This design comes from an exercise in tuning for small area, a short achievable clock period and few clock cycles per item on the open sky130 flow, not from production work. In this exercise RTL edits were held to simulation tests only and were not proved equivalent to the original. Some runs may be left out. An edit can pass the tests and still lose a function that they never use.

`config.mk`:
```
export PLATFORM = sky130hd
export DESIGN_NAME = WD
export DESIGN_NICKNAME = WD
export VERILOG_FILES = /design/flow/design.v
export SDC_FILE = /design/flow/constraint.sdc
export NUM_CORES = 4
export LEC_CHECK = 0
export CAP_MARGIN = 20
export CORE_MARGIN = 2
export CORE_UTILIZATION = 40
export PLACE_DENSITY = 0.6
export SLEW_MARGIN = 20
```
`constraint.sdc`:
```
create_clock -name core_clock -period 12.0 [get_ports {clk}]
set_input_delay 2.4000 -clock core_clock [delete_from_list [all_inputs] [get_ports {clk}]]
set_output_delay 2.4000 -clock core_clock [all_outputs]
set_load 0.01 [all_outputs]
```
`design.v`:
```
module WD(
    clk,
    rst_n,
    in_valid,
    keyboard,
    answer,
    weight,
    match_target,
    out_valid,
    result,
    out_value
);
input clk, rst_n, in_valid;
input [4:0] keyboard, answer;
input [3:0] weight;
input [2:0] match_target;
output reg out_valid;
output reg [4:0]  result;
output reg [10:0] out_value;
parameter IDLE    = 2'd0;
parameter INPUT   = 2'd1;
parameter CAL     = 2'd2;
parameter OUT     = 2'd3;
integer i, j, k, l, m, n, r;
reg [1:0] current_state, next_state;
reg [4:0] key [0:7];
reg [4:0] ans [0:4];
reg [3:0] wei [0:4];
reg [2:0] mat_a, mat_b;
reg [4:0] nans [0:2];
reg [2:0] cnt0;
reg [2:0] cnt1;
reg [2:0] cnt2;
reg [2:0] cnt3;
reg [2:0] cnt4;
reg [2:0] cnt_a, cnt_b;
reg [5:0] cnt_56;
reg [6:0] cnt_120;
reg [2:0] cnt_out;
reg [4:0] temp;
reg [4:0] resultsss [0:4];
reg finish;
reg [3:0] cnt;
reg [6:0] cnt_cal;
reg [10:0] out_val;
reg [10:0] outs;
always @(posedge clk or negedge rst_n) begin
    if(!rst_n)
		current_state <= IDLE;
    else
		current_state <= next_state;
end
always @(*) begin
    if (!rst_n) next_state = IDLE;
    else begin
        case (current_state)
			IDLE: begin
				if (in_valid)	next_state = INPUT;
				else 			next_state = current_state;
			end
            INPUT: begin
                if (cnt == 7)   next_state = CAL;
                else            next_state = current_state;
            end
			CAL: begin
				if (cnt_120 == 120 && cnt_56 == 1)		next_state = OUT;
				else 			next_state = current_state;
			end
			OUT: begin
				if (cnt_out == 5)	next_state = IDLE;
				else 			next_state = current_state;
			end
            default: 			next_state = current_state;
        endcase
    end
end
function [14:0] comb_rom;
	input [5:0] a;
	begin
		case (a)
			6'd0: comb_rom = {3'd4, 3'd3, 3'd2, 3'd1, 3'd0};
			6'd1: comb_rom = {3'd5, 3'd3, 3'd2, 3'd1, 3'd0};
			6'd2: comb_rom = {3'd6, 3'd3, 3'd2, 3'd1, 3'd0};
			6'd3: comb_rom = {3'd7, 3'd3, 3'd2, 3'd1, 3'd0};
			6'd4: comb_rom = {3'd5, 3'd4, 3'd2, 3'd1, 3'd0};
			6'd5: comb_rom = {3'd6, 3'd4, 3'd2, 3'd1, 3'd0};
			6'd6: comb_rom = {3'd7, 3'd4, 3'd2, 3'd1, 3'd0};
			6'd7: comb_rom = {3'd6, 3'd5, 3'd2, 3'd1, 3'd0};
			6'd8: comb_rom = {3'd7, 3'd5, 3'd2, 3'd1, 3'd0};
			6'd9: comb_rom = {3'd7, 3'd6, 3'd2, 3'd1, 3'd0};
			6'd10: comb_rom = {3'd5, 3'd4, 3'd3, 3'd1, 3'd0};
			6'd11: comb_rom = {3'd6, 3'd4, 3'd3, 3'd1, 3'd0};
			6'd12: comb_rom = {3'd7, 3'd4, 3'd3, 3'd1, 3'd0};
			6'd13: comb_rom = {3'd6, 3'd5, 3'd3, 3'd1, 3'd0};
			6'd14: comb_rom = {3'd7, 3'd5, 3'd3, 3'd1, 3'd0};
			6'd15: comb_rom = {3'd7, 3'd6, 3'd3, 3'd1, 3'd0};
			6'd16: comb_rom = {3'd6, 3'd5, 3'd4, 3'd1, 3'd0};
			6'd17: comb_rom = {3'd7, 3'd5, 3'd4, 3'd1, 3'd0};
			6'd18: comb_rom = {3'd7, 3'd6, 3'd4, 3'd1, 3'd0};
			6'd19: comb_rom = {3'd7, 3'd6, 3'd5, 3'd1, 3'd0};
			6'd20: comb_rom = {3'd5, 3'd4, 3'd3, 3'd2, 3'd0};
			6'd21: comb_rom = {3'd6, 3'd4, 3'd3, 3'd2, 3'd0};
			6'd22: comb_rom = {3'd7, 3'd4, 3'd3, 3'd2, 3'd0};
			6'd23: comb_rom = {3'd6, 3'd5, 3'd3, 3'd2, 3'd0};
			6'd24: comb_rom = {3'd7, 3'd5, 3'd3, 3'd2, 3'd0};
			6'd25: comb_rom = {3'd7, 3'd6, 3'd3, 3'd2, 3'd0};
			6'd26: comb_rom = {3'd6, 3'd5, 3'd4, 3'd2, 3'd0};
			6'd27: comb_rom = {3'd7, 3'd5, 3'd4, 3'd2, 3'd0};
			6'd28: comb_rom = {3'd7, 3'd6, 3'd4, 3'd2, 3'd0};
			6'd29: comb_rom = {3'd7, 3'd6, 3'd5, 3'd2, 3'd0};
			6'd30: comb_rom = {3'd6, 3'd5, 3'd4, 3'd3, 3'd0};
			6'd31: comb_rom = {3'd7, 3'd5, 3'd4, 3'd3, 3'd0};
			6'd32: comb_rom = {3'd7, 3'd6, 3'd4, 3'd3, 3'd0};
			6'd33: comb_rom = {3'd7, 3'd6, 3'd5, 3'd3, 3'd0};
			6'd34: comb_rom = {3'd7, 3'd6, 3'd5, 3'd4, 3'd0};
			6'd35: comb_rom = {3'd5, 3'd4, 3'd3, 3'd2, 3'd1};
			6'd36: comb_rom = {3'd6, 3'd4, 3'd3, 3'd2, 3'd1};
			6'd37: comb_rom = {3'd7, 3'd4, 3'd3, 3'd2, 3'd1};
			6'd38: comb_rom = {3'd6, 3'd5, 3'd3, 3'd2, 3'd1};
			6'd39: comb_rom = {3'd7, 3'd5, 3'd3, 3'd2, 3'd1};
			6'd40: comb_rom = {3'd7, 3'd6, 3'd3, 3'd2, 3'd1};
			6'd41: comb_rom = {3'd6, 3'd5, 3'd4, 3'd2, 3'd1};
			6'd42: comb_rom = {3'd7, 3'd5, 3'd4, 3'd2, 3'd1};
			6'd43: comb_rom = {3'd7, 3'd6, 3'd4, 3'd2, 3'd1};
			6'd44: comb_rom = {3'd7, 3'd6, 3'd5, 3'd2, 3'd1};
			6'd45: comb_rom = {3'd6, 3'd5, 3'd4, 3'd3, 3'd1};
			6'd46: comb_rom = {3'd7, 3'd5, 3'd4, 3'd3, 3'd1};
			6'd47: comb_rom = {3'd7, 3'd6, 3'd4, 3'd3, 3'd1};
			6'd48: comb_rom = {3'd7, 3'd6, 3'd5, 3'd3, 3'd1};
			6'd49: comb_rom = {3'd7, 3'd6, 3'd5, 3'd4, 3'd1};
			6'd50: comb_rom = {3'd6, 3'd5, 3'd4, 3'd3, 3'd2};
			6'd51: comb_rom = {3'd7, 3'd5, 3'd4, 3'd3, 3'd2};
			6'd52: comb_rom = {3'd7, 3'd6, 3'd4, 3'd3, 3'd2};
			6'd53: comb_rom = {3'd7, 3'd6, 3'd5, 3'd3, 3'd2};
			6'd54: comb_rom = {3'd7, 3'd6, 3'd5, 3'd4, 3'd2};
			6'd55: comb_rom = {3'd7, 3'd6, 3'd5, 3'd4, 3'd3};
			default: comb_rom = {3'd4, 3'd3, 3'd2, 3'd1, 3'd0};
		endcase
	end
endfunction
function [14:0] perm_rom;
	input [6:0] a;
	begin
		case (a)
			7'd0: perm_rom = {3'd4, 3'd3, 3'd2, 3'd1, 3'd0};
			7'd1: perm_rom = {3'd3, 3'd4, 3'd2, 3'd1, 3'd0};
			7'd2: perm_rom = {3'd4, 3'd2, 3'd3, 3'd1, 3'd0};
			7'd3: perm_rom = {3'd2, 3'd4, 3'd3, 3'd1, 3'd0};
			7'd4: perm_rom = {3'd2, 3'd3, 3'd4, 3'd1, 3'd0};
			7'd5: perm_rom = {3'd3, 3'd2, 3'd4, 3'd1, 3'd0};
			7'd6: perm_rom = {3'd4, 3'd3, 3'd1, 3'd2, 3'd0};
			7'd7: perm_rom = {3'd3, 3'd4, 3'd1, 3'd2, 3'd0};
			7'd8: perm_rom = {3'd4, 3'd1, 3'd3, 3'd2, 3'd0};
			7'd9: perm_rom = {3'd1, 3'd4, 3'd3, 3'd2, 3'd0};
			7'd10: perm_rom = {3'd1, 3'd3, 3'd4, 3'd2, 3'd0};
			7'd11: perm_rom = {3'd3, 3'd1, 3'd4, 3'd2, 3'd0};
			7'd12: perm_rom = {3'd4, 3'd2, 3'd1, 3'd3, 3'd0};
			7'd13: perm_rom = {3'd2, 3'd4, 3'd1, 3'd3, 3'd0};
			7'd14: perm_rom = {3'd4, 3'd1, 3'd2, 3'd3, 3'd0};
			7'd15: perm_rom = {3'd1, 3'd4, 3'd2, 3'd3, 3'd0};
			7'd16: perm_rom = {3'd2, 3'd1, 3'd4, 3'd3, 3'd0};
			7'd17: perm_rom = {3'd1, 3'd2, 3'd4, 3'd3, 3'd0};
			7'd18: perm_rom = {3'd1, 3'd3, 3'd2, 3'd4, 3'd0};
			7'd19: perm_rom = {3'd3, 3'd1, 3'd2, 3'd4, 3'd0};
			7'd20: perm_rom = {3'd2, 3'd1, 3'd3, 3'd4, 3'd0};
			7'd21: perm_rom = {3'd1, 3'd2, 3'd3, 3'd4, 3'd0};
			7'd22: perm_rom = {3'd2, 3'd3, 3'd1, 3'd4, 3'd0};
			7'd23: perm_rom = {3'd3, 3'd2, 3'd1, 3'd4, 3'd0};
			7'd24: perm_rom = {3'd4, 3'd3, 3'd2, 3'd0, 3'd1};
			7'd25: perm_rom = {3'd3, 3'd4, 3'd2, 3'd0, 3'd1};
			7'd26: perm_rom = {3'd4, 3'd2, 3'd3, 3'd0, 3'd1};
			7'd27: perm_rom = {3'd2, 3'd4, 3'd3, 3'd0, 3'd1};
			7'd28: perm_rom = {3'd3, 3'd2, 3'd4, 3'd0, 3'd1};
			7'd29: perm_rom = {3'd2, 3'd3, 3'd4, 3'd0, 3'd1};
			7'd30: perm_rom = {3'd4, 3'd3, 3'd0, 3'd2, 3'd1};
			7'd31: perm_rom = {3'd3, 3'd4, 3'd0, 3'd2, 3'd1};
			7'd32: perm_rom = {3'd4, 3'd0, 3'd3, 3'd2, 3'd1};
			7'd33: perm_rom = {3'd0, 3'd4, 3'd3, 3'd2, 3'd1};
			7'd34: perm_rom = {3'd0, 3'd3, 3'd4, 3'd2, 3'd1};
			7'd35: perm_rom = {3'd3, 3'd0, 3'd4, 3'd2, 3'd1};
			7'd36: perm_rom = {3'd4, 3'd2, 3'd0, 3'd3, 3'd1};
			7'd37: perm_rom = {3'd2, 3'd4, 3'd0, 3'd3, 3'd1};
			7'd38: perm_rom = {3'd4, 3'd0, 3'd2, 3'd3, 3'd1};
			7'd39: perm_rom = {3'd0, 3'd4, 3'd2, 3'd3, 3'd1};
			7'd40: perm_rom = {3'd2, 3'd0, 3'd4, 3'd3, 3'd1};
			7'd41: perm_rom = {3'd0, 3'd2, 3'd4, 3'd3, 3'd1};
			7'd42: perm_rom = {3'd3, 3'd2, 3'd0, 3'd4, 3'd1};
			7'd43: perm_rom = {3'd2, 3'd3, 3'd0, 3'd4, 3'd1};
			7'd44: perm_rom = {3'd2, 3'd0, 3'd3, 3'd4, 3'd1};
			7'd45: perm_rom = {3'd0, 3'd2, 3'd3, 3'd4, 3'd1};
			7'd46: perm_rom = {3'd0, 3'd3, 3'd2, 3'd4, 3'd1};
			7'd47: perm_rom = {3'd3, 3'd0, 3'd2, 3'd4, 3'd1};
			7'd48: perm_rom = {3'd4, 3'd3, 3'd1, 3'd0, 3'd2};
			7'd49: perm_rom = {3'd3, 3'd4, 3'd1, 3'd0, 3'd2};
			7'd50: perm_rom = {3'd4, 3'd1, 3'd3, 3'd0, 3'd2};
			7'd51: perm_rom = {3'd1, 3'd4, 3'd3, 3'd0, 3'd2};
			7'd52: perm_rom = {3'd1, 3'd3, 3'd4, 3'd0, 3'd2};
			7'd53: perm_rom = {3'd3, 3'd1, 3'd4, 3'd0, 3'd2};
			7'd54: perm_rom = {3'd4, 3'd3, 3'd0, 3'd1, 3'd2};
			7'd55: perm_rom = {3'd3, 3'd4, 3'd0, 3'd1, 3'd2};
			7'd56: perm_rom = {3'd4, 3'd0, 3'd3, 3'd1, 3'd2};
			7'd57: perm_rom = {3'd0, 3'd4, 3'd3, 3'd1, 3'd2};
			7'd58: perm_rom = {3'd3, 3'd0, 3'd4, 3'd1, 3'd2};
			7'd59: perm_rom = {3'd0, 3'd3, 3'd4, 3'd1, 3'd2};
			7'd60: perm_rom = {3'd1, 3'd4, 3'd0, 3'd3, 3'd2};
			7'd61: perm_rom = {3'd4, 3'd1, 3'd0, 3'd3, 3'd2};
			7'd62: perm_rom = {3'd1, 3'd0, 3'd4, 3'd3, 3'd2};
			7'd63: perm_rom = {3'd0, 3'd1, 3'd4, 3'd3, 3'd2};
			7'd64: perm_rom = {3'd4, 3'd0, 3'd1, 3'd3, 3'd2};
			7'd65: perm_rom = {3'd0, 3'd4, 3'd1, 3'd3, 3'd2};
			7'd66: perm_rom = {3'd1, 3'd0, 3'd3, 3'd4, 3'd2};
			7'd67: perm_rom = {3'd0, 3'd1, 3'd3, 3'd4, 3'd2};
			7'd68: perm_rom = {3'd3, 3'd0, 3'd1, 3'd4, 3'd2};
			7'd69: perm_rom = {3'd0, 3'd3, 3'd1, 3'd4, 3'd2};
			7'd70: perm_rom = {3'd1, 3'd3, 3'd0, 3'd4, 3'd2};
			7'd71: perm_rom = {3'd3, 3'd1, 3'd0, 3'd4, 3'd2};
			7'd72: perm_rom = {3'd0, 3'd4, 3'd2, 3'd1, 3'd3};
			7'd73: perm_rom = {3'd4, 3'd0, 3'd2, 3'd1, 3'd3};
			7'd74: perm_rom = {3'd2, 3'd4, 3'd0, 3'd1, 3'd3};
			7'd75: perm_rom = {3'd4, 3'd2, 3'd0, 3'd1, 3'd3};
			7'd76: perm_rom = {3'd2, 3'd0, 3'd4, 3'd1, 3'd3};
			7'd77: perm_rom = {3'd0, 3'd2, 3'd4, 3'd1, 3'd3};
			7'd78: perm_rom = {3'd1, 3'd4, 3'd0, 3'd2, 3'd3};
			7'd79: perm_rom = {3'd4, 3'd1, 3'd0, 3'd2, 3'd3};
			7'd80: perm_rom = {3'd4, 3'd0, 3'd1, 3'd2, 3'd3};
			7'd81: perm_rom = {3'd0, 3'd4, 3'd1, 3'd2, 3'd3};
			7'd82: perm_rom = {3'd1, 3'd0, 3'd4, 3'd2, 3'd3};
			7'd83: perm_rom = {3'd0, 3'd1, 3'd4, 3'd2, 3'd3};
			7'd84: perm_rom = {3'd1, 3'd0, 3'd2, 3'd4, 3'd3};
			7'd85: perm_rom = {3'd0, 3'd1, 3'd2, 3'd4, 3'd3};
			7'd86: perm_rom = {3'd2, 3'd1, 3'd0, 3'd4, 3'd3};
			7'd87: perm_rom = {3'd1, 3'd2, 3'd0, 3'd4, 3'd3};
			7'd88: perm_rom = {3'd2, 3'd0, 3'd1, 3'd4, 3'd3};
			7'd89: perm_rom = {3'd0, 3'd2, 3'd1, 3'd4, 3'd3};
			7'd90: perm_rom = {3'd1, 3'd4, 3'd2, 3'd0, 3'd3};
			7'd91: perm_rom = {3'd4, 3'd1, 3'd2, 3'd0, 3'd3};
			7'd92: perm_rom = {3'd2, 3'd4, 3'd1, 3'd0, 3'd3};
			7'd93: perm_rom = {3'd4, 3'd2, 3'd1, 3'd0, 3'd3};
			7'd94: perm_rom = {3'd2, 3'd1, 3'd4, 3'd0, 3'd3};
			7'd95: perm_rom = {3'd1, 3'd2, 3'd4, 3'd0, 3'd3};
			7'd96: perm_rom = {3'd0, 3'd3, 3'd2, 3'd1, 3'd4};
			7'd97: perm_rom = {3'd3, 3'd0, 3'd2, 3'd1, 3'd4};
			7'd98: perm_rom = {3'd2, 3'd0, 3'd3, 3'd1, 3'd4};
			7'd99: perm_rom = {3'd0, 3'd2, 3'd3, 3'd1, 3'd4};
			7'd100: perm_rom = {3'd2, 3'd3, 3'd0, 3'd1, 3'd4};
			7'd101: perm_rom = {3'd3, 3'd2, 3'd0, 3'd1, 3'd4};
			7'd102: perm_rom = {3'd3, 3'd0, 3'd1, 3'd2, 3'd4};
			7'd103: perm_rom = {3'd0, 3'd3, 3'd1, 3'd2, 3'd4};
			7'd104: perm_rom = {3'd1, 3'd0, 3'd3, 3'd2, 3'd4};
			7'd105: perm_rom = {3'd0, 3'd1, 3'd3, 3'd2, 3'd4};
			7'd106: perm_rom = {3'd1, 3'd3, 3'd0, 3'd2, 3'd4};
			7'd107: perm_rom = {3'd3, 3'd1, 3'd0, 3'd2, 3'd4};
			7'd108: perm_rom = {3'd1, 3'd0, 3'd2, 3'd3, 3'd4};
			7'd109: perm_rom = {3'd0, 3'd1, 3'd2, 3'd3, 3'd4};
			7'd110: perm_rom = {3'd2, 3'd0, 3'd1, 3'd3, 3'd4};
			7'd111: perm_rom = {3'd0, 3'd2, 3'd1, 3'd3, 3'd4};
			7'd112: perm_rom = {3'd2, 3'd1, 3'd0, 3'd3, 3'd4};
			7'd113: perm_rom = {3'd1, 3'd2, 3'd0, 3'd3, 3'd4};
			7'd114: perm_rom = {3'd1, 3'd3, 3'd2, 3'd0, 3'd4};
			7'd115: perm_rom = {3'd3, 3'd1, 3'd2, 3'd0, 3'd4};
			7'd116: perm_rom = {3'd1, 3'd2, 3'd3, 3'd0, 3'd4};
			7'd117: perm_rom = {3'd2, 3'd1, 3'd3, 3'd0, 3'd4};
			7'd118: perm_rom = {3'd2, 3'd3, 3'd1, 3'd0, 3'd4};
			7'd119: perm_rom = {3'd3, 3'd2, 3'd1, 3'd0, 3'd4};
			default: perm_rom = {3'd4, 3'd3, 3'd2, 3'd1, 3'd0};
		endcase
	end
endfunction
function [2:0] row_sel;
	input [14:0] row;
	input [2:0] k;
	begin
		case (k)
			3'd0: row_sel = row[2:0];
			3'd1: row_sel = row[5:3];
			3'd2: row_sel = row[8:6];
			3'd3: row_sel = row[11:9];
			3'd4: row_sel = row[14:12];
			default: row_sel = row[2:0];
		endcase
	end
endfunction
wire [14:0] comb_row = comb_rom(cnt_56);
wire [14:0] perm_row = perm_rom(cnt_120);
wire [14:0] comb_first = comb_rom(6'd0);
always @(*) begin
	if(key[cnt0] == ans[0]) begin					 
		if(key[cnt1] == ans[1]) begin				 
			if(key[cnt2] == ans[2]) begin			 
				if(key[cnt3] == ans[3]) begin		 
					if(key[cnt4] == ans[4]) begin	 
						cnt_a = 5;
						cnt_b = 0;
					end
					else begin								 
						cnt_a = 4;
						cnt_b = 0;
					end
				end
				else if(key[cnt3] == ans[4] || key[cnt3] == ans[0] || key[cnt3] == ans[1] || key[cnt3] == ans[2]) begin
					if(key[cnt4] == ans[4]) begin	 
						cnt_a = 4;
						cnt_b = 1;
					end
					else if(key[cnt4] == ans[0] || key[cnt4] == ans[1] || key[cnt4] == ans[2] || key[cnt4] == ans[3]) begin
						cnt_a = 3;
						cnt_b = 2;
					end
					else begin
						cnt_a = 3;
						cnt_b = 1;
					end
				end
				else begin
					if(key[cnt4] == ans[4]) begin	 
						cnt_a = 4;
						cnt_b = 0;
					end
					else if(key[cnt4] == ans[0] || key[cnt4] == ans[1] || key[cnt4] == ans[2] || key[cnt4] == ans[3]) begin
						cnt_a = 3;
						cnt_b = 1;
					end
					else begin
						cnt_a = 3;
						cnt_b = 0;
					end
				end
			end
			else if(key[cnt2] == ans[3] || key[cnt2] == ans[4] || key[cnt2] == ans[0] || key[cnt2] == ans[1]) begin
				if(key[cnt3] == ans[3]) begin		 
					if(key[cnt4] == ans[4]) begin
						cnt_a = 4;
						cnt_b = 1;
					end
					else if(key[cnt4] == ans[0] || key[cnt4] == ans[1] || key[cnt4] == ans[2] || key[cnt4] == ans[3]) begin
						cnt_a = 3;
						cnt_b = 2;
					end
					else begin
						cnt_a = 3;
						cnt_b = 1;
					end
				end
				else if(key[cnt3] == ans[4] || key[cnt3] == ans[0] || key[cnt3] == ans[1] || key[cnt3] == ans[2]) begin
					if(key[cnt4] == ans[4]) begin
						cnt_a = 3;
						cnt_b = 2;
					end
					else if(key[cnt4] == ans[0] || key[cnt4] == ans[1] || key[cnt4] == ans[2] || key[cnt4] == ans[3]) begin
						cnt_a = 2;
						cnt_b = 3;
					end
					else begin
						cnt_a = 2;
						cnt_b = 2;
					end
				end
				else begin									 
					if(key[cnt4] == ans[4]) begin
						cnt_a = 3;
						cnt_b = 1;
					end
					else if(key[cnt4] == ans[0] || key[cnt4] == ans[1] || key[cnt4] == ans[2] || key[cnt4] == ans[3]) begin
						cnt_a = 2;
						cnt_b = 2;
					end
					else begin
						cnt_a = 2;
						cnt_b = 1;
					end
				end
			end
			else begin										 
				if(key[cnt3] == ans[3]) begin		 
					if(key[cnt4] == ans[4]) begin
						cnt_a = 4;
						cnt_b = 0;
					end
					else if(key[cnt4] == ans[0] || key[cnt4] == ans[1] || key[cnt4] == ans[2] || key[cnt4] == ans[3]) begin
						cnt_a = 3;
						cnt_b = 1;
					end
					else begin
						cnt_a = 3;
						cnt_b = 0;
					end
				end
				else if(key[cnt3] == ans[4] || key[cnt3] == ans[0] || key[cnt3] == ans[1] || key[cnt3] == ans[2]) begin
					if(key[cnt4] == ans[4]) begin
						cnt_a = 3;
						cnt_b = 1;
					end
					else if(key[cnt4] == ans[0] || key[cnt4] == ans[1] || key[cnt4] == ans[2] || key[cnt4] == ans[3]) begin
						cnt_a = 2;
						cnt_b = 2;
					end
					else begin
						cnt_a = 2;
						cnt_b = 1;
					end
				end
				else begin									 
					if(key[cnt4] == ans[4]) begin
						cnt_a = 3;
						cnt_b = 0;
					end
					else if(key[cnt4] == ans[0] || key[cnt4] == ans[1] || key[cnt4] == ans[2] || key[cnt4] == ans[3]) begin
						cnt_a = 2;
						cnt_b = 1;
					end
					else begin
						cnt_a = 2;
						cnt_b = 0;
					end
				end
			end
		end
		else if(key[cnt1] == ans[2] || key[cnt1] == ans[3] || key[cnt1] == ans[4] || key[cnt1] == ans[0]) begin
			if(key[cnt2] == ans[2]) begin			 
				if(key[cnt3] == ans[3]) begin		 
					if(key[cnt4] == ans[4]) begin	 
						cnt_a = 4;
						cnt_b = 1;
					end
					else if(key[cnt4] == ans[0] || key[cnt4] == ans[1] || key[cnt4] == ans[2] || key[cnt4] == ans[3]) begin
						cnt_a = 3;
						cnt_b = 2;
					end
					else begin								 
						cnt_a = 3;
						cnt_b = 1;
					end
				end
				else if(key[cnt3] == ans[4] || key[cnt3] == ans[0] || key[cnt3] == ans[1] || key[cnt3] == ans[2]) begin
					if(key[cnt4] == ans[4]) begin	 
						cnt_a = 3;
						cnt_b = 2;
					end
					else if(key[cnt4] == ans[0] || key[cnt4] == ans[1] || key[cnt4] == ans[2] || key[cnt4] == ans[3]) begin
						cnt_a = 2;
						cnt_b = 3;
					end
					else begin
						cnt_a = 2;
						cnt_b = 2;
					end
				end
				else begin									 
					if(key[cnt4] == ans[4]) begin	 
						cnt_a = 3;
						cnt_b = 1;
					end
					else if(key[cnt4] == ans[0] || key[cnt4] == ans[1] || key[cnt4] == ans[2] || key[cnt4] == ans[3]) begin
						cnt_a = 2;
						cnt_b = 2;
					end
					else begin
						cnt_a = 2;
						cnt_b = 1;
					end
				end
			end
			else if(key[cnt2] == ans[3] || key[cnt2] == ans[4] || key[cnt2] == ans[0] || key[cnt2] == ans[1]) begin
				if(key[cnt3] == ans[3]) begin		 
					if(key[cnt4] == ans[4]) begin
						cnt_a = 3;
						cnt_b = 2;
					end
					else if(key[cnt4] == ans[0] || key[cnt4] == ans[1] || key[cnt4] == ans[2] || key[cnt4] == ans[3]) begin
						cnt_a = 2;
						cnt_b = 3;
					end
					else begin
						cnt_a = 2;
						cnt_b = 2;
					end
				end
				else if(key[cnt3] == ans[4] || key[cnt3] == ans[0] || key[cnt3] == ans[1] || key[cnt3] == ans[2]) begin
					if(key[cnt4] == ans[4]) begin
						cnt_a = 2;
						cnt_b = 3;
					end
					else if(key[cnt4] == ans[0] || key[cnt4] == ans[1] || key[cnt4] == ans[2] || key[cnt4] == ans[3]) begin
						cnt_a = 1;
						cnt_b = 4;
					end
					else begin
						cnt_a = 1;
						cnt_b = 3;
					end
				end
				else begin									 
					if(key[cnt4] == ans[4]) begin
						cnt_a = 2;
						cnt_b = 2;
					end
					else if(key[cnt4] == ans[0] || key[cnt4] == ans[1] || key[cnt4] == ans[2] || key[cnt4] == ans[3]) begin
						cnt_a = 1;
						cnt_b = 3;
					end
					else begin
						cnt_a = 1;
						cnt_b = 2;
					end
				end
			end
			else begin										 
				if(key[cnt3] == ans[3]) begin		 
					if(key[cnt4] == ans[4]) begin
						cnt_a = 3;
						cnt_b = 1;
					end
					else if(key[cnt4] == ans[0] || key[cnt4] == ans[1] || key[cnt4] == ans[2] || key[cnt4] == ans[3]) begin
						cnt_a = 2;
						cnt_b = 2;
					end
					else begin
						cnt_a = 2;
						cnt_b = 1;
					end
				end
				else if(key[cnt3] == ans[4] || key[cnt3] == ans[0] || key[cnt3] == ans[1] || key[cnt3] == ans[2]) begin
					if(key[cnt4] == ans[4]) begin
						cnt_a = 2;
						cnt_b = 2;
					end
					else if(key[cnt4] == ans[0] || key[cnt4] == ans[1] || key[cnt4] == ans[2] || key[cnt4] == ans[3]) begin
						cnt_a = 1;
						cnt_b = 3;
					end
					else begin
						cnt_a = 1;
						cnt_b = 2;
					end
				end
				else begin									 
					if(key[cnt4] == ans[4]) begin
						cnt_a = 2;
						cnt_b = 1;
					end
					else if(key[cnt4] == ans[0] || key[cnt4] == ans[1] || key[cnt4] == ans[2] || key[cnt4] == ans[3]) begin
						cnt_a = 1;
						cnt_b = 2;
					end
					else begin
						cnt_a = 1;
						cnt_b = 1;
					end
				end
			end
		end
		else begin											 
			if(key[cnt2] == ans[2]) begin			 
				if(key[cnt3] == ans[3]) begin		 
					if(key[cnt4] == ans[4]) begin	 
						cnt_a = 4;
						cnt_b = 0;
					end
					else if(key[cnt4] == ans[0] || key[cnt4] == ans[1] || key[cnt4] == ans[2] || key[cnt4] == ans[3]) begin
						cnt_a = 3;
						cnt_b = 1;
					end
					else begin								 
						cnt_a = 3;
						cnt_b = 0;
					end
				end
				else if(key[cnt3] == ans[4] || key[cnt3] == ans[0] || key[cnt3] == ans[1] || key[cnt3] == ans[2]) begin
					if(key[cnt4] == ans[4]) begin	 
						cnt_a = 3;
						cnt_b = 1;
					end
					else if(key[cnt4] == ans[0] || key[cnt4] == ans[1] || key[cnt4] == ans[2] || key[cnt4] == ans[3]) begin
						cnt_a = 2;
						cnt_b = 2;
					end
					else begin
						cnt_a = 2;
						cnt_b = 1;
					end
				end
				else begin									 
					if(key[cnt4] == ans[4]) begin	 
						cnt_a = 3;
						cnt_b = 0;
					end
					else if(key[cnt4] == ans[0] || key[cnt4] == ans[1] || key[cnt4] == ans[2] || key[cnt4] == ans[3]) begin
						cnt_a = 2;
						cnt_b = 1;
					end
					else begin
						cnt_a = 2;
						cnt_b = 0;
					end
				end
			end
			else if(key[cnt2] == ans[3] || key[cnt2] == ans[4] || key[cnt2] == ans[0] || key[cnt2] == ans[1]) begin
				if(key[cnt3] == ans[3]) begin		 
					if(key[cnt4] == ans[4]) begin
						cnt_a = 3;
						cnt_b = 1;
					end
					else if(key[cnt4] == ans[0] || key[cnt4] == ans[1] || key[cnt4] == ans[2] || key[cnt4] == ans[3]) begin
						cnt_a = 2;
						cnt_b = 2;
					end
					else begin
						cnt_a = 2;
						cnt_b = 1;
					end
				end
				else if(key[cnt3] == ans[4] || key[cnt3] == ans[0] || key[cnt3] == ans[1] || key[cnt3] == ans[2]) begin
					if(key[cnt4] == ans[4]) begin
						cnt_a = 2;
						cnt_b = 2;
					end
					else if(key[cnt4] == ans[0] || key[cnt4] == ans[1] || key[cnt4] == ans[2] || key[cnt4] == ans[3]) begin
						cnt_a = 1;
						cnt_b = 3;
					end
					else begin
						cnt_a = 1;
						cnt_b = 2;
					end
				end
				else begin									 
					if(key[cnt4] == ans[4]) begin
						cnt_a = 2;
						cnt_b = 1;
					end
					else if(key[cnt4] == ans[0] || key[cnt4] == ans[1] || key[cnt4] == ans[2] || key[cnt4] == ans[3]) begin
						cnt_a = 1;
						cnt_b = 2;
					end
					else begin
						cnt_a = 1;
						cnt_b = 1;
					end
				end
			end
			else begin										 
				if(key[cnt3] == ans[3]) begin		 
					if(key[cnt4] == ans[4]) begin
						cnt_a = 3;
						cnt_b = 0;
					end
					else if(key[cnt4] == ans[0] || key[cnt4] == ans[1] || key[cnt4] == ans[2] || key[cnt4] == ans[3]) begin
						cnt_a = 2;
						cnt_b = 1;
					end
					else begin
						cnt_a = 2;
						cnt_b = 0;
					end
				end
				else if(key[cnt3] == ans[4] || key[cnt3] == ans[0] || key[cnt3] == ans[1] || key[cnt3] == ans[2]) begin
					if(key[cnt4] == ans[4]) begin
						cnt_a = 2;
						cnt_b = 1;
					end
					else if(key[cnt4] == ans[0] || key[cnt4] == ans[1] || key[cnt4] == ans[2] || key[cnt4] == ans[3]) begin
						cnt_a = 1;
						cnt_b = 2;
					end
					else begin
						cnt_a = 1;
						cnt_b = 1;
					end
				end
				else begin									 
					if(key[cnt4] == ans[4]) begin
						cnt_a = 2;
						cnt_b = 0;
					end
					else begin
						cnt_a = 1;
						cnt_b = 1;
					end
				end
			end
		end
	end
	else if(key[cnt0] == ans[1] || key[cnt0] == ans[2] || key[cnt0] == ans[3] || key[cnt0] == ans[4]) begin
		if(key[cnt1] == ans[1]) begin				 
			if(key[cnt2] == ans[2]) begin			 
				if(key[cnt3] == ans[3]) begin		 
					if(key[cnt4] == ans[0] || key[cnt4] == ans[1] || key[cnt4] == ans[2] || key[cnt4] == ans[3]) begin
						cnt_a = 3;
						cnt_b = 2;
					end
					else begin								 
						cnt_a = 3;
						cnt_b = 1;
					end
				end
				else if(key[cnt3] == ans[4] || key[cnt3] == ans[0] || key[cnt3] == ans[1] || key[cnt3] == ans[2]) begin
					if(key[cnt4] == ans[4]) begin	 
						cnt_a = 3;
						cnt_b = 2;
					end
					else if(key[cnt4] == ans[0] || key[cnt4] == ans[1] || key[cnt4] == ans[2] || key[cnt4] == ans[3]) begin
						cnt_a = 2;
						cnt_b = 3;
					end
					else begin
						cnt_a = 2;
						cnt_b = 2;
					end
				end
				else begin
					if(key[cnt4] == ans[4]) begin	 
						cnt_a = 3;
						cnt_b = 1;
					end
					else if(key[cnt4] == ans[0] || key[cnt4] == ans[1] || key[cnt4] == ans[2] || key[cnt4] == ans[3]) begin
						cnt_a = 2;
						cnt_b = 2;
					end
					else begin
						cnt_a = 2;
						cnt_b = 1;
					end
				end
			end
			else if(key[cnt2] == ans[3] || key[cnt2] == ans[4] || key[cnt2] == ans[0] || key[cnt2] == ans[1]) begin
				if(key[cnt3] == ans[3]) begin		 
					if(key[cnt4] == ans[4]) begin
						cnt_a = 3;
						cnt_b = 2;
					end
					else if(key[cnt4] == ans[0] || key[cnt4] == ans[1] || key[cnt4] == ans[2] || key[cnt4] == ans[3]) begin
						cnt_a = 2;
						cnt_b = 3;
					end
					else begin
						cnt_a = 2;
						cnt_b = 2;
					end
				end
				else if(key[cnt3] == ans[4] || key[cnt3] == ans[0] || key[cnt3] == ans[1] || key[cnt3] == ans[2]) begin
					if(key[cnt4] == ans[4]) begin
						cnt_a = 2;
						cnt_b = 3;
					end
					else if(key[cnt4] == ans[0] || key[cnt4] == ans[1] || key[cnt4] == ans[2] || key[cnt4] == ans[3]) begin
						cnt_a = 1;
						cnt_b = 4;
					end
					else begin
						cnt_a = 1;
						cnt_b = 3;
					end
				end
				else begin									 
					if(key[cnt4] == ans[4]) begin
						cnt_a = 2;
						cnt_b = 2;
					end
					else if(key[cnt4] == ans[0] || key[cnt4] == ans[1] || key[cnt4] == ans[2] || key[cnt4] == ans[3]) begin
						cnt_a = 1;
						cnt_b = 3;
					end
					else begin
						cnt_a = 1;
						cnt_b = 2;
					end
				end
			end
			else begin										 
				if(key[cnt3] == ans[3]) begin		 
					if(key[cnt4] == ans[4]) begin
						cnt_a = 3;
						cnt_b = 1;
					end
					else if(key[cnt4] == ans[0] || key[cnt4] == ans[1] || key[cnt4] == ans[2] || key[cnt4] == ans[3]) begin
						cnt_a = 2;
						cnt_b = 2;
					end
					else begin
						cnt_a = 2;
						cnt_b = 1;
					end
				end
				else if(key[cnt3] == ans[4] || key[cnt3] == ans[0] || key[cnt3] == ans[1] || key[cnt3] == ans[2]) begin
					if(key[cnt4] == ans[4]) begin
						cnt_a = 2;
						cnt_b = 2;
					end
					else if(key[cnt4] == ans[0] || key[cnt4] == ans[1] || key[cnt4] == ans[2] || key[cnt4] == ans[3]) begin
						cnt_a = 1;
						cnt_b = 3;
					end
					else begin
						cnt_a = 1;
						cnt_b = 2;
					end
				end
				else begin									 
					if(key[cnt4] == ans[4]) begin
						cnt_a = 2;
						cnt_b = 1;
					end
					else if(key[cnt4] == ans[0] || key[cnt4] == ans[1] || key[cnt4] == ans[2] || key[cnt4] == ans[3]) begin
						cnt_a = 1;
						cnt_b = 2;
					end
					else begin
						cnt_a = 1;
						cnt_b = 1;
					end
				end
			end
		end
		else if(key[cnt1] == ans[2] || key[cnt1] == ans[3] || key[cnt1] == ans[4] || key[cnt1] == ans[0]) begin
			if(key[cnt2] == ans[2]) begin			 
				if(key[cnt3] == ans[3]) begin		 
					if(key[cnt4] == ans[4]) begin	 
						cnt_a = 3;
						cnt_b = 2;
					end
					else if(key[cnt4] == ans[0] || key[cnt4] == ans[1] || key[cnt4] == ans[2] || key[cnt4] == ans[3]) begin
						cnt_a = 2;
						cnt_b = 3;
					end
					else begin								 
						cnt_a = 2;
						cnt_b = 2;
					end
				end
				else if(key[cnt3] == ans[4] || key[cnt3] == ans[0] || key[cnt3] == ans[1] || key[cnt3] == ans[2]) begin
					if(key[cnt4] == ans[4]) begin	 
						cnt_a = 2;
						cnt_b = 3;
					end
					else if(key[cnt4] == ans[0] || key[cnt4] == ans[1] || key[cnt4] == ans[2] || key[cnt4] == ans[3]) begin
						cnt_a = 1;
						cnt_b = 4;
					end
					else begin
						cnt_a = 1;
						cnt_b = 3;
					end
				end
				else begin									 
					if(key[cnt4] == ans[4]) begin	 
						cnt_a = 2;
						cnt_b = 2;
					end
					else if(key[cnt4] == ans[0] || key[cnt4] == ans[1] || key[cnt4] == ans[2] || key[cnt4] == ans[3]) begin
						cnt_a = 1;
						cnt_b = 3;
					end
					else begin
						cnt_a = 1;
						cnt_b = 2;
					end
				end
			end
			else if(key[cnt2] == ans[3] || key[cnt2] == ans[4] || key[cnt2] == ans[0] || key[cnt2] == ans[1]) begin
				if(key[cnt3] == ans[3]) begin		 
					if(key[cnt4] == ans[4]) begin
						cnt_a = 2;
						cnt_b = 3;
					end
					else if(key[cnt4] == ans[0] || key[cnt4] == ans[1] || key[cnt4] == ans[2] || key[cnt4] == ans[3]) begin
						cnt_a = 1;
						cnt_b = 4;
					end
					else begin
						cnt_a = 1;
						cnt_b = 3;
					end
				end
				else if(key[cnt3] == ans[4] || key[cnt3] == ans[0] || key[cnt3] == ans[1] || key[cnt3] == ans[2]) begin
					if(key[cnt4] == ans[4]) begin
						cnt_a = 1;
						cnt_b = 4;
					end
					else if(key[cnt4] == ans[0] || key[cnt4] == ans[1] || key[cnt4] == ans[2] || key[cnt4] == ans[3]) begin
						cnt_a = 0;
						cnt_b = 5;
					end
					else begin
						cnt_a = 0;
						cnt_b = 4;
					end
				end
				else begin									 
					if(key[cnt4] == ans[4]) begin
						cnt_a = 1;
						cnt_b = 3;
					end
					else if(key[cnt4] == ans[0] || key[cnt4] == ans[1] || key[cnt4] == ans[2] || key[cnt4] == ans[3]) begin
						cnt_a = 0;
						cnt_b = 4;
					end
					else begin
						cnt_a = 0;
						cnt_b = 3;
					end
				end
			end
			else begin										 
				if(key[cnt3] == ans[3]) begin		 
					if(key[cnt4] == ans[4]) begin
						cnt_a = 2;
						cnt_b = 2;
					end
					else if(key[cnt4] == ans[0] || key[cnt4] == ans[1] || key[cnt4] == ans[2] || key[cnt4] == ans[3]) begin
						cnt_a = 1;
						cnt_b = 3;
					end
					else begin
						cnt_a = 1;
						cnt_b = 2;
					end
				end
				else if(key[cnt3] == ans[4] || key[cnt3] == ans[0] || key[cnt3] == ans[1] || key[cnt3] == ans[2]) begin
					if(key[cnt4] == ans[4]) begin
						cnt_a = 1;
						cnt_b = 3;
					end
					else if(key[cnt4] == ans[0] || key[cnt4] == ans[1] || key[cnt4] == ans[2] || key[cnt4] == ans[3]) begin
						cnt_a = 0;
						cnt_b = 4;
					end
					else begin
						cnt_a = 0;
						cnt_b = 3;
					end
				end
				else begin									 
					if(key[cnt4] == ans[4]) begin
						cnt_a = 1;
						cnt_b = 2;
					end
					else if(key[cnt4] == ans[0] || key[cnt4] == ans[1] || key[cnt4] == ans[2] || key[cnt4] == ans[3]) begin
						cnt_a = 0;
						cnt_b = 3;
					end
					else begin
						cnt_a = 0;
						cnt_b = 2;
					end
				end
			end
		end
		else begin											 
			if(key[cnt2] == ans[2]) begin			 
				if(key[cnt3] == ans[3]) begin		 
					if(key[cnt4] == ans[4]) begin	 
						cnt_a = 3;
						cnt_b = 1;
					end
					else if(key[cnt4] == ans[0] || key[cnt4] == ans[1] || key[cnt4] == ans[2] || key[cnt4] == ans[3]) begin
						cnt_a = 2;
						cnt_b = 2;
					end
					else begin								 
						cnt_a = 2;
						cnt_b = 1;
					end
				end
				else if(key[cnt3] == ans[4] || key[cnt3] == ans[0] || key[cnt3] == ans[1] || key[cnt3] == ans[2]) begin
					if(key[cnt4] == ans[4]) begin	 
						cnt_a = 2;
						cnt_b = 2;
					end
					else if(key[cnt4] == ans[0] || key[cnt4] == ans[1] || key[cnt4] == ans[2] || key[cnt4] == ans[3]) begin
						cnt_a = 1;
						cnt_b = 3;
					end
					else begin
						cnt_a = 1;
						cnt_b = 2;
					end
				end
				else begin									 
					if(key[cnt4] == ans[4]) begin	 
						cnt_a = 2;
						cnt_b = 1;
					end
					else if(key[cnt4] == ans[0] || key[cnt4] == ans[1] || key[cnt4] == ans[2] || key[cnt4] == ans[3]) begin
						cnt_a = 1;
						cnt_b = 2;
					end
					else begin
						cnt_a = 1;
						cnt_b = 1;
					end
				end
			end
			else if(key[cnt2] == ans[3] || key[cnt2] == ans[4] || key[cnt2] == ans[0] || key[cnt2] == ans[1]) begin
				if(key[cnt3] == ans[3]) begin		 
					if(key[cnt4] == ans[4]) begin
						cnt_a = 2;
						cnt_b = 2;
					end
					else if(key[cnt4] == ans[0] || key[cnt4] == ans[1] || key[cnt4] == ans[2] || key[cnt4] == ans[3]) begin
						cnt_a = 1;
						cnt_b = 3;
					end
					else begin
						cnt_a = 1;
						cnt_b = 2;
					end
				end
				else if(key[cnt3] == ans[4] || key[cnt3] == ans[0] || key[cnt3] == ans[1] || key[cnt3] == ans[2]) begin
					if(key[cnt4] == ans[4]) begin
						cnt_a = 1;
						cnt_b = 3;
					end
					else if(key[cnt4] == ans[0] || key[cnt4] == ans[1] || key[cnt4] == ans[2] || key[cnt4] == ans[3]) begin
						cnt_a = 0;
						cnt_b = 4;
					end
					else begin
						cnt_a = 0;
						cnt_b = 3;
					end
				end
				else begin									 
					if(key[cnt4] == ans[4]) begin
						cnt_a = 1;
						cnt_b = 2;
					end
					else if(key[cnt4] == ans[0] || key[cnt4] == ans[1] || key[cnt4] == ans[2] || key[cnt4] == ans[3]) begin
						cnt_a = 0;
						cnt_b = 3;
					end
					else begin
						cnt_a = 0;
						cnt_b = 2;
					end
				end
			end
			else begin										 
				if(key[cnt3] == ans[3]) begin		 
					if(key[cnt4] == ans[4]) begin	 
						cnt_a = 2;
						cnt_b = 1;
					end
					else if(key[cnt4] == ans[0] || key[cnt4] == ans[1] || key[cnt4] == ans[2] || key[cnt4] == ans[3]) begin
						cnt_a = 1;
						cnt_b = 2;
					end
					else begin
						cnt_a = 1;
						cnt_b = 1;
					end
				end
				else if(key[cnt3] == ans[4] || key[cnt3] == ans[0] || key[cnt3] == ans[1] || key[cnt3] == ans[2]) begin
					if(key[cnt4] == ans[4]) begin	 
						cnt_a = 1;
						cnt_b = 2;
					end
					else if(key[cnt4] == ans[0] || key[cnt4] == ans[1] || key[cnt4] == ans[2] || key[cnt4] == ans[3]) begin
						cnt_a = 0;
						cnt_b = 3;
					end
					else begin
						cnt_a = 0;
						cnt_b = 2;
					end
				end
				else begin									 
					if(key[cnt4] == ans[4]) begin
						cnt_a = 1;
						cnt_b = 1;
					end
					else begin
						cnt_a = 0;
						cnt_b = 2;
					end
				end
			end
		end
	end
	else begin
			if(key[cnt1] == ans[1]) begin				 
				if(key[cnt2] == ans[2]) begin			 
					if(key[cnt3] == ans[3]) begin		 
						if(key[cnt4] == ans[4]) begin	 
							cnt_a = 4;
							cnt_b = 0;
						end
						else if(key[cnt4] == ans[0] || key[cnt4] == ans[1] || key[cnt4] == ans[2] || key[cnt4] == ans[3]) begin
							cnt_a = 3;
							cnt_b = 1;
						end
						else begin								 
							cnt_a = 3;
							cnt_b = 0;
						end
					end
					else if(key[cnt3] == ans[4] || key[cnt3] == ans[0] || key[cnt3] == ans[1] || key[cnt3] == ans[2]) begin
						if(key[cnt4] == ans[4]) begin	 
							cnt_a = 3;
							cnt_b = 1;
						end
						else if(key[cnt4] == ans[0] || key[cnt4] == ans[1] || key[cnt4] == ans[2] || key[cnt4] == ans[3]) begin
							cnt_a = 2;
							cnt_b = 2;
						end
						else begin
							cnt_a = 2;
							cnt_b = 1;
						end
					end
					else begin									 
						if(key[cnt4] == ans[4]) begin	 
							cnt_a = 3;
							cnt_b = 0;
						end
						else if(key[cnt4] == ans[0] || key[cnt4] == ans[1] || key[cnt4] == ans[2] || key[cnt4] == ans[3]) begin
							cnt_a = 2;
							cnt_b = 1;
						end
						else begin
							cnt_a = 2;
							cnt_b = 0;
						end
					end
				end
				else if(key[cnt2] == ans[3] || key[cnt2] == ans[4] || key[cnt2] == ans[0] || key[cnt2] == ans[1]) begin
					if(key[cnt3] == ans[3]) begin		 
						if(key[cnt4] == ans[4]) begin
							cnt_a = 3;
							cnt_b = 1;
						end
						else if(key[cnt4] == ans[0] || key[cnt4] == ans[1] || key[cnt4] == ans[2] || key[cnt4] == ans[3]) begin
							cnt_a = 2;
							cnt_b = 2;
						end
						else begin
							cnt_a = 2;
							cnt_b = 1;
						end
					end
					else if(key[cnt3] == ans[4] || key[cnt3] == ans[0] || key[cnt3] == ans[1] || key[cnt3] == ans[2]) begin
						if(key[cnt4] == ans[4]) begin
							cnt_a = 2;
							cnt_b = 2;
						end
						else if(key[cnt4] == ans[0] || key[cnt4] == ans[1] || key[cnt4] == ans[2] || key[cnt4] == ans[3]) begin
							cnt_a = 1;
							cnt_b = 3;
						end
						else begin
							cnt_a = 1;
							cnt_b = 2;
						end
					end
					else begin									 
						if(key[cnt4] == ans[4]) begin
							cnt_a = 2;
							cnt_b = 1;
						end
						else if(key[cnt4] == ans[0] || key[cnt4] == ans[1] || key[cnt4] == ans[2] || key[cnt4] == ans[3]) begin
							cnt_a = 1;
							cnt_b = 2;
						end
						else begin
							cnt_a = 1;
							cnt_b = 1;
						end
					end
				end
				else begin										 
					if(key[cnt3] == ans[3]) begin		 
						if(key[cnt4] == ans[4]) begin
							cnt_a = 3;
							cnt_b = 0;
						end
						else if(key[cnt4] == ans[0] || key[cnt4] == ans[1] || key[cnt4] == ans[2] || key[cnt4] == ans[3]) begin
							cnt_a = 2;
							cnt_b = 1;
						end
						else begin
							cnt_a = 2;
							cnt_b = 0;
						end
					end
					else if(key[cnt3] == ans[4] || key[cnt3] == ans[0] || key[cnt3] == ans[1] || key[cnt3] == ans[2]) begin
						if(key[cnt4] == ans[4]) begin
							cnt_a = 2;
							cnt_b = 1;
						end
						else if(key[cnt4] == ans[0] || key[cnt4] == ans[1] || key[cnt4] == ans[2] || key[cnt4] == ans[3]) begin
							cnt_a = 1;
							cnt_b = 2;
						end
						else begin
							cnt_a = 1;
							cnt_b = 1;
						end
					end
					else begin									 
						if(key[cnt4] == ans[4]) begin
							cnt_a = 2;
							cnt_b = 0;
						end
						else if(key[cnt4] == ans[0] || key[cnt4] == ans[1] || key[cnt4] == ans[2] || key[cnt4] == ans[3]) begin
							cnt_a = 1;
							cnt_b = 1;
						end
						else begin
							cnt_a = 1;
							cnt_b = 0;
						end
					end
				end
			end
			else if(key[cnt1] == ans[2] || key[cnt1] == ans[3] || key[cnt1] == ans[4] || key[cnt1] == ans[0]) begin
				if(key[cnt2] == ans[2]) begin			 
					if(key[cnt3] == ans[3]) begin		 
						if(key[cnt4] == ans[4]) begin	 
							cnt_a = 3;
							cnt_b = 1;
						end
						else if(key[cnt4] == ans[0] || key[cnt4] == ans[1] || key[cnt4] == ans[2] || key[cnt4] == ans[3]) begin
							cnt_a = 2;
							cnt_b = 2;
						end
						else begin								 
							cnt_a = 2;
							cnt_b = 1;
						end
					end
					else if(key[cnt3] == ans[4] || key[cnt3] == ans[0] || key[cnt3] == ans[1] || key[cnt3] == ans[2]) begin
						if(key[cnt4] == ans[4]) begin	 
							cnt_a = 2;
							cnt_b = 2;
						end
						else if(key[cnt4] == ans[0] || key[cnt4] == ans[1] || key[cnt4] == ans[2] || key[cnt4] == ans[3]) begin
							cnt_a = 1;
							cnt_b = 3;
						end
						else begin
							cnt_a = 1;
							cnt_b = 2;
						end
					end
					else begin									 
						if(key[cnt4] == ans[4]) begin	 
							cnt_a = 2;
							cnt_b = 1;
						end
						else if(key[cnt4] == ans[0] || key[cnt4] == ans[1] || key[cnt4] == ans[2] || key[cnt4] == ans[3]) begin
							cnt_a = 1;
							cnt_b = 2;
						end
						else begin
							cnt_a = 1;
							cnt_b = 1;
						end
					end
				end
				else if(key[cnt2] == ans[3] || key[cnt2] == ans[4] || key[cnt2] == ans[0] || key[cnt2] == ans[1]) begin
					if(key[cnt3] == ans[3]) begin		 
						if(key[cnt4] == ans[4]) begin
							cnt_a = 2;
							cnt_b = 2;
						end
						else if(key[cnt4] == ans[0] || key[cnt4] == ans[1] || key[cnt4] == ans[2] || key[cnt4] == ans[3]) begin
							cnt_a = 1;
							cnt_b = 3;
						end
						else begin
							cnt_a = 1;
							cnt_b = 2;
						end
					end
					else if(key[cnt3] == ans[4] || key[cnt3] == ans[0] || key[cnt3] == ans[1] || key[cnt3] == ans[2]) begin
						if(key[cnt4] == ans[4]) begin
							cnt_a = 1;
							cnt_b = 3;
						end
						else if(key[cnt4] == ans[0] || key[cnt4] == ans[1] || key[cnt4] == ans[2] || key[cnt4] == ans[3]) begin
							cnt_a = 0;
							cnt_b = 4;
						end
						else begin
							cnt_a = 0;
							cnt_b = 3;
						end
					end
					else begin									 
						if(key[cnt4] == ans[4]) begin
							cnt_a = 1;
							cnt_b = 2;
						end
						else if(key[cnt4] == ans[0] || key[cnt4] == ans[1] || key[cnt4] == ans[2] || key[cnt4] == ans[3]) begin
							cnt_a = 0;
							cnt_b = 3;
						end
						else begin
							cnt_a = 0;
							cnt_b = 2;
						end
					end
				end
				else begin										 
					if(key[cnt3] == ans[3]) begin		 
						if(key[cnt4] == ans[4]) begin
							cnt_a = 2;
							cnt_b = 1;
						end
						else if(key[cnt4] == ans[0] || key[cnt4] == ans[1] || key[cnt4] == ans[2] || key[cnt4] == ans[3]) begin
							cnt_a = 1;
							cnt_b = 2;
						end
						else begin
							cnt_a = 1;
							cnt_b = 1;
						end
					end
					else if(key[cnt3] == ans[4] || key[cnt3] == ans[0] || key[cnt3] == ans[1] || key[cnt3] == ans[2]) begin
						if(key[cnt4] == ans[4]) begin
							cnt_a = 1;
							cnt_b = 2;
						end
						else if(key[cnt4] == ans[0] || key[cnt4] == ans[1] || key[cnt4] == ans[2] || key[cnt4] == ans[3]) begin
							cnt_a = 0;
							cnt_b = 3;
						end
						else begin
							cnt_a = 0;
							cnt_b = 2;
						end
					end
					else begin									 
						if(key[cnt4] == ans[4]) begin
							cnt_a = 1;
							cnt_b = 1;
						end
						else begin
							cnt_a = 0;
							cnt_b = 2;
						end
					end
				end
			end
			else begin											 
				if(key[cnt2] == ans[2]) begin			 
					if(key[cnt3] == ans[3]) begin		 
						if(key[cnt4] == ans[4]) begin	 
							cnt_a = 3;
							cnt_b = 0;
						end
						else if(key[cnt4] == ans[0] || key[cnt4] == ans[1] || key[cnt4] == ans[2] || key[cnt4] == ans[3]) begin
							cnt_a = 2;
							cnt_b = 1;
						end
						else begin								 
							cnt_a = 2;
							cnt_b = 0;
						end
					end
					else if(key[cnt3] == ans[4] || key[cnt3] == ans[0] || key[cnt3] == ans[1] || key[cnt3] == ans[2]) begin
						if(key[cnt4] == ans[4]) begin	 
							cnt_a = 2;
							cnt_b = 1;
						end
						else if(key[cnt4] == ans[0] || key[cnt4] == ans[1] || key[cnt4] == ans[2] || key[cnt4] == ans[3]) begin
							cnt_a = 1;
							cnt_b = 2;
						end
						else begin
							cnt_a = 1;
							cnt_b = 1;
						end
					end
					else begin									 
						if(key[cnt4] == ans[4]) begin	 
							cnt_a = 2;
							cnt_b = 0;
						end
						else begin
							cnt_a = 1;
							cnt_b = 1;
						end
					end
				end
				else if(key[cnt2] == ans[3] || key[cnt2] == ans[4] || key[cnt2] == ans[0] || key[cnt2] == ans[1]) begin
					if(key[cnt3] == ans[3]) begin		 
						if(key[cnt4] == ans[4]) begin
							cnt_a = 2;
							cnt_b = 1;
						end
						else if(key[cnt4] == ans[0] || key[cnt4] == ans[1] || key[cnt4] == ans[2] || key[cnt4] == ans[3]) begin
							cnt_a = 1;
							cnt_b = 2;
						end
						else begin
							cnt_a = 1;
							cnt_b = 1;
						end
					end
					else if(key[cnt3] == ans[4] || key[cnt3] == ans[0] || key[cnt3] == ans[1] || key[cnt3] == ans[2]) begin
						if(key[cnt4] == ans[4]) begin
							cnt_a = 1;
							cnt_b = 2;
						end
						else if(key[cnt4] == ans[0] || key[cnt4] == ans[1] || key[cnt4] == ans[2] || key[cnt4] == ans[3]) begin
							cnt_a = 0;
							cnt_b = 3;
						end
						else begin
							cnt_a = 0;
							cnt_b = 2;
						end
					end
					else begin									 
						if(key[cnt4] == ans[4]) begin
							cnt_a = 1;
							cnt_b = 1;
						end
						else begin
							cnt_a = 0;
							cnt_b = 2;
						end
					end
				end
				else begin										 
					if(key[cnt3] == ans[3]) begin		 
						if(key[cnt4] == ans[4]) begin
							cnt_a = 2;
							cnt_b = 0;
						end
						else begin
							cnt_a = 1;
							cnt_b = 1;
						end
					end
					else begin
						if(key[cnt4] == ans[4]) begin
							cnt_a = 1;
							cnt_b = 1;
						end
						else begin
							cnt_a = 0;
							cnt_b = 2;
						end
					end
				end
			end
		end
end
always @(posedge clk or negedge rst_n) begin
    if(!rst_n) begin
		out_valid <= 0;
		result <= 0;
		out_value <= 0;
		cnt <= 0;
		cnt0 <= row_sel(comb_first, 3'd0);
		cnt1 <= row_sel(comb_first, 3'd1);
		cnt2 <= row_sel(comb_first, 3'd2);
		cnt3 <= row_sel(comb_first, 3'd3);
		cnt4 <= row_sel(comb_first, 3'd4);
		cnt_56 <= 0;
		cnt_120 <= 0;
		cnt_out <= 0;
		resultsss[0] <= 0;
		resultsss[1] <= 0;
		resultsss[2] <= 0;
		resultsss[3] <= 0;
		resultsss[4] <= 0 ;
		cnt_cal <= 0;
		out_val <= 0;
		outs <= 0;
		finish <= 0;
	end
	else begin
		case (current_state)
			IDLE: begin
				cnt0 <= row_sel(comb_first, 3'd0);
				cnt1 <= row_sel(comb_first, 3'd1);
				cnt2 <= row_sel(comb_first, 3'd2);
				cnt3 <= row_sel(comb_first, 3'd3);
				cnt4 <= row_sel(comb_first, 3'd4);
				resultsss[0] <= 0;
				resultsss[1] <= 0;
				resultsss[2] <= 0;
				resultsss[3] <= 0;
				resultsss[4] <= 0;
				outs <= 0;
				cnt_56 <= 1;
				cnt_120 <= 0;
				if(in_valid && cnt < 8) begin
					key[cnt] <= keyboard;
					ans[cnt] <= answer;
					wei[cnt] <= weight;
					mat_a <= match_target;
					cnt <= cnt + 1;
				end
				else begin
					cnt <= 0;
					cnt_cal <= 0;
				end
			end
            INPUT: begin
				if(cnt < 2) begin
					key[cnt] <= keyboard;
					ans[cnt] <= answer;
					wei[cnt] <= weight;
					mat_b <= match_target;
				end
				else if(cnt < 5) begin
					key[cnt] <= keyboard;
					ans[cnt] <= answer;
					wei[cnt] <= weight;
				end
				else if(cnt < 8) begin
					key[cnt] <= keyboard;
				end
				cnt <= cnt + 1;
			end
            CAL: begin
				cnt0 <= row_sel(comb_row, row_sel(perm_row, 3'd0));
				cnt1 <= row_sel(comb_row, row_sel(perm_row, 3'd1));
				cnt2 <= row_sel(comb_row, row_sel(perm_row, 3'd2));
				cnt3 <= row_sel(comb_row, row_sel(perm_row, 3'd3));
				cnt4 <= row_sel(comb_row, row_sel(perm_row, 3'd4));
				if(cnt_56 == 55) begin
					cnt_56 <= 0;
					cnt_120 <= cnt_120 + 1;
				end
				else begin
					cnt_56 <= cnt_56 + 1;
				end
				if(cnt_120 == 120 && cnt_56 == 1) begin
					out_valid <= 1;
					cnt_out <= cnt_out + 1;
					out_value <= outs;
					result <= resultsss[cnt_out];
				end
				if(cnt_a == mat_a && cnt_b == mat_b) begin
					if(outs < key[cnt0]*wei[0] + key[cnt1]*wei[1] + key[cnt2]*wei[2] + key[cnt3]*wei[3] + key[cnt4]*wei[4]) begin
						outs  <= key[cnt0]*wei[0] + key[cnt1]*wei[1] + key[cnt2]*wei[2] + key[cnt3]*wei[3] + key[cnt4]*wei[4];
						resultsss[0] <= key[cnt0];
						resultsss[1] <= key[cnt1];
						resultsss[2] <= key[cnt2];
						resultsss[3] <= key[cnt3];
						resultsss[4] <= key[cnt4];
					end
					else if(outs == key[cnt0]*wei[0] + key[cnt1]*wei[1] + key[cnt2]*wei[2] + key[cnt3]*wei[3] + key[cnt4]*wei[4]) begin
						if(resultsss[0]*16 + resultsss[1]*8 + resultsss[2]*4 + resultsss[3]*2 + resultsss[4] < key[cnt0]*16 + key[cnt1]*8 + key[cnt2]*4 + key[cnt3]*2 + key[cnt4]) begin
							resultsss[0] <= key[cnt0];
							resultsss[1] <= key[cnt1];
							resultsss[2] <= key[cnt2];
							resultsss[3] <= key[cnt3];
							resultsss[4] <= key[cnt4];
						end
						else if(resultsss[0]*16 + resultsss[1]*8 + resultsss[2]*4 + resultsss[3]*2 + resultsss[4] == key[cnt0]*16 + key[cnt1]*8 + key[cnt2]*4 + key[cnt3]*2 + key[cnt4]) begin
							if(resultsss[0] > key[cnt0]) begin
								resultsss[0] <= key[cnt0];
								resultsss[1] <= key[cnt1];
								resultsss[2] <= key[cnt2];
								resultsss[3] <= key[cnt3];
								resultsss[4] <= key[cnt4];
							end
							else if(resultsss[0] == key[cnt0]) begin
								if(resultsss[1] > key[cnt1]) begin
									resultsss[0] <= key[cnt0];
									resultsss[1] <= key[cnt1];
									resultsss[2] <= key[cnt2];
									resultsss[3] <= key[cnt3];
									resultsss[4] <= key[cnt4];
								end
								else if(resultsss[1] == key[cnt1]) begin
									if(resultsss[2] > key[cnt2]) begin
										resultsss[0] <= key[cnt0];
										resultsss[1] <= key[cnt1];
										resultsss[2] <= key[cnt2];
										resultsss[3] <= key[cnt3];
										resultsss[4] <= key[cnt4];
									end
									else if(resultsss[2] == key[cnt2]) begin
										if(resultsss[3] > key[cnt3]) begin
											resultsss[0] <= key[cnt0];
											resultsss[1] <= key[cnt1];
											resultsss[2] <= key[cnt2];
											resultsss[3] <= key[cnt3];
											resultsss[4] <= key[cnt4];
										end
									end
								end
							end
						end
					end
				end
				cnt_cal <= cnt_cal + 1;
			end
			OUT: begin
				if(cnt_out < 5) result <= resultsss[cnt_out];
				else result <= 0;
				cnt_out <= cnt_out + 1;
				if(cnt_out == 5) begin
					cnt_out <= 0;
					out_valid <= 0;
					cnt <= 0;
				end
			end
            default: cnt_out <= 0;
        endcase
	end
end
endmodule
```
`run.sh`:
```
#!/bin/bash
# synth_recipe.tcl (not shown) runs the flow's synth.tcl, then flattens the netlist and writes it again
# the make line also repeats each setting of config.mk as NAME=value (left out here)
make -C /OpenROAD-flow-scripts/flow DESIGN_CONFIG=/design/flow/config.mk WORK_HOME=/design/flow/orfs CLKGATE_MAP_FILE= SYNTH_SCRIPT=/design/flow/synth_recipe.tcl finish
```
run_1/routed.png
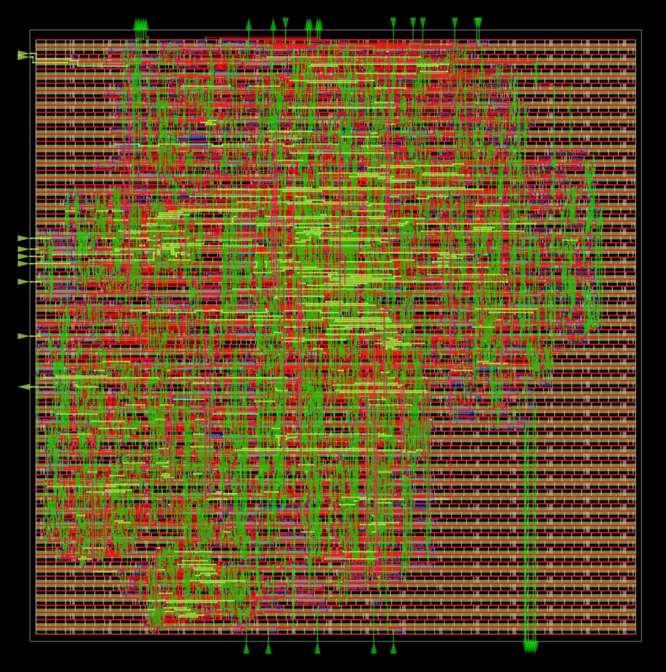
highest routed layer: met4
met2 routed WL: 28800 um

run_1/sizing.png
Drawn at 3 px/um.
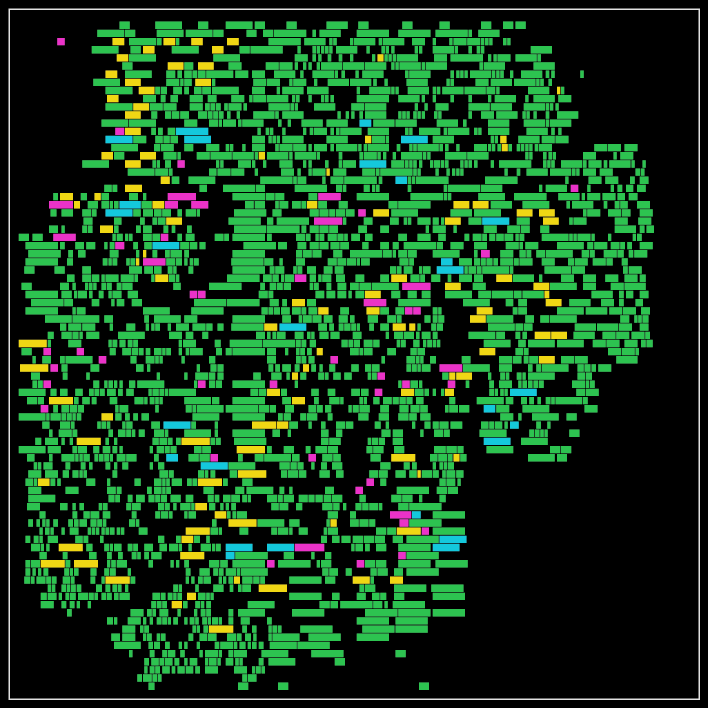
- green: x1 and smaller (cells 2019; share 92%)
- cyan: x6 and larger (cells 27; share 1.2%)
- magenta: x3 and x4 (cells 48; share 2.2%)
- yellow: x2 (cells 108; share 4.9%)

==> out/metrics.yaml, run 1 <==
timing:
  rsz0062_at_grt: "false"
  timing.fmax_mhz: 101
  hold_ws_ps: 483
  period_needed_ps: 9900
  min_period_over_period_pct: 82.5
  setup-violations-final: 0
  finalWorstSetupSlack_ps: 2100
final_layout:
  nClkBuffers: 17
  clock_area_share_pct: 2.71
  fill_cells: 4853
  seq_cells: 181
  final_core_util_pct: 43.2
  n_all_buffers: 62
  syn_to_final_growth_pct: 6.53
  largest_class: "multi-input combinational cells"
clocking:
  clk_pin_slew_ps: 70
  numCtsBuffers: 17
  h-tree-depth: 4
  worstSkewPairLatency_ps: 480
  cts_sinks: 181
setup_path:
  ff2ff_path_depth: 32
  crit_slowest_cell: "dfstp_2"
  r2r_end: "resultsss[3][2]$_DFFE_PN0P_"
  crit_path_start: "cnt1[0]$_DFFE_PN1P_"
die:
  initial_utilization_pct: 40.5
  placementRows: 82
  die-area_um2: 52700
  design.core.area_um2: 50200
global_route:
  grt_max_degree: 81
  overflow: 0
  busiest_layer: "met2"
run:
  maxCapViolCount: 0
drt:
  drt_iter0_markers: 1679
  met1_length_um: 28000
  met3_length_um: 4000
synth:
  yosys_register_bits: 181
  synth_top_family_by_area: "adder cells"
  synth_xor_area_share_pct: 5.55
  synth_compound_area_share_pct: 20.3
  synthSimpleGateAreaFrac_pct: 15.2
  synth_top_area_cell: "edfxtp_1"
  async_flop_share_pct: 49.7
placed_design:
  placed_area_um2: 21100
  dpl_worst_slack_ps: 2210
  dp.cells: 2842
min_path:
  hold_depth: 2
run_status:
  status: "complete, no violations"
Testbench counts for the RTL of run 1, summed over its fixed seeds: cycles 323,232, items 48.
run_1/ff_map.png
Drawn at 1.5 px/um. Other sequential cells in the stronger gray, the rest of the logic in the fainter gray.
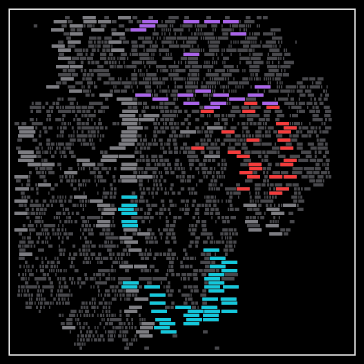
- red: `resultsss` (sequential cells 25)
- cyan: `key` (sequential cells 40; where bottom middle)
- purple: `wei` (sequential cells 20; where top middle)
- not colored: 96

run 1: registers in the layout (all words and copies together), names as in the netlist, 4 cells and up:
| signal | flops |
|---|---|
| key | 40 |
| ans | 25 |
| resultsss | 25 |
| wei | 20 |
| out_value | 11 |
| outs | 11 |
| cnt_120 | 7 |
| cnt_56 | 6 |
| result | 5 |
| cnt | 4 |
run 1: worst min-delay path by stage:
stage	start	to	slack, ps
2_1_floorplan	outs[0]$_DFFE_PN0P_	outs[0]$_DFFE_PN0P_	470
3_3_place_gp	result[1]$_DFFE_PN0P_	result[1]$_DFFE_PN0P_	470
3_5_place_dp	result[3]$_DFFE_PN0P_	result[3]$_DFFE_PN0P_	480
4_1_cts	result[3]$_DFFE_PN0P_	result[3]$_DFFE_PN0P_	490
5_1_grt	result[2]$_DFFE_PN0P_	result[2]$_DFFE_PN0P_	520
6_report	result[3]$_DFFE_PN0P_	result[3]$_DFFE_PN0P_	480
run 1: worst max-delay path: cells and delay by family (launching register included):
| family | cells | cell delay, ps |
|---|---|---|
| fa+ha+maj | 9 | 4330 |
| compound gates | 12 | 2840 |
| simple gates | 5 | 1060 |
| flops | 1 | 870 |
| buf+inv | 5 | 570 |
| xor+xnor | 1 | 110 |
run_1/m4.png
Drawn at 2 px/um. Supply wires on this layer in gray. Cells faint in the background.
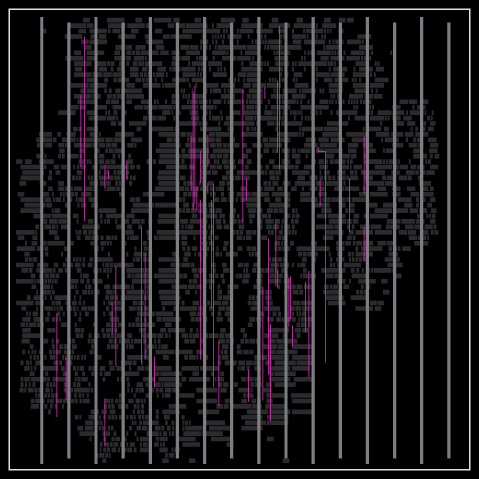

## Run 2: files that changed since run 1, shown whole
==> design.v <==
module WD(
    clk,
    rst_n,
    in_valid,
    keyboard,
    answer,
    weight,
    match_target,
    out_valid,
    result,
    out_value
);
input clk, rst_n, in_valid;
input [4:0] keyboard, answer;
input [3:0] weight;
input [2:0] match_target;
output out_valid;
output [4:0]  result;
output [10:0] out_value;
localparam LOAD = 2'd0;
localparam SRCH = 2'd1;
localparam OUTP = 2'd2;
integer i, j, s;
reg [1:0] st;
reg [2:0] cnt;
reg [4:0] kv [0:7];
reg [2:0] kt [0:7];
reg [4:0] bc [0:4];
reg [3:0] ws [0:4];
reg [2:0] wp [0:4];
reg [2:0] ta, nt;
reg [10:0] bv;
reg [9:0] bcode;
reg [2:0] lv;
reg [2:0] cs [0:3];
reg [3:0] p;
reg [2:0] na_cnt, nn_cnt;
reg [4:0] pa, px;
assign out_valid = (st == OUTP);
assign result    = (cnt == 3'd0) ? bc[0] : (cnt == 3'd1) ? bc[1] :
                   (cnt == 3'd2) ? bc[2] : (cnt == 3'd3) ? bc[3] : bc[4];
assign out_value = bv;
reg [7:0] gt;
reg [2:0] ktu [0:7];
reg [2:0] xtag;
reg [4:0] ge;
always @(*) begin
    for (i = 0; i < 8; i = i + 1) begin
        gt[i] = (cnt > i) && (kv[i] > keyboard);
        ktu[i] = ((cnt > i) && (cnt < 5) && (kv[i] == answer)) ? cnt : kt[i];
    end
    xtag = 3'd7;
    for (j = 0; j < 5; j = j + 1)
        if ((cnt > j) && (bc[j] == keyboard)) xtag = j;
    if ((cnt < 5) && (keyboard == answer)) xtag = cnt;
    for (i = 0; i < 5; i = i + 1)
        ge[i] = (cnt > i) && (ws[i] >= weight);
end
reg [7:0] used, isans, feas, tsel, unusedp, take, rest;
reg [4:0] laterpos, ansunused;
reg [2:0] wpl, possa, ua, ux, rem;
reg [2:0] a2 [0:7];
reg [2:0] n2 [0:7];
reg [2:0] pa_i;
reg nodeok, anyf;
reg [2:0] t, a2t, n2t, nat, nxt;
reg [2:0] ca, cx, rk;
reg [2:0] sidx [0:4];
reg [4:0] kslot [0:4];
reg [4:0] cpos [0:4];
reg [11:0] ssum;
reg [9:0] code;
reg better, prune;
reg [2:0] prevc, lvm1;
reg prevfix, prevans;
always @(*) begin
    for (i = 0; i < 8; i = i + 1) begin
        used[i] = ((lv > 0) && (cs[0] == i)) || ((lv > 1) && (cs[1] == i)) ||
                  ((lv > 2) && (cs[2] == i)) || ((lv > 3) && (cs[3] == i));
        isans[i] = (kt[i] != 3'd7);
    end
    wpl = wp[lv];
    rem = 3'd4 - lv;
    laterpos = 5'd0;
    for (s = 0; s < 5; s = s + 1)
        if (s > lv) laterpos = laterpos | (5'd1 << wp[s]);
    ansunused = 5'd0;
    ua = 3'd0;
    ux = 3'd0;
    for (i = 0; i < 8; i = i + 1) begin
        if (!used[i] && isans[i]) begin
            ansunused = ansunused | (5'd1 << kt[i]);
            ua = ua + 3'd1;
        end
        if (!used[i] && !isans[i]) ux = ux + 3'd1;
    end
    possa = 3'd0;
    for (j = 0; j < 5; j = j + 1)
        if (ansunused[j] && laterpos[j]) possa = possa + 3'd1;
    nodeok = ({1'b0, nt} <= {1'b0, nn_cnt} + {1'b0, ua}) &&
             ({1'b0, rem} + {1'b0, nn_cnt} + 4'd1 <= {1'b0, ux} + {1'b0, nt});
    for (i = 0; i < 8; i = i + 1) begin
        a2[i] = na_cnt + (kt[i] == wpl);
        n2[i] = nn_cnt + isans[i];
        pa_i = possa - (isans[i] && laterpos[kt[i]]);
        feas[i] = nodeok && !used[i] && (i >= p) && !(isans[i] ? pa[lv] : px[lv]) &&
                  (a2[i] <= ta) && (n2[i] <= nt) &&
                  ({1'b0, nt} <= {1'b0, n2[i]} + {1'b0, rem}) &&
                  ({1'b0, ta} <= {1'b0, a2[i]} + {1'b0, pa_i}) &&
                  ({1'b0, ta} + {1'b0, n2[i]} <= {1'b0, nt} + {1'b0, a2[i]});
    end
    anyf = |feas;
    tsel = feas & (~feas + 8'd1);
    t = 3'd0;
    for (i = 7; i >= 0; i = i - 1)
        if (feas[i]) t = i;
    a2t = a2[t];
    n2t = n2[t];
    nat = nt - n2t;
    nxt = rem - nat;
    unusedp = ~used & ~tsel;
    ca = 3'd0;
    cx = 3'd0;
    for (i = 0; i < 8; i = i + 1) begin
        take[i] = unusedp[i] && (isans[i] ? (ca < nat) : (cx < nxt));
        if (unusedp[i] && isans[i]) ca = ca + 3'd1;
        if (unusedp[i] && !isans[i]) cx = cx + 3'd1;
    end
    for (s = 0; s < 4; s = s + 1)
        sidx[s] = cs[s];
    sidx[4] = 3'd0;
    sidx[lv] = t;
    rk = lv + 3'd1;
    for (i = 0; i < 8; i = i + 1)
        if (take[i]) begin
            sidx[rk] = i;
            rk = rk + 3'd1;
        end
    for (s = 0; s < 5; s = s + 1)
        kslot[s] = kv[sidx[s]];
    ssum = 12'd0;
    for (s = 0; s < 5; s = s + 1)
        ssum = ssum + kslot[s] * ws[s];
    for (j = 0; j < 5; j = j + 1) begin
        cpos[j] = 5'd0;
        for (s = 0; s < 5; s = s + 1)
            if (wp[s] == j) cpos[j] = kslot[s];
    end
    code = {cpos[0], 4'd0} + {1'b0, cpos[1], 3'd0} + {2'b0, cpos[2], 2'd0} +
           {3'b0, cpos[3], 1'b0} + {4'b0, cpos[4]};
    better = ({ssum[10:0], code} > {bv, bcode}) ||
             (({ssum[10:0], code} == {bv, bcode}) &&
              ({cpos[0], cpos[1], cpos[2], cpos[3]} < {bc[0], bc[1], bc[2], bc[3]}));
    prune = !ssum[11] && ({ssum[10:0], code} < {bv, bcode});
    rest = feas & ~(tsel | (tsel - 8'd1)) & (isans[t] ? ~isans : isans);
    lvm1 = lv - 3'd1;
    prevc = cs[lvm1[1:0]];
    prevfix = (kt[prevc] == wp[lvm1]);
    prevans = isans[prevc];
end
reg done, bt;
always @(*) begin
    bt = 1'b0;
    if (!anyf) bt = 1'b1;
    else if (lv == 3'd4) bt = !ssum[11];
    else if (prune) bt = (rest == 8'd0);
    done = (st == SRCH) && bt && (lv == 3'd0);
end
always @(posedge clk or negedge rst_n) begin
    if (!rst_n) begin
        st <= LOAD;
        cnt <= 3'd0;
    end else begin
        case (st)
            LOAD: begin
                if (in_valid) begin
                    cnt <= cnt + 3'd1;
                    if (cnt == 3'd7) st <= SRCH;
                end
            end
            SRCH: begin
                if (done) begin
                    st <= OUTP;
                    cnt <= 3'd0;
                end
            end
            OUTP: begin
                cnt <= cnt + 3'd1;
                if (cnt == 3'd4) begin
                    st <= LOAD;
                    cnt <= 3'd0;
                end
            end
            default: begin
                st <= LOAD;
                cnt <= 3'd0;
            end
        endcase
    end
end
always @(posedge clk) begin
    if (st == LOAD) begin
        if (in_valid) begin
            for (i = 0; i < 8; i = i + 1) begin
                if (!gt[i]) begin
                    if (i == 0 || gt[i - 1]) begin
                        kv[i] <= keyboard;
                        kt[i] <= xtag;
                    end else begin
                        kv[i] <= kv[i - 1];
                        kt[i] <= ktu[i - 1];
                    end
                end else begin
                    kt[i] <= ktu[i];
                end
            end
            if (cnt < 5) begin
                bc[cnt] <= answer;
                for (i = 0; i < 5; i = i + 1) begin
                    if (!ge[i]) begin
                        if (i == 0 || ge[i - 1]) begin
                            ws[i] <= weight;
                            wp[i] <= cnt;
                        end else begin
                            ws[i] <= ws[i - 1];
                            wp[i] <= wp[i - 1];
                        end
                    end
                end
            end
            if (cnt == 3'd0) ta <= match_target;
            if (cnt == 3'd1) nt <= ta + match_target;
            if (cnt == 3'd7) begin
                lv <= 3'd0;
                p <= 4'd0;
                na_cnt <= 3'd0;
                nn_cnt <= 3'd0;
                pa[0] <= 1'b0;
                px[0] <= 1'b0;
                bv <= 11'd0;
                bcode <= 10'd0;
                for (j = 0; j < 5; j = j + 1)
                    bc[j] <= 5'd0;
            end
        end
    end else if (st == SRCH) begin
        if (bt) begin
            if (lv != 3'd0) begin
                lv <= lv - 3'd1;
                p <= {1'b0, prevc} + 4'd1;
                na_cnt <= na_cnt - prevfix;
                nn_cnt <= nn_cnt - prevans;
            end
        end else if (lv != 3'd4 && !prune) begin
            cs[lv[1:0]] <= t;
            lv <= lv + 3'd1;
            p <= 4'd0;
            na_cnt <= a2t;
            nn_cnt <= n2t;
            pa[lv + 3'd1] <= 1'b0;
            px[lv + 3'd1] <= 1'b0;
        end else begin
            p <= {1'b0, t} + 4'd1;
            if (lv != 3'd4) begin
                if (isans[t]) pa[lv] <= 1'b1;
                else px[lv] <= 1'b1;
            end
        end
        if (anyf && lv == 3'd4 && better) begin
            bv <= ssum[10:0];
            bcode <= code;
            for (j = 0; j < 5; j = j + 1)
                bc[j] <= cpos[j];
        end
    end
end
endmodule
run_2/m4.png
Drawn at 1.5 px/um. Supply wires on this layer in gray. Cells faint in the background.
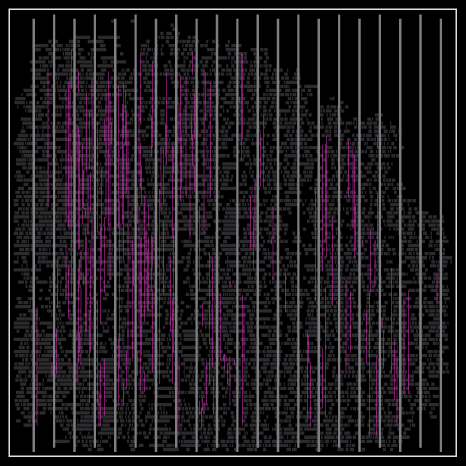
- share of all routed wire: 5.7%
- nets with wire on the layer: 143

run_2/routed.png
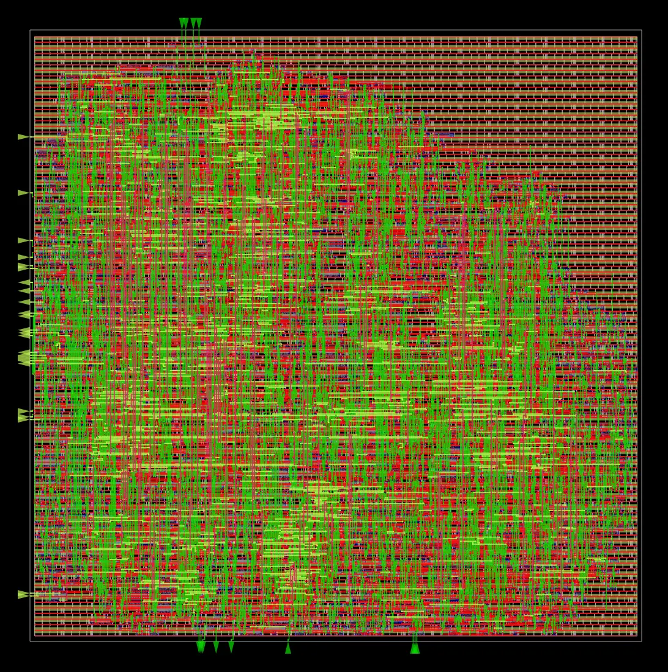
Via Count: 35704
Routed WL per cell: 22.6 um

run_2/closeup.png
Window x 208 to 238, y 59 to 89 um. Cells in gray, sequential cells in the stronger gray; small squares are vias.
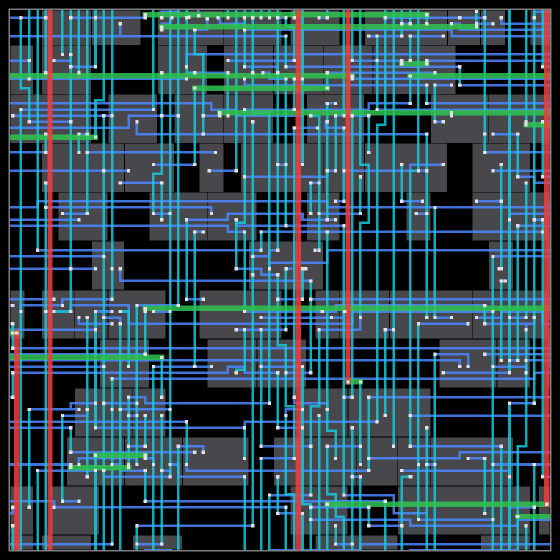
- green: M3
- blue: M1
- cyan: M2
- red: M4
- cells with their middle in the window: 67
- sequential cells in the window: 0
- most frequent: buf_4 (17), ha_1 (14)

==> out/metrics.yaml, run 2 <==
final_layout:
  largest_class: "multi-input combinational cells"
  seq_cells: 191
  clock_area_share_pct: 1.31
  fill_cells: 7831
  final_core_util_pct: 55.1
  seq_area_share_pct: 12.2
  top_register: "kv"
  syn_to_final_growth_pct: 36.4
  top_regs: "kv (40), bc (25), kt (24)"
  nClkBuffers: 21
  n_all_buffers: 1139
synth:
  yosys_register_bits: 191
  synth_top_area_cell: "ha_1"
die:
  die-area_um2: 88300
  design.core.area_um2: 85100
  initial_utilization_pct: 40.4
clocking:
  numCtsBuffers: 17
  cts_sinks: 191
  clk_pin_slew_ps: 80
  h-tree-depth: 4
  worstSkewPairLatency_ps: 510
timing:
  period_needed_ps: 23670
  finalWorstSetupSlack_ps: -11670
  hold_ws_ps: 590
  min_period_over_period_pct: 197
  setup-violations-final: 154
setup_path:
  crit_cells: 108
  crit_buf_inv: 23
  crit_path_start: "lv[1]$_SDFFCE_PP0P_"
  r2r_end: "bc[2][4]$_DFFE_PP_"
  ff2ff_path_depth: 108
  crit_slowest_cell: "or4_4"
  path_delay_family: "adder cells"
placed_design:
  dpl_worst_slack_ps: -11730
run_status:
  violations: "setup timing"
  status: "failed layout checks"
min_path:
  min_from: "px[3]$_DFFE_PP_"
  holdPathEnd: "px[3]$_DFFE_PP_"
global_route:
  grt_max_degree: 38
  overflow: 0
run:
  maxCapViolCount: 0
Testbench counts for the RTL of run 2, summed over its fixed seeds: cycles 1,545, items 48.
## run 2: changes by cell type after synthesis, moves of 80 or more
cell	delta
ha_1	+396
inv_1	+221
nand2_1	+112
a21oi_1	+97
edfxtp_1	+95
nor2_1	+89
o21ai_0	+82
dfrtp_1	-80
## run 2: cell families after synthesis
group                    synth area share [%]
buffers and inverters                    7.02
AND/OR/NAND/NOR                          17.4
adder cells (fa/ha/maj)                  28.0
multiplexers                             4.60
flip-flops                               16.6
AO/OA/AOI/OAI                            20.7
XOR/XNOR                                 5.64
## run 2: worst reg2reg max path: cells and delay by family (launching register included)
family	cells	cell delay, ps
DFF	1	470
AOI/OAI and AO/OA	23	4310
xor gates and xnor gates	3	480
and+or+nand+nor	22	4450
buffers and inverters	23	2290
adders and majority gates	28	9050
muxes	9	2350
## run 2: routing by layer
metal / up-vias / routed length (um) / share of wire [%] / GRT usage (%)
met2: 1518 / 64500 / 46 / 50.3
met3: 356 / 9660 / 6.9 / 3.65
met4: 0 / 7910 / 5.6 / 16.0
li1: 16690 / - / - / -
met1: 17140 / 57900 / 41 / 39.6
met5: - / 0 / 0 / 0
run_2/sizing.png
Drawn at 2 px/um.
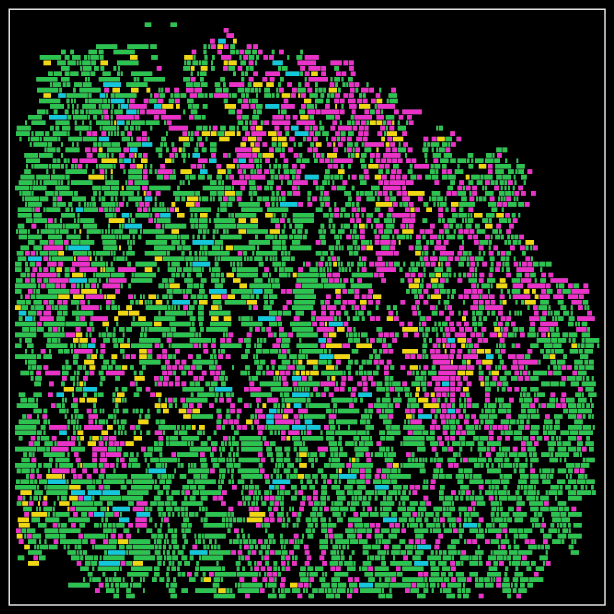

==> run 3: a larger rewrite; changed files in full <==
==> design.v <==
module WD(
    clk,
    rst_n,
    in_valid,
    keyboard,
    answer,
    weight,
    match_target,
    out_valid,
    result,
    out_value
);
input clk, rst_n, in_valid;
input [4:0] keyboard, answer;
input [3:0] weight;
input [2:0] match_target;
output out_valid;
output [4:0]  result;
output [10:0] out_value;
localparam LOAD = 3'd0;
localparam SEL  = 3'd1;
localparam CMP  = 3'd2;
localparam EVAL = 3'd3;
localparam OUTP = 3'd4;
integer i, j, s;
reg [2:0] st;
reg [2:0] cnt;
reg [4:0] kv [0:7];
reg [2:0] kt [0:7];
reg [4:0] bc [0:4];
reg [3:0] ws [0:4];
reg [2:0] sp [0:4];
reg [2:0] ta, nt;
reg [10:0] bv;
reg [9:0] bcode;
reg found;
reg [2:0] lv;
reg [2:0] cs [0:3];
reg [7:0] used;
reg [3:0] p;
reg [2:0] na_cnt, nn_cnt;
reg [4:0] pa, px;
reg [4:0] ksl [0:4];
reg [2:0] tr;
reg [7:0] tselr;
reg tans, tfix, trest;
assign out_valid = (st == OUTP);
assign result    = (cnt == 3'd0) ? bc[0] : (cnt == 3'd1) ? bc[1] :
                   (cnt == 3'd2) ? bc[2] : (cnt == 3'd3) ? bc[3] : bc[4];
assign out_value = bv;
reg [7:0] gt;
reg [2:0] ktu [0:7];
reg [2:0] ktn [0:7];
reg [2:0] xtag;
reg [4:0] ge;
reg [2:0] wslot;
always @(*) begin
    for (i = 0; i < 8; i = i + 1) begin
        gt[i] = (cnt > i) && (kv[i] > keyboard);
        ktu[i] = ((cnt > i) && (cnt < 5) && (kv[i] == answer)) ? cnt : kt[i];
    end
    xtag = 3'd7;
    for (j = 0; j < 5; j = j + 1)
        if ((cnt > j) && (bc[j] == keyboard)) xtag = j;
    if ((cnt < 5) && (keyboard == answer)) xtag = cnt;
    for (i = 0; i < 8; i = i + 1) begin
        if (gt[i]) ktn[i] = ktu[i];
        else if (i == 0) ktn[i] = xtag;
        else if (gt[i - 1]) ktn[i] = xtag;
        else ktn[i] = ktu[i - 1];
    end
    for (i = 0; i < 5; i = i + 1)
        ge[i] = (cnt > i) && (ws[i] >= weight);
    wslot = {2'b0, ge[0]} + {2'b0, ge[1]} + {2'b0, ge[2]} + {2'b0, ge[3]} + {2'b0, ge[4]};
end
reg [7:0] isans, avail, feas, tsel, unusedp, below, take;
reg [2:0] rem, possa;
reg [3:0] typeok;
reg [1:0] ty [0:7];
reg anyf, t_ans, t_fix, rest_nz;
reg [2:0] t, a2t, n2t, nat, nxt;
reg [2:0] cab, cxb, rk;
reg [2:0] slot_of [0:7];
reg [4:0] kslot [0:4];
function tok;
    input [2:0] a, n, ta_, nt_, rem_, possa_;
    input fix, ans, adj;
    reg [3:0] a2, n2;
    begin
        a2 = a + fix;
        n2 = n + ans;
        tok = (nt_ >= 3'd2) && (a2 <= ta_) && (n2 <= nt_) &&
              (nt_ <= n2 + rem_) && (ta_ + adj <= a2 + possa_) &&
              (ta_ + n2 <= nt_ + a2);
    end
endfunction
always @(*) begin
    rem = 3'd4 - lv;
    possa = 3'd0;
    for (i = 0; i < 8; i = i + 1) begin
        isans[i] = (kt[i] != 3'd7);
        if (isans[i] && !used[i] && (kt[i] > lv)) possa = possa + 3'd1;
        if (!isans[i]) ty[i] = 2'd0;
        else if (kt[i] == lv) ty[i] = 2'd1;
        else if (kt[i] > lv) ty[i] = 2'd2;
        else ty[i] = 2'd3;
    end
    typeok[0] = tok(na_cnt, nn_cnt, ta, nt, rem, possa, 1'b0, 1'b0, 1'b0);
    typeok[1] = tok(na_cnt, nn_cnt, ta, nt, rem, possa, 1'b1, 1'b1, 1'b0);
    typeok[2] = tok(na_cnt, nn_cnt, ta, nt, rem, possa, 1'b0, 1'b1, 1'b1);
    typeok[3] = tok(na_cnt, nn_cnt, ta, nt, rem, possa, 1'b0, 1'b1, 1'b0);
    for (i = 0; i < 8; i = i + 1) begin
        avail[i] = !used[i] && (i >= p) && !(isans[i] ? pa[lv] : px[lv]);
        feas[i] = avail[i] && typeok[ty[i]];
    end
    anyf = |feas;
    tsel = feas & (~feas + 8'd1);
    t = 3'd0;
    for (i = 7; i >= 0; i = i - 1)
        if (feas[i]) t = i;
    t_ans = |(tsel & isans);
    t_fix = t_ans && (kt[t] == lv);
    a2t = na_cnt + t_fix;
    n2t = nn_cnt + t_ans;
    nat = nt - (nn_cnt + tans);
    nxt = rem - nat;
    below = tsel - 8'd1;
    rest_nz = |(feas & ~(below | tsel) & (t_ans ? ~isans : isans));
    unusedp = ~used & ~tselr;
    for (i = 0; i < 8; i = i + 1) begin
        cab = 3'd0;
        cxb = 3'd0;
        for (j = 0; j < i; j = j + 1) begin
            cab = cab + (unusedp[j] & isans[j]);
            cxb = cxb + (unusedp[j] & !isans[j]);
        end
        take[i] = unusedp[i] && (isans[i] ? (cab < nat) : (cxb < nxt));
        slot_of[i] = lv + 3'd1 + ((cab < nat) ? cab : nat) + ((cxb < nxt) ? cxb : nxt);
    end
    for (s = 0; s < 5; s = s + 1) begin
        kslot[s] = 5'd0;
        if (s < lv) kslot[s] = kv[cs[s]];
        else if (s == lv) kslot[s] = kv[tr];
        else
            for (i = 0; i < 8; i = i + 1)
                if (take[i] && (slot_of[i] == s)) kslot[s] = kslot[s] | kv[i];
    end
end
reg [11:0] ssum;
reg [9:0] code;
reg [4:0] cpos [0:4];
reg better, prune;
reg [2:0] lvm1, prevc;
reg prevfix, prevans;
always @(*) begin
    ssum = ksl[0] * ws[0] + ksl[1] * ws[1] + ksl[2] * ws[2] + ksl[3] * ws[3] + ksl[4] * ws[4];
    for (j = 0; j < 5; j = j + 1)
        cpos[j] = ksl[sp[j]];
    code = {cpos[0], 4'd0} + {1'b0, cpos[1], 3'd0} + {2'b0, cpos[2], 2'd0} +
           {3'b0, cpos[3], 1'b0} + {4'b0, cpos[4]};
    better = ({ssum[10:0], code} > {bv, bcode}) ||
             (({ssum[10:0], code} == {bv, bcode}) &&
              ({cpos[0], cpos[1], cpos[2], cpos[3]} < {bc[0], bc[1], bc[2], bc[3]}));
    prune = found && !ssum[11] && ({ssum[10:0], code} < {bv, bcode});
    lvm1 = lv - 3'd1;
    prevc = cs[lvm1[1:0]];
    prevfix = (kt[prevc] == lvm1);
    prevans = isans[prevc];
end
reg bt, desc, done;
always @(*) begin
    bt = 1'b0;
    desc = 1'b0;
    if (st == SEL) begin
        if (!anyf) bt = 1'b1;
        else if (lv != 3'd4 && !found) desc = 1'b1;
    end else if (st == EVAL) begin
        if (lv == 3'd4) bt = !ssum[11];
        else if (!prune) desc = 1'b1;
        else bt = !trest;
    end
    done = bt && (lv == 3'd0);
end
always @(posedge clk or negedge rst_n) begin
    if (!rst_n) begin
        st <= LOAD;
        cnt <= 3'd0;
    end else begin
        case (st)
            LOAD: begin
                if (in_valid) begin
                    cnt <= cnt + 3'd1;
                    if (cnt == 3'd7) st <= SEL;
                end
            end
            SEL: begin
                if (done) begin
                    st <= OUTP;
                    cnt <= 3'd0;
                end else if (anyf && !desc) st <= CMP;
            end
            CMP: st <= EVAL;
            EVAL: begin
                if (done) begin
                    st <= OUTP;
                    cnt <= 3'd0;
                end else st <= SEL;
            end
            OUTP: begin
                cnt <= cnt + 3'd1;
                if (cnt == 3'd4) begin
                    st <= LOAD;
                    cnt <= 3'd0;
                end
            end
            default: begin
                st <= LOAD;
                cnt <= 3'd0;
            end
        endcase
    end
end
always @(posedge clk) begin
    if (st == LOAD) begin
        if (in_valid) begin
            for (i = 0; i < 8; i = i + 1) begin
                if (!gt[i]) begin
                    if (i == 0 || gt[i - 1]) kv[i] <= keyboard;
                    else kv[i] <= kv[i - 1];
                end
                if (cnt == 3'd7 && ktn[i] != 3'd7) kt[i] <= sp[ktn[i]];
                else kt[i] <= ktn[i];
            end
            if (cnt < 5) begin
                bc[cnt] <= answer;
                for (i = 0; i < 5; i = i + 1) begin
                    if (!ge[i]) begin
                        if (i == 0 || ge[i - 1]) ws[i] <= weight;
                        else ws[i] <= ws[i - 1];
                    end
                    if (i == cnt) sp[i] <= wslot;
                    else if (i < cnt && !ge[sp[i]]) sp[i] <= sp[i] + 3'd1;
                end
            end
            if (cnt == 3'd0) ta <= match_target;
            if (cnt == 3'd1) nt <= ta + match_target;
            if (cnt == 3'd7) begin
                lv <= 3'd0;
                used <= 8'd0;
                p <= 4'd0;
                na_cnt <= 3'd0;
                nn_cnt <= 3'd0;
                pa[0] <= 1'b0;
                px[0] <= 1'b0;
                bv <= 11'd0;
                bcode <= 10'd0;
                found <= 1'b0;
                for (j = 0; j < 5; j = j + 1)
                    bc[j] <= 5'd0;
            end
        end
    end else if (st == CMP) begin
        for (s = 0; s < 5; s = s + 1)
            ksl[s] <= kslot[s];
    end else if (st == SEL || st == EVAL) begin
        if (st == SEL) begin
            tselr <= tsel;
            tr <= t;
            tans <= t_ans;
            tfix <= t_fix;
            trest <= rest_nz;
        end
        if (bt) begin
            if (lv != 3'd0) begin
                lv <= lvm1;
                used[prevc] <= 1'b0;
                p <= {1'b0, prevc} + 4'd1;
                na_cnt <= na_cnt - prevfix;
                nn_cnt <= nn_cnt - prevans;
            end
        end else if (desc) begin
            cs[lv[1:0]] <= (st == SEL) ? t : tr;
            used[(st == SEL) ? t : tr] <= 1'b1;
            lv <= lv + 3'd1;
            p <= 4'd0;
            na_cnt <= na_cnt + ((st == SEL) ? t_fix : tfix);
            nn_cnt <= nn_cnt + ((st == SEL) ? t_ans : tans);
            pa[lv + 3'd1] <= 1'b0;
            px[lv + 3'd1] <= 1'b0;
        end else if (st == EVAL) begin
            p <= {1'b0, tr} + 4'd1;
            if (lv != 3'd4) begin
                if (tans) pa[lv] <= 1'b1;
                else px[lv] <= 1'b1;
            end
        end
        if (st == EVAL && lv == 3'd4 && better) begin
            found <= 1'b1;
            bv <= ssum[10:0];
            bcode <= code;
            for (j = 0; j < 5; j = j + 1)
                bc[j] <= cpos[j];
        end
    end
end
endmodule
run_3/sizing.png
Drawn at 2 px/um.
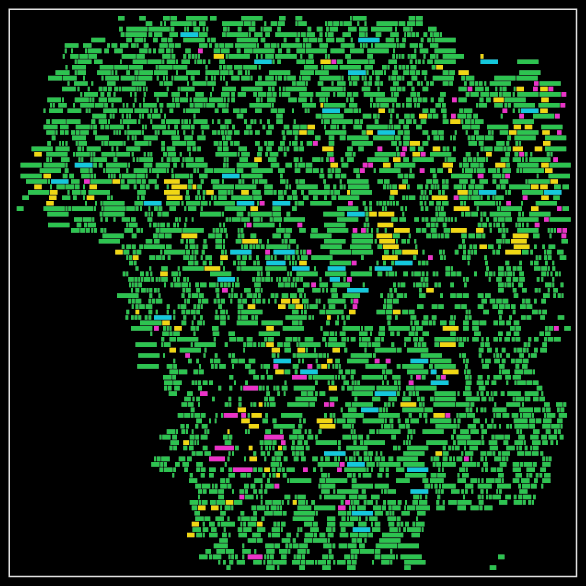
- cyan: x6 and larger (cells 41; share 1.2%)
- green: x1 and smaller (cells 3191; share 92%)
- yellow: x2 (cells 139; share 4.0%)
- magenta: x3 and x4 (cells 85; share 2.5%)

run_3/closeup.png
Window x 197 to 227, y 56 to 86 um. Cells in gray, sequential cells in the stronger gray; small squares are vias.
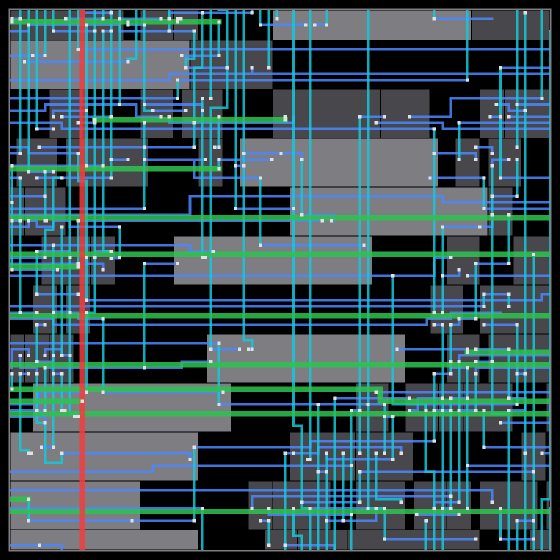
- green: M3
- cyan: M2
- red: M4
- blue: M1
- sequential cells in the window: 9
- netlist names of flops here include: `tselr` (3), `pa` (2), `px` (2)
- cells with their middle in the window: 53
- most frequent: edfxtp_1 (9), nor2_1 (8)

run_3/ff_map.png
Drawn at 1.5 px/um. Other sequential cells in the stronger gray, the rest of the logic in the fainter gray.
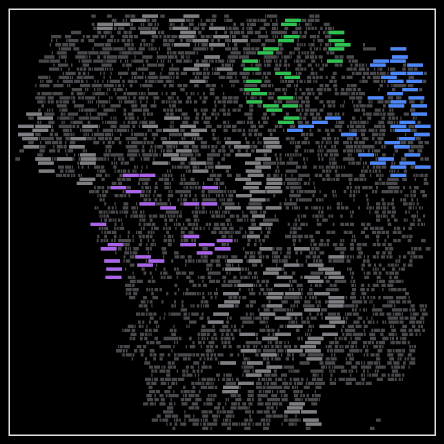
- purple: `kt` (sequential cells 24)
- green: `bc` (sequential cells 25)
- blue: `kv` (sequential cells 40; where top right)

==> out/metrics.yaml, run 3 <==
setup_path:
  crit_buf_inv: 4
  crit_path_start: "lv[1]$_SDFFCE_PP0P_"
  crit_slowest_cell: "edfxtp_1"
  ff2ff_path_depth: 44
  path_delay_family: "adder cells"
  crit_cells: 44
die:
  placementRows: 102
  design.core.area_um2: 77200
  die-area_um2: 80000
placed_design:
  placed_area_um2: 32600
  dp.cells: 4439
timing:
  period_needed_ps: 11350
  finalWorstSetupSlack_ps: 650
  hold_ws_ps: 558
  setup-violations-final: 0
  timing.fmax_mhz: 88.1
  rsz0062_at_grt: "false"
clocking:
  numCtsBuffers: 30
  cts_sinks: 240
  clk_pin_slew_ps: 60
  h-tree-depth: 1
  worstSkewPairLatency_ps: 640
global_route:
  overflow: 0
  grt_max_degree: 34
run_status:
  status: "complete, no violations"
drt:
  vias: 27850
  routedWlPerCell_um: 25.4
synth:
  synth_compound_area_share_pct: 19.9
  synthSimpleGateAreaFrac_pct: 14.7
  synth_adder_area_share_pct: 23.0
  async_flop_share_pct: 2.50
  synth_mux_area_share_pct: 8.23
  synth_top_area_cell: "edfxtp_1"
  synth_top_family_by_area: "adder cells"
final_layout:
  syn_to_final_growth_pct: 8.50
  fill_cells: 7499
  top_register: "kv"
min_path:
  min_from: "tfix$_DFFE_PP_"
run:
  maxCapViolCount: 0
Testbench counts for the RTL of run 3, summed over its fixed seeds: cycles 2,927, items 48.
[run 3: cell count changes after synthesis, moves of 35 or more]
cell,before,now
edfxtp_1,186,234
nor2b_1,83,37
xnor2_1,125,90
clkbuf_1,112,182
inv_1,458,359
nor2_1,257,192
a22oi_1,29,77
mux2i_1,72,123
ha_1,565,373
[run 3: metal layers]
| layer | global-route usage [%] | share of wire, % | up-vias |
|---|---|---|---|
| met5 | 0 | 0.014 | - |
| met2 | 41.9 | 43 | 1473 |
| met4 | 9.26 | 3.8 | 2 |
| met3 | 5.83 | 11 | 260 |
| li1 | - | - | 12635 |
| met1 | 39.3 | 43 | 13480 |
[run 3: final cells by class]
type	instances	area, um2	area share (%)
multi-input combinational	2688	21900	64.9
antenna	1	2.50	0.00741
tap	1040	1300	3.85
clock inverter	22	328	0.971
inverter	365	1370	4.06
clock buffer	34	766	2.27
sequential	240	7180	21.3
timing repair buffer	107	921	2.73
run_3/routed.png
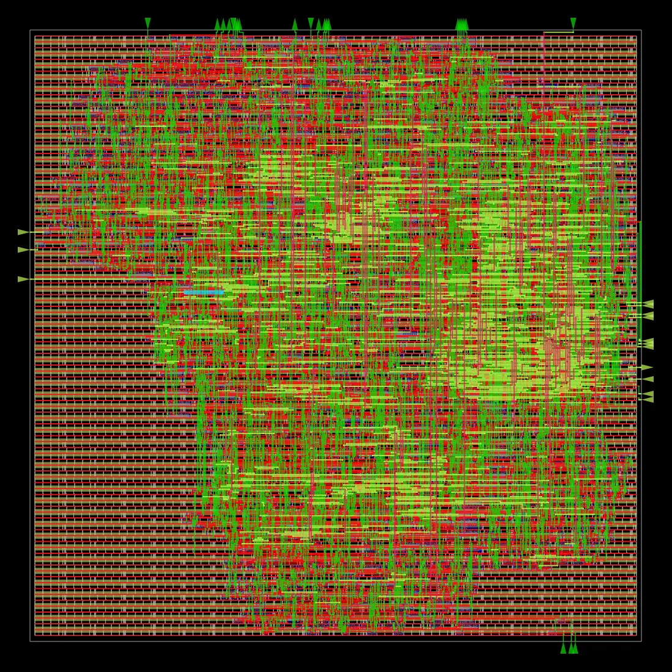

--- run 4 (changed files replaced; the others as in run 3) ---
==> design.v <==
module WD(
    clk,
    rst_n,
    in_valid,
    keyboard,
    answer,
    weight,
    match_target,
    out_valid,
    result,
    out_value
);
input clk, rst_n, in_valid;
input [4:0] keyboard, answer;
input [3:0] weight;
input [2:0] match_target;
output out_valid;
output [4:0]  result;
output [10:0] out_value;
localparam LOAD = 3'd0;
localparam SEL  = 3'd1;
localparam CMP  = 3'd2;
localparam EVAL = 3'd3;
localparam OUTP = 3'd4;
integer i, j, s;
reg [2:0] st;
reg [2:0] cnt;
reg [4:0] kv [0:7];
reg [2:0] kt [0:7];
reg [4:0] bc [0:4];
reg [3:0] w [0:4];
reg [2:0] sp [0:4];
reg [2:0] ta, nt;
reg ok2;
reg [10:0] bv;
reg [9:0] bcode;
reg found;
reg [4:0] lvh;               
reg [2:0] cs [0:3];          
reg [7:0] used;
reg [7:0] pm;                
reg [4:0] da, dn, dx;        
reg [4:0] pa, px;            
reg [7:0] tselr;
reg [2:0] tr;
reg tans, tfix, trest;
reg [4:0] cpr [0:4];
assign out_valid = (st == OUTP);
assign result    = (cnt == 3'd0) ? bc[0] : (cnt == 3'd1) ? bc[1] :
                   (cnt == 3'd2) ? bc[2] : (cnt == 3'd3) ? bc[3] : bc[4];
assign out_value = bv;
function [4:0] therm;
    input [2:0] v;
    begin
        therm[0] = (v > 3'd0);
        therm[1] = (v > 3'd1);
        therm[2] = (v > 3'd2);
        therm[3] = (v > 3'd3);
        therm[4] = (v > 3'd4);
    end
endfunction
function tle;
    input [4:0] x, y;
    begin
        tle = ~|(x & ~y);
    end
endfunction
function lt21;
    input [20:0] a, b;
    reg l, e;
    integer k;
    begin
        l = 1'b0;
        e = 1'b1;
        for (k = 20; k >= 0; k = k - 1) begin
            l = l | (e & ~a[k] & b[k]);
            e = e & ~(a[k] ^ b[k]);
        end
        lt21 = l;
    end
endfunction
function eq21;
    input [20:0] a, b;
    begin
        eq21 = ~|(a ^ b);
    end
endfunction
function lt20;
    input [19:0] a, b;
    reg l, e;
    integer k;
    begin
        l = 1'b0;
        e = 1'b1;
        for (k = 19; k >= 0; k = k - 1) begin
            l = l | (e & ~a[k] & b[k]);
            e = e & ~(a[k] ^ b[k]);
        end
        lt20 = l;
    end
endfunction
function [2:0] cnt7;
    input [6:0] x;
    reg s1, c1, s2, c2, s3, c3;
    begin
        s1 = x[0] ^ x[1] ^ x[2];
        c1 = (x[0] & x[1]) | (x[0] & x[2]) | (x[1] & x[2]);
        s2 = x[3] ^ x[4] ^ x[5];
        c2 = (x[3] & x[4]) | (x[3] & x[5]) | (x[4] & x[5]);
        s3 = s1 ^ s2 ^ x[6];
        c3 = (s1 & s2) | (s1 & x[6]) | (s2 & x[6]);
        cnt7[0] = s3;
        cnt7[1] = c1 ^ c2 ^ c3;
        cnt7[2] = (c1 & c2) | (c1 & c3) | (c2 & c3);
    end
endfunction
reg [7:0] gt;
reg [2:0] ktu [0:7];
reg [2:0] ktn [0:7];
reg [2:0] xtag;
reg [2:0] spn [0:4];
always @(*) begin
    for (i = 0; i < 8; i = i + 1) begin
        gt[i] = (cnt > i) && (kv[i] > keyboard);
        ktu[i] = ((cnt > i) && (cnt < 5) && (kv[i] == answer)) ? cnt : kt[i];
    end
    xtag = 3'd7;
    for (j = 0; j < 5; j = j + 1)
        if ((cnt > j) && (bc[j] == keyboard)) xtag = j;
    if ((cnt < 5) && (keyboard == answer)) xtag = cnt;
    for (i = 0; i < 8; i = i + 1) begin
        if (gt[i]) ktn[i] = ktu[i];
        else if (i == 0) ktn[i] = xtag;
        else if (gt[i - 1]) ktn[i] = xtag;
        else ktn[i] = ktu[i - 1];
    end
    for (j = 0; j < 5; j = j + 1) begin
        spn[j] = 3'd0;
        for (i = 0; i < 5; i = i + 1)
            if ((w[i] > w[j]) || ((w[i] == w[j]) && (i < j)))
                spn[j] = spn[j] + 3'd1;
    end
end
reg [7:0] isans;
reg [4:0] ko [0:7];          
reg [4:0] spo [0:4];         
always @(*) begin
    for (i = 0; i < 8; i = i + 1) begin
        isans[i] = (kt[i] != 3'd7);
        for (s = 0; s < 5; s = s + 1)
            ko[i][s] = (kt[i] == s);
    end
    for (j = 0; j < 5; j = j + 1)
        for (s = 0; s < 5; s = s + 1)
            spo[j][s] = (sp[j] == s);
end
reg [4:0] lvgt;              
reg [4:0] fu;
reg [3:0] px4;
reg [4:0] pat;
reg [3:0] typeok;
reg [7:0] fixh, later, feas, pref, tsel, above, restm;
reg paL, pxL, anyf, t_ans, t_fix, rest_nz;
reg [2:0] t;
always @(*) begin
    lvgt[0] = 1'b0;
    for (s = 1; s < 5; s = s + 1)
        lvgt[s] = lvgt[s - 1] | lvh[s - 1];
    for (s = 0; s < 5; s = s + 1) begin
        fu[s] = 1'b1;
        for (i = 0; i < 8; i = i + 1)
            if (used[i] && ko[i][s]) fu[s] = 1'b0;
    end
    px4 = fu[4:1] & lvgt[4:1];
    pat[0] = |px4;
    pat[1] = (px4[0] & (px4[1] | px4[2] | px4[3])) | (px4[1] & (px4[2] | px4[3])) | (px4[2] & px4[3]);
    pat[2] = (px4[0] & px4[1] & (px4[2] | px4[3])) | (px4[2] & px4[3] & (px4[0] | px4[1]));
    pat[3] = &px4;
    pat[4] = 1'b0;
    typeok[0] = ok2 && dx[0] && tle(da, pat) && tle(da, dn);
    typeok[1] = ok2 && da[0] && dn[0] && tle(da >> 1, pat) && tle(da, dn);
    typeok[2] = ok2 && dn[0] && pat[0] && tle(da, pat >> 1) && tle(da, dn >> 1);
    typeok[3] = ok2 && dn[0] && tle(da, pat) && tle(da, dn >> 1);
    paL = |(pa & lvh);
    pxL = |(px & lvh);
    for (i = 0; i < 8; i = i + 1) begin
        fixh[i] = |(ko[i] & lvh);
        later[i] = |(ko[i] & lvgt);
        feas[i] = !used[i] && pm[i] &&
                  (isans[i] ? (!paL && (fixh[i] ? typeok[1] : later[i] ? typeok[2] : typeok[3]))
                            : (!pxL && typeok[0]));
    end
    pref[0] = 1'b0;
    for (i = 1; i < 8; i = i + 1)
        pref[i] = pref[i - 1] | feas[i - 1];
    tsel = feas & ~pref;
    anyf = |feas;
    above[0] = 1'b0;
    for (i = 1; i < 8; i = i + 1)
        above[i] = above[i - 1] | tsel[i - 1];
    t[0] = tsel[1] | tsel[3] | tsel[5] | tsel[7];
    t[1] = tsel[2] | tsel[3] | tsel[6] | tsel[7];
    t[2] = tsel[4] | tsel[5] | tsel[6] | tsel[7];
    t_ans = |(tsel & isans);
    t_fix = |(tsel & fixh);
    restm = feas & above & (t_ans ? ~isans : isans);
    rest_nz = |restm;
end
reg [7:0] unusedp, ua, ux, take;
reg [7:0] nda, ndx;
reg [2:0] cab, cxb, rk;
reg [3:0] rkh [0:7];
reg [4:0] slh [0:7];         
reg [4:0] cpos [0:4];
reg [7:0] below;
always @(*) begin
    unusedp = ~used & ~tselr;
    ua = unusedp & isans;
    ux = unusedp & ~isans;
    nda = {3'b0, tans ? (dn >> 1) : dn};
    ndx = {3'b0, tans ? dx : (dx >> 1)};
    for (i = 0; i < 8; i = i + 1) begin
        for (j = 0; j < 8; j = j + 1)
            below[j] = (j < i);
        cab = cnt7(ua[6:0] & below[6:0]);
        cxb = cnt7(ux[6:0] & below[6:0]);
        take[i] = isans[i] ? (ua[i] && nda[cab]) : (ux[i] && ndx[cxb]);
    end
    for (i = 0; i < 8; i = i + 1) begin
        for (j = 0; j < 8; j = j + 1)
            below[j] = (j < i);
        rk = cnt7(take[6:0] & below[6:0]);
        for (s = 0; s < 4; s = s + 1)
            rkh[i][s] = (rk == s);
    end
    for (i = 0; i < 8; i = i + 1) begin
        slh[i] = 5'd0;
        if (tselr[i]) slh[i] = lvh;
        else if (used[i]) begin
            for (s = 0; s < 4; s = s + 1)
                if (!lvgt[s] && !lvh[s] && cs[s] == i) slh[i] = slh[i] | (5'd1 << s);
        end else if (take[i]) begin
            slh[i] = ({5{rkh[i][0]}} & {lvh[3:0], 1'b0}) |
                     ({5{rkh[i][1]}} & {lvh[2:0], 2'b0}) |
                     ({5{rkh[i][2]}} & {lvh[1:0], 3'b0}) |
                     ({5{rkh[i][3]}} & {lvh[0], 4'b0});
        end
    end
    for (j = 0; j < 5; j = j + 1) begin
        cpos[j] = 5'd0;
        for (i = 0; i < 8; i = i + 1)
            if (|(slh[i] & spo[j])) cpos[j] = cpos[j] | kv[i];
    end
end
reg [11:0] ssum;
reg [9:0] code;
reg better, prune, ltb;
reg [7:0] abover;
always @(*) begin
    ssum = cpr[0] * w[0] + cpr[1] * w[1] + cpr[2] * w[2] + cpr[3] * w[3] + cpr[4] * w[4];
    code = {cpr[0], 4'd0} + {1'b0, cpr[1], 3'd0} + {2'b0, cpr[2], 2'd0} +
           {3'b0, cpr[3], 1'b0} + {4'b0, cpr[4]};
    ltb = lt21({ssum[10:0], code}, {bv, bcode});
    better = !ltb && (!eq21({ssum[10:0], code}, {bv, bcode}) ||
             lt20({cpr[0], cpr[1], cpr[2], cpr[3]}, {bc[0], bc[1], bc[2], bc[3]}));
    prune = found && !ssum[11] && ltb;
    abover[0] = 1'b0;
    for (i = 1; i < 8; i = i + 1)
        abover[i] = abover[i - 1] | tselr[i - 1];
end
reg bt, desc, nxts, done;
reg [2:0] prevc;
reg [7:0] prevsel, prevabove;
reg prevfix, prevans;
always @(*) begin
    bt = 1'b0;
    desc = 1'b0;
    nxts = 1'b0;
    if (st == SEL) begin
        if (!anyf) bt = 1'b1;
        else if (!lvh[4] && !found) desc = 1'b1;
    end else if (st == EVAL) begin
        if (lvh[4]) begin
            bt = !ssum[11];
            nxts = ssum[11];
        end else if (!prune) desc = 1'b1;
        else begin
            bt = !trest;
            nxts = trest;
        end
    end
    done = bt && lvh[0];
    prevc = lvh[1] ? cs[0] : lvh[2] ? cs[1] : lvh[3] ? cs[2] : cs[3];
    for (i = 0; i < 8; i = i + 1)
        prevsel[i] = (prevc == i);
    prevabove[0] = 1'b0;
    for (i = 1; i < 8; i = i + 1)
        prevabove[i] = prevabove[i - 1] | prevsel[i - 1];
    prevans = |(prevsel & isans);
    prevfix = |(ko[prevc] & {1'b0, lvh[4:1]});
end
always @(posedge clk or negedge rst_n) begin
    if (!rst_n) begin
        st <= LOAD;
        cnt <= 3'd0;
    end else begin
        case (st)
            LOAD: begin
                if (in_valid) begin
                    cnt <= cnt + 3'd1;
                    if (cnt == 3'd7) st <= SEL;
                end
            end
            SEL: begin
                if (done) begin
                    st <= OUTP;
                    cnt <= 3'd0;
                end else if (anyf && !desc) st <= CMP;
            end
            CMP: st <= EVAL;
            EVAL: begin
                if (done) begin
                    st <= OUTP;
                    cnt <= 3'd0;
                end else st <= SEL;
            end
            OUTP: begin
                cnt <= cnt + 3'd1;
                if (cnt == 3'd4) begin
                    st <= LOAD;
                    cnt <= 3'd0;
                end
            end
            default: begin
                st <= LOAD;
                cnt <= 3'd0;
            end
        endcase
    end
end
always @(posedge clk) begin
    if (st == LOAD) begin
        if (in_valid) begin
            for (i = 0; i < 8; i = i + 1) begin
                if (!gt[i]) begin
                    if (i == 0 || gt[i - 1]) kv[i] <= keyboard;
                    else kv[i] <= kv[i - 1];
                end
                if (cnt == 3'd7 && ktn[i] != 3'd7) kt[i] <= spn[ktn[i]];
                else kt[i] <= ktn[i];
            end
            if (cnt < 5) begin
                bc[cnt] <= answer;
                w[cnt] <= weight;
            end
            if (cnt == 3'd0) ta <= match_target;
            if (cnt == 3'd1) nt <= ta + match_target;
            if (cnt == 3'd7) begin
                for (j = 0; j < 5; j = j + 1) begin
                    sp[j] <= spn[j];
                    bc[j] <= 5'd0;
                end
                ok2 <= (nt >= 3'd2);
                lvh <= 5'b00001;
                used <= 8'd0;
                pm <= 8'hff;
                da <= therm(ta);
                dn <= therm(nt);
                dx <= therm(3'd5 - nt);
                pa[0] <= 1'b0;
                px[0] <= 1'b0;
                bv <= 11'd0;
                bcode <= 10'd0;
                found <= 1'b0;
            end
        end
    end else if (st == CMP) begin
        for (j = 0; j < 5; j = j + 1)
            cpr[j] <= cpos[j];
    end else if (st == SEL || st == EVAL) begin
        if (st == SEL) begin
            tselr <= tsel;
            tr <= t;
            tans <= t_ans;
            tfix <= t_fix;
            trest <= rest_nz;
        end
        if (bt) begin
            if (!lvh[0]) begin
                lvh <= lvh >> 1;
                used <= used & ~prevsel;
                pm <= prevabove;
                if (prevfix) da <= {da[3:0], 1'b1};
                if (prevans) dn <= {dn[3:0], 1'b1};
                else dx <= {dx[3:0], 1'b1};
            end
        end else if (desc) begin
            for (s = 0; s < 4; s = s + 1)
                if (lvh[s]) cs[s] <= (st == SEL) ? t : tr;
            used <= used | ((st == SEL) ? tsel : tselr);
            lvh <= lvh << 1;
            pm <= 8'hff;
            if ((st == SEL) ? t_fix : tfix) da <= da >> 1;
            if ((st == SEL) ? t_ans : tans) dn <= dn >> 1;
            else dx <= dx >> 1;
            pa <= pa & ~{lvh[3:0], 1'b0};
            px <= px & ~{lvh[3:0], 1'b0};
        end else if (nxts) begin
            pm <= abover;
            if (!lvh[4]) begin
                if (tans) pa <= pa | lvh;
                else px <= px | lvh;
            end
        end
        if (st == EVAL && lvh[4] && better) begin
            found <= 1'b1;
            bv <= ssum[10:0];
            bcode <= code;
            for (j = 0; j < 5; j = j + 1)
                bc[j] <= cpr[j];
        end
    end
end
endmodule
run_4/routed.png
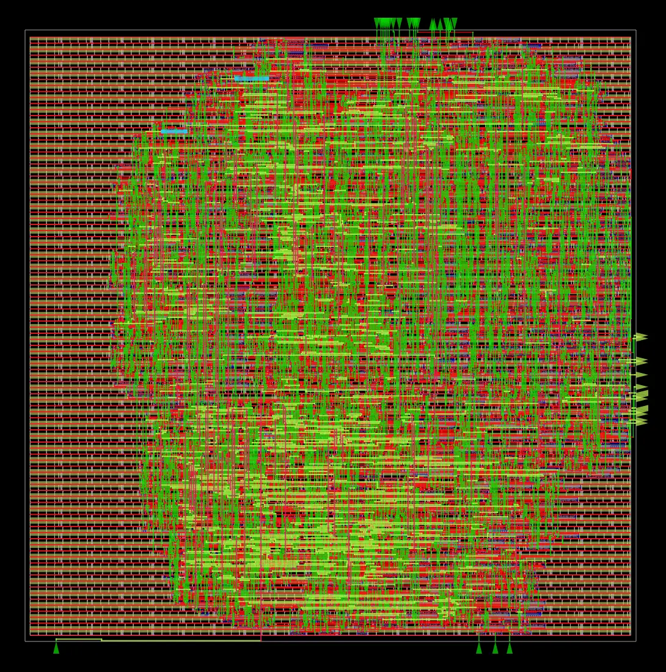
GRT Util Overall: 27.9%
met1 WL: 44800 um
Routed WL per cell: 25.2 um
WL final: 108000 um
met3 wire len: 9920 um

run_4/sizing.png
Drawn at 2 px/um.
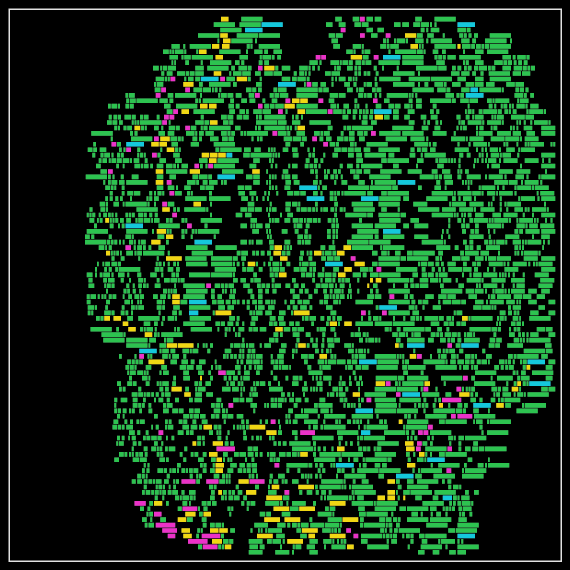
Area Growth Syn to Fin: 8.05%
Final Cell Area: 31800 um2

==> out/metrics.yaml, run 4 <==
run_status:
  status: "complete, no violations"
final_layout:
  seqCellArea_um2: 7660
  top_register: "kv"
  final_core_util_pct: 43.6
  largest_reg_flops: 40
  fill_cells: 7211
  multi_input_area_um2: 20000
  top_regs: "kv (40), bc (25), cpr (25)"
global_route:
  busiest_layer: "met2"
  grt_use_met2_pct: 44.5
  use_met1_pct: 37.6
  grt_max_degree: 56
  grtUsageMet3_pct: 5.34
synth:
  synth_compound_area_share_pct: 21.6
  synth_top_area_cell: "edfxtp_1"
  synthSimpleGateAreaFrac_pct: 19.2
  async_flop_share_pct: 2.34
  synth_top_family_by_area: "compound AO/OA/AOI/OAI gates"
  yosys_register_bits: 256
  synth_adder_area_share_pct: 15.9
drt:
  dr.max_layer_used: "met5"
  drt_iter0_markers: 3513
  vias: 26970
die:
  die-area_um2: 75700
  design.core.area_um2: 72800
  initial_utilization_pct: 40.4
  placementRows: 99
min_path:
  hold_depth: 1
  min_from: "pa[1]$_DFFE_PP_"
  holdPathEnd: "pa[1]$_DFFE_PP_"
clocking:
  clk_pin_slew_ps: 70
  h-tree-depth: 1
  worstSkewPairLatency_ps: 600
  cts_sinks: 256
  numCtsBuffers: 30
timing:
  finalWorstSetupSlack_ps: 2430
  hold_ws_ps: 584
  rsz0062_at_grt: "false"
  min_period_over_period_pct: 79.7
  timing.fmax_mhz: 105
  period_needed_ps: 9570
setup_path:
  path_delay_family: "adder cells"
  crit_slowest_cell: "o41ai_1"
  ff2ff_path_depth: 27
  crit_buf_inv: 5
placed_design:
  dp.cells: 4220
  placed_area_um2: 30800
  dpl_worst_slack_ps: 2100
run:
  maxCapViolCount: 0
Testbench counts for the RTL of run 4, summed over its fixed seeds: cycles 2,927, items 48.
run_4/ff_map.png
Drawn at 1.5 px/um. Other sequential cells in the stronger gray, the rest of the logic in the fainter gray.
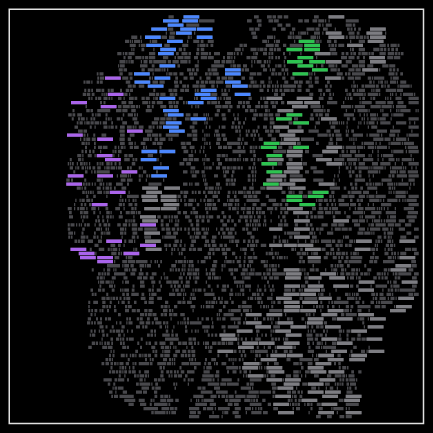
- blue: `kv` (sequential cells 40; where top middle)
- green: `bc` (sequential cells 25)
- purple: `kt` (sequential cells 24)
- not colored: 167

-- run 4: changes by cell type after synthesis, sizes merged, moves of 41 or more --
cell / before / now
nand2: 253 / 314
ha: 373 / 191
nor2: 193 / 249
clkbuf: 182 / 141
inv: 360 / 290
nor2b: 37 / 79
-- run 4: area by class of cell --
class	instances	share of cell area, %
Antenna cell	1	0.00787
Timing Repair Buffer	102	2.69
Tap cell	959	3.77
Clock buffer	41	2.65
Multi-Input combinational cell	2607	62.8
Inverter	296	3.49
Sequential cell	256	24.1
Clock inverter	15	0.476
-- run 4: worst max path at each step --
stage	slack [ps]	start	depth (start not counted)	endpoint
2_1_floorplan	3370	cpr[1][3]$_DFFE_PP_	25	da[0]$_DFFE_PP_
3_3_place_gp	2180	cpr[1][3]$_DFFE_PP_	27	pm[3]$_SDFFCE_PP1P_
3_5_place_dp	2100	cpr[1][3]$_DFFE_PP_	26	pm[5]$_SDFFCE_PP1P_
4_1_cts	2060	cpr[1][3]$_DFFE_PP_	26	pm[6]$_SDFFCE_PP1P_
5_1_grt	1890	cpr[1][3]$_DFFE_PP_	30	dx[0]$_DFFE_PP_
6_report	2430	cpr[1][3]$_DFFE_PP_	27	pm[6]$_SDFFCE_PP1P_
run_4/m4.png
Drawn at 1.5 px/um. Supply wires on this layer in gray. Cells faint in the background.
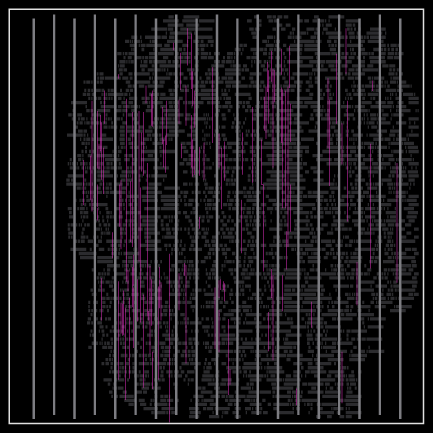

==> inputs of run 5 (changes only) <==
--- a/design.v
+++ b/design.v
@@ -17,19 +17,17 @@
 output out_valid;
 output [4:0]  result;
 output [10:0] out_value;
-localparam LOAD = 3'd0;
-localparam SEL  = 3'd1;
-localparam CMP  = 3'd2;
-localparam EVAL = 3'd3;
-localparam OUTP = 3'd4;
+localparam LOAD = 2'd0;
+localparam SEL  = 2'd1;
+localparam EVAL = 2'd2;
+localparam OUTP = 2'd3;
 integer i, j, s;
-reg [2:0] st;
+reg [1:0] st;
 reg [2:0] cnt;
 reg [4:0] kv [0:7];
 reg [2:0] kt [0:7];
 reg [4:0] bc [0:4];
 reg [3:0] w [0:4];
-reg [2:0] sp [0:4];
 reg [2:0] ta, nt;
 reg ok2;
 reg [10:0] bv;
@@ -42,7 +40,6 @@
 reg [4:0] da, dn, dx;        
 reg [4:0] pa, px;            
 reg [7:0] tselr;
-reg [2:0] tr;
 reg tans, tfix, trest;
 reg [4:0] cpr [0:4];
 assign out_valid = (st == OUTP);
@@ -152,7 +149,7 @@
     end
     for (j = 0; j < 5; j = j + 1)
         for (s = 0; s < 5; s = s + 1)
-            spo[j][s] = (sp[j] == s);
+            spo[j][s] = (spn[j] == s);
 end
 reg [4:0] lvgt;              
 reg [4:0] fu;
@@ -206,44 +203,47 @@
     restm = feas & above & (t_ans ? ~isans : isans);
     rest_nz = |restm;
 end
-reg [7:0] unusedp, ua, ux, take;
-reg [7:0] nda, ndx;
-reg [2:0] cab, cxb, rk;
-reg [3:0] rkh [0:7];
+reg [7:0] ua, ux, take;
+reg [4:0] nda, ndx, tca, tcx, ma, mx;
+reg [2:0] cab, cxb;
+reg [5:0] ea, ex;
+reg [3:0] rkh;
 reg [4:0] slh [0:7];         
 reg [4:0] cpos [0:4];
 reg [7:0] below;
 always @(*) begin
-    unusedp = ~used & ~tselr;
-    ua = unusedp & isans;
-    ux = unusedp & ~isans;
-    nda = {3'b0, tans ? (dn >> 1) : dn};
-    ndx = {3'b0, tans ? dx : (dx >> 1)};
+    ua = ~used & isans;
+    ux = ~used & ~isans;
+    nda = t_ans ? (dn >> 1) : dn;
+    ndx = t_ans ? dx : (dx >> 1);
     for (i = 0; i < 8; i = i + 1) begin
         for (j = 0; j < 8; j = j + 1)
             below[j] = (j < i);
         cab = cnt7(ua[6:0] & below[6:0]);
         cxb = cnt7(ux[6:0] & below[6:0]);
-        take[i] = isans[i] ? (ua[i] && nda[cab]) : (ux[i] && ndx[cxb]);
-    end
-    for (i = 0; i < 8; i = i + 1) begin
-        for (j = 0; j < 8; j = j + 1)
-            below[j] = (j < i);
-        rk = cnt7(take[6:0] & below[6:0]);
-        for (s = 0; s < 4; s = s + 1)
-            rkh[i][s] = (rk == s);
-    end
-    for (i = 0; i < 8; i = i + 1) begin
+        tca = therm(cab);
+        tcx = therm(cxb);
+        if (above[i] && t_ans) tca = tca >> 1;
+        if (above[i] && !t_ans) tcx = tcx >> 1;
+        take[i] = !tsel[i] && (isans[i] ? (ua[i] && |(nda & ~tca)) : (ux[i] && |(ndx & ~tcx)));
+        ma = tca & nda;
+        mx = tcx & ndx;
+        ea = {ma, 1'b1} & ~{1'b0, ma};
+        ex = {mx, 1'b1} & ~{1'b0, mx};
+        rkh[0] = ea[0] & ex[0];
+        rkh[1] = (ea[1] & ex[0]) | (ea[0] & ex[1]);
+        rkh[2] = (ea[2] & ex[0]) | (ea[1] & ex[1]) | (ea[0] & ex[2]);
+        rkh[3] = (ea[3] & ex[0]) | (ea[2] & ex[1]) | (ea[1] & ex[2]) | (ea[0] & ex[3]);
         slh[i] = 5'd0;
-        if (tselr[i]) slh[i] = lvh;
+        if (tsel[i]) slh[i] = lvh;
         else if (used[i]) begin
             for (s = 0; s < 4; s = s + 1)
                 if (!lvgt[s] && !lvh[s] && cs[s] == i) slh[i] = slh[i] | (5'd1 << s);
         end else if (take[i]) begin
-            slh[i] = ({5{rkh[i][0]}} & {lvh[3:0], 1'b0}) |
-                     ({5{rkh[i][1]}} & {lvh[2:0], 2'b0}) |
-                     ({5{rkh[i][2]}} & {lvh[1:0], 3'b0}) |
-                     ({5{rkh[i][3]}} & {lvh[0], 4'b0});
+            slh[i] = ({5{rkh[0]}} & {lvh[3:0], 1'b0}) |
+                     ({5{rkh[1]}} & {lvh[2:0], 2'b0}) |
+                     ({5{rkh[2]}} & {lvh[1:0], 3'b0}) |
+                     ({5{rkh[3]}} & {lvh[0], 4'b0});
         end
     end
     for (j = 0; j < 5; j = j + 1) begin
@@ -256,6 +256,7 @@
 reg [9:0] code;
 reg better, prune, ltb;
 reg [7:0] abover;
+reg [2:0] trr;
 always @(*) begin
     ssum = cpr[0] * w[0] + cpr[1] * w[1] + cpr[2] * w[2] + cpr[3] * w[3] + cpr[4] * w[4];
     code = {cpr[0], 4'd0} + {1'b0, cpr[1], 3'd0} + {2'b0, cpr[2], 2'd0} +
@@ -267,6 +268,9 @@
     abover[0] = 1'b0;
     for (i = 1; i < 8; i = i + 1)
         abover[i] = abover[i - 1] | tselr[i - 1];
+    trr[0] = tselr[1] | tselr[3] | tselr[5] | tselr[7];
+    trr[1] = tselr[2] | tselr[3] | tselr[6] | tselr[7];
+    trr[2] = tselr[4] | tselr[5] | tselr[6] | tselr[7];
 end
 reg bt, desc, nxts, done;
 reg [2:0] prevc;
@@ -315,9 +319,8 @@
                 if (done) begin
                     st <= OUTP;
                     cnt <= 3'd0;
-                end else if (anyf && !desc) st <= CMP;
+                end else if (anyf && !desc) st <= EVAL;
             end
-            CMP: st <= EVAL;
             EVAL: begin
                 if (done) begin
                     st <= OUTP;
@@ -331,10 +334,6 @@
                     cnt <= 3'd0;
                 end
             end
-            default: begin
-                st <= LOAD;
-                cnt <= 3'd0;
-            end
         endcase
     end
 end
@@ -356,10 +355,8 @@
             if (cnt == 3'd0) ta <= match_target;
             if (cnt == 3'd1) nt <= ta + match_target;
             if (cnt == 3'd7) begin
-                for (j = 0; j < 5; j = j + 1) begin
-                    sp[j] <= spn[j];
+                for (j = 0; j < 5; j = j + 1)
                     bc[j] <= 5'd0;
-                end
                 ok2 <= (nt >= 3'd2);
                 lvh <= 5'b00001;
                 used <= 8'd0;
@@ -374,13 +371,11 @@
                 found <= 1'b0;
             end
         end
-    end else if (st == CMP) begin
-        for (j = 0; j < 5; j = j + 1)
-            cpr[j] <= cpos[j];
     end else if (st == SEL || st == EVAL) begin
         if (st == SEL) begin
+            for (j = 0; j < 5; j = j + 1)
+                cpr[j] <= cpos[j];
             tselr <= tsel;
-            tr <= t;
             tans <= t_ans;
             tfix <= t_fix;
             trest <= rest_nz;
@@ -396,7 +391,7 @@
             end
         end else if (desc) begin
             for (s = 0; s < 4; s = s + 1)
-                if (lvh[s]) cs[s] <= (st == SEL) ? t : tr;
+                if (lvh[s]) cs[s] <= (st == SEL) ? t : trr;
             used <= used | ((st == SEL) ? tsel : tselr);
             lvh <= lvh << 1;
             pm <= 8'hff;
--- a/config.mk
+++ b/config.mk
@@ -9,4 +9,5 @@
 export CORE_MARGIN = 2
 export CORE_UTILIZATION = 40
 export PLACE_DENSITY = 0.6
+export SETUP_SLACK_MARGIN = 3
 export SLEW_MARGIN = 20
run_5/m4.png
Drawn at 1.5 px/um. Supply wires on this layer in gray. Cells faint in the background.
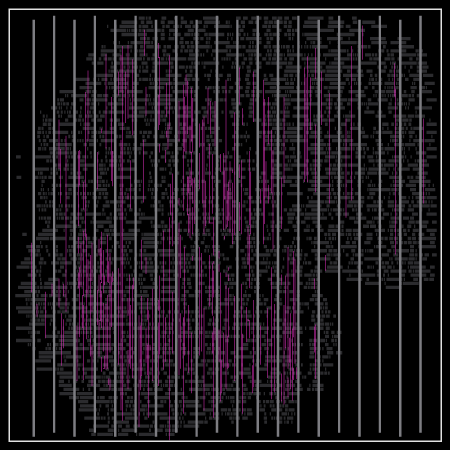
- nets with wire on the layer: 190
- main direction: vertical
- wire length on this layer: 8800 um

run_5/ff_map.png
Drawn at 1 px/um. Other sequential cells in the stronger gray, the rest of the logic in the fainter gray.
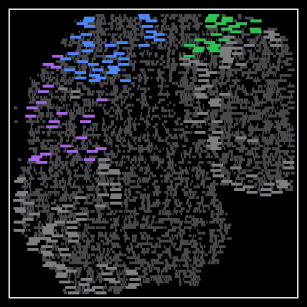
sequential share of cell area: 20.0%
Finished Core Util: 44.8%

run_5/closeup.png
Window x 200 to 230, y 57 to 87 um. Cells in gray, sequential cells in the stronger gray; small squares are vias.
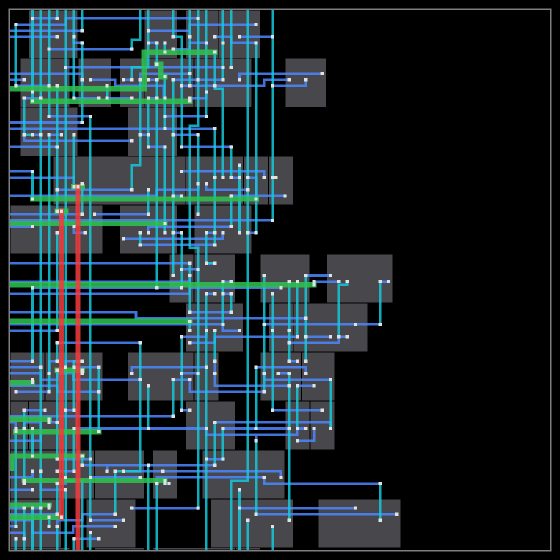
- cyan: M2
- red: M4
- blue: M1
- green: M3
- cells with their middle in the window: 47
- most frequent: nand2_1 (4), ha_1 (4)
- sequential cells in the window: 0

==> out/metrics.yaml, run 5 <==
clocking:
  worstSkewPairLatency_ps: 590
  cts_sinks: 237
  h-tree-depth: 2
timing:
  hold_ws_ps: 559
  min_period_over_period_pct: 72.8
  timing.fmax_mhz: 114
final_layout:
  seq_cells: 237
  top_regs: "kv (40), bc (25), cpr (25)"
  inv_count: 290
  largest_reg_flops: 40
  multi_input_area_um2: 23100
  clock_area_share_pct: 3.06
  seqCellArea_um2: 7090
  n_all_buffers: 204
  n_antenna_cell: 0
  multi_input_area_share_pct: 65.3
global_route:
  overflow: 0
drt:
  drt_iter0_markers: 5051
synth:
  yosys_register_bits: 237
setup_path:
  crit_buf_inv: 6
  crit_slowest_cell: "fa_1"
min_path:
  hold_depth: 2
  min_from: "pa[1]$_DFFE_PP_"
  holdPathEnd: "pa[1]$_DFFE_PP_"
placed_design:
  dpl_worst_slack_ps: 1950
  dp.cells: 4969
  placed_area_um2: 33500
run_status:
  status: "complete, no violations"
die:
  design.core.area_um2: 79100
  initial_utilization_pct: 40.5
  die-area_um2: 82400
Testbench counts for the RTL of run 5, summed over its fixed seeds: cycles 2,236, items 48.
[run 5: changes by cell type after synthesis, sizes merged, moves of 21 or more]
cell,before,now
nand2,314,486
mux2,59,31
nand4,28,55
a211oi,35,56
clkbuf,141,163
a222oi,30,9
a211o,10,39
nor2,249,337
a31oi,21,51
a21oi,197,236
o21ai,186,297
nand3,60,108
mux2i,121,73
[run 5: metal layers]
layer,track usage (%),routed length [um],vias to the layer above
met2,51.3,61500,2457
met4,17.3,8800,0
li1,-,-,14998
met1,45.6,56900,16353
met5,0,0,-
met3,7.59,17500,510
[run 5: logic make-up after synthesis]
logic type,synth area share [%]
AO/OA/AOI/OAI,26.1
XOR/XNOR,3.17
adder cells (fa/ha/maj),14.8
buffers and inverters,6.62
flip-flops,22.1
multiplexers,4.02
AND/OR/NAND/NOR,23.2
run_5/sizing.png
Drawn at 2 px/um.
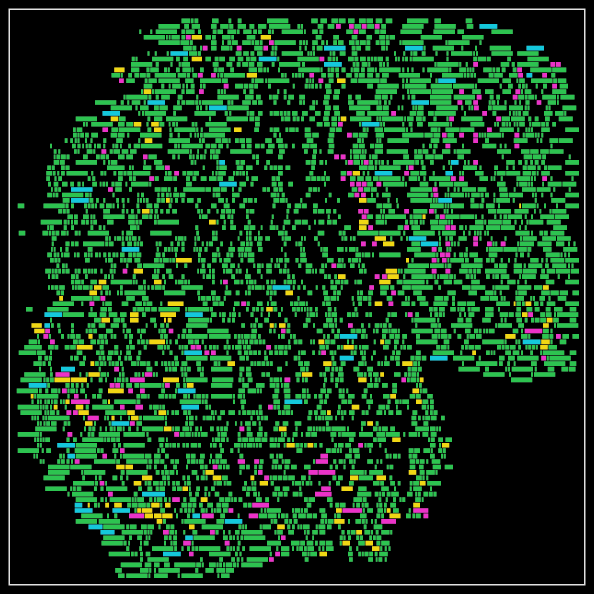

==> inputs of run 6 (changes only) <==
--- a/config.mk
+++ b/config.mk
@@ -9,5 +9,5 @@
 export CORE_MARGIN = 2
 export CORE_UTILIZATION = 40
 export PLACE_DENSITY = 0.6
-export SETUP_SLACK_MARGIN = 3
+export SETUP_SLACK_MARGIN = 5
 export SLEW_MARGIN = 20
run_6/sizing.png
Drawn at 2 px/um.
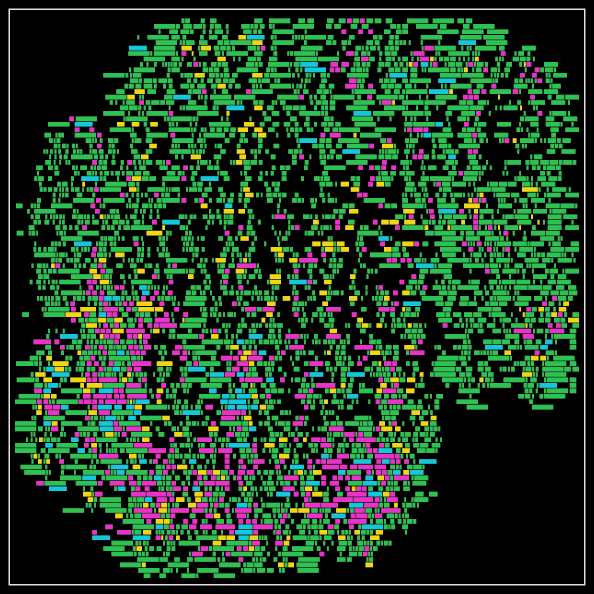
- cyan: x6 and larger (cells 115; share 2.7%)
- green: x1 and smaller (cells 3442; share 79%)
- yellow: x2 (cells 259; share 6.0%)
- magenta: x3 and x4 (cells 516; share 12%)

run_6/closeup.png
Window x 200 to 230, y 57 to 87 um. Cells in gray, sequential cells in the stronger gray; small squares are vias.
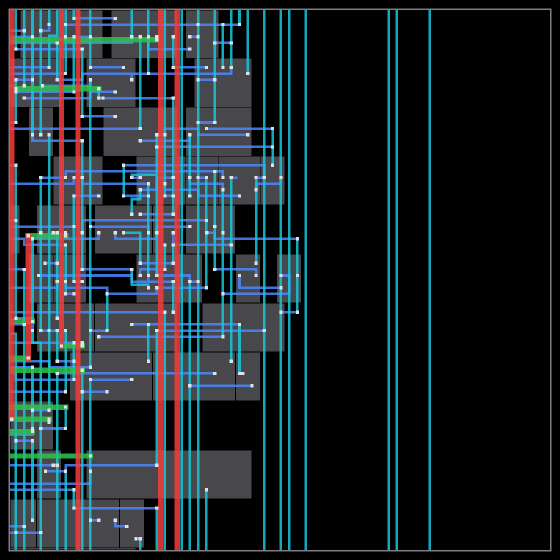
- cyan: M2
- blue: M1
- red: M4
- green: M3
- most frequent: ha_1 (5), inv_1 (4), nor2_1 (3)
- sequential cells in the window: 0
- cells with their middle in the window: 34

==> out/metrics.yaml, run 6 <==
setup_path:
  crit_cells: 33
  crit_end: "dx[2]$_DFFE_PP_"
  crit_slowest_cell: "fa_1"
  path_delay_family: "adder cells"
  crit_path_start: "cpr[1][1]$_DFFE_PP_"
  ff2ff_path_depth: 33
  crit_buf_inv: 8
timing:
  rsz0062_at_grt: "true"
  timing.fmax_mhz: 119
  min_period_over_period_pct: 70.3
  hold_ws_ps: 549
  setup-violations-final: 0
run_status:
  status: "complete, no violations"
final_layout:
  seq_area_share_pct: 17.9
  fill_cells: 7493
  final_core_util_pct: 50.2
  n_all_buffers: 474
  largest_class: "multi-input combinational cells"
  fin_area_um2: 39700
  clock_area_share_pct: 2.68
  multi_input_gates: 3271
  n_antenna_cell: 2
  syn_to_final_growth_pct: 24.0
  bufAreaShareNonClock_pct: 10.4
  nClkBuffers: 38
  multi_input_area_share_pct: 63.0
  largest_reg_flops: 40
global_route:
  use_met1_pct: 46.8
  grt_use_met2_pct: 53.8
  track_usage_pct: 36.2
  overflow: 0
  grt_max_degree: 67
  grtUsageMet3_pct: 10.8
  busiest_layer: "met2"
die:
  initial_utilization_pct: 40.5
  placementRows: 103
  die-area_um2: 82400
  design.core.area_um2: 79100
placed_design:
  dp.cells: 4966
  dpl_worst_slack_ps: 2380
clocking:
  h-tree-depth: 2
  cts_sinks: 237
  clk_pin_slew_ps: 70
min_path:
  min_from: "px[3]$_DFFE_PP_"
  hold_depth: 2
drt:
  vias: 36651
  routedWlPerCell_um: 29.3
  met1_length_um: 58200
  met3_length_um: 21700
  drt_iter0_markers: 6352
  routed_wl_um: 158000
synth:
  async_flop_share_pct: 2.11
  synth_top_area_cell: "edfxtp_1"
  yosys_register_bits: 237
run_6/ff_map.png
Drawn at 1 px/um. Other sequential cells in the stronger gray, the rest of the logic in the fainter gray.
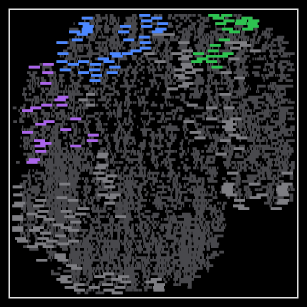
- green: `bc` (sequential cells 25; where top right)
- purple: `kt` (sequential cells 24; where left middle)
- blue: `kv` (sequential cells 40)
- not colored: 148

-- run 6: cell count changes in the layout (fill, tap and decap cells not counted), sizes merged, moves of 2 or more --
cell,delta
clkinvlp,+4
inv,-4
nand4,+2
clkinv,-2
clkbuf,+2
diode,+2
buf,+270
-- run 6: what timing repair did --
| action | in CTS | in global routing |
|---|---|---|
| pin swaps | 87 | 128 |
| gates resized for setup | 186 | 277 |
| gates cloned | 7 | 4 |
| endpoints found under the setup margin | 207 | 211 |
| hold endpoints to repair | 0 | 0 |
| setup buffers | 214 | 132 |
-- run 6: cell families (layout without fill, tap and decap cells) --
logic type / Yosys count / after routing / share of synthesized area [%]
xor gates and xnor gates: 116 / 116 / 3.17
adders and majority gates: 320 / 320 / 14.8
DFF: 237 / 237 / 22.1
muxes: 113 / 113 / 4.02
other: 0 / 2 / 0
and+or+nand+nor: 1495 / 1499 / 23.2
buffers and inverters: 522 / 824 / 6.62
AOI/OAI and AO/OA: 1219 / 1223 / 26.1
run_6/routed.png
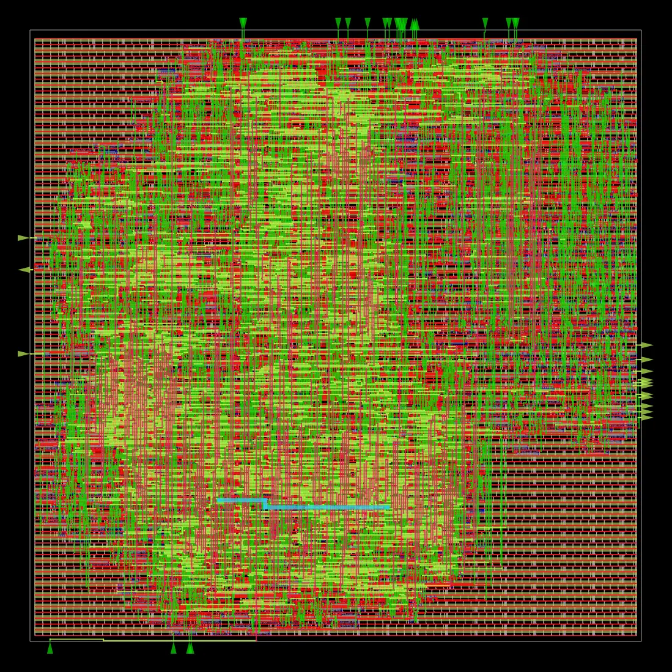

==> inputs of run 7 (changes only) <==
--- a/config.mk
+++ b/config.mk
@@ -9,5 +9,4 @@
 export CORE_MARGIN = 2
 export CORE_UTILIZATION = 40
 export PLACE_DENSITY = 0.6
-export SETUP_SLACK_MARGIN = 5
 export SLEW_MARGIN = 20
run_7/routed.png
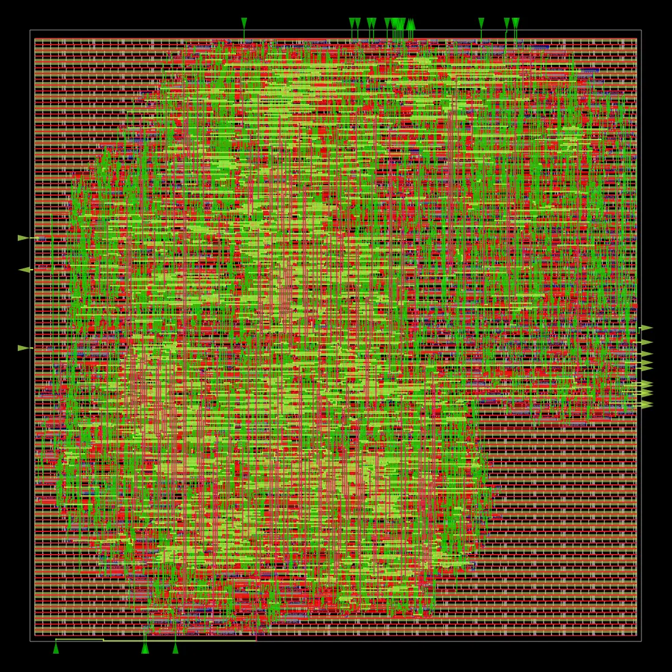
met3 wire len: 17700 um
met2 routed WL: 60400 um
WL final: 143000 um

run_7/closeup.png
Window x 200 to 230, y 57 to 87 um. Cells in gray, sequential cells in the stronger gray; small squares are vias.
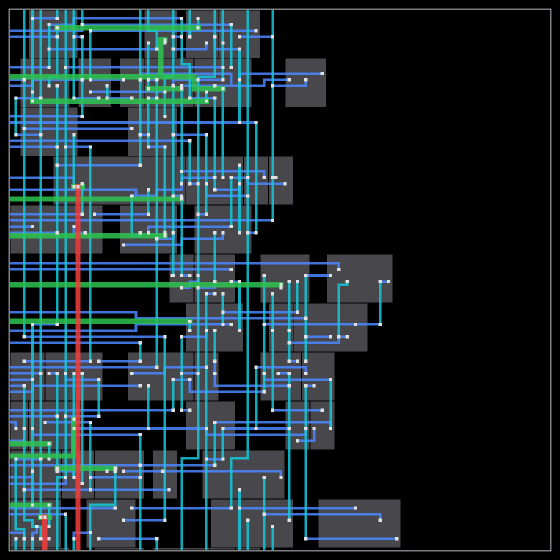

run_7/m4.png
Drawn at 1.5 px/um. Supply wires on this layer in gray. Cells faint in the background.
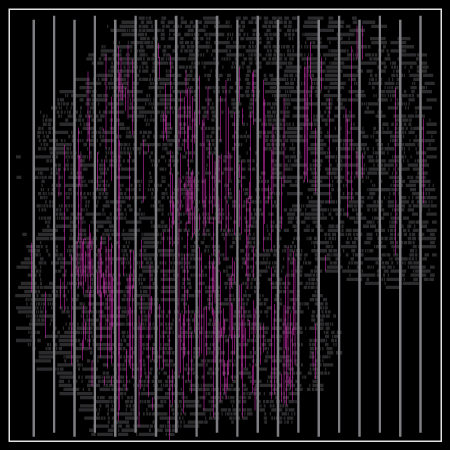
- share of all routed wire: 6.2%
- longest straight run: 250 um

==> out/metrics.yaml, run 7 <==
synth:
  yosys_register_bits: 237
  async_flop_share_pct: 2.11
die:
  n_tap_cell: 1050
  placementRows: 103
global_route:
  track_usage_pct: 33.7
  grt_max_degree: 72
setup_path:
  crit_slowest_cell: "a21oi_1"
  r2r_end: "dx[1]$_DFFE_PP_"
  crit_cells: 32
min_path:
  hold_depth: 2
  min_from: "px[2]$_DFFE_PP_"
timing:
  period_needed_ps: 10170
  hold_ws_ps: 563
  min_period_over_period_pct: 84.8
final_layout:
  bufAreaShareNonClock_pct: 3.06
  seqCellArea_um2: 7090
  n_antenna_cell: 1
  clock_area_share_pct: 3.14
  multi_input_area_um2: 22900
  top_regs: "kv (40), bc (25), cpr (25)"
  syn_to_final_growth_pct: 7.93
  seq_area_share_pct: 20.5
  multi_input_gates: 3263
clocking:
  worstSkewPairLatency_ps: 580
  clk_pin_slew_ps: 70
run_status:
  status: "complete, no violations"
drt:
  routedWlPerCell_um: 28.4
==> run 7: kinds of logic (layout without fill, tap and decap cells) <==
group                      count (synthesis)  after routing  share of synthesized area (%)
DFF                                      237            237                           22.1
and+or+nand+nor                         1495           1495                           23.2
buffers and inverters                    522            479                           6.62
AOI/OAI and AO/OA                       1219           1219                           26.1
muxes                                    113            113                           4.02
other                                      0              1                              0
adders and majority gates                320            320                           14.8
xor gates and xnor gates                 116            116                           3.17
==> run 7: per-layer routing <==
metal	wire, um	part of all wire [%]	global-route usage, %
met2	60400	42	50.7
met4	8820	6.2	17.3
met5	0	0	0
met3	17700	12	7.29
met1	56000	39	45.5
==> run 7: per-stage QoR <==
| step | instance area (um2) | util, % |
|---|---|---|
| global route | 34600 | 43.7 |
| detailed placement | 33500 | 42.3 |
| global placement | 33500 | 42.3 |
| floorplan | 32000 | - |
| CTS | 34600 | 43.7 |
| finish | 34600 | 43.7 |
==> run 7: worst min-delay path, stage by stage, from the launching register on <==
cell      delay, ps
edfxtp_1        350
nand2_1          50
nand2_1          60
run_7/ff_map.png
Drawn at 1 px/um. Other sequential cells in the stronger gray, the rest of the logic in the fainter gray.
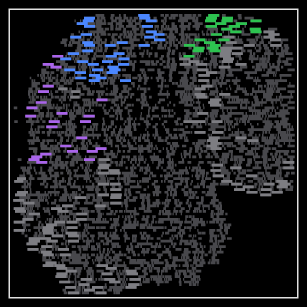

--- run 8 (changed files replaced; the others as in run 7) ---
==> design.v <==
module WD(
    clk,
    rst_n,
    in_valid,
    keyboard,
    answer,
    weight,
    match_target,
    out_valid,
    result,
    out_value
);
input clk, rst_n, in_valid;
input [4:0] keyboard, answer;
input [3:0] weight;
input [2:0] match_target;
output out_valid;
output [4:0]  result;
output [10:0] out_value;
localparam LOAD = 2'd0;
localparam SEL  = 2'd1;
localparam EVAL = 2'd2;
localparam OUTP = 2'd3;
localparam PNONE = 2'd0;
localparam PDESC = 2'd1;
localparam PBACK = 2'd2;
localparam PNEXT = 2'd3;
integer i, j, s;
reg [1:0] st;
reg [2:0] cnt;
reg [4:0] kv [0:7];
reg [2:0] kt [0:7];
reg [4:0] bc [0:4];
reg [3:0] w [0:4];
reg [2:0] ta, nt;
reg ok2;
reg [10:0] bv;
reg [9:0] bcode;
reg found;
reg [4:0] lvh;               
reg [2:0] cs [0:3];          
reg [7:0] used;
reg [7:0] pm;                
reg [4:0] da, dn, dx;        
reg [4:0] pa, px;            
reg [7:0] abover;
reg [2:0] trr;
reg [1:0] pend;
reg pbetter;
reg [7:0] tselr;
reg tans, tfix, trest;
reg [4:0] cpr [0:4];
assign out_valid = (st == OUTP);
assign result    = (cnt == 3'd0) ? bc[0] : (cnt == 3'd1) ? bc[1] :
                   (cnt == 3'd2) ? bc[2] : (cnt == 3'd3) ? bc[3] : bc[4];
assign out_value = bv;
function [4:0] therm;
    input [2:0] v;
    begin
        therm[0] = (v > 3'd0);
        therm[1] = (v > 3'd1);
        therm[2] = (v > 3'd2);
        therm[3] = (v > 3'd3);
        therm[4] = (v > 3'd4);
    end
endfunction
function tle;
    input [4:0] x, y;
    begin
        tle = ~|(x & ~y);
    end
endfunction
function lt21;
    input [20:0] a, b;
    reg l, e;
    integer k;
    begin
        l = 1'b0;
        e = 1'b1;
        for (k = 20; k >= 0; k = k - 1) begin
            l = l | (e & ~a[k] & b[k]);
            e = e & ~(a[k] ^ b[k]);
        end
        lt21 = l;
    end
endfunction
function eq21;
    input [20:0] a, b;
    begin
        eq21 = ~|(a ^ b);
    end
endfunction
function lt20;
    input [19:0] a, b;
    reg l, e;
    integer k;
    begin
        l = 1'b0;
        e = 1'b1;
        for (k = 19; k >= 0; k = k - 1) begin
            l = l | (e & ~a[k] & b[k]);
            e = e & ~(a[k] ^ b[k]);
        end
        lt20 = l;
    end
endfunction
function lt5;
    input [4:0] a, b;
    reg l, e;
    integer k;
    begin
        l = 1'b0;
        e = 1'b1;
        for (k = 4; k >= 0; k = k - 1) begin
            l = l | (e & ~a[k] & b[k]);
            e = e & ~(a[k] ^ b[k]);
        end
        lt5 = l;
    end
endfunction
function lt4;
    input [3:0] a, b;
    reg l, e;
    integer k;
    begin
        l = 1'b0;
        e = 1'b1;
        for (k = 3; k >= 0; k = k - 1) begin
            l = l | (e & ~a[k] & b[k]);
            e = e & ~(a[k] ^ b[k]);
        end
        lt4 = l;
    end
endfunction
function [2:0] cnt7;
    input [6:0] x;
    reg s1, c1, s2, c2, s3, c3;
    begin
        s1 = x[0] ^ x[1] ^ x[2];
        c1 = (x[0] & x[1]) | (x[0] & x[2]) | (x[1] & x[2]);
        s2 = x[3] ^ x[4] ^ x[5];
        c2 = (x[3] & x[4]) | (x[3] & x[5]) | (x[4] & x[5]);
        s3 = s1 ^ s2 ^ x[6];
        c3 = (s1 & s2) | (s1 & x[6]) | (s2 & x[6]);
        cnt7[0] = s3;
        cnt7[1] = c1 ^ c2 ^ c3;
        cnt7[2] = (c1 & c2) | (c1 & c3) | (c2 & c3);
    end
endfunction
reg [7:0] gt;
reg [2:0] ktu [0:7];
reg [2:0] ktn [0:7];
reg [2:0] xtag;
reg [2:0] spn [0:4];
reg [4:0] wb [0:4];
always @(*) begin
    for (i = 0; i < 8; i = i + 1) begin
        gt[i] = (cnt > i) && lt5(keyboard, kv[i]);
        ktu[i] = ((cnt > i) && (cnt < 5) && (kv[i] == answer)) ? cnt : kt[i];
    end
    xtag = 3'd7;
    for (j = 0; j < 5; j = j + 1)
        if ((cnt > j) && (bc[j] == keyboard)) xtag = j;
    if ((cnt < 5) && (keyboard == answer)) xtag = cnt;
    for (i = 0; i < 8; i = i + 1) begin
        if (gt[i]) ktn[i] = ktu[i];
        else if (i == 0) ktn[i] = xtag;
        else if (gt[i - 1]) ktn[i] = xtag;
        else ktn[i] = ktu[i - 1];
    end
    for (i = 0; i < 5; i = i + 1)
        for (j = 0; j < 5; j = j + 1)
            if (i < j) wb[i][j] = !lt4(w[i], w[j]);
            else wb[i][j] = 1'b0;
    for (j = 0; j < 5; j = j + 1) begin
        spn[j] = 3'd0;
        for (i = 0; i < 5; i = i + 1) begin
            if (i < j && wb[i][j]) spn[j] = spn[j] + 3'd1;
            if (i > j && !wb[j][i]) spn[j] = spn[j] + 3'd1;
        end
    end
end
reg [7:0] isans;
reg [4:0] ko [0:7];          
reg [4:0] spo [0:4];         
always @(*) begin
    for (i = 0; i < 8; i = i + 1) begin
        isans[i] = (kt[i] != 3'd7);
        for (s = 0; s < 5; s = s + 1)
            ko[i][s] = (kt[i] == s);
    end
    for (j = 0; j < 5; j = j + 1)
        for (s = 0; s < 5; s = s + 1)
            spo[j][s] = (spn[j] == s);
end
reg [4:0] lvhe, dae, dne, dxe, pae, pxe;
reg [7:0] usede, pme;
reg [2:0] cse [0:3];
reg founde;
reg [2:0] prevc;
reg [7:0] prevsel, prevabove;
reg prevfix, prevans;
always @(*) begin
    prevc = lvh[1] ? cs[0] : lvh[2] ? cs[1] : lvh[3] ? cs[2] : cs[3];
    for (i = 0; i < 8; i = i + 1)
        prevsel[i] = (prevc == i);
    prevabove[0] = 1'b0;
    for (i = 1; i < 8; i = i + 1)
        prevabove[i] = prevabove[i - 1] | prevsel[i - 1];
    prevans = |(prevsel & isans);
    prevfix = |(ko[prevc] & {1'b0, lvh[4:1]});
    lvhe = lvh;
    usede = used;
    pme = pm;
    dae = da;
    dne = dn;
    dxe = dx;
    pae = pa;
    pxe = px;
    for (s = 0; s < 4; s = s + 1)
        cse[s] = cs[s];
    founde = found | pbetter;
    case (pend)
        PDESC: begin
            for (s = 0; s < 4; s = s + 1)
                if (lvh[s]) cse[s] = trr;
            usede = used | tselr;
            lvhe = lvh << 1;
            pme = 8'hff;
            if (tfix) dae = da >> 1;
            if (tans) dne = dn >> 1;
            else dxe = dx >> 1;
            pae = pa & ~{lvh[3:0], 1'b0};
            pxe = px & ~{lvh[3:0], 1'b0};
        end
        PBACK: begin
            lvhe = lvh >> 1;
            usede = used & ~prevsel;
            pme = prevabove;
            if (prevfix) dae = {da[3:0], 1'b1};
            if (prevans) dne = {dn[3:0], 1'b1};
            else dxe = {dx[3:0], 1'b1};
        end
        PNEXT: begin
            pme = abover;
            if (!lvh[4]) begin
                if (tans) pae = pa | lvh;
                else pxe = px | lvh;
            end
        end
        default: ;
    endcase
end
reg [4:0] lvgt;              
reg [4:0] fu;
reg [3:0] px4;
reg [4:0] pat;
reg [3:0] typeok;
reg [7:0] fixh, later, feas, pref, tsel, above, restm;
reg paL, pxL, anyf, t_ans, t_fix, rest_nz;
reg [2:0] t;
always @(*) begin
    lvgt[0] = 1'b0;
    for (s = 1; s < 5; s = s + 1)
        lvgt[s] = lvgt[s - 1] | lvhe[s - 1];
    for (s = 0; s < 5; s = s + 1) begin
        fu[s] = 1'b1;
        for (i = 0; i < 8; i = i + 1)
            if (usede[i] && ko[i][s]) fu[s] = 1'b0;
    end
    px4 = fu[4:1] & lvgt[4:1];
    pat[0] = |px4;
    pat[1] = (px4[0] & (px4[1] | px4[2] | px4[3])) | (px4[1] & (px4[2] | px4[3])) | (px4[2] & px4[3]);
    pat[2] = (px4[0] & px4[1] & (px4[2] | px4[3])) | (px4[2] & px4[3] & (px4[0] | px4[1]));
    pat[3] = &px4;
    pat[4] = 1'b0;
    typeok[0] = ok2 && dxe[0] && tle(dae, pat) && tle(dae, dne);
    typeok[1] = ok2 && dae[0] && dne[0] && tle(dae >> 1, pat) && tle(dae, dne);
    typeok[2] = ok2 && dne[0] && pat[0] && tle(dae, pat >> 1) && tle(dae, dne >> 1);
    typeok[3] = ok2 && dne[0] && tle(dae, pat) && tle(dae, dne >> 1);
    paL = |(pae & lvhe);
    pxL = |(pxe & lvhe);
    for (i = 0; i < 8; i = i + 1) begin
        fixh[i] = |(ko[i] & lvhe);
        later[i] = |(ko[i] & lvgt);
        feas[i] = !usede[i] && pme[i] &&
                  (isans[i] ? (!paL && (fixh[i] ? typeok[1] : later[i] ? typeok[2] : typeok[3]))
                            : (!pxL && typeok[0]));
    end
    pref[0] = 1'b0;
    for (i = 1; i < 8; i = i + 1)
        pref[i] = pref[i - 1] | feas[i - 1];
    tsel = feas & ~pref;
    anyf = |feas;
    above[0] = 1'b0;
    for (i = 1; i < 8; i = i + 1)
        above[i] = above[i - 1] | tsel[i - 1];
    t[0] = tsel[1] | tsel[3] | tsel[5] | tsel[7];
    t[1] = tsel[2] | tsel[3] | tsel[6] | tsel[7];
    t[2] = tsel[4] | tsel[5] | tsel[6] | tsel[7];
    t_ans = |(tsel & isans);
    t_fix = |(tsel & fixh);
    restm = feas & above & (t_ans ? ~isans : isans);
    rest_nz = |restm;
end
reg [7:0] ua, ux, take;
reg [4:0] nda, ndx, tca, tcx, ma, mx;
reg [2:0] cab, cxb;
reg [5:0] ea, ex;
reg [3:0] rkh;
reg [4:0] slh [0:7];         
reg [4:0] cpos [0:4];
reg [7:0] below;
always @(*) begin
    ua = ~usede & isans;
    ux = ~usede & ~isans;
    nda = t_ans ? (dne >> 1) : dne;
    ndx = t_ans ? dxe : (dxe >> 1);
    for (i = 0; i < 8; i = i + 1) begin
        for (j = 0; j < 8; j = j + 1)
            below[j] = (j < i);
        cab = cnt7(ua[6:0] & below[6:0]);
        cxb = cnt7(ux[6:0] & below[6:0]);
        tca = therm(cab);
        tcx = therm(cxb);
        if (above[i] && t_ans) tca = tca >> 1;
        if (above[i] && !t_ans) tcx = tcx >> 1;
        take[i] = !tsel[i] && (isans[i] ? (ua[i] && |(nda & ~tca)) : (ux[i] && |(ndx & ~tcx)));
        ma = tca & nda;
        mx = tcx & ndx;
        ea = {ma, 1'b1} & ~{1'b0, ma};
        ex = {mx, 1'b1} & ~{1'b0, mx};
        rkh[0] = ea[0] & ex[0];
        rkh[1] = (ea[1] & ex[0]) | (ea[0] & ex[1]);
        rkh[2] = (ea[2] & ex[0]) | (ea[1] & ex[1]) | (ea[0] & ex[2]);
        rkh[3] = (ea[3] & ex[0]) | (ea[2] & ex[1]) | (ea[1] & ex[2]) | (ea[0] & ex[3]);
        slh[i] = 5'd0;
        if (tsel[i]) slh[i] = lvhe;
        else if (usede[i]) begin
            for (s = 0; s < 4; s = s + 1)
                if (!lvgt[s] && !lvhe[s] && cse[s] == i) slh[i] = slh[i] | (5'd1 << s);
        end else if (take[i]) begin
            slh[i] = ({5{rkh[0]}} & {lvhe[3:0], 1'b0}) |
                     ({5{rkh[1]}} & {lvhe[2:0], 2'b0}) |
                     ({5{rkh[2]}} & {lvhe[1:0], 3'b0}) |
                     ({5{rkh[3]}} & {lvhe[0], 4'b0});
        end
    end
    for (j = 0; j < 5; j = j + 1) begin
        cpos[j] = 5'd0;
        for (i = 0; i < 8; i = i + 1)
            if (|(slh[i] & spo[j])) cpos[j] = cpos[j] | kv[i];
    end
end
reg [11:0] ssum;
reg [9:0] code;
reg better, prune, ltb;
always @(*) begin
    ssum = cpr[0] * w[0] + cpr[1] * w[1] + cpr[2] * w[2] + cpr[3] * w[3] + cpr[4] * w[4];
    code = {cpr[0], 4'd0} + {1'b0, cpr[1], 3'd0} + {2'b0, cpr[2], 2'd0} +
           {3'b0, cpr[3], 1'b0} + {4'b0, cpr[4]};
    ltb = lt21({ssum[10:0], code}, {bv, bcode});
    better = !ltb && (!eq21({ssum[10:0], code}, {bv, bcode}) ||
             lt20({cpr[0], cpr[1], cpr[2], cpr[3]}, {bc[0], bc[1], bc[2], bc[3]}));
    prune = found && !ssum[11] && ltb;
    abover[0] = 1'b0;
    for (i = 1; i < 8; i = i + 1)
        abover[i] = abover[i - 1] | tselr[i - 1];
    trr[0] = tselr[1] | tselr[3] | tselr[5] | tselr[7];
    trr[1] = tselr[2] | tselr[3] | tselr[6] | tselr[7];
    trr[2] = tselr[4] | tselr[5] | tselr[6] | tselr[7];
end
reg sbt, sdesc, done;
reg [2:0] eprevc;
reg [7:0] eprevsel, eprevabove;
reg eprevfix, eprevans;
always @(*) begin
    sbt = !anyf;
    sdesc = anyf && !lvhe[4] && !founde;
    done = ((pend == PBACK) && lvh[0]) || (sbt && lvhe[0]);
    eprevc = lvhe[1] ? cse[0] : lvhe[2] ? cse[1] : lvhe[3] ? cse[2] : cse[3];
    for (i = 0; i < 8; i = i + 1)
        eprevsel[i] = (eprevc == i);
    eprevabove[0] = 1'b0;
    for (i = 1; i < 8; i = i + 1)
        eprevabove[i] = eprevabove[i - 1] | eprevsel[i - 1];
    eprevans = |(eprevsel & isans);
    eprevfix = |(ko[eprevc] & {1'b0, lvhe[4:1]});
end
always @(posedge clk or negedge rst_n) begin
    if (!rst_n) begin
        st <= LOAD;
        cnt <= 3'd0;
    end else begin
        case (st)
            LOAD: begin
                if (in_valid) begin
                    cnt <= cnt + 3'd1;
                    if (cnt == 3'd7) st <= SEL;
                end
            end
            SEL: begin
                if (done) begin
                    st <= OUTP;
                    cnt <= 3'd0;
                end else if (anyf && !sdesc) st <= EVAL;
            end
            EVAL: begin
                if (!lvh[4] && lvh[0] && prune && !trest) begin
                    st <= OUTP;
                    cnt <= 3'd0;
                end else st <= SEL;
            end
            OUTP: begin
                cnt <= cnt + 3'd1;
                if (cnt == 3'd4) begin
                    st <= LOAD;
                    cnt <= 3'd0;
                end
            end
        endcase
    end
end
always @(posedge clk) begin
    for (j = 0; j < 5; j = j + 1)
        cpr[j] <= cpos[j];
    tselr <= tsel;
    tans <= t_ans;
    tfix <= t_fix;
    trest <= rest_nz;
end
always @(posedge clk) begin
    if (st == LOAD) begin
        if (in_valid) begin
            for (i = 0; i < 8; i = i + 1) begin
                if (!gt[i]) begin
                    if (i == 0 || gt[i - 1]) kv[i] <= keyboard;
                    else kv[i] <= kv[i - 1];
                end
                if (cnt == 3'd7 && ktn[i] != 3'd7) kt[i] <= spn[ktn[i]];
                else kt[i] <= ktn[i];
            end
            if (cnt < 5) begin
                bc[cnt] <= answer;
                w[cnt] <= weight;
            end
            if (cnt == 3'd0) ta <= match_target;
            if (cnt == 3'd1) nt <= ta + match_target;
            if (cnt == 3'd7) begin
                for (j = 0; j < 5; j = j + 1)
                    bc[j] <= 5'd0;
                ok2 <= (nt >= 3'd2);
                lvh <= 5'b00001;
                used <= 8'd0;
                pm <= 8'hff;
                da <= therm(ta);
                dn <= therm(nt);
                dx <= therm(3'd5 - nt);
                pa[0] <= 1'b0;
                px[0] <= 1'b0;
                bv <= 11'd0;
                bcode <= 10'd0;
                found <= 1'b0;
                pend <= PNONE;
                pbetter <= 1'b0;
            end
        end
    end else if (st == SEL) begin
        if (sbt) begin
            lvh <= lvhe >> 1;
            used <= usede & ~eprevsel;
            pm <= eprevabove;
            da <= eprevfix ? {dae[3:0], 1'b1} : dae;
            dn <= eprevans ? {dne[3:0], 1'b1} : dne;
            dx <= eprevans ? dxe : {dxe[3:0], 1'b1};
            pa <= pae;
            px <= pxe;
        end else if (sdesc) begin
            lvh <= lvhe << 1;
            used <= usede | tsel;
            pm <= 8'hff;
            da <= t_fix ? (dae >> 1) : dae;
            dn <= t_ans ? (dne >> 1) : dne;
            dx <= t_ans ? dxe : (dxe >> 1);
            pa <= pae & ~{lvhe[3:0], 1'b0};
            px <= pxe & ~{lvhe[3:0], 1'b0};
        end else begin
            lvh <= lvhe;
            used <= usede;
            pm <= pme;
            da <= dae;
            dn <= dne;
            dx <= dxe;
            pa <= pae;
            px <= pxe;
        end
        for (s = 0; s < 4; s = s + 1)
            cs[s] <= (sdesc && lvhe[s]) ? t : cse[s];
        pend <= PNONE;
        pbetter <= 1'b0;
        if (pbetter) begin
            found <= 1'b1;
            bv <= ssum[10:0];
            bcode <= code;
            for (j = 0; j < 5; j = j + 1)
                bc[j] <= cpr[j];
        end
    end else if (st == EVAL) begin
        if (lvh[4]) begin
            pbetter <= better;
            pend <= ssum[11] ? PNEXT : PBACK;
        end else if (!prune) pend <= PDESC;
        else pend <= trest ? PNEXT : PBACK;
    end
end
endmodule
==> config.mk <==
export PLATFORM = sky130hd
export DESIGN_NAME = WD
export DESIGN_NICKNAME = WD
export VERILOG_FILES = /design/flow/design.v
export SDC_FILE = /design/flow/constraint.sdc
export NUM_CORES = 4
export LEC_CHECK = 0
export CAP_MARGIN = 20
export CORE_MARGIN = 2
export CORE_UTILIZATION = 40
export PLACE_DENSITY = 0.6
export SETUP_SLACK_MARGIN = 2
export SLEW_MARGIN = 20
run_8/ff_map.png
Drawn at 1 px/um. Other sequential cells in the stronger gray, the rest of the logic in the fainter gray.
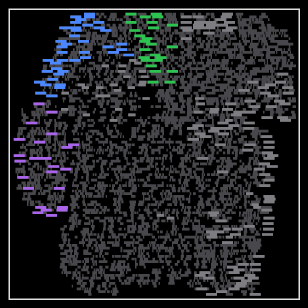
- blue: `kv` (sequential cells 40; where top left)
- green: `bc` (sequential cells 25; where top middle)
- purple: `kt` (sequential cells 24; where left middle)
- not colored: 151

run_8/routed.png
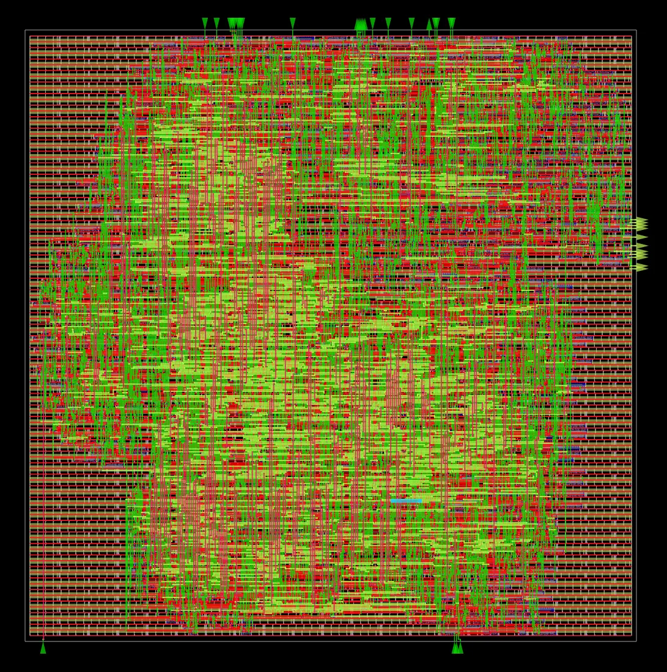
met2 routed WL: 62800 um
Routed WL per cell: 29.7 um
WL final: 155000 um

==> out/metrics.yaml, run 8 <==
final_layout:
  bufAreaShareNonClock_pct: 3.93
  seq_cells: 240
  inv_count: 255
  multi_input_gates: 3427
  fin_area_um2: 35300
  seqCellArea_um2: 6820
  seq_area_share_pct: 19.3
  clock_area_share_pct: 3.45
  nClkBuffers: 42
  final_core_util_pct: 44.0
  top_regs: "kv (40), bc (25), cpr (25)"
  largest_class: "multi-input combinational cells"
run:
  maxCapViolCount: 0
synth:
  synth_compound_area_share_pct: 30.3
  synthSimpleGateAreaFrac_pct: 21.3
  synth_top_family_by_area: "compound AO/OA/AOI/OAI gates"
  synth_xor_area_share_pct: 3.41
clocking:
  numCtsBuffers: 35
  h-tree-depth: 2
  cts_sinks: 240
  worstSkewPairLatency_ps: 590
  clk_pin_slew_ps: 60
timing:
  period_needed_ps: 9720
  min_period_over_period_pct: 81.0
  setup-violations-final: 0
  rsz0062_at_grt: "false"
global_route:
  grt_max_degree: 48
  track_usage_pct: 36.0
  overflow: 0
run_status:
  status: "complete, no violations"
drt:
  vias: 36296
placed_design:
  dp.cells: 5146
  dpl_worst_slack_ps: 1860
setup_path:
  crit_buf_inv: 2
  ff2ff_path_depth: 23
die:
  initial_utilization_pct: 40.3
  die-area_um2: 83200
min_path:
  min_from: "st[1]$_DFFE_PN0P_"
  hold_depth: 1
Testbench counts for the RTL of run 8, summed over its fixed seeds: cycles 2,236, items 48.
run_8/m4.png
Drawn at 1.5 px/um. Supply wires on this layer in gray. Cells faint in the background.
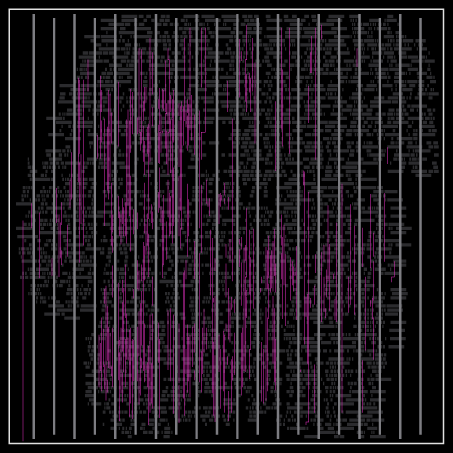
- share of all routed wire: 6.8%
- main direction: vertical
- nets with wire on the layer: 253
- longest straight run: 153 um

run 8: worst max path at each step:
stage / from / end / cells after the start
final: kt[5][0]$_DFFE_PP_ / cpr[1][1]$_DFF_P_ / 23
after floorplan: w[3][2]$_DFFE_PP_ / cnt[0]$_DFFE_PN0P_ / 29
after CTS: pend[0]$_SDFFCE_PP0P_ / cpr[1][1]$_DFF_P_ / 31
after global routing: pend[0]$_SDFFCE_PP0P_ / cpr[1][3]$_DFF_P_ / 32
after global placement: lvh[1]$_SDFFCE_PP0P_ / cpr[3][1]$_DFF_P_ / 28
after detailed placement: lvh[1]$_SDFFCE_PP0P_ / cpr[3][3]$_DFF_P_ / 28
run 8: layer usage:
| metal | routed length [um] | GRT usage [%] | vias up |
|---|---|---|---|
| met4 | 10600 | 20.5 | 2 |
| met5 | 12 | 0 | - |
| met2 | 62800 | 51.4 | 2858 |
| met1 | 60600 | 48.5 | 17211 |
| met3 | 21000 | 10.2 | 696 |
| li1 | - | - | 15529 |
run 8: what timing repair did:
item / CTS / global route
gates resized for setup: 2 / 14
setup endpoints to repair: 14 / 25
pin swaps: 0 / 2
setup buffers: 0 / 3
hold buffers: 0 / 0
run_8/closeup.png
Window x 201 to 231, y 57 to 87 um. Cells in gray, sequential cells in the stronger gray; small squares are vias.
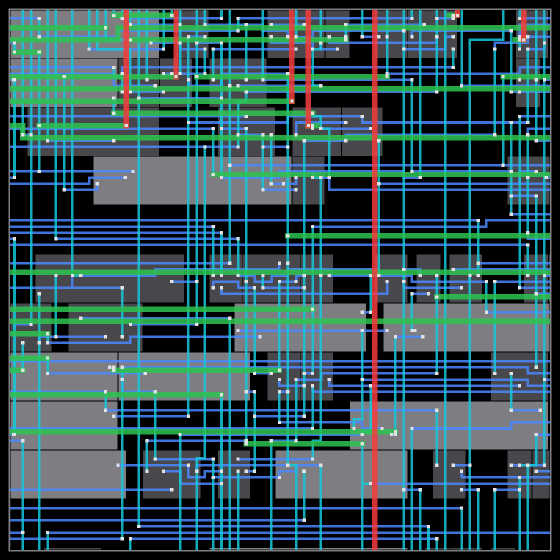

==> inputs of run 9 (changes only) <==
--- a/config.mk
+++ b/config.mk
@@ -9,5 +9,5 @@
 export CORE_MARGIN = 2
 export CORE_UTILIZATION = 40
 export PLACE_DENSITY = 0.6
-export SETUP_SLACK_MARGIN = 2
+export SETUP_SLACK_MARGIN = 3
 export SLEW_MARGIN = 20
run_9/closeup.png
Window x 201 to 231, y 57 to 87 um. Cells in gray, sequential cells in the stronger gray; small squares are vias.
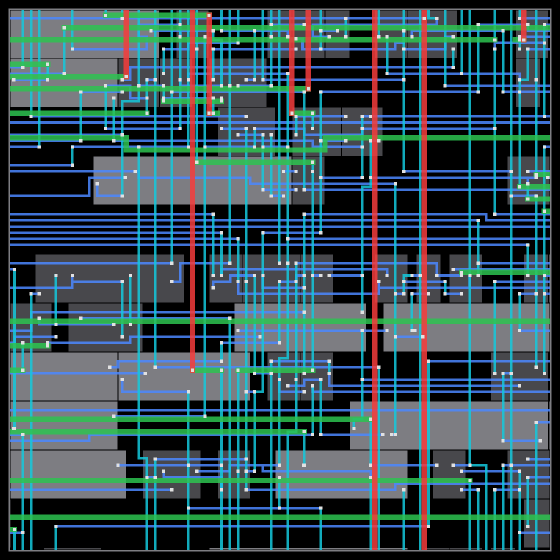
- blue: M1
- red: M4
- green: M3
- cyan: M2
- cells with their middle in the window: 44
- netlist names of flops here include: `tselr` (4), `used` (4), `pm` (2)
- most frequent: edfxtp_1 (6), a21oi_1 (5), dfxtp_1 (5)
- sequential cells in the window: 11

run_9/routed.png
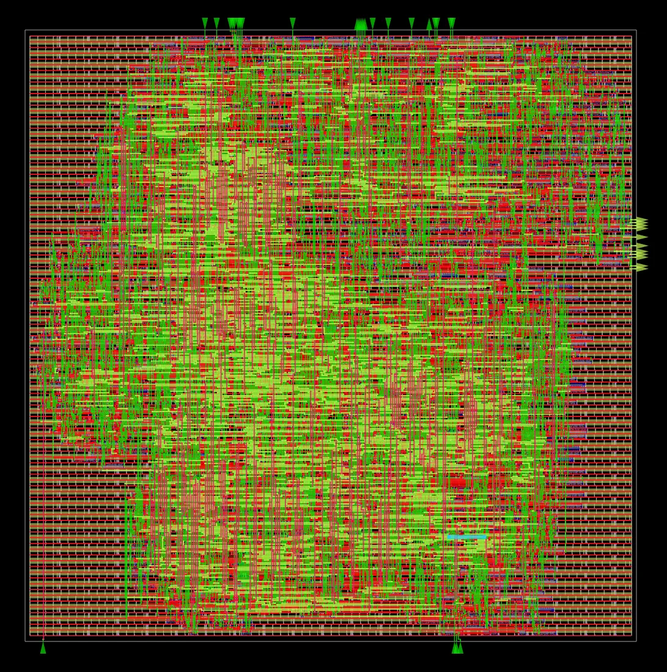
Via Count: 36157
met3 wire len: 22300 um

==> out/metrics.yaml, run 9 <==
setup_path:
  crit_end: "cpr[2][1]$_DFF_P_"
  crit_slowest_cell: "a221oi_2"
  r2r_end: "cpr[2][1]$_DFF_P_"
  ff2ff_path_depth: 28
  crit_path_start: "pend[1]$_SDFFCE_PP0P_"
final_layout:
  seq_area_share_pct: 19.1
  n_all_buffers: 200
  top_register: "kv"
  bufAreaShareNonClock_pct: 4.58
  seq_cells: 240
  fill_cells: 8035
  top_regs: "kv (40), bc (25), cpr (25)"
  fin_area_um2: 35800
  clock_area_share_pct: 3.41
  seqCellArea_um2: 6820
die:
  n_tap_cell: 1060
  initial_utilization_pct: 40.3
  design.core.area_um2: 80300
  die-area_um2: 83200
  placementRows: 104
global_route:
  track_usage_pct: 36.1
  grtUsageMet3_pct: 11.3
  overflow: 0
  grt_max_degree: 48
  grt_use_met2_pct: 51.6
  busiest_layer: "met2"
run:
  maxCapViolCount: 0
placed_design:
  dpl_worst_slack_ps: 1860
  placed_area_um2: 34000
synth:
  async_flop_share_pct: 2.08
  synth_top_area_cell: "edfxtp_1"
timing:
  rsz0062_at_grt: "false"
  min_period_over_period_pct: 73.3
  finalWorstSetupSlack_ps: 3200
  timing.fmax_mhz: 114
  period_needed_ps: 8800
  hold_ws_ps: 572
  setup-violations-final: 0
clocking:
  cts_sinks: 240
  h-tree-depth: 2
  numCtsBuffers: 35
  cts_hold_buf: 0
  postCtsSetupBuffers: 8
  worstSkewPairLatency_ps: 590
drt:
  routed_wl_um: 155000
  routedWlPerCell_um: 29.6
  met2_wirelength_um: 62800
run_status:
  status: "complete, no violations"
min_path:
  hold_depth: 2
run_9/sizing.png
Drawn at 2 px/um.
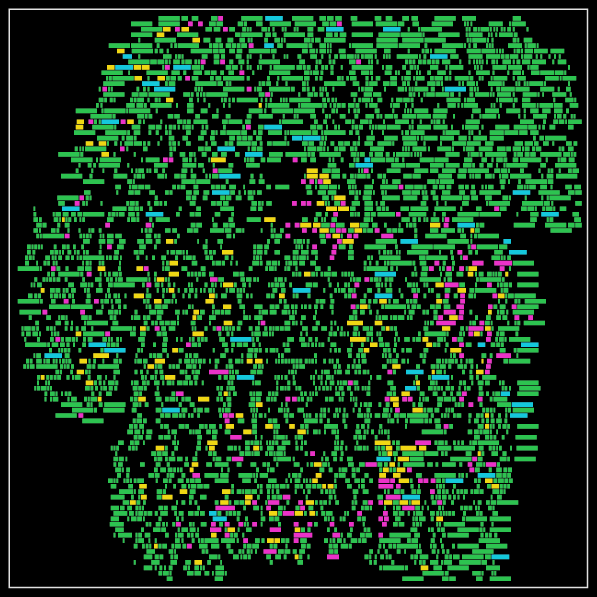
- green: x1 and smaller (cells 3768; share 90%)
- magenta: x3 and x4 (cells 196; share 4.7%)
- cyan: x6 and larger (cells 53; share 1.3%)
- yellow: x2 (cells 169; share 4.0%)

## run 9: cell counts after synthesis
Identical to the previous run, type by type.
## run 9: worst max-delay path, delay by kind of cell, from the launching register on
family	cells	cell delay, ps
compound gates	15	4430
fa+ha+maj	1	150
buf+inv	5	1080
flops	1	410
simple gates	7	2520
## run 9: worst min-delay path by stage
stage | from | to | slack (ps)
2_1_floorplan | px[0]$_SDFFCE_PP0P_ | px[0]$_SDFFCE_PP0P_ | 520
3_3_place_gp | px[0]$_SDFFCE_PP0P_ | px[0]$_SDFFCE_PP0P_ | 550
3_5_place_dp | px[0]$_SDFFCE_PP0P_ | px[0]$_SDFFCE_PP0P_ | 560
4_1_cts | px[0]$_SDFFCE_PP0P_ | px[0]$_SDFFCE_PP0P_ | 580
5_1_grt | st[1]$_DFFE_PN0P_ | st[1]$_DFFE_PN0P_ | 620
6_report | px[0]$_SDFFCE_PP0P_ | px[0]$_SDFFCE_PP0P_ | 570
## run 9: cell families after synthesis
group | share of synthesized area, %
AO/OA/AOI/OAI | 30.3
XOR/XNOR | 3.41
adder cells (fa/ha/maj) | 13.3
buffers and inverters | 6.58
flip-flops | 21.1
multiplexers | 4.06
AND/OR/NAND/NOR | 21.3
run_9/m4.png
Drawn at 1.5 px/um. Supply wires on this layer in gray. Cells faint in the background.
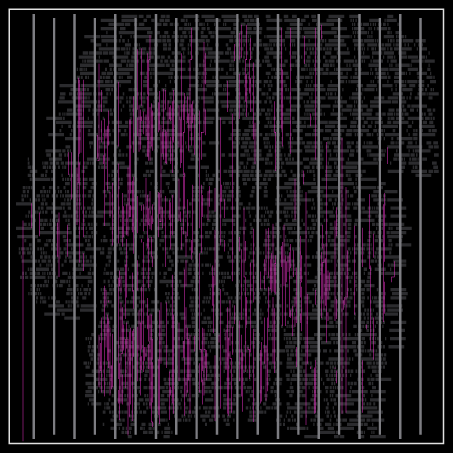

==> inputs of run 10 (changes only) <==
--- a/config.mk
+++ b/config.mk
@@ -5,6 +5,7 @@
 export SDC_FILE = /design/flow/constraint.sdc
 export NUM_CORES = 4
 export LEC_CHECK = 0
+export ABC_AREA = 1
 export CAP_MARGIN = 20
 export CORE_MARGIN = 2
 export CORE_UTILIZATION = 40
run_10/m4.png
Drawn at 1.5 px/um. Supply wires on this layer in gray. Cells faint in the background.
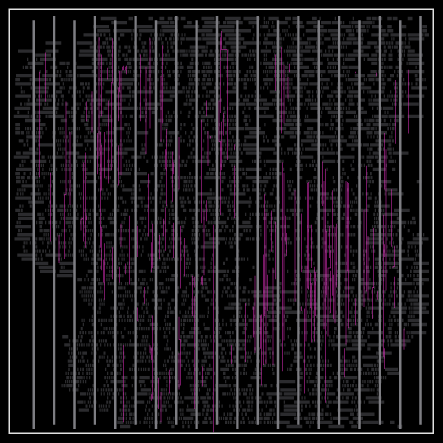
- longest straight run: 156 um
- nets with wire on the layer: 134
- main direction: vertical

run_10/ff_map.png
Drawn at 1.5 px/um. Other sequential cells in the stronger gray, the rest of the logic in the fainter gray.
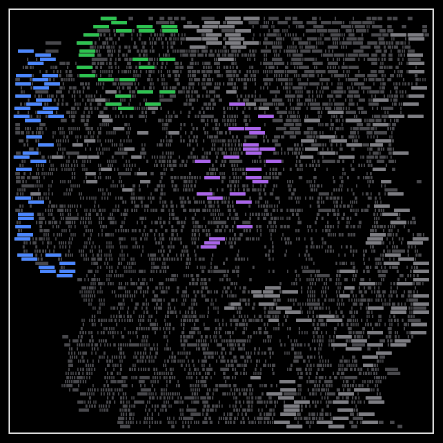
- green: `bc` (sequential cells 25; where top left)
- purple: `kt` (sequential cells 24)
- blue: `kv` (sequential cells 40)

run_10/routed.png
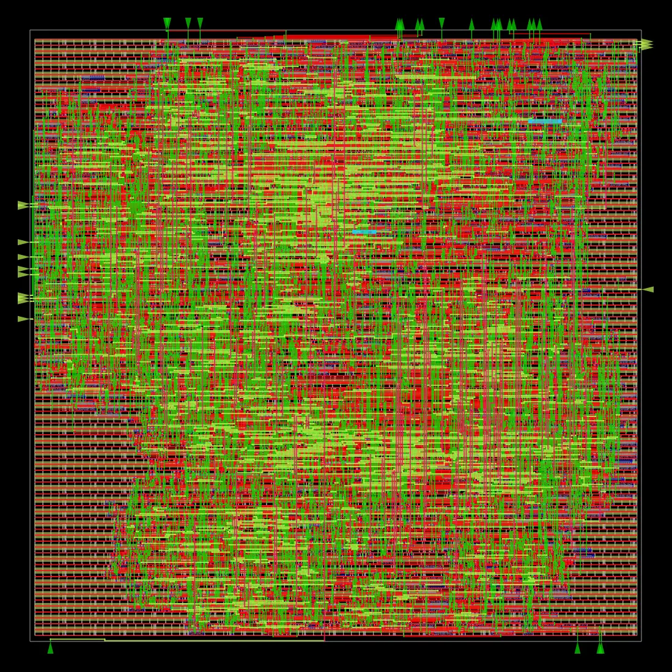
met2 routed WL: 56400 um
highest routed layer: met5
GRT Util Overall: 34.5%
WL final: 140000 um
Via Count: 34837

==> out/metrics.yaml, run 10 <==
run_status:
  status: "complete, no violations"
clocking:
  cts_hold_buf: 0
  worstSkewPairLatency_ps: 580
  postCtsSetupBuffers: 0
  clk_pin_slew_ps: 60
  cts_sinks: 240
  numCtsBuffers: 34
  h-tree-depth: 2
final_layout:
  top_register: "kv"
  fin_area_um2: 33900
  n_antenna_cell: 0
  seq_cells: 240
  final_core_util_pct: 44.4
  largest_reg_flops: 40
  n_all_buffers: 140
  bufAreaShareNonClock_pct: 3.36
  largest_class: "multi-input combinational cells"
  fill_cells: 8116
  inv_count: 732
  clock_area_share_pct: 3.41
  multi_input_gates: 3777
  syn_to_final_growth_pct: 9.76
  seq_area_share_pct: 20.2
synth:
  async_flop_share_pct: 2.08
  yosys_register_bits: 240
  synth_xor_area_share_pct: 1.59
  synth_top_area_cell: "edfxtp_1"
  synthSimpleGateAreaFrac_pct: 37.0
timing:
  min_period_over_period_pct: 70.1
  period_needed_ps: 8420
  setup-violations-final: 0
  timing.fmax_mhz: 119
  finalWorstSetupSlack_ps: 3580
run:
  maxCapViolCount: 0
global_route:
  grt_max_degree: 48
  overflow: 0
  busiest_layer: "met1"
  use_met1_pct: 50.2
setup_path:
  crit_slowest_cell: "ha_1"
die:
  initial_utilization_pct: 40.5
  die-area_um2: 79400
  n_tap_cell: 1030
  design.core.area_um2: 76200
placed_design:
  dp.cells: 5899
  placed_area_um2: 32500
drt:
  met3_length_um: 16100
  met1_length_um: 61000
==> run 10: critical path, delay by kind of cell (launching register included) <==
kind	cells	cell delay, ps
AO/OA/AOI/OAI	2	350
adder cells (fa/ha/maj)	2	880
AND/OR/NAND/NOR	34	5400
flip-flops	1	440
buffers and inverters	7	1130
==> run 10: logic make-up after synthesis <==
family          after synthesis
buf+inv                     868
flops                       240
simple gates               2660
fa+ha+maj                   245
compound gates              814
xor+xnor                     56
==> run 10: path summary, 6_finish.rpt <==
| check | start | to | cells after the start |
|---|---|---|---|
| worst max-delay path | pend[1]$_SDFFCE_PP0P_ | cpr[3][3]$_DFF_P_ | 45 |
| worst min-delay path | pa[0]$_SDFFCE_PP0P_ | pa[0]$_SDFFCE_PP0P_ | 2 |
| worst max register to register | pend[1]$_SDFFCE_PP0P_ | cpr[3][3]$_DFF_P_ | 45 |
| worst min register to register | pa[0]$_SDFFCE_PP0P_ | pa[0]$_SDFFCE_PP0P_ | 2 |
| max in group asynchronous | rst_n | cnt[1]$_DFFE_PN0P_ | 1 |
| min in group asynchronous | rst_n | st[1]$_DFFE_PN0P_ | 1 |
run_10/sizing.png
Drawn at 2 px/um.
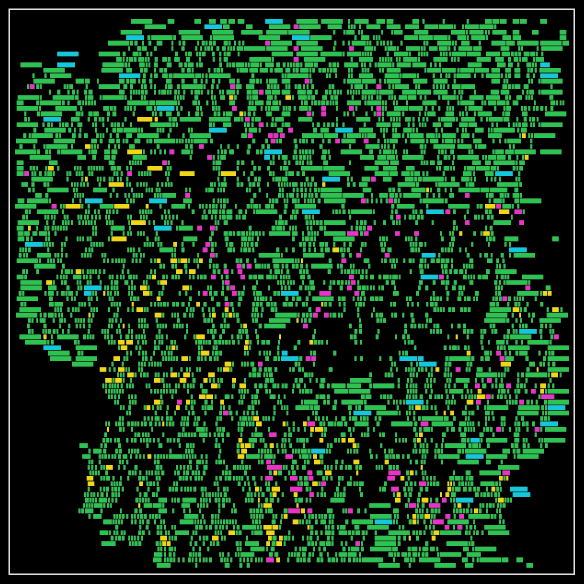

==> inputs of run 11 (changes only) <==
--- a/config.mk
+++ b/config.mk
@@ -10,5 +10,5 @@
 export CORE_MARGIN = 2
 export CORE_UTILIZATION = 40
 export PLACE_DENSITY = 0.6
-export SETUP_SLACK_MARGIN = 3
+export SETUP_SLACK_MARGIN = 5
 export SLEW_MARGIN = 20
run_11/sizing.png
Drawn at 2 px/um.
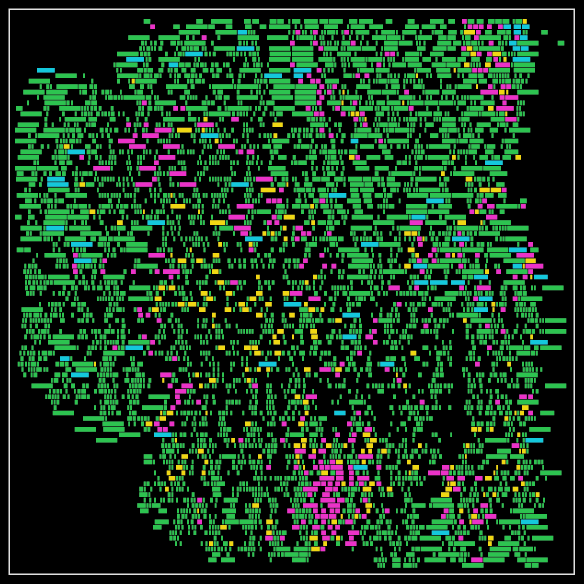
- magenta: x3 and x4 (cells 306; share 6.0%)
- cyan: x6 and larger (cells 60; share 1.2%)
- green: x1 and smaller (cells 4475; share 88%)
- yellow: x2 (cells 230; share 4.5%)

run_11/routed.png
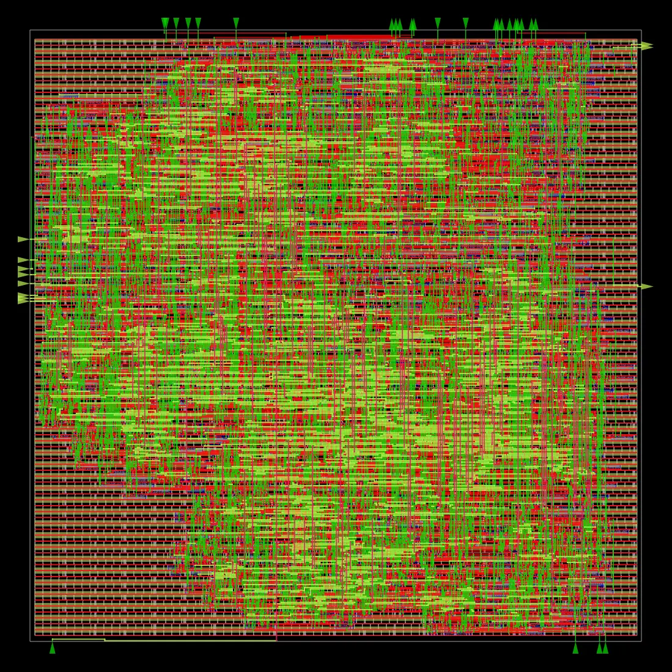
WL final: 142000 um
Routed WL per cell: 23.2 um
met3 wire len: 18800 um
highest routed layer: met4
Via Count: 35924

run_11/closeup.png
Window x 196 to 226, y 55 to 85 um. Cells in gray, sequential cells in the stronger gray; small squares are vias.
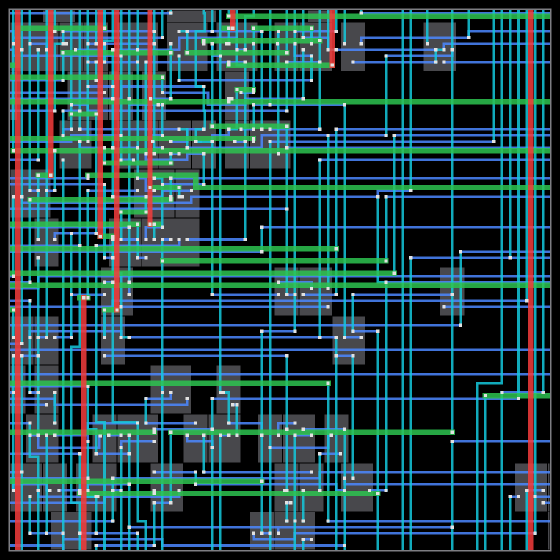

==> out/metrics.yaml, run 11 <==
run_status:
  status: "complete, no violations"
final_layout:
  n_antenna_cell: 0
  top_regs: "kv (40), bc (25), cpr (25)"
  largest_reg_flops: 40
  fin_area_um2: 35500
  top_register: "kv"
timing:
  setup-violations-final: 0
  timing.fmax_mhz: 127
global_route:
  grt_max_degree: 47
  overflow: 0
  track_usage_pct: 34.7
synth:
  synth_xor_area_share_pct: 1.59
  async_flop_share_pct: 2.08
  synth_compound_area_share_pct: 15.8
  synthSimpleGateAreaFrac_pct: 37.0
  synth_adder_area_share_pct: 12.5
  synth_top_area_cell: "edfxtp_1"
clocking:
  h-tree-depth: 1
  worstSkewPairLatency_ps: 640
  numCtsBuffers: 31
  clk_pin_slew_ps: 70
  cts-resized-gates: 102
min_path:
  hold_depth: 2
setup_path:
  ff2ff_path_depth: 37
  r2r_end: "cnt[2]$_DFFE_PN0P_"
  r2r-start: "cpr[2][1]$_DFF_P_"
  crit_end: "cnt[2]$_DFFE_PN0P_"
run:
  maxCapViolCount: 0
die:
  placementRows: 101
  initial_utilization_pct: 40.5
  design.core.area_um2: 76200
drt:
  drt_iter0_markers: 5407
## run 11: cell counts after synthesis
No cell type changed its count.
## run 11: metal layers
metal	vias up	global-route usage [%]	routed length [um]	share of wire (%)
li1	16349	-	-	-
met1	16702	49.3	58500	41
met4	0	13.7	6510	4.6
met2	2461	50.2	57800	41
met3	412	8.44	18800	13
met5	-	0	0	0
## run 11: worst max-delay path: cells and delay by family, from the launching register on
| family | cells | cell delay, ps |
|---|---|---|
| flip-flops | 1 | 520 |
| AO/OA/AOI/OAI | 11 | 1460 |
| XOR/XNOR | 1 | 160 |
| AND/OR/NAND/NOR | 11 | 1210 |
| adder cells (fa/ha/maj) | 9 | 4050 |
| buffers and inverters | 5 | 370 |
## run 11: through the flow
stage	setup slack, ps	std cells	hold slack, ps
after floorplan	4790	4883	520
after global placement	3240	5885	543
after detailed placement	3090	5887	563
after CTS	4260	6035	574
after global routing	3660	6101	612
final	4140	6101	574
## run 11: layout make-up
class	instances	area (um2)
clock inverter	16	154
multi-input combinational	3780	21400
clock buffer	42	867
fill	7955	40700
sequential	240	6900
inverter	732	2780
timing repair buffer	261	2160
tap	1030	1290
run_11/ff_map.png
Drawn at 1.5 px/um. Other sequential cells in the stronger gray, the rest of the logic in the fainter gray.
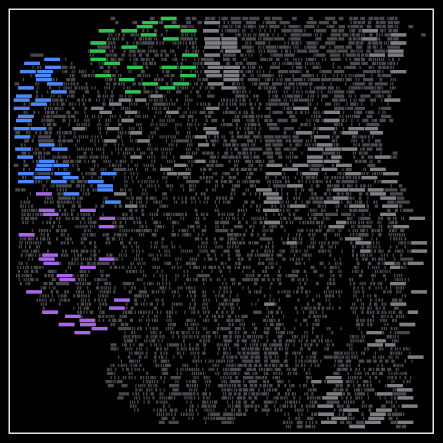

==> inputs of run 12 (changes only) <==
--- a/config.mk
+++ b/config.mk
@@ -10,5 +10,5 @@
 export CORE_MARGIN = 2
 export CORE_UTILIZATION = 40
 export PLACE_DENSITY = 0.6
-export SETUP_SLACK_MARGIN = 5
+export SETUP_SLACK_MARGIN = 4
 export SLEW_MARGIN = 20
run_12/ff_map.png
Drawn at 1.5 px/um. Other sequential cells in the stronger gray, the rest of the logic in the fainter gray.
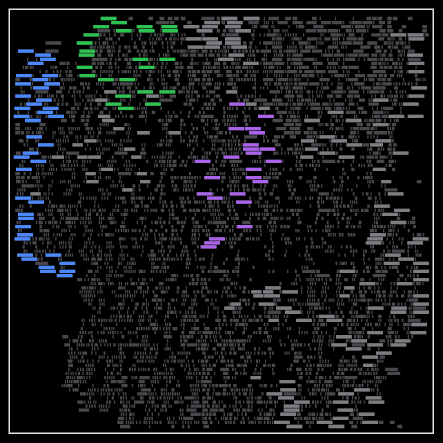
- blue: `kv` (sequential cells 40)
- green: `bc` (sequential cells 25; where top left)
- purple: `kt` (sequential cells 24)
- not colored: 151

run_12/sizing.png
Drawn at 2 px/um.
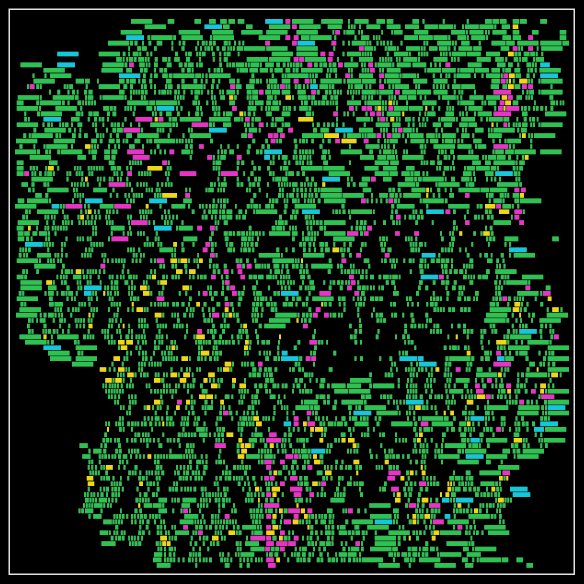
- green: x1 and smaller (cells 4536; share 90%)
- yellow: x2 (cells 204; share 4.1%)
- magenta: x3 and x4 (cells 219; share 4.4%)
- cyan: x6 and larger (cells 55; share 1.1%)

run_12/closeup.png
Window x 196 to 226, y 55 to 85 um. Cells in gray, sequential cells in the stronger gray; small squares are vias.
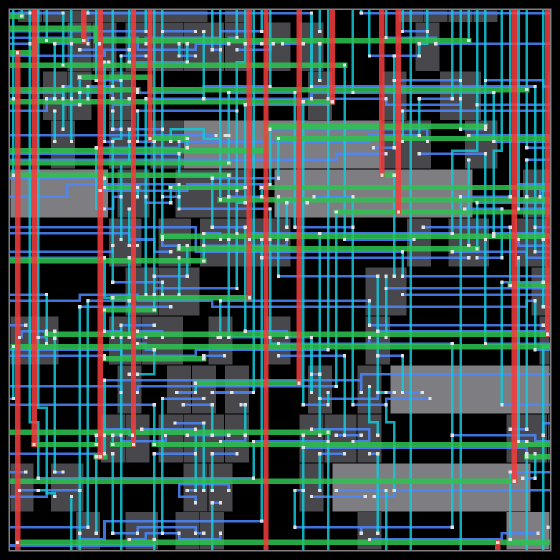

==> out/metrics.yaml, run 12 <==
drt:
  routedWlPerCell_um: 23.4
  drt_iter0_markers: 4646
  met1_length_um: 61100
global_route:
  track_usage_pct: 34.9
  overflow: 0
  grt_max_degree: 48
setup_path:
  crit_cells: 39
  path_delay_family: "adder cells"
  crit_buf_inv: 7
  r2r-start: "w[4][2]$_DFFE_PP_"
run:
  maxCapViolCount: 0
final_layout:
  n_antenna_cell: 1
  seq_cells: 240
  syn_to_final_growth_pct: 12.3
  clock_area_share_pct: 3.33
  n_all_buffers: 202
  seq_area_share_pct: 19.8
  bufAreaShareNonClock_pct: 4.73
die:
  design.core.area_um2: 76200
  die-area_um2: 79400
  initial_utilization_pct: 40.5
synth:
  async_flop_share_pct: 2.08
clocking:
  h-tree-depth: 2
  numCtsBuffers: 34
min_path:
  hold_depth: 2
timing:
  hold_ws_ps: 565
  min_period_over_period_pct: 65.7
run_status:
  status: "complete, no violations"
[run 12: repair_timing]
| item | in CTS | in global routing |
|---|---|---|
| endpoints found under the hold margin | 0 | 0 |
| hold buffers | 0 | 0 |
| pin swaps | 7 | 44 |
| setup buffers | 37 | 42 |
| endpoints found under the setup margin | 31 | 36 |
| gates cloned | 2 | 1 |
| gates resized for setup | 44 | 67 |
[run 12: cell families (layout without fill, tap and decap cells)]
family	count (synthesis)	in the layout	share of synthesized area (%)
adders and majority gates	245	245	12.5
AOI/OAI and AO/OA	814	814	15.8
buffers and inverters	868	996	11.0
xor gates and xnor gates	56	56	1.59
other	0	1	0
and+or+nand+nor	2660	2663	37.0
DFF	240	240	22.1
[run 12: metrics by stage]
step | std cells | cell area, um2
2_1_floorplan | 4883 | 30900
3_3_place_gp | 5899 | 32500
3_5_place_dp | 5899 | 32500
4_1_cts | 6000 | 34100
5_1_grt | 6044 | 34700
6_report | 6045 | 34700
run_12/m4.png
Drawn at 1.5 px/um. Supply wires on this layer in gray. Cells faint in the background.
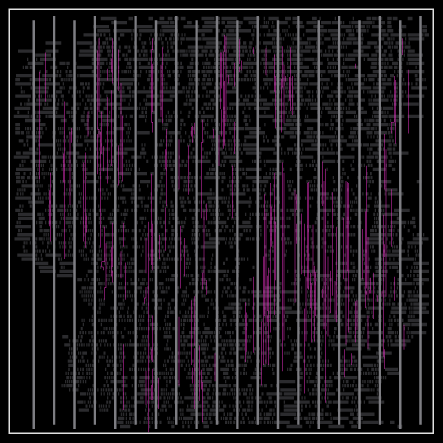

==> inputs of run 13 (changes only) <==
--- a/config.mk
+++ b/config.mk
@@ -9,6 +9,8 @@
 export CAP_MARGIN = 20
 export CORE_MARGIN = 2
 export CORE_UTILIZATION = 40
+export CTS_BUF_LIST = sky130_fd_sc_hd__clkbuf_4 sky130_fd_sc_hd__clkbuf_8
+export CTS_CLUSTER_SIZE = 30
 export PLACE_DENSITY = 0.6
 export SETUP_SLACK_MARGIN = 4
 export SLEW_MARGIN = 20
run_13/m4.png
Drawn at 1.5 px/um. Supply wires on this layer in gray. Cells faint in the background.
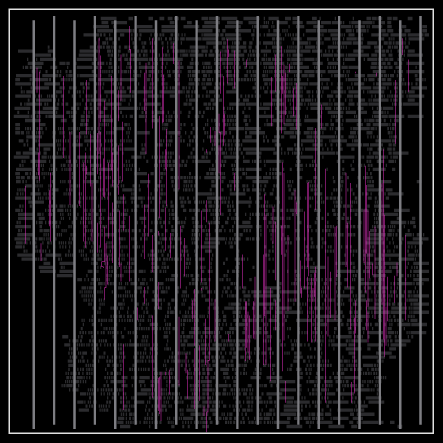
- main direction: vertical
- longest straight run: 156 um
- wire length on this layer: 6360 um

run_13/sizing.png
Drawn at 2 px/um.
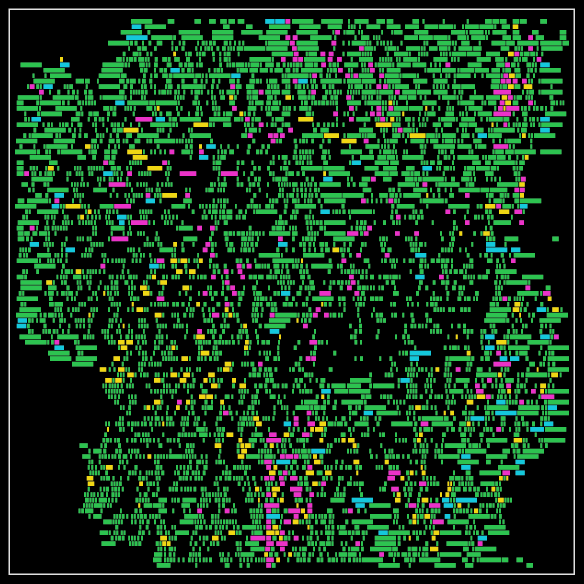
- magenta: x3 and x4 (cells 227; share 4.5%)
- green: x1 and smaller (cells 4533; share 90%)
- cyan: x6 and larger (cells 76; share 1.5%)
- yellow: x2 (cells 215; share 4.3%)

==> out/metrics.yaml, run 13 <==
clocking:
  cts_hold_buf: 0
  cts_sinks: 240
timing:
  rsz0062_at_grt: "true"
  setup-violations-final: 0
  finalWorstSetupSlack_ps: 4130
  hold_ws_ps: 569
  period_needed_ps: 7870
  timing.fmax_mhz: 127
drt:
  met1_length_um: 61000
  vias: 35207
  routedWlPerCell_um: 23.4
global_route:
  grt_use_met2_pct: 49.9
final_layout:
  syn_to_final_growth_pct: 12.6
  top_register: "kv"
setup_path:
  crit_cells: 39
  crit_slowest_cell: "fa_1"
  crit_path_start: "w[4][2]$_DFFE_PP_"
synth:
  async_flop_share_pct: 2.08
  synthSimpleGateAreaFrac_pct: 37.0
  synth_top_family_by_area: "simple AND/OR/NAND/NOR gates"
run_status:
  status: "complete, no violations"
die:
  placementRows: 101
min_path:
  hold_depth: 2
run_13/ff_map.png
Drawn at 1.5 px/um. Other sequential cells in the stronger gray, the rest of the logic in the fainter gray.
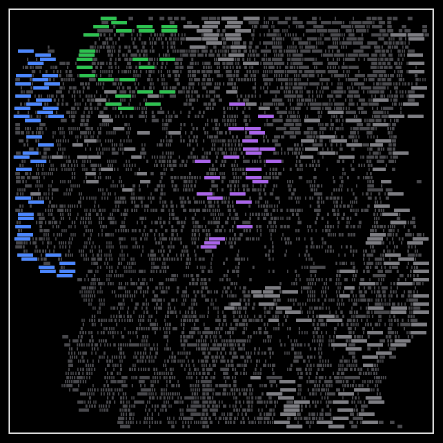
- blue: `kv` (sequential cells 40)
- purple: `kt` (sequential cells 24)
- green: `bc` (sequential cells 25; where top left)
- not colored: 151

## run 13: cell counts after synthesis
Identical to the previous run, type by type.
## run 13: logic make-up after synthesis
| family | count (synthesis) |
|---|---|
| simple gates | 2660 |
| buf+inv | 868 |
| compound gates | 814 |
| fa+ha+maj | 245 |
| flops | 240 |
| xor+xnor | 56 |
## run 13: worst paths after layout
kind                                       end  slack (ps)
max in group asynchronous   cnt[2]$_DFFE_PN0P_        9700
setup / recovery            cnt[2]$_DFFE_PN0P_        4130
hold reg to reg            px[0]$_SDFFCE_PP0P_         570
hold / removal             px[0]$_SDFFCE_PP0P_         570
setup reg to reg            cnt[2]$_DFFE_PN0P_        4130
min in group asynchronous    st[1]$_DFFE_PN0P_        2030
## run 13: cell type report
type / instances / area [um2] / share of cell area (%)
multi-input cells: 3779 / 21000 / 60.3
flip-flops and latches: 240 / 6860 / 19.7
inverters: 732 / 2770 / 7.96
repair buffers: 209 / 1730 / 4.97
well taps: 1030 / 1290 / 3.71
clock buffers: 69 / 868 / 2.50
clock inverters: 22 / 269 / 0.774
diodes: 2 / 5.00 / 0.0144
run_13/closeup.png
Window x 196 to 226, y 55 to 85 um. Cells in gray, sequential cells in the stronger gray; small squares are vias.
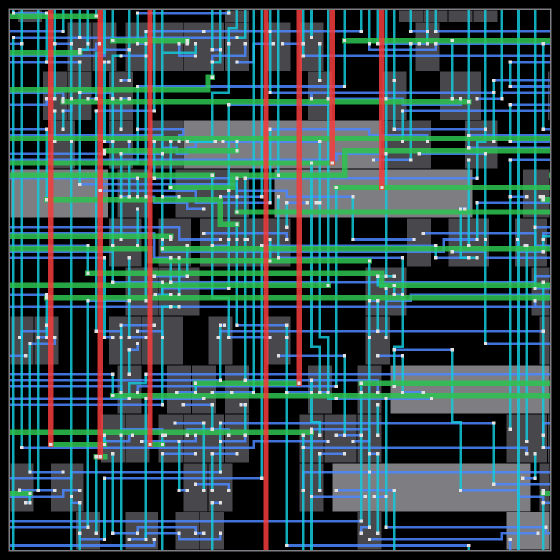

==> inputs of run 14 (changes only) <==
--- a/design.v
+++ b/design.v
@@ -21,10 +21,10 @@
 localparam SEL  = 2'd1;
 localparam EVAL = 2'd2;
 localparam OUTP = 2'd3;
-localparam PNONE = 2'd0;
-localparam PDESC = 2'd1;
-localparam PBACK = 2'd2;
-localparam PNEXT = 2'd3;
+localparam PNONE = 3'd0;
+localparam PDESC = 3'd1;
+localparam PBACK = 3'd2;
+localparam PNEXT = 3'd4;
 integer i, j, s;
 reg [1:0] st;
 reg [2:0] cnt;
@@ -45,7 +45,7 @@
 reg [4:0] pa, px;            
 reg [7:0] abover;
 reg [2:0] trr;
-reg [1:0] pend;
+reg [2:0] pend;                
 reg pbetter;
 reg [7:0] tselr;
 reg tans, tfix, trest;
@@ -220,8 +220,8 @@
     for (s = 0; s < 4; s = s + 1)
         cse[s] = cs[s];
     founde = found | pbetter;
-    case (pend)
-        PDESC: begin
+    case (1'b1)
+        pend[0]: begin
             for (s = 0; s < 4; s = s + 1)
                 if (lvh[s]) cse[s] = trr;
             usede = used | tselr;
@@ -233,7 +233,7 @@
             pae = pa & ~{lvh[3:0], 1'b0};
             pxe = px & ~{lvh[3:0], 1'b0};
         end
-        PBACK: begin
+        pend[1]: begin
             lvhe = lvh >> 1;
             usede = used & ~prevsel;
             pme = prevabove;
@@ -241,7 +241,7 @@
             if (prevans) dne = {dn[3:0], 1'b1};
             else dxe = {dx[3:0], 1'b1};
         end
-        PNEXT: begin
+        pend[2]: begin
             pme = abover;
             if (!lvh[4]) begin
                 if (tans) pae = pa | lvh;
@@ -377,7 +377,7 @@
 always @(*) begin
     sbt = !anyf;
     sdesc = anyf && !lvhe[4] && !founde;
-    done = ((pend == PBACK) && lvh[0]) || (sbt && lvhe[0]);
+    done = (pend[1] && lvh[0]) || (sbt && lvhe[0]);
     eprevc = lvhe[1] ? cse[0] : lvhe[2] ? cse[1] : lvhe[3] ? cse[2] : cse[3];
     for (i = 0; i < 8; i = i + 1)
         eprevsel[i] = (eprevc == i);
--- a/config.mk
+++ b/config.mk
@@ -9,8 +9,6 @@
 export CAP_MARGIN = 20
 export CORE_MARGIN = 2
 export CORE_UTILIZATION = 40
-export CTS_BUF_LIST = sky130_fd_sc_hd__clkbuf_4 sky130_fd_sc_hd__clkbuf_8
-export CTS_CLUSTER_SIZE = 30
 export PLACE_DENSITY = 0.6
 export SETUP_SLACK_MARGIN = 4
 export SLEW_MARGIN = 20
run_14/closeup.png
Window x 196 to 226, y 55 to 85 um. Cells in gray, sequential cells in the stronger gray; small squares are vias.
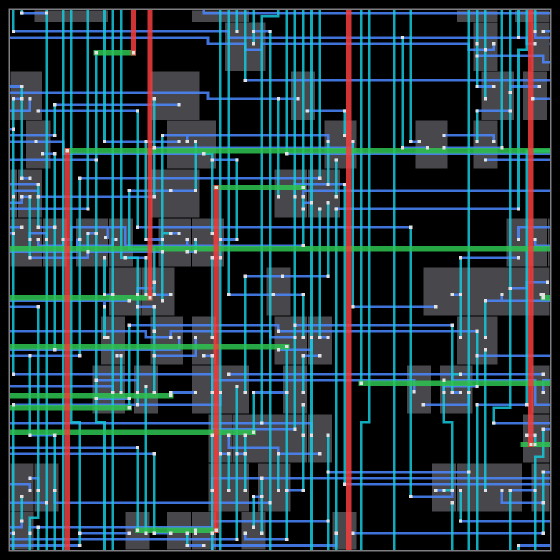

run_14/ff_map.png
Drawn at 1.5 px/um. Other sequential cells in the stronger gray, the rest of the logic in the fainter gray.
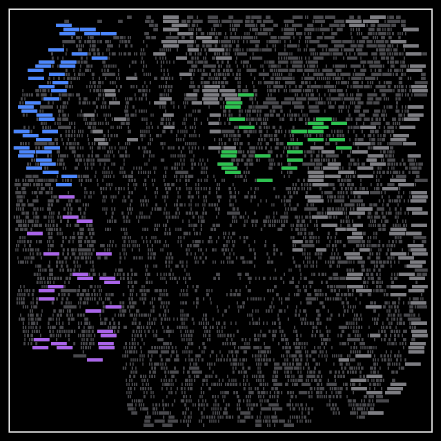
- purple: `kt` (sequential cells 24)
- green: `bc` (sequential cells 25)
- blue: `kv` (sequential cells 40; where top left)
- not colored: 152

==> out/metrics.yaml, run 14 <==
synth:
  synth_mux_area_share_pct: 0.143
  synth_adder_area_share_pct: 12.4
  async_flop_share_pct: 2.07
  synth_xor_area_share_pct: 1.71
  synth_top_area_cell: "edfxtp_1"
  synthSimpleGateAreaFrac_pct: 35.0
  yosys_register_bits: 241
final_layout:
  bufAreaShareNonClock_pct: 4.41
  top_register: "kv"
  syn_to_final_growth_pct: 11.8
  nClkBuffers: 43
  fill_cells: 8107
  largest_class: "multi-input combinational cells"
  n_all_buffers: 182
  multi_input_area_um2: 20700
  multi_input_gates: 3712
  inv_count: 751
  multi_input_area_share_pct: 60.4
drt:
  dr.max_layer_used: "met5"
  met2_wirelength_um: 58600
  met1_length_um: 62600
timing:
  hold_ws_ps: 579
  setup-violations-final: 0
  min_period_over_period_pct: 64.7
  timing.fmax_mhz: 129
global_route:
  grt_max_degree: 52
  grt_use_met2_pct: 51.5
  overflow: 0
  grtUsageMet3_pct: 8.01
die:
  initial_utilization_pct: 40.4
  die-area_um2: 78900
  design.core.area_um2: 75900
  placementRows: 101
  n_tap_cell: 1030
min_path:
  hold_depth: 2
clocking:
  h-tree-depth: 1
  cts_hold_buf: 0
  cts_sinks: 241
  worstSkewPairLatency_ps: 610
  cts-resized-gates: 41
  clk_pin_slew_ps: 60
  numCtsBuffers: 31
run_status:
  status: "complete, no violations"
Testbench counts for the RTL of run 14, summed over its fixed seeds: cycles 2,236, items 48.
run_14/routed.png
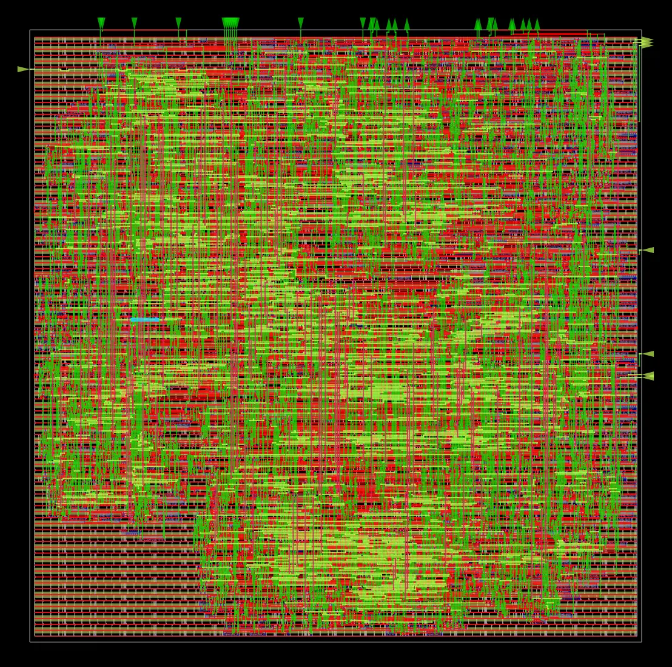
Via Count: 34979
met3 wire len: 18200 um
Routed WL per cell: 24.4 um
GRT Util Overall: 35.9%

## run 14: stage by stage
step	setup slack, ps	cells
2_1_floorplan	4600	4832
3_3_place_gp	3150	5837
3_5_place_dp	2890	5838
4_1_cts	4010	5928
5_1_grt	3840	5973
6_report	4230	5974
## run 14: worst max-delay path: cells and delay by family, from the launching register on
kind / cells / cell delay, ps
AO/OA/AOI/OAI: 10 / 1350
buffers and inverters: 8 / 600
adder cells (fa/ha/maj): 9 / 4060
XOR/XNOR: 1 / 190
AND/OR/NAND/NOR: 10 / 1040
flip-flops: 1 / 450
## run 14: worst paths after layout
kind                                    start            endpoint
hold reg to reg            kv[4][0]$_DFFE_PP_  kv[5][0]$_DFFE_PP_
hold / removal             kv[4][0]$_DFFE_PP_  kv[5][0]$_DFFE_PP_
setup reg to reg            w[3][2]$_DFFE_PP_  cnt[2]$_DFFE_PN0P_
max in group asynchronous               rst_n   st[0]$_DFFE_PN0P_
min in group asynchronous               rst_n  cnt[1]$_DFFE_PN0P_
setup / recovery            w[3][2]$_DFFE_PP_  cnt[2]$_DFFE_PN0P_
run_14/m4.png
Drawn at 1.5 px/um. Supply wires on this layer in gray. Cells faint in the background.
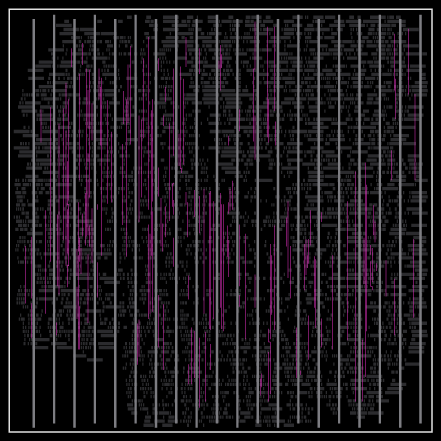

==> inputs of run 15 (changes only) <==
--- a/config.mk
+++ b/config.mk
@@ -6,9 +6,9 @@
 export NUM_CORES = 4
 export LEC_CHECK = 0
 export ABC_AREA = 1
-export CAP_MARGIN = 20
+export CAP_MARGIN = 5
 export CORE_MARGIN = 2
 export CORE_UTILIZATION = 40
 export PLACE_DENSITY = 0.6
 export SETUP_SLACK_MARGIN = 4
-export SLEW_MARGIN = 20
+export SLEW_MARGIN = 5
run_15/m4.png
Drawn at 1.5 px/um. Supply wires on this layer in gray. Cells faint in the background.
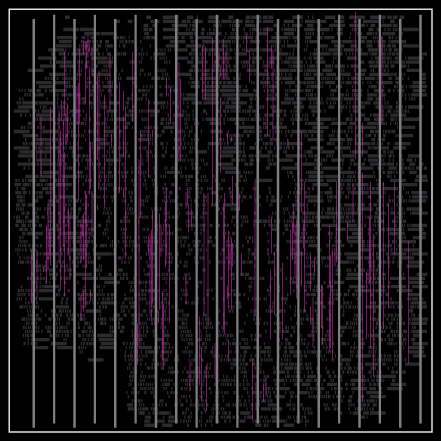
- wire length on this layer: 6280 um
- longest straight run: 152 um
- share of all routed wire: 4.3%
- nets with wire on the layer: 126

run_15/routed.png
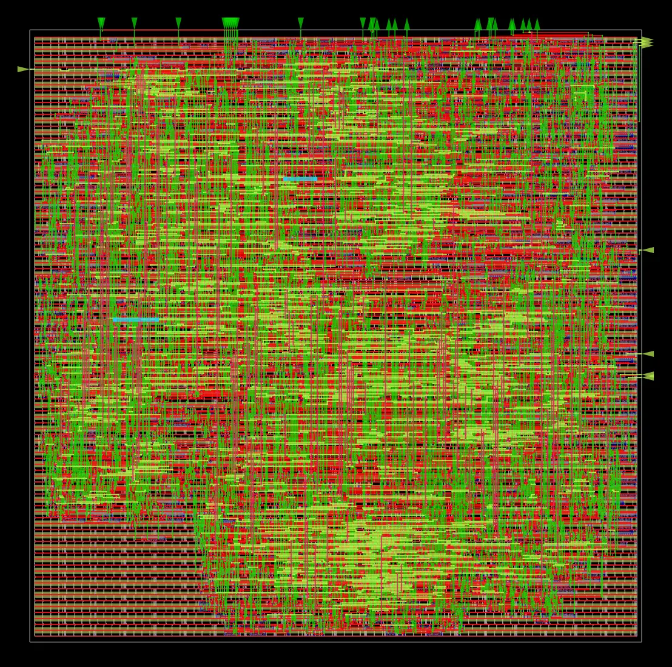
Via Count: 34955
highest routed layer: met5
met2 routed WL: 58600 um
met1 WL: 62800 um

==> out/metrics.yaml, run 15 <==
run_status:
  status: "complete, no violations"
drt:
  routedWlPerCell_um: 24.4
  met3_length_um: 17800
final_layout:
  bufAreaShareNonClock_pct: 4.33
  final_core_util_pct: 45.1
  fin_area_um2: 34200
  seq_cells: 241
  stdcell_count: 5974
clocking:
  h-tree-depth: 1
  clk_pin_slew_ps: 60
  numCtsBuffers: 31
timing:
  min_period_over_period_pct: 64.6
  period_needed_ps: 7750
  timing.fmax_mhz: 129
  hold_ws_ps: 579
die:
  design.core.area_um2: 75900
placed_design:
  dp.cells: 5837
  placed_area_um2: 32200
synth:
  synth_top_area_cell: "edfxtp_1"
  async_flop_share_pct: 2.07
global_route:
  grtUsageMet3_pct: 7.86
min_path:
  holdPathEnd: "kv[5][0]$_DFFE_PP_"
  min_from: "kv[4][0]$_DFFE_PP_"
run:
  maxCapViolCount: 0
run_15/sizing.png
Drawn at 2 px/um.
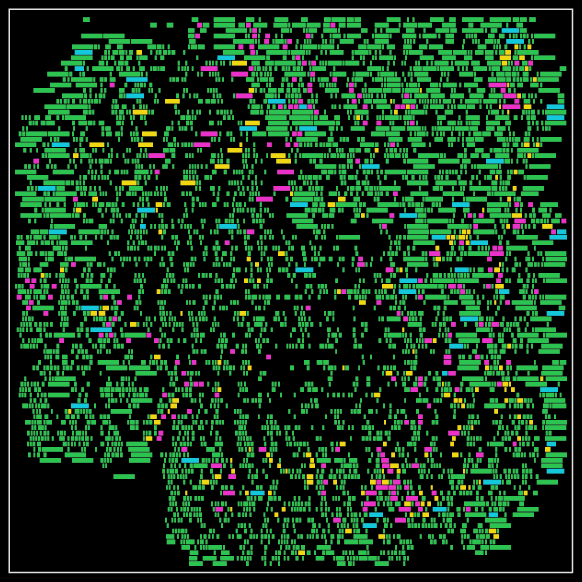
Area Growth Syn to Fin: 11.6%
Setup WS post-layout: 4250 ps

## run 15: cell count changes in the layout (fill, tap and decap cells not counted), sizes merged
cell      delta
buf          +1
clkbuf       +1
nand3        +1
diode        -1
clkinv       +1
nor2         -1
clkinvlp     -2
## run 15: repair_timing
action / in CTS / in global routing
buffers inserted: 29 / 47
pin swaps: 5 / 40
gates resized for setup: 41 / 71
gates cloned: 2 / 2
setup endpoints to repair: 30 / 32
## run 15: cells by family (layout without fill, tap and decap cells)
kind of cell	after synthesis	in the layout	share of synthesized area [%]
xor gates and xnor gates	60	60	1.71
AOI/OAI and AO/OA	870	870	16.9
adders and majority gates	241	241	12.4
muxes	4	4	0.143
buffers and inverters	883	991	11.5
DFF	241	241	22.3
and+or+nand+nor	2533	2537	35.0
run_15/closeup.png
Window x 196 to 226, y 55 to 85 um. Cells in gray, sequential cells in the stronger gray; small squares are vias.
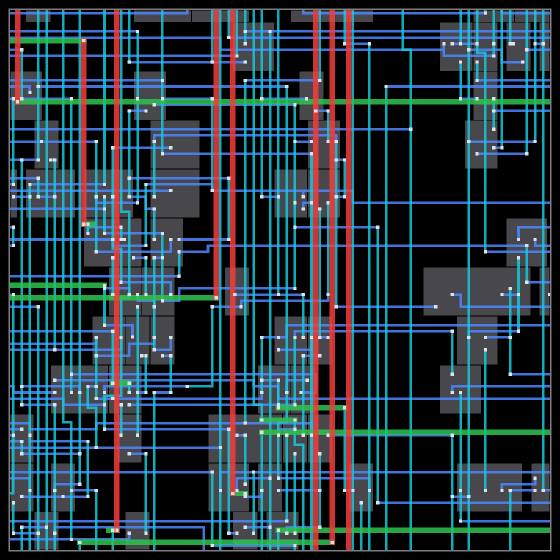

==> inputs of run 16 (changes only) <==
--- a/config.mk
+++ b/config.mk
@@ -9,6 +9,6 @@
 export CAP_MARGIN = 5
 export CORE_MARGIN = 2
 export CORE_UTILIZATION = 40
-export PLACE_DENSITY = 0.6
+export PLACE_DENSITY = 0.7
 export SETUP_SLACK_MARGIN = 4
 export SLEW_MARGIN = 5
run_16/closeup.png
Window x 196 to 226, y 55 to 85 um. Cells in gray, sequential cells in the stronger gray; small squares are vias.
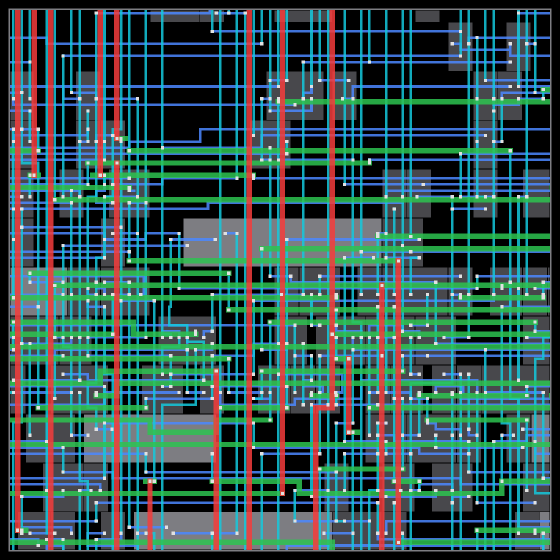
- red: M4
- cyan: M2
- blue: M1
- green: M3
- cells with their middle in the window: 70
- most frequent: nand2_1 (17), nor2_1 (11), inv_1 (5)
- netlist names of flops here include: `used` (2), `tselr` (1)
- sequential cells in the window: 3

run_16/m4.png
Drawn at 1.5 px/um. Supply wires on this layer in gray. Cells faint in the background.
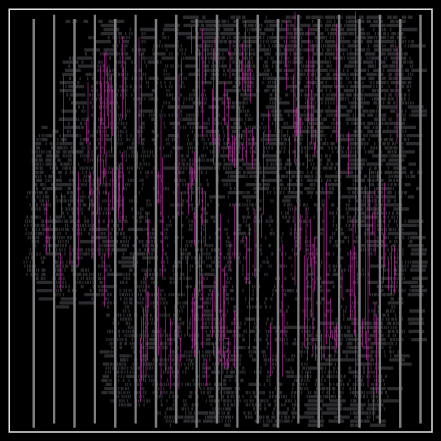
- main direction: vertical
- longest straight run: 148 um
- wire length on this layer: 6960 um
- share of all routed wire: 4.9%

==> out/metrics.yaml, run 16 <==
final_layout:
  syn_to_final_growth_pct: 11.3
  largest_reg_flops: 40
  final_core_util_pct: 45.0
  seq_cells: 241
  n_antenna_cell: 1
  fill_cells: 7921
synth:
  synth_top_area_cell: "edfxtp_1"
  yosys_register_bits: 241
  synth_mux_area_share_pct: 0.143
  synth_adder_area_share_pct: 12.4
  synth_xor_area_share_pct: 1.71
drt:
  dr.max_layer_used: "met5"
  met2_wirelength_um: 58400
  routedWlPerCell_um: 24.0
  met1_length_um: 59500
  met3_length_um: 18600
setup_path:
  r2r_end: "cnt[2]$_DFFE_PN0P_"
  crit_buf_inv: 7
  crit_end: "cnt[2]$_DFFE_PN0P_"
  crit_slowest_cell: "fa_1"
timing:
  finalWorstSetupSlack_ps: 4250
  period_needed_ps: 7750
die:
  die-area_um2: 78900
  initial_utilization_pct: 40.4
  design.core.area_um2: 75900
run_status:
  status: "complete, no violations"
global_route:
  overflow: 0
  grtUsageMet3_pct: 8.87
clocking:
  clk_pin_slew_ps: 60
  h-tree-depth: 2
run_16/ff_map.png
Drawn at 1.5 px/um. Other sequential cells in the stronger gray, the rest of the logic in the fainter gray.
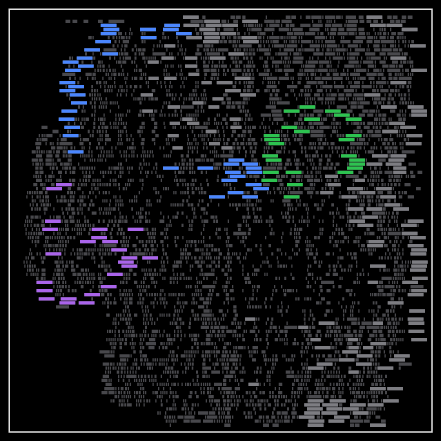
- green: `bc` (sequential cells 25)
- purple: `kt` (sequential cells 24; where left middle)
- blue: `kv` (sequential cells 40)

run 16: repair_timing:
action                     4_1_cts  5_1_grt
resized for setup               34       60
gates cloned                     1        2
pin swaps                        2       29
buffers inserted                28       41
setup endpoints to repair       29       32
run 16: worst min-delay path by stage:
stage	to	startpoint	slack, ps
2_1_floorplan	pa[0]$_SDFFCE_PP0P_	pa[0]$_SDFFCE_PP0P_	520
3_3_place_gp	pa[0]$_SDFFCE_PP0P_	pa[0]$_SDFFCE_PP0P_	560
3_5_place_dp	px[0]$_SDFFCE_PP0P_	px[0]$_SDFFCE_PP0P_	570
4_1_cts	px[0]$_SDFFCE_PP0P_	px[0]$_SDFFCE_PP0P_	590
5_1_grt	pend[2]$_SDFFCE_PP0P_	trest$_DFF_P_	610
6_report	px[0]$_SDFFCE_PP0P_	px[0]$_SDFFCE_PP0P_	590
run 16: stage by stage:
step / instance area (um2) / instances
after global placement: 32200 / 5842
after global routing: 34100 / 5976
after detailed placement: 32200 / 5842
after floorplan: 30700 / 4832
final: 34100 / 5976
after CTS: 33600 / 5931
run_16/routed.png
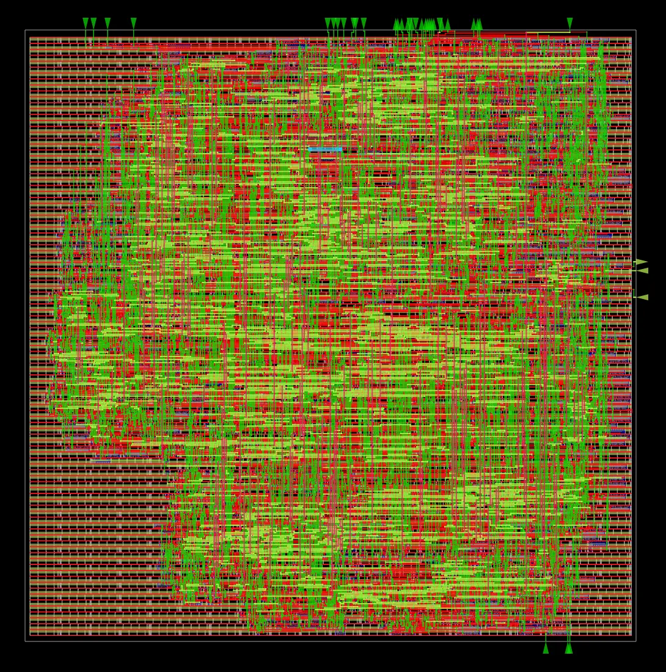

==> inputs of run 17 (changes only) <==
--- a/config.mk
+++ b/config.mk
@@ -9,6 +9,6 @@
 export CAP_MARGIN = 5
 export CORE_MARGIN = 2
 export CORE_UTILIZATION = 40
-export PLACE_DENSITY = 0.7
-export SETUP_SLACK_MARGIN = 4
+export PLACE_DENSITY = 0.6
+export SETUP_SLACK_MARGIN = 4.5
 export SLEW_MARGIN = 5
run_17/routed.png
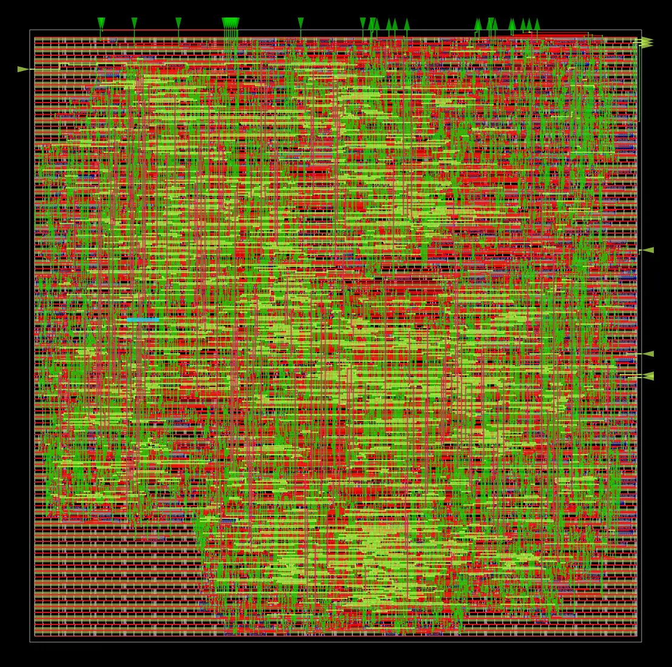
met3 wire len: 17900 um
GRT Util Overall: 36.3%

run_17/ff_map.png
Drawn at 1.5 px/um. Other sequential cells in the stronger gray, the rest of the logic in the fainter gray.
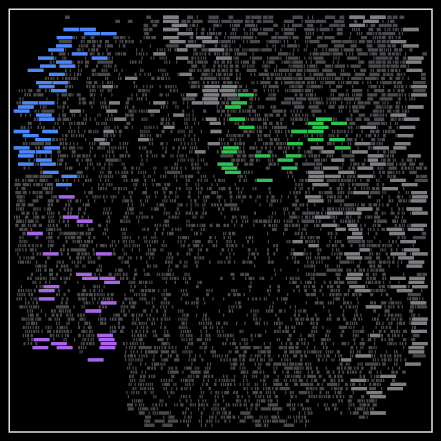
- blue: `kv` (sequential cells 40; where top left)
- green: `bc` (sequential cells 25)
- purple: `kt` (sequential cells 24)

run_17/closeup.png
Window x 196 to 226, y 55 to 85 um. Cells in gray, sequential cells in the stronger gray; small squares are vias.
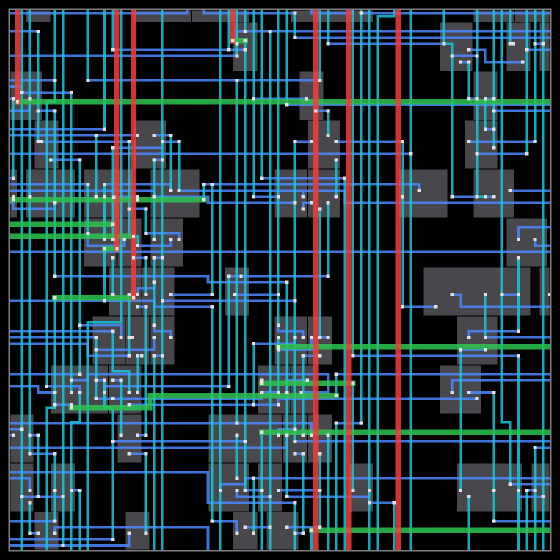
- green: M3
- blue: M1
- cyan: M2
- red: M4
- most frequent: nand2_1 (12), nand3_1 (10), inv_1 (7)
- sequential cells in the window: 0
- cells with their middle in the window: 52

==> out/metrics.yaml, run 17 <==
run_status:
  status: "complete, no violations"
final_layout:
  n_antenna_cell: 0
  largest_reg_flops: 40
  stdcell_count: 5996
  final_core_util_pct: 45.7
  fill_cells: 8005
  syn_to_final_growth_pct: 13.2
drt:
  drt_iter0_markers: 5144
  met1_length_um: 62800
  routedWlPerCell_um: 24.4
  met2_wirelength_um: 58900
  vias: 35056
clocking:
  h-tree-depth: 1
  clk_pin_slew_ps: 60
  postCtsSetupBuffers: 61
  cts-resized-gates: 89
  worstSkewPairLatency_ps: 640
  cts_sinks: 241
setup_path:
  ff2ff_setup_slack_ps: 4450
  ff2ff_path_depth: 36
  crit_path_start: "w[4][1]$_DFFE_PP_"
  r2r_end: "cnt[2]$_DFFE_PN0P_"
  r2r-start: "w[4][1]$_DFFE_PP_"
synth:
  yosys_register_bits: 241
  synth_top_area_cell: "edfxtp_1"
  async_flop_share_pct: 2.07
timing:
  setup-violations-final: 0
  period_needed_ps: 7550
  rsz0062_at_grt: "true"
  timing.fmax_mhz: 133
  finalWorstSetupSlack_ps: 4450
placed_design:
  dp.cells: 5837
die:
  die-area_um2: 78900
  placementRows: 101
  design.core.area_um2: 75900
global_route:
  grtUsageMet3_pct: 8.12
run:
  maxCapViolCount: 0
min_path:
  min_from: "kv[4][0]$_DFFE_PP_"
  holdPathEnd: "kv[5][0]$_DFFE_PP_"
==> run 17: cells by family after synthesis <==
| logic type | share of synthesized area (%) |
|---|---|
| AO/OA/AOI/OAI | 16.9 |
| XOR/XNOR | 1.71 |
| adder cells (fa/ha/maj) | 12.4 |
| buffers and inverters | 11.5 |
| flip-flops | 22.3 |
| multiplexers | 0.143 |
| AND/OR/NAND/NOR | 35.0 |
==> run 17: layout make-up <==
class                      instances  area (um2)  area share (%)
clock buffer                      44         907            2.61
clock inverter                    13         135           0.389
inverter                         751        2850            8.21
multi-input combinational       3711       20900            60.3
sequential                       241        6900            19.9
tap                             1030        1290            3.71
timing repair buffer             206        1700            4.89
==> run 17: tightest hold or removal path: cells and delay by family (launching register included) <==
family,cells,cell delay [ps]
and+or+nand+nor,1,60
DFF,1,350
AOI/OAI and AO/OA,1,60

==> layout pictures side by side <==
Routing view.
shot_01.png
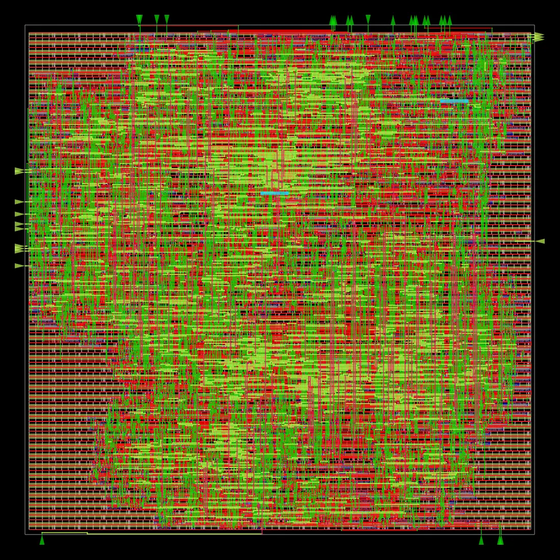
shot_02.png
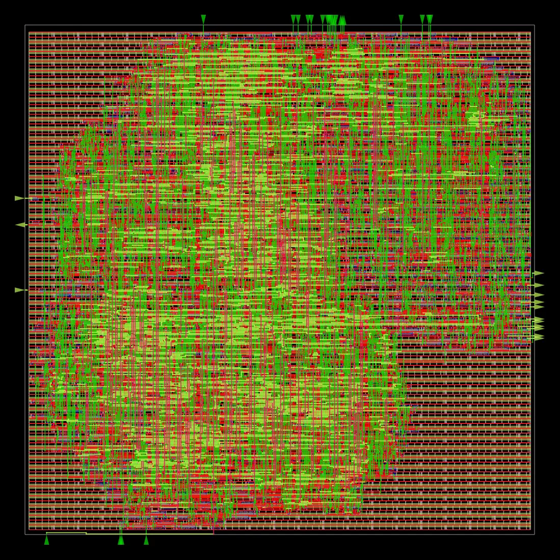
Of these, most wire per cell: shot_02.png
shot_01.png comes from run 13.
shot_02.png comes from run 5.


==> screenshots <==
Sequential cells grouped by signal name.
panel A
Drawn at 1 px/um. Other sequential cells in the stronger gray, the rest of the logic in the fainter gray.
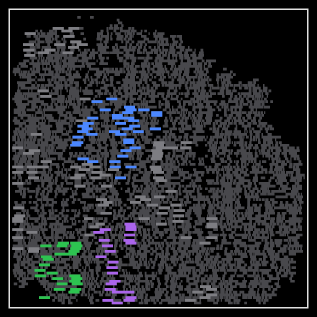
panel B
Drawn at 1 px/um. Other sequential cells in the stronger gray, the rest of the logic in the fainter gray.
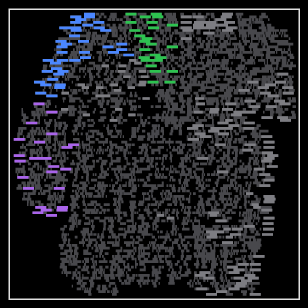
panel C
Drawn at 1.5 px/um. Other sequential cells in the stronger gray, the rest of the logic in the fainter gray.
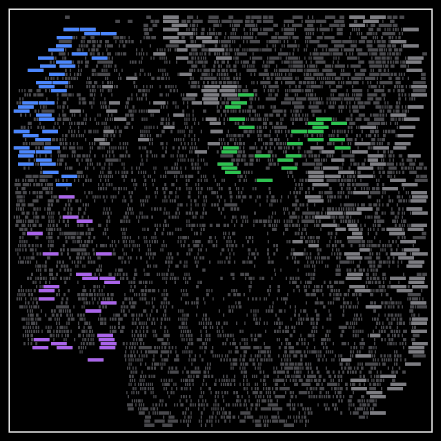
Panel C is run 15.
Panel B is run 9.
Panel A is run 2.

Key to panel C:
- purple: `kt` (sequential cells 24)
- green: `bc` (sequential cells 25)
- blue: `kv` (sequential cells 40; where top left)

[re-timing with driven ports]
How much do the figures lean on ideal ports? The routed layouts below were timed once more, with nothing changed but the port constraints. Step 1: set_driving_cell puts a clkbuf_16 on clk and a buf_2 on each other input, an assumption about the parent block. Step 2 adds t to the input delays and takes it off the output delays; t is the mean of the earliest and latest rising clock arrival at the registers after step 1. Input paths then give back, and output paths get back, about the clock's delay inside the block. Slacks: ideal ports / drivers / drivers and shift; pairs: ideal ports / drivers.
run | shift t [ns] | slack for setup (ns) | cell pins on the clock port's net
run 1 | 0.530 | 2.096 / 2.096 / 2.096 | 1
run 2 | 0.557 | -11.671 / -11.671 / -11.671 | 1
run 3 | 0.677 | 0.650 / 0.650 / 0.650 | 1
run 4 | 0.659 | 2.433 / 2.433 / 2.433 | 1
run 5 | 0.633 | 3.263 / 3.263 / 3.263 | 1
run 6 | 0.631 | 3.563 / 3.563 / 3.563 | 1
run 7 | 0.633 | 1.829 / 1.829 / 1.829 | 1
run 8 | 0.643 | 2.275 / 2.275 / 2.275 | 1
run 9 | 0.645 | 3.201 / 3.201 / 3.201 | 1
run 10 | 0.617 | 3.583 / 3.583 / 3.583 | 1
run 11 | 0.686 | 4.138 / 4.138 / 4.138 | 1
run 12 | 0.624 | 4.115 / 4.115 / 4.115 | 1
run 13 | 0.732 | 4.127 / 4.127 / 4.127 | 1
run 14 | 0.668 | 4.230 / 4.230 / 4.230 | 1
run 15 | 0.678 | 4.249 / 4.249 / 4.249 | 1
run 16 | 0.629 | 4.254 / 4.254 / 4.228 | 1
run 17 | 0.680 | 4.454 / 4.454 / 4.454 | 1
The setup slack of run 16, which loses most, moves by 0.000 ns with the drivers and by -0.026 ns with both steps.
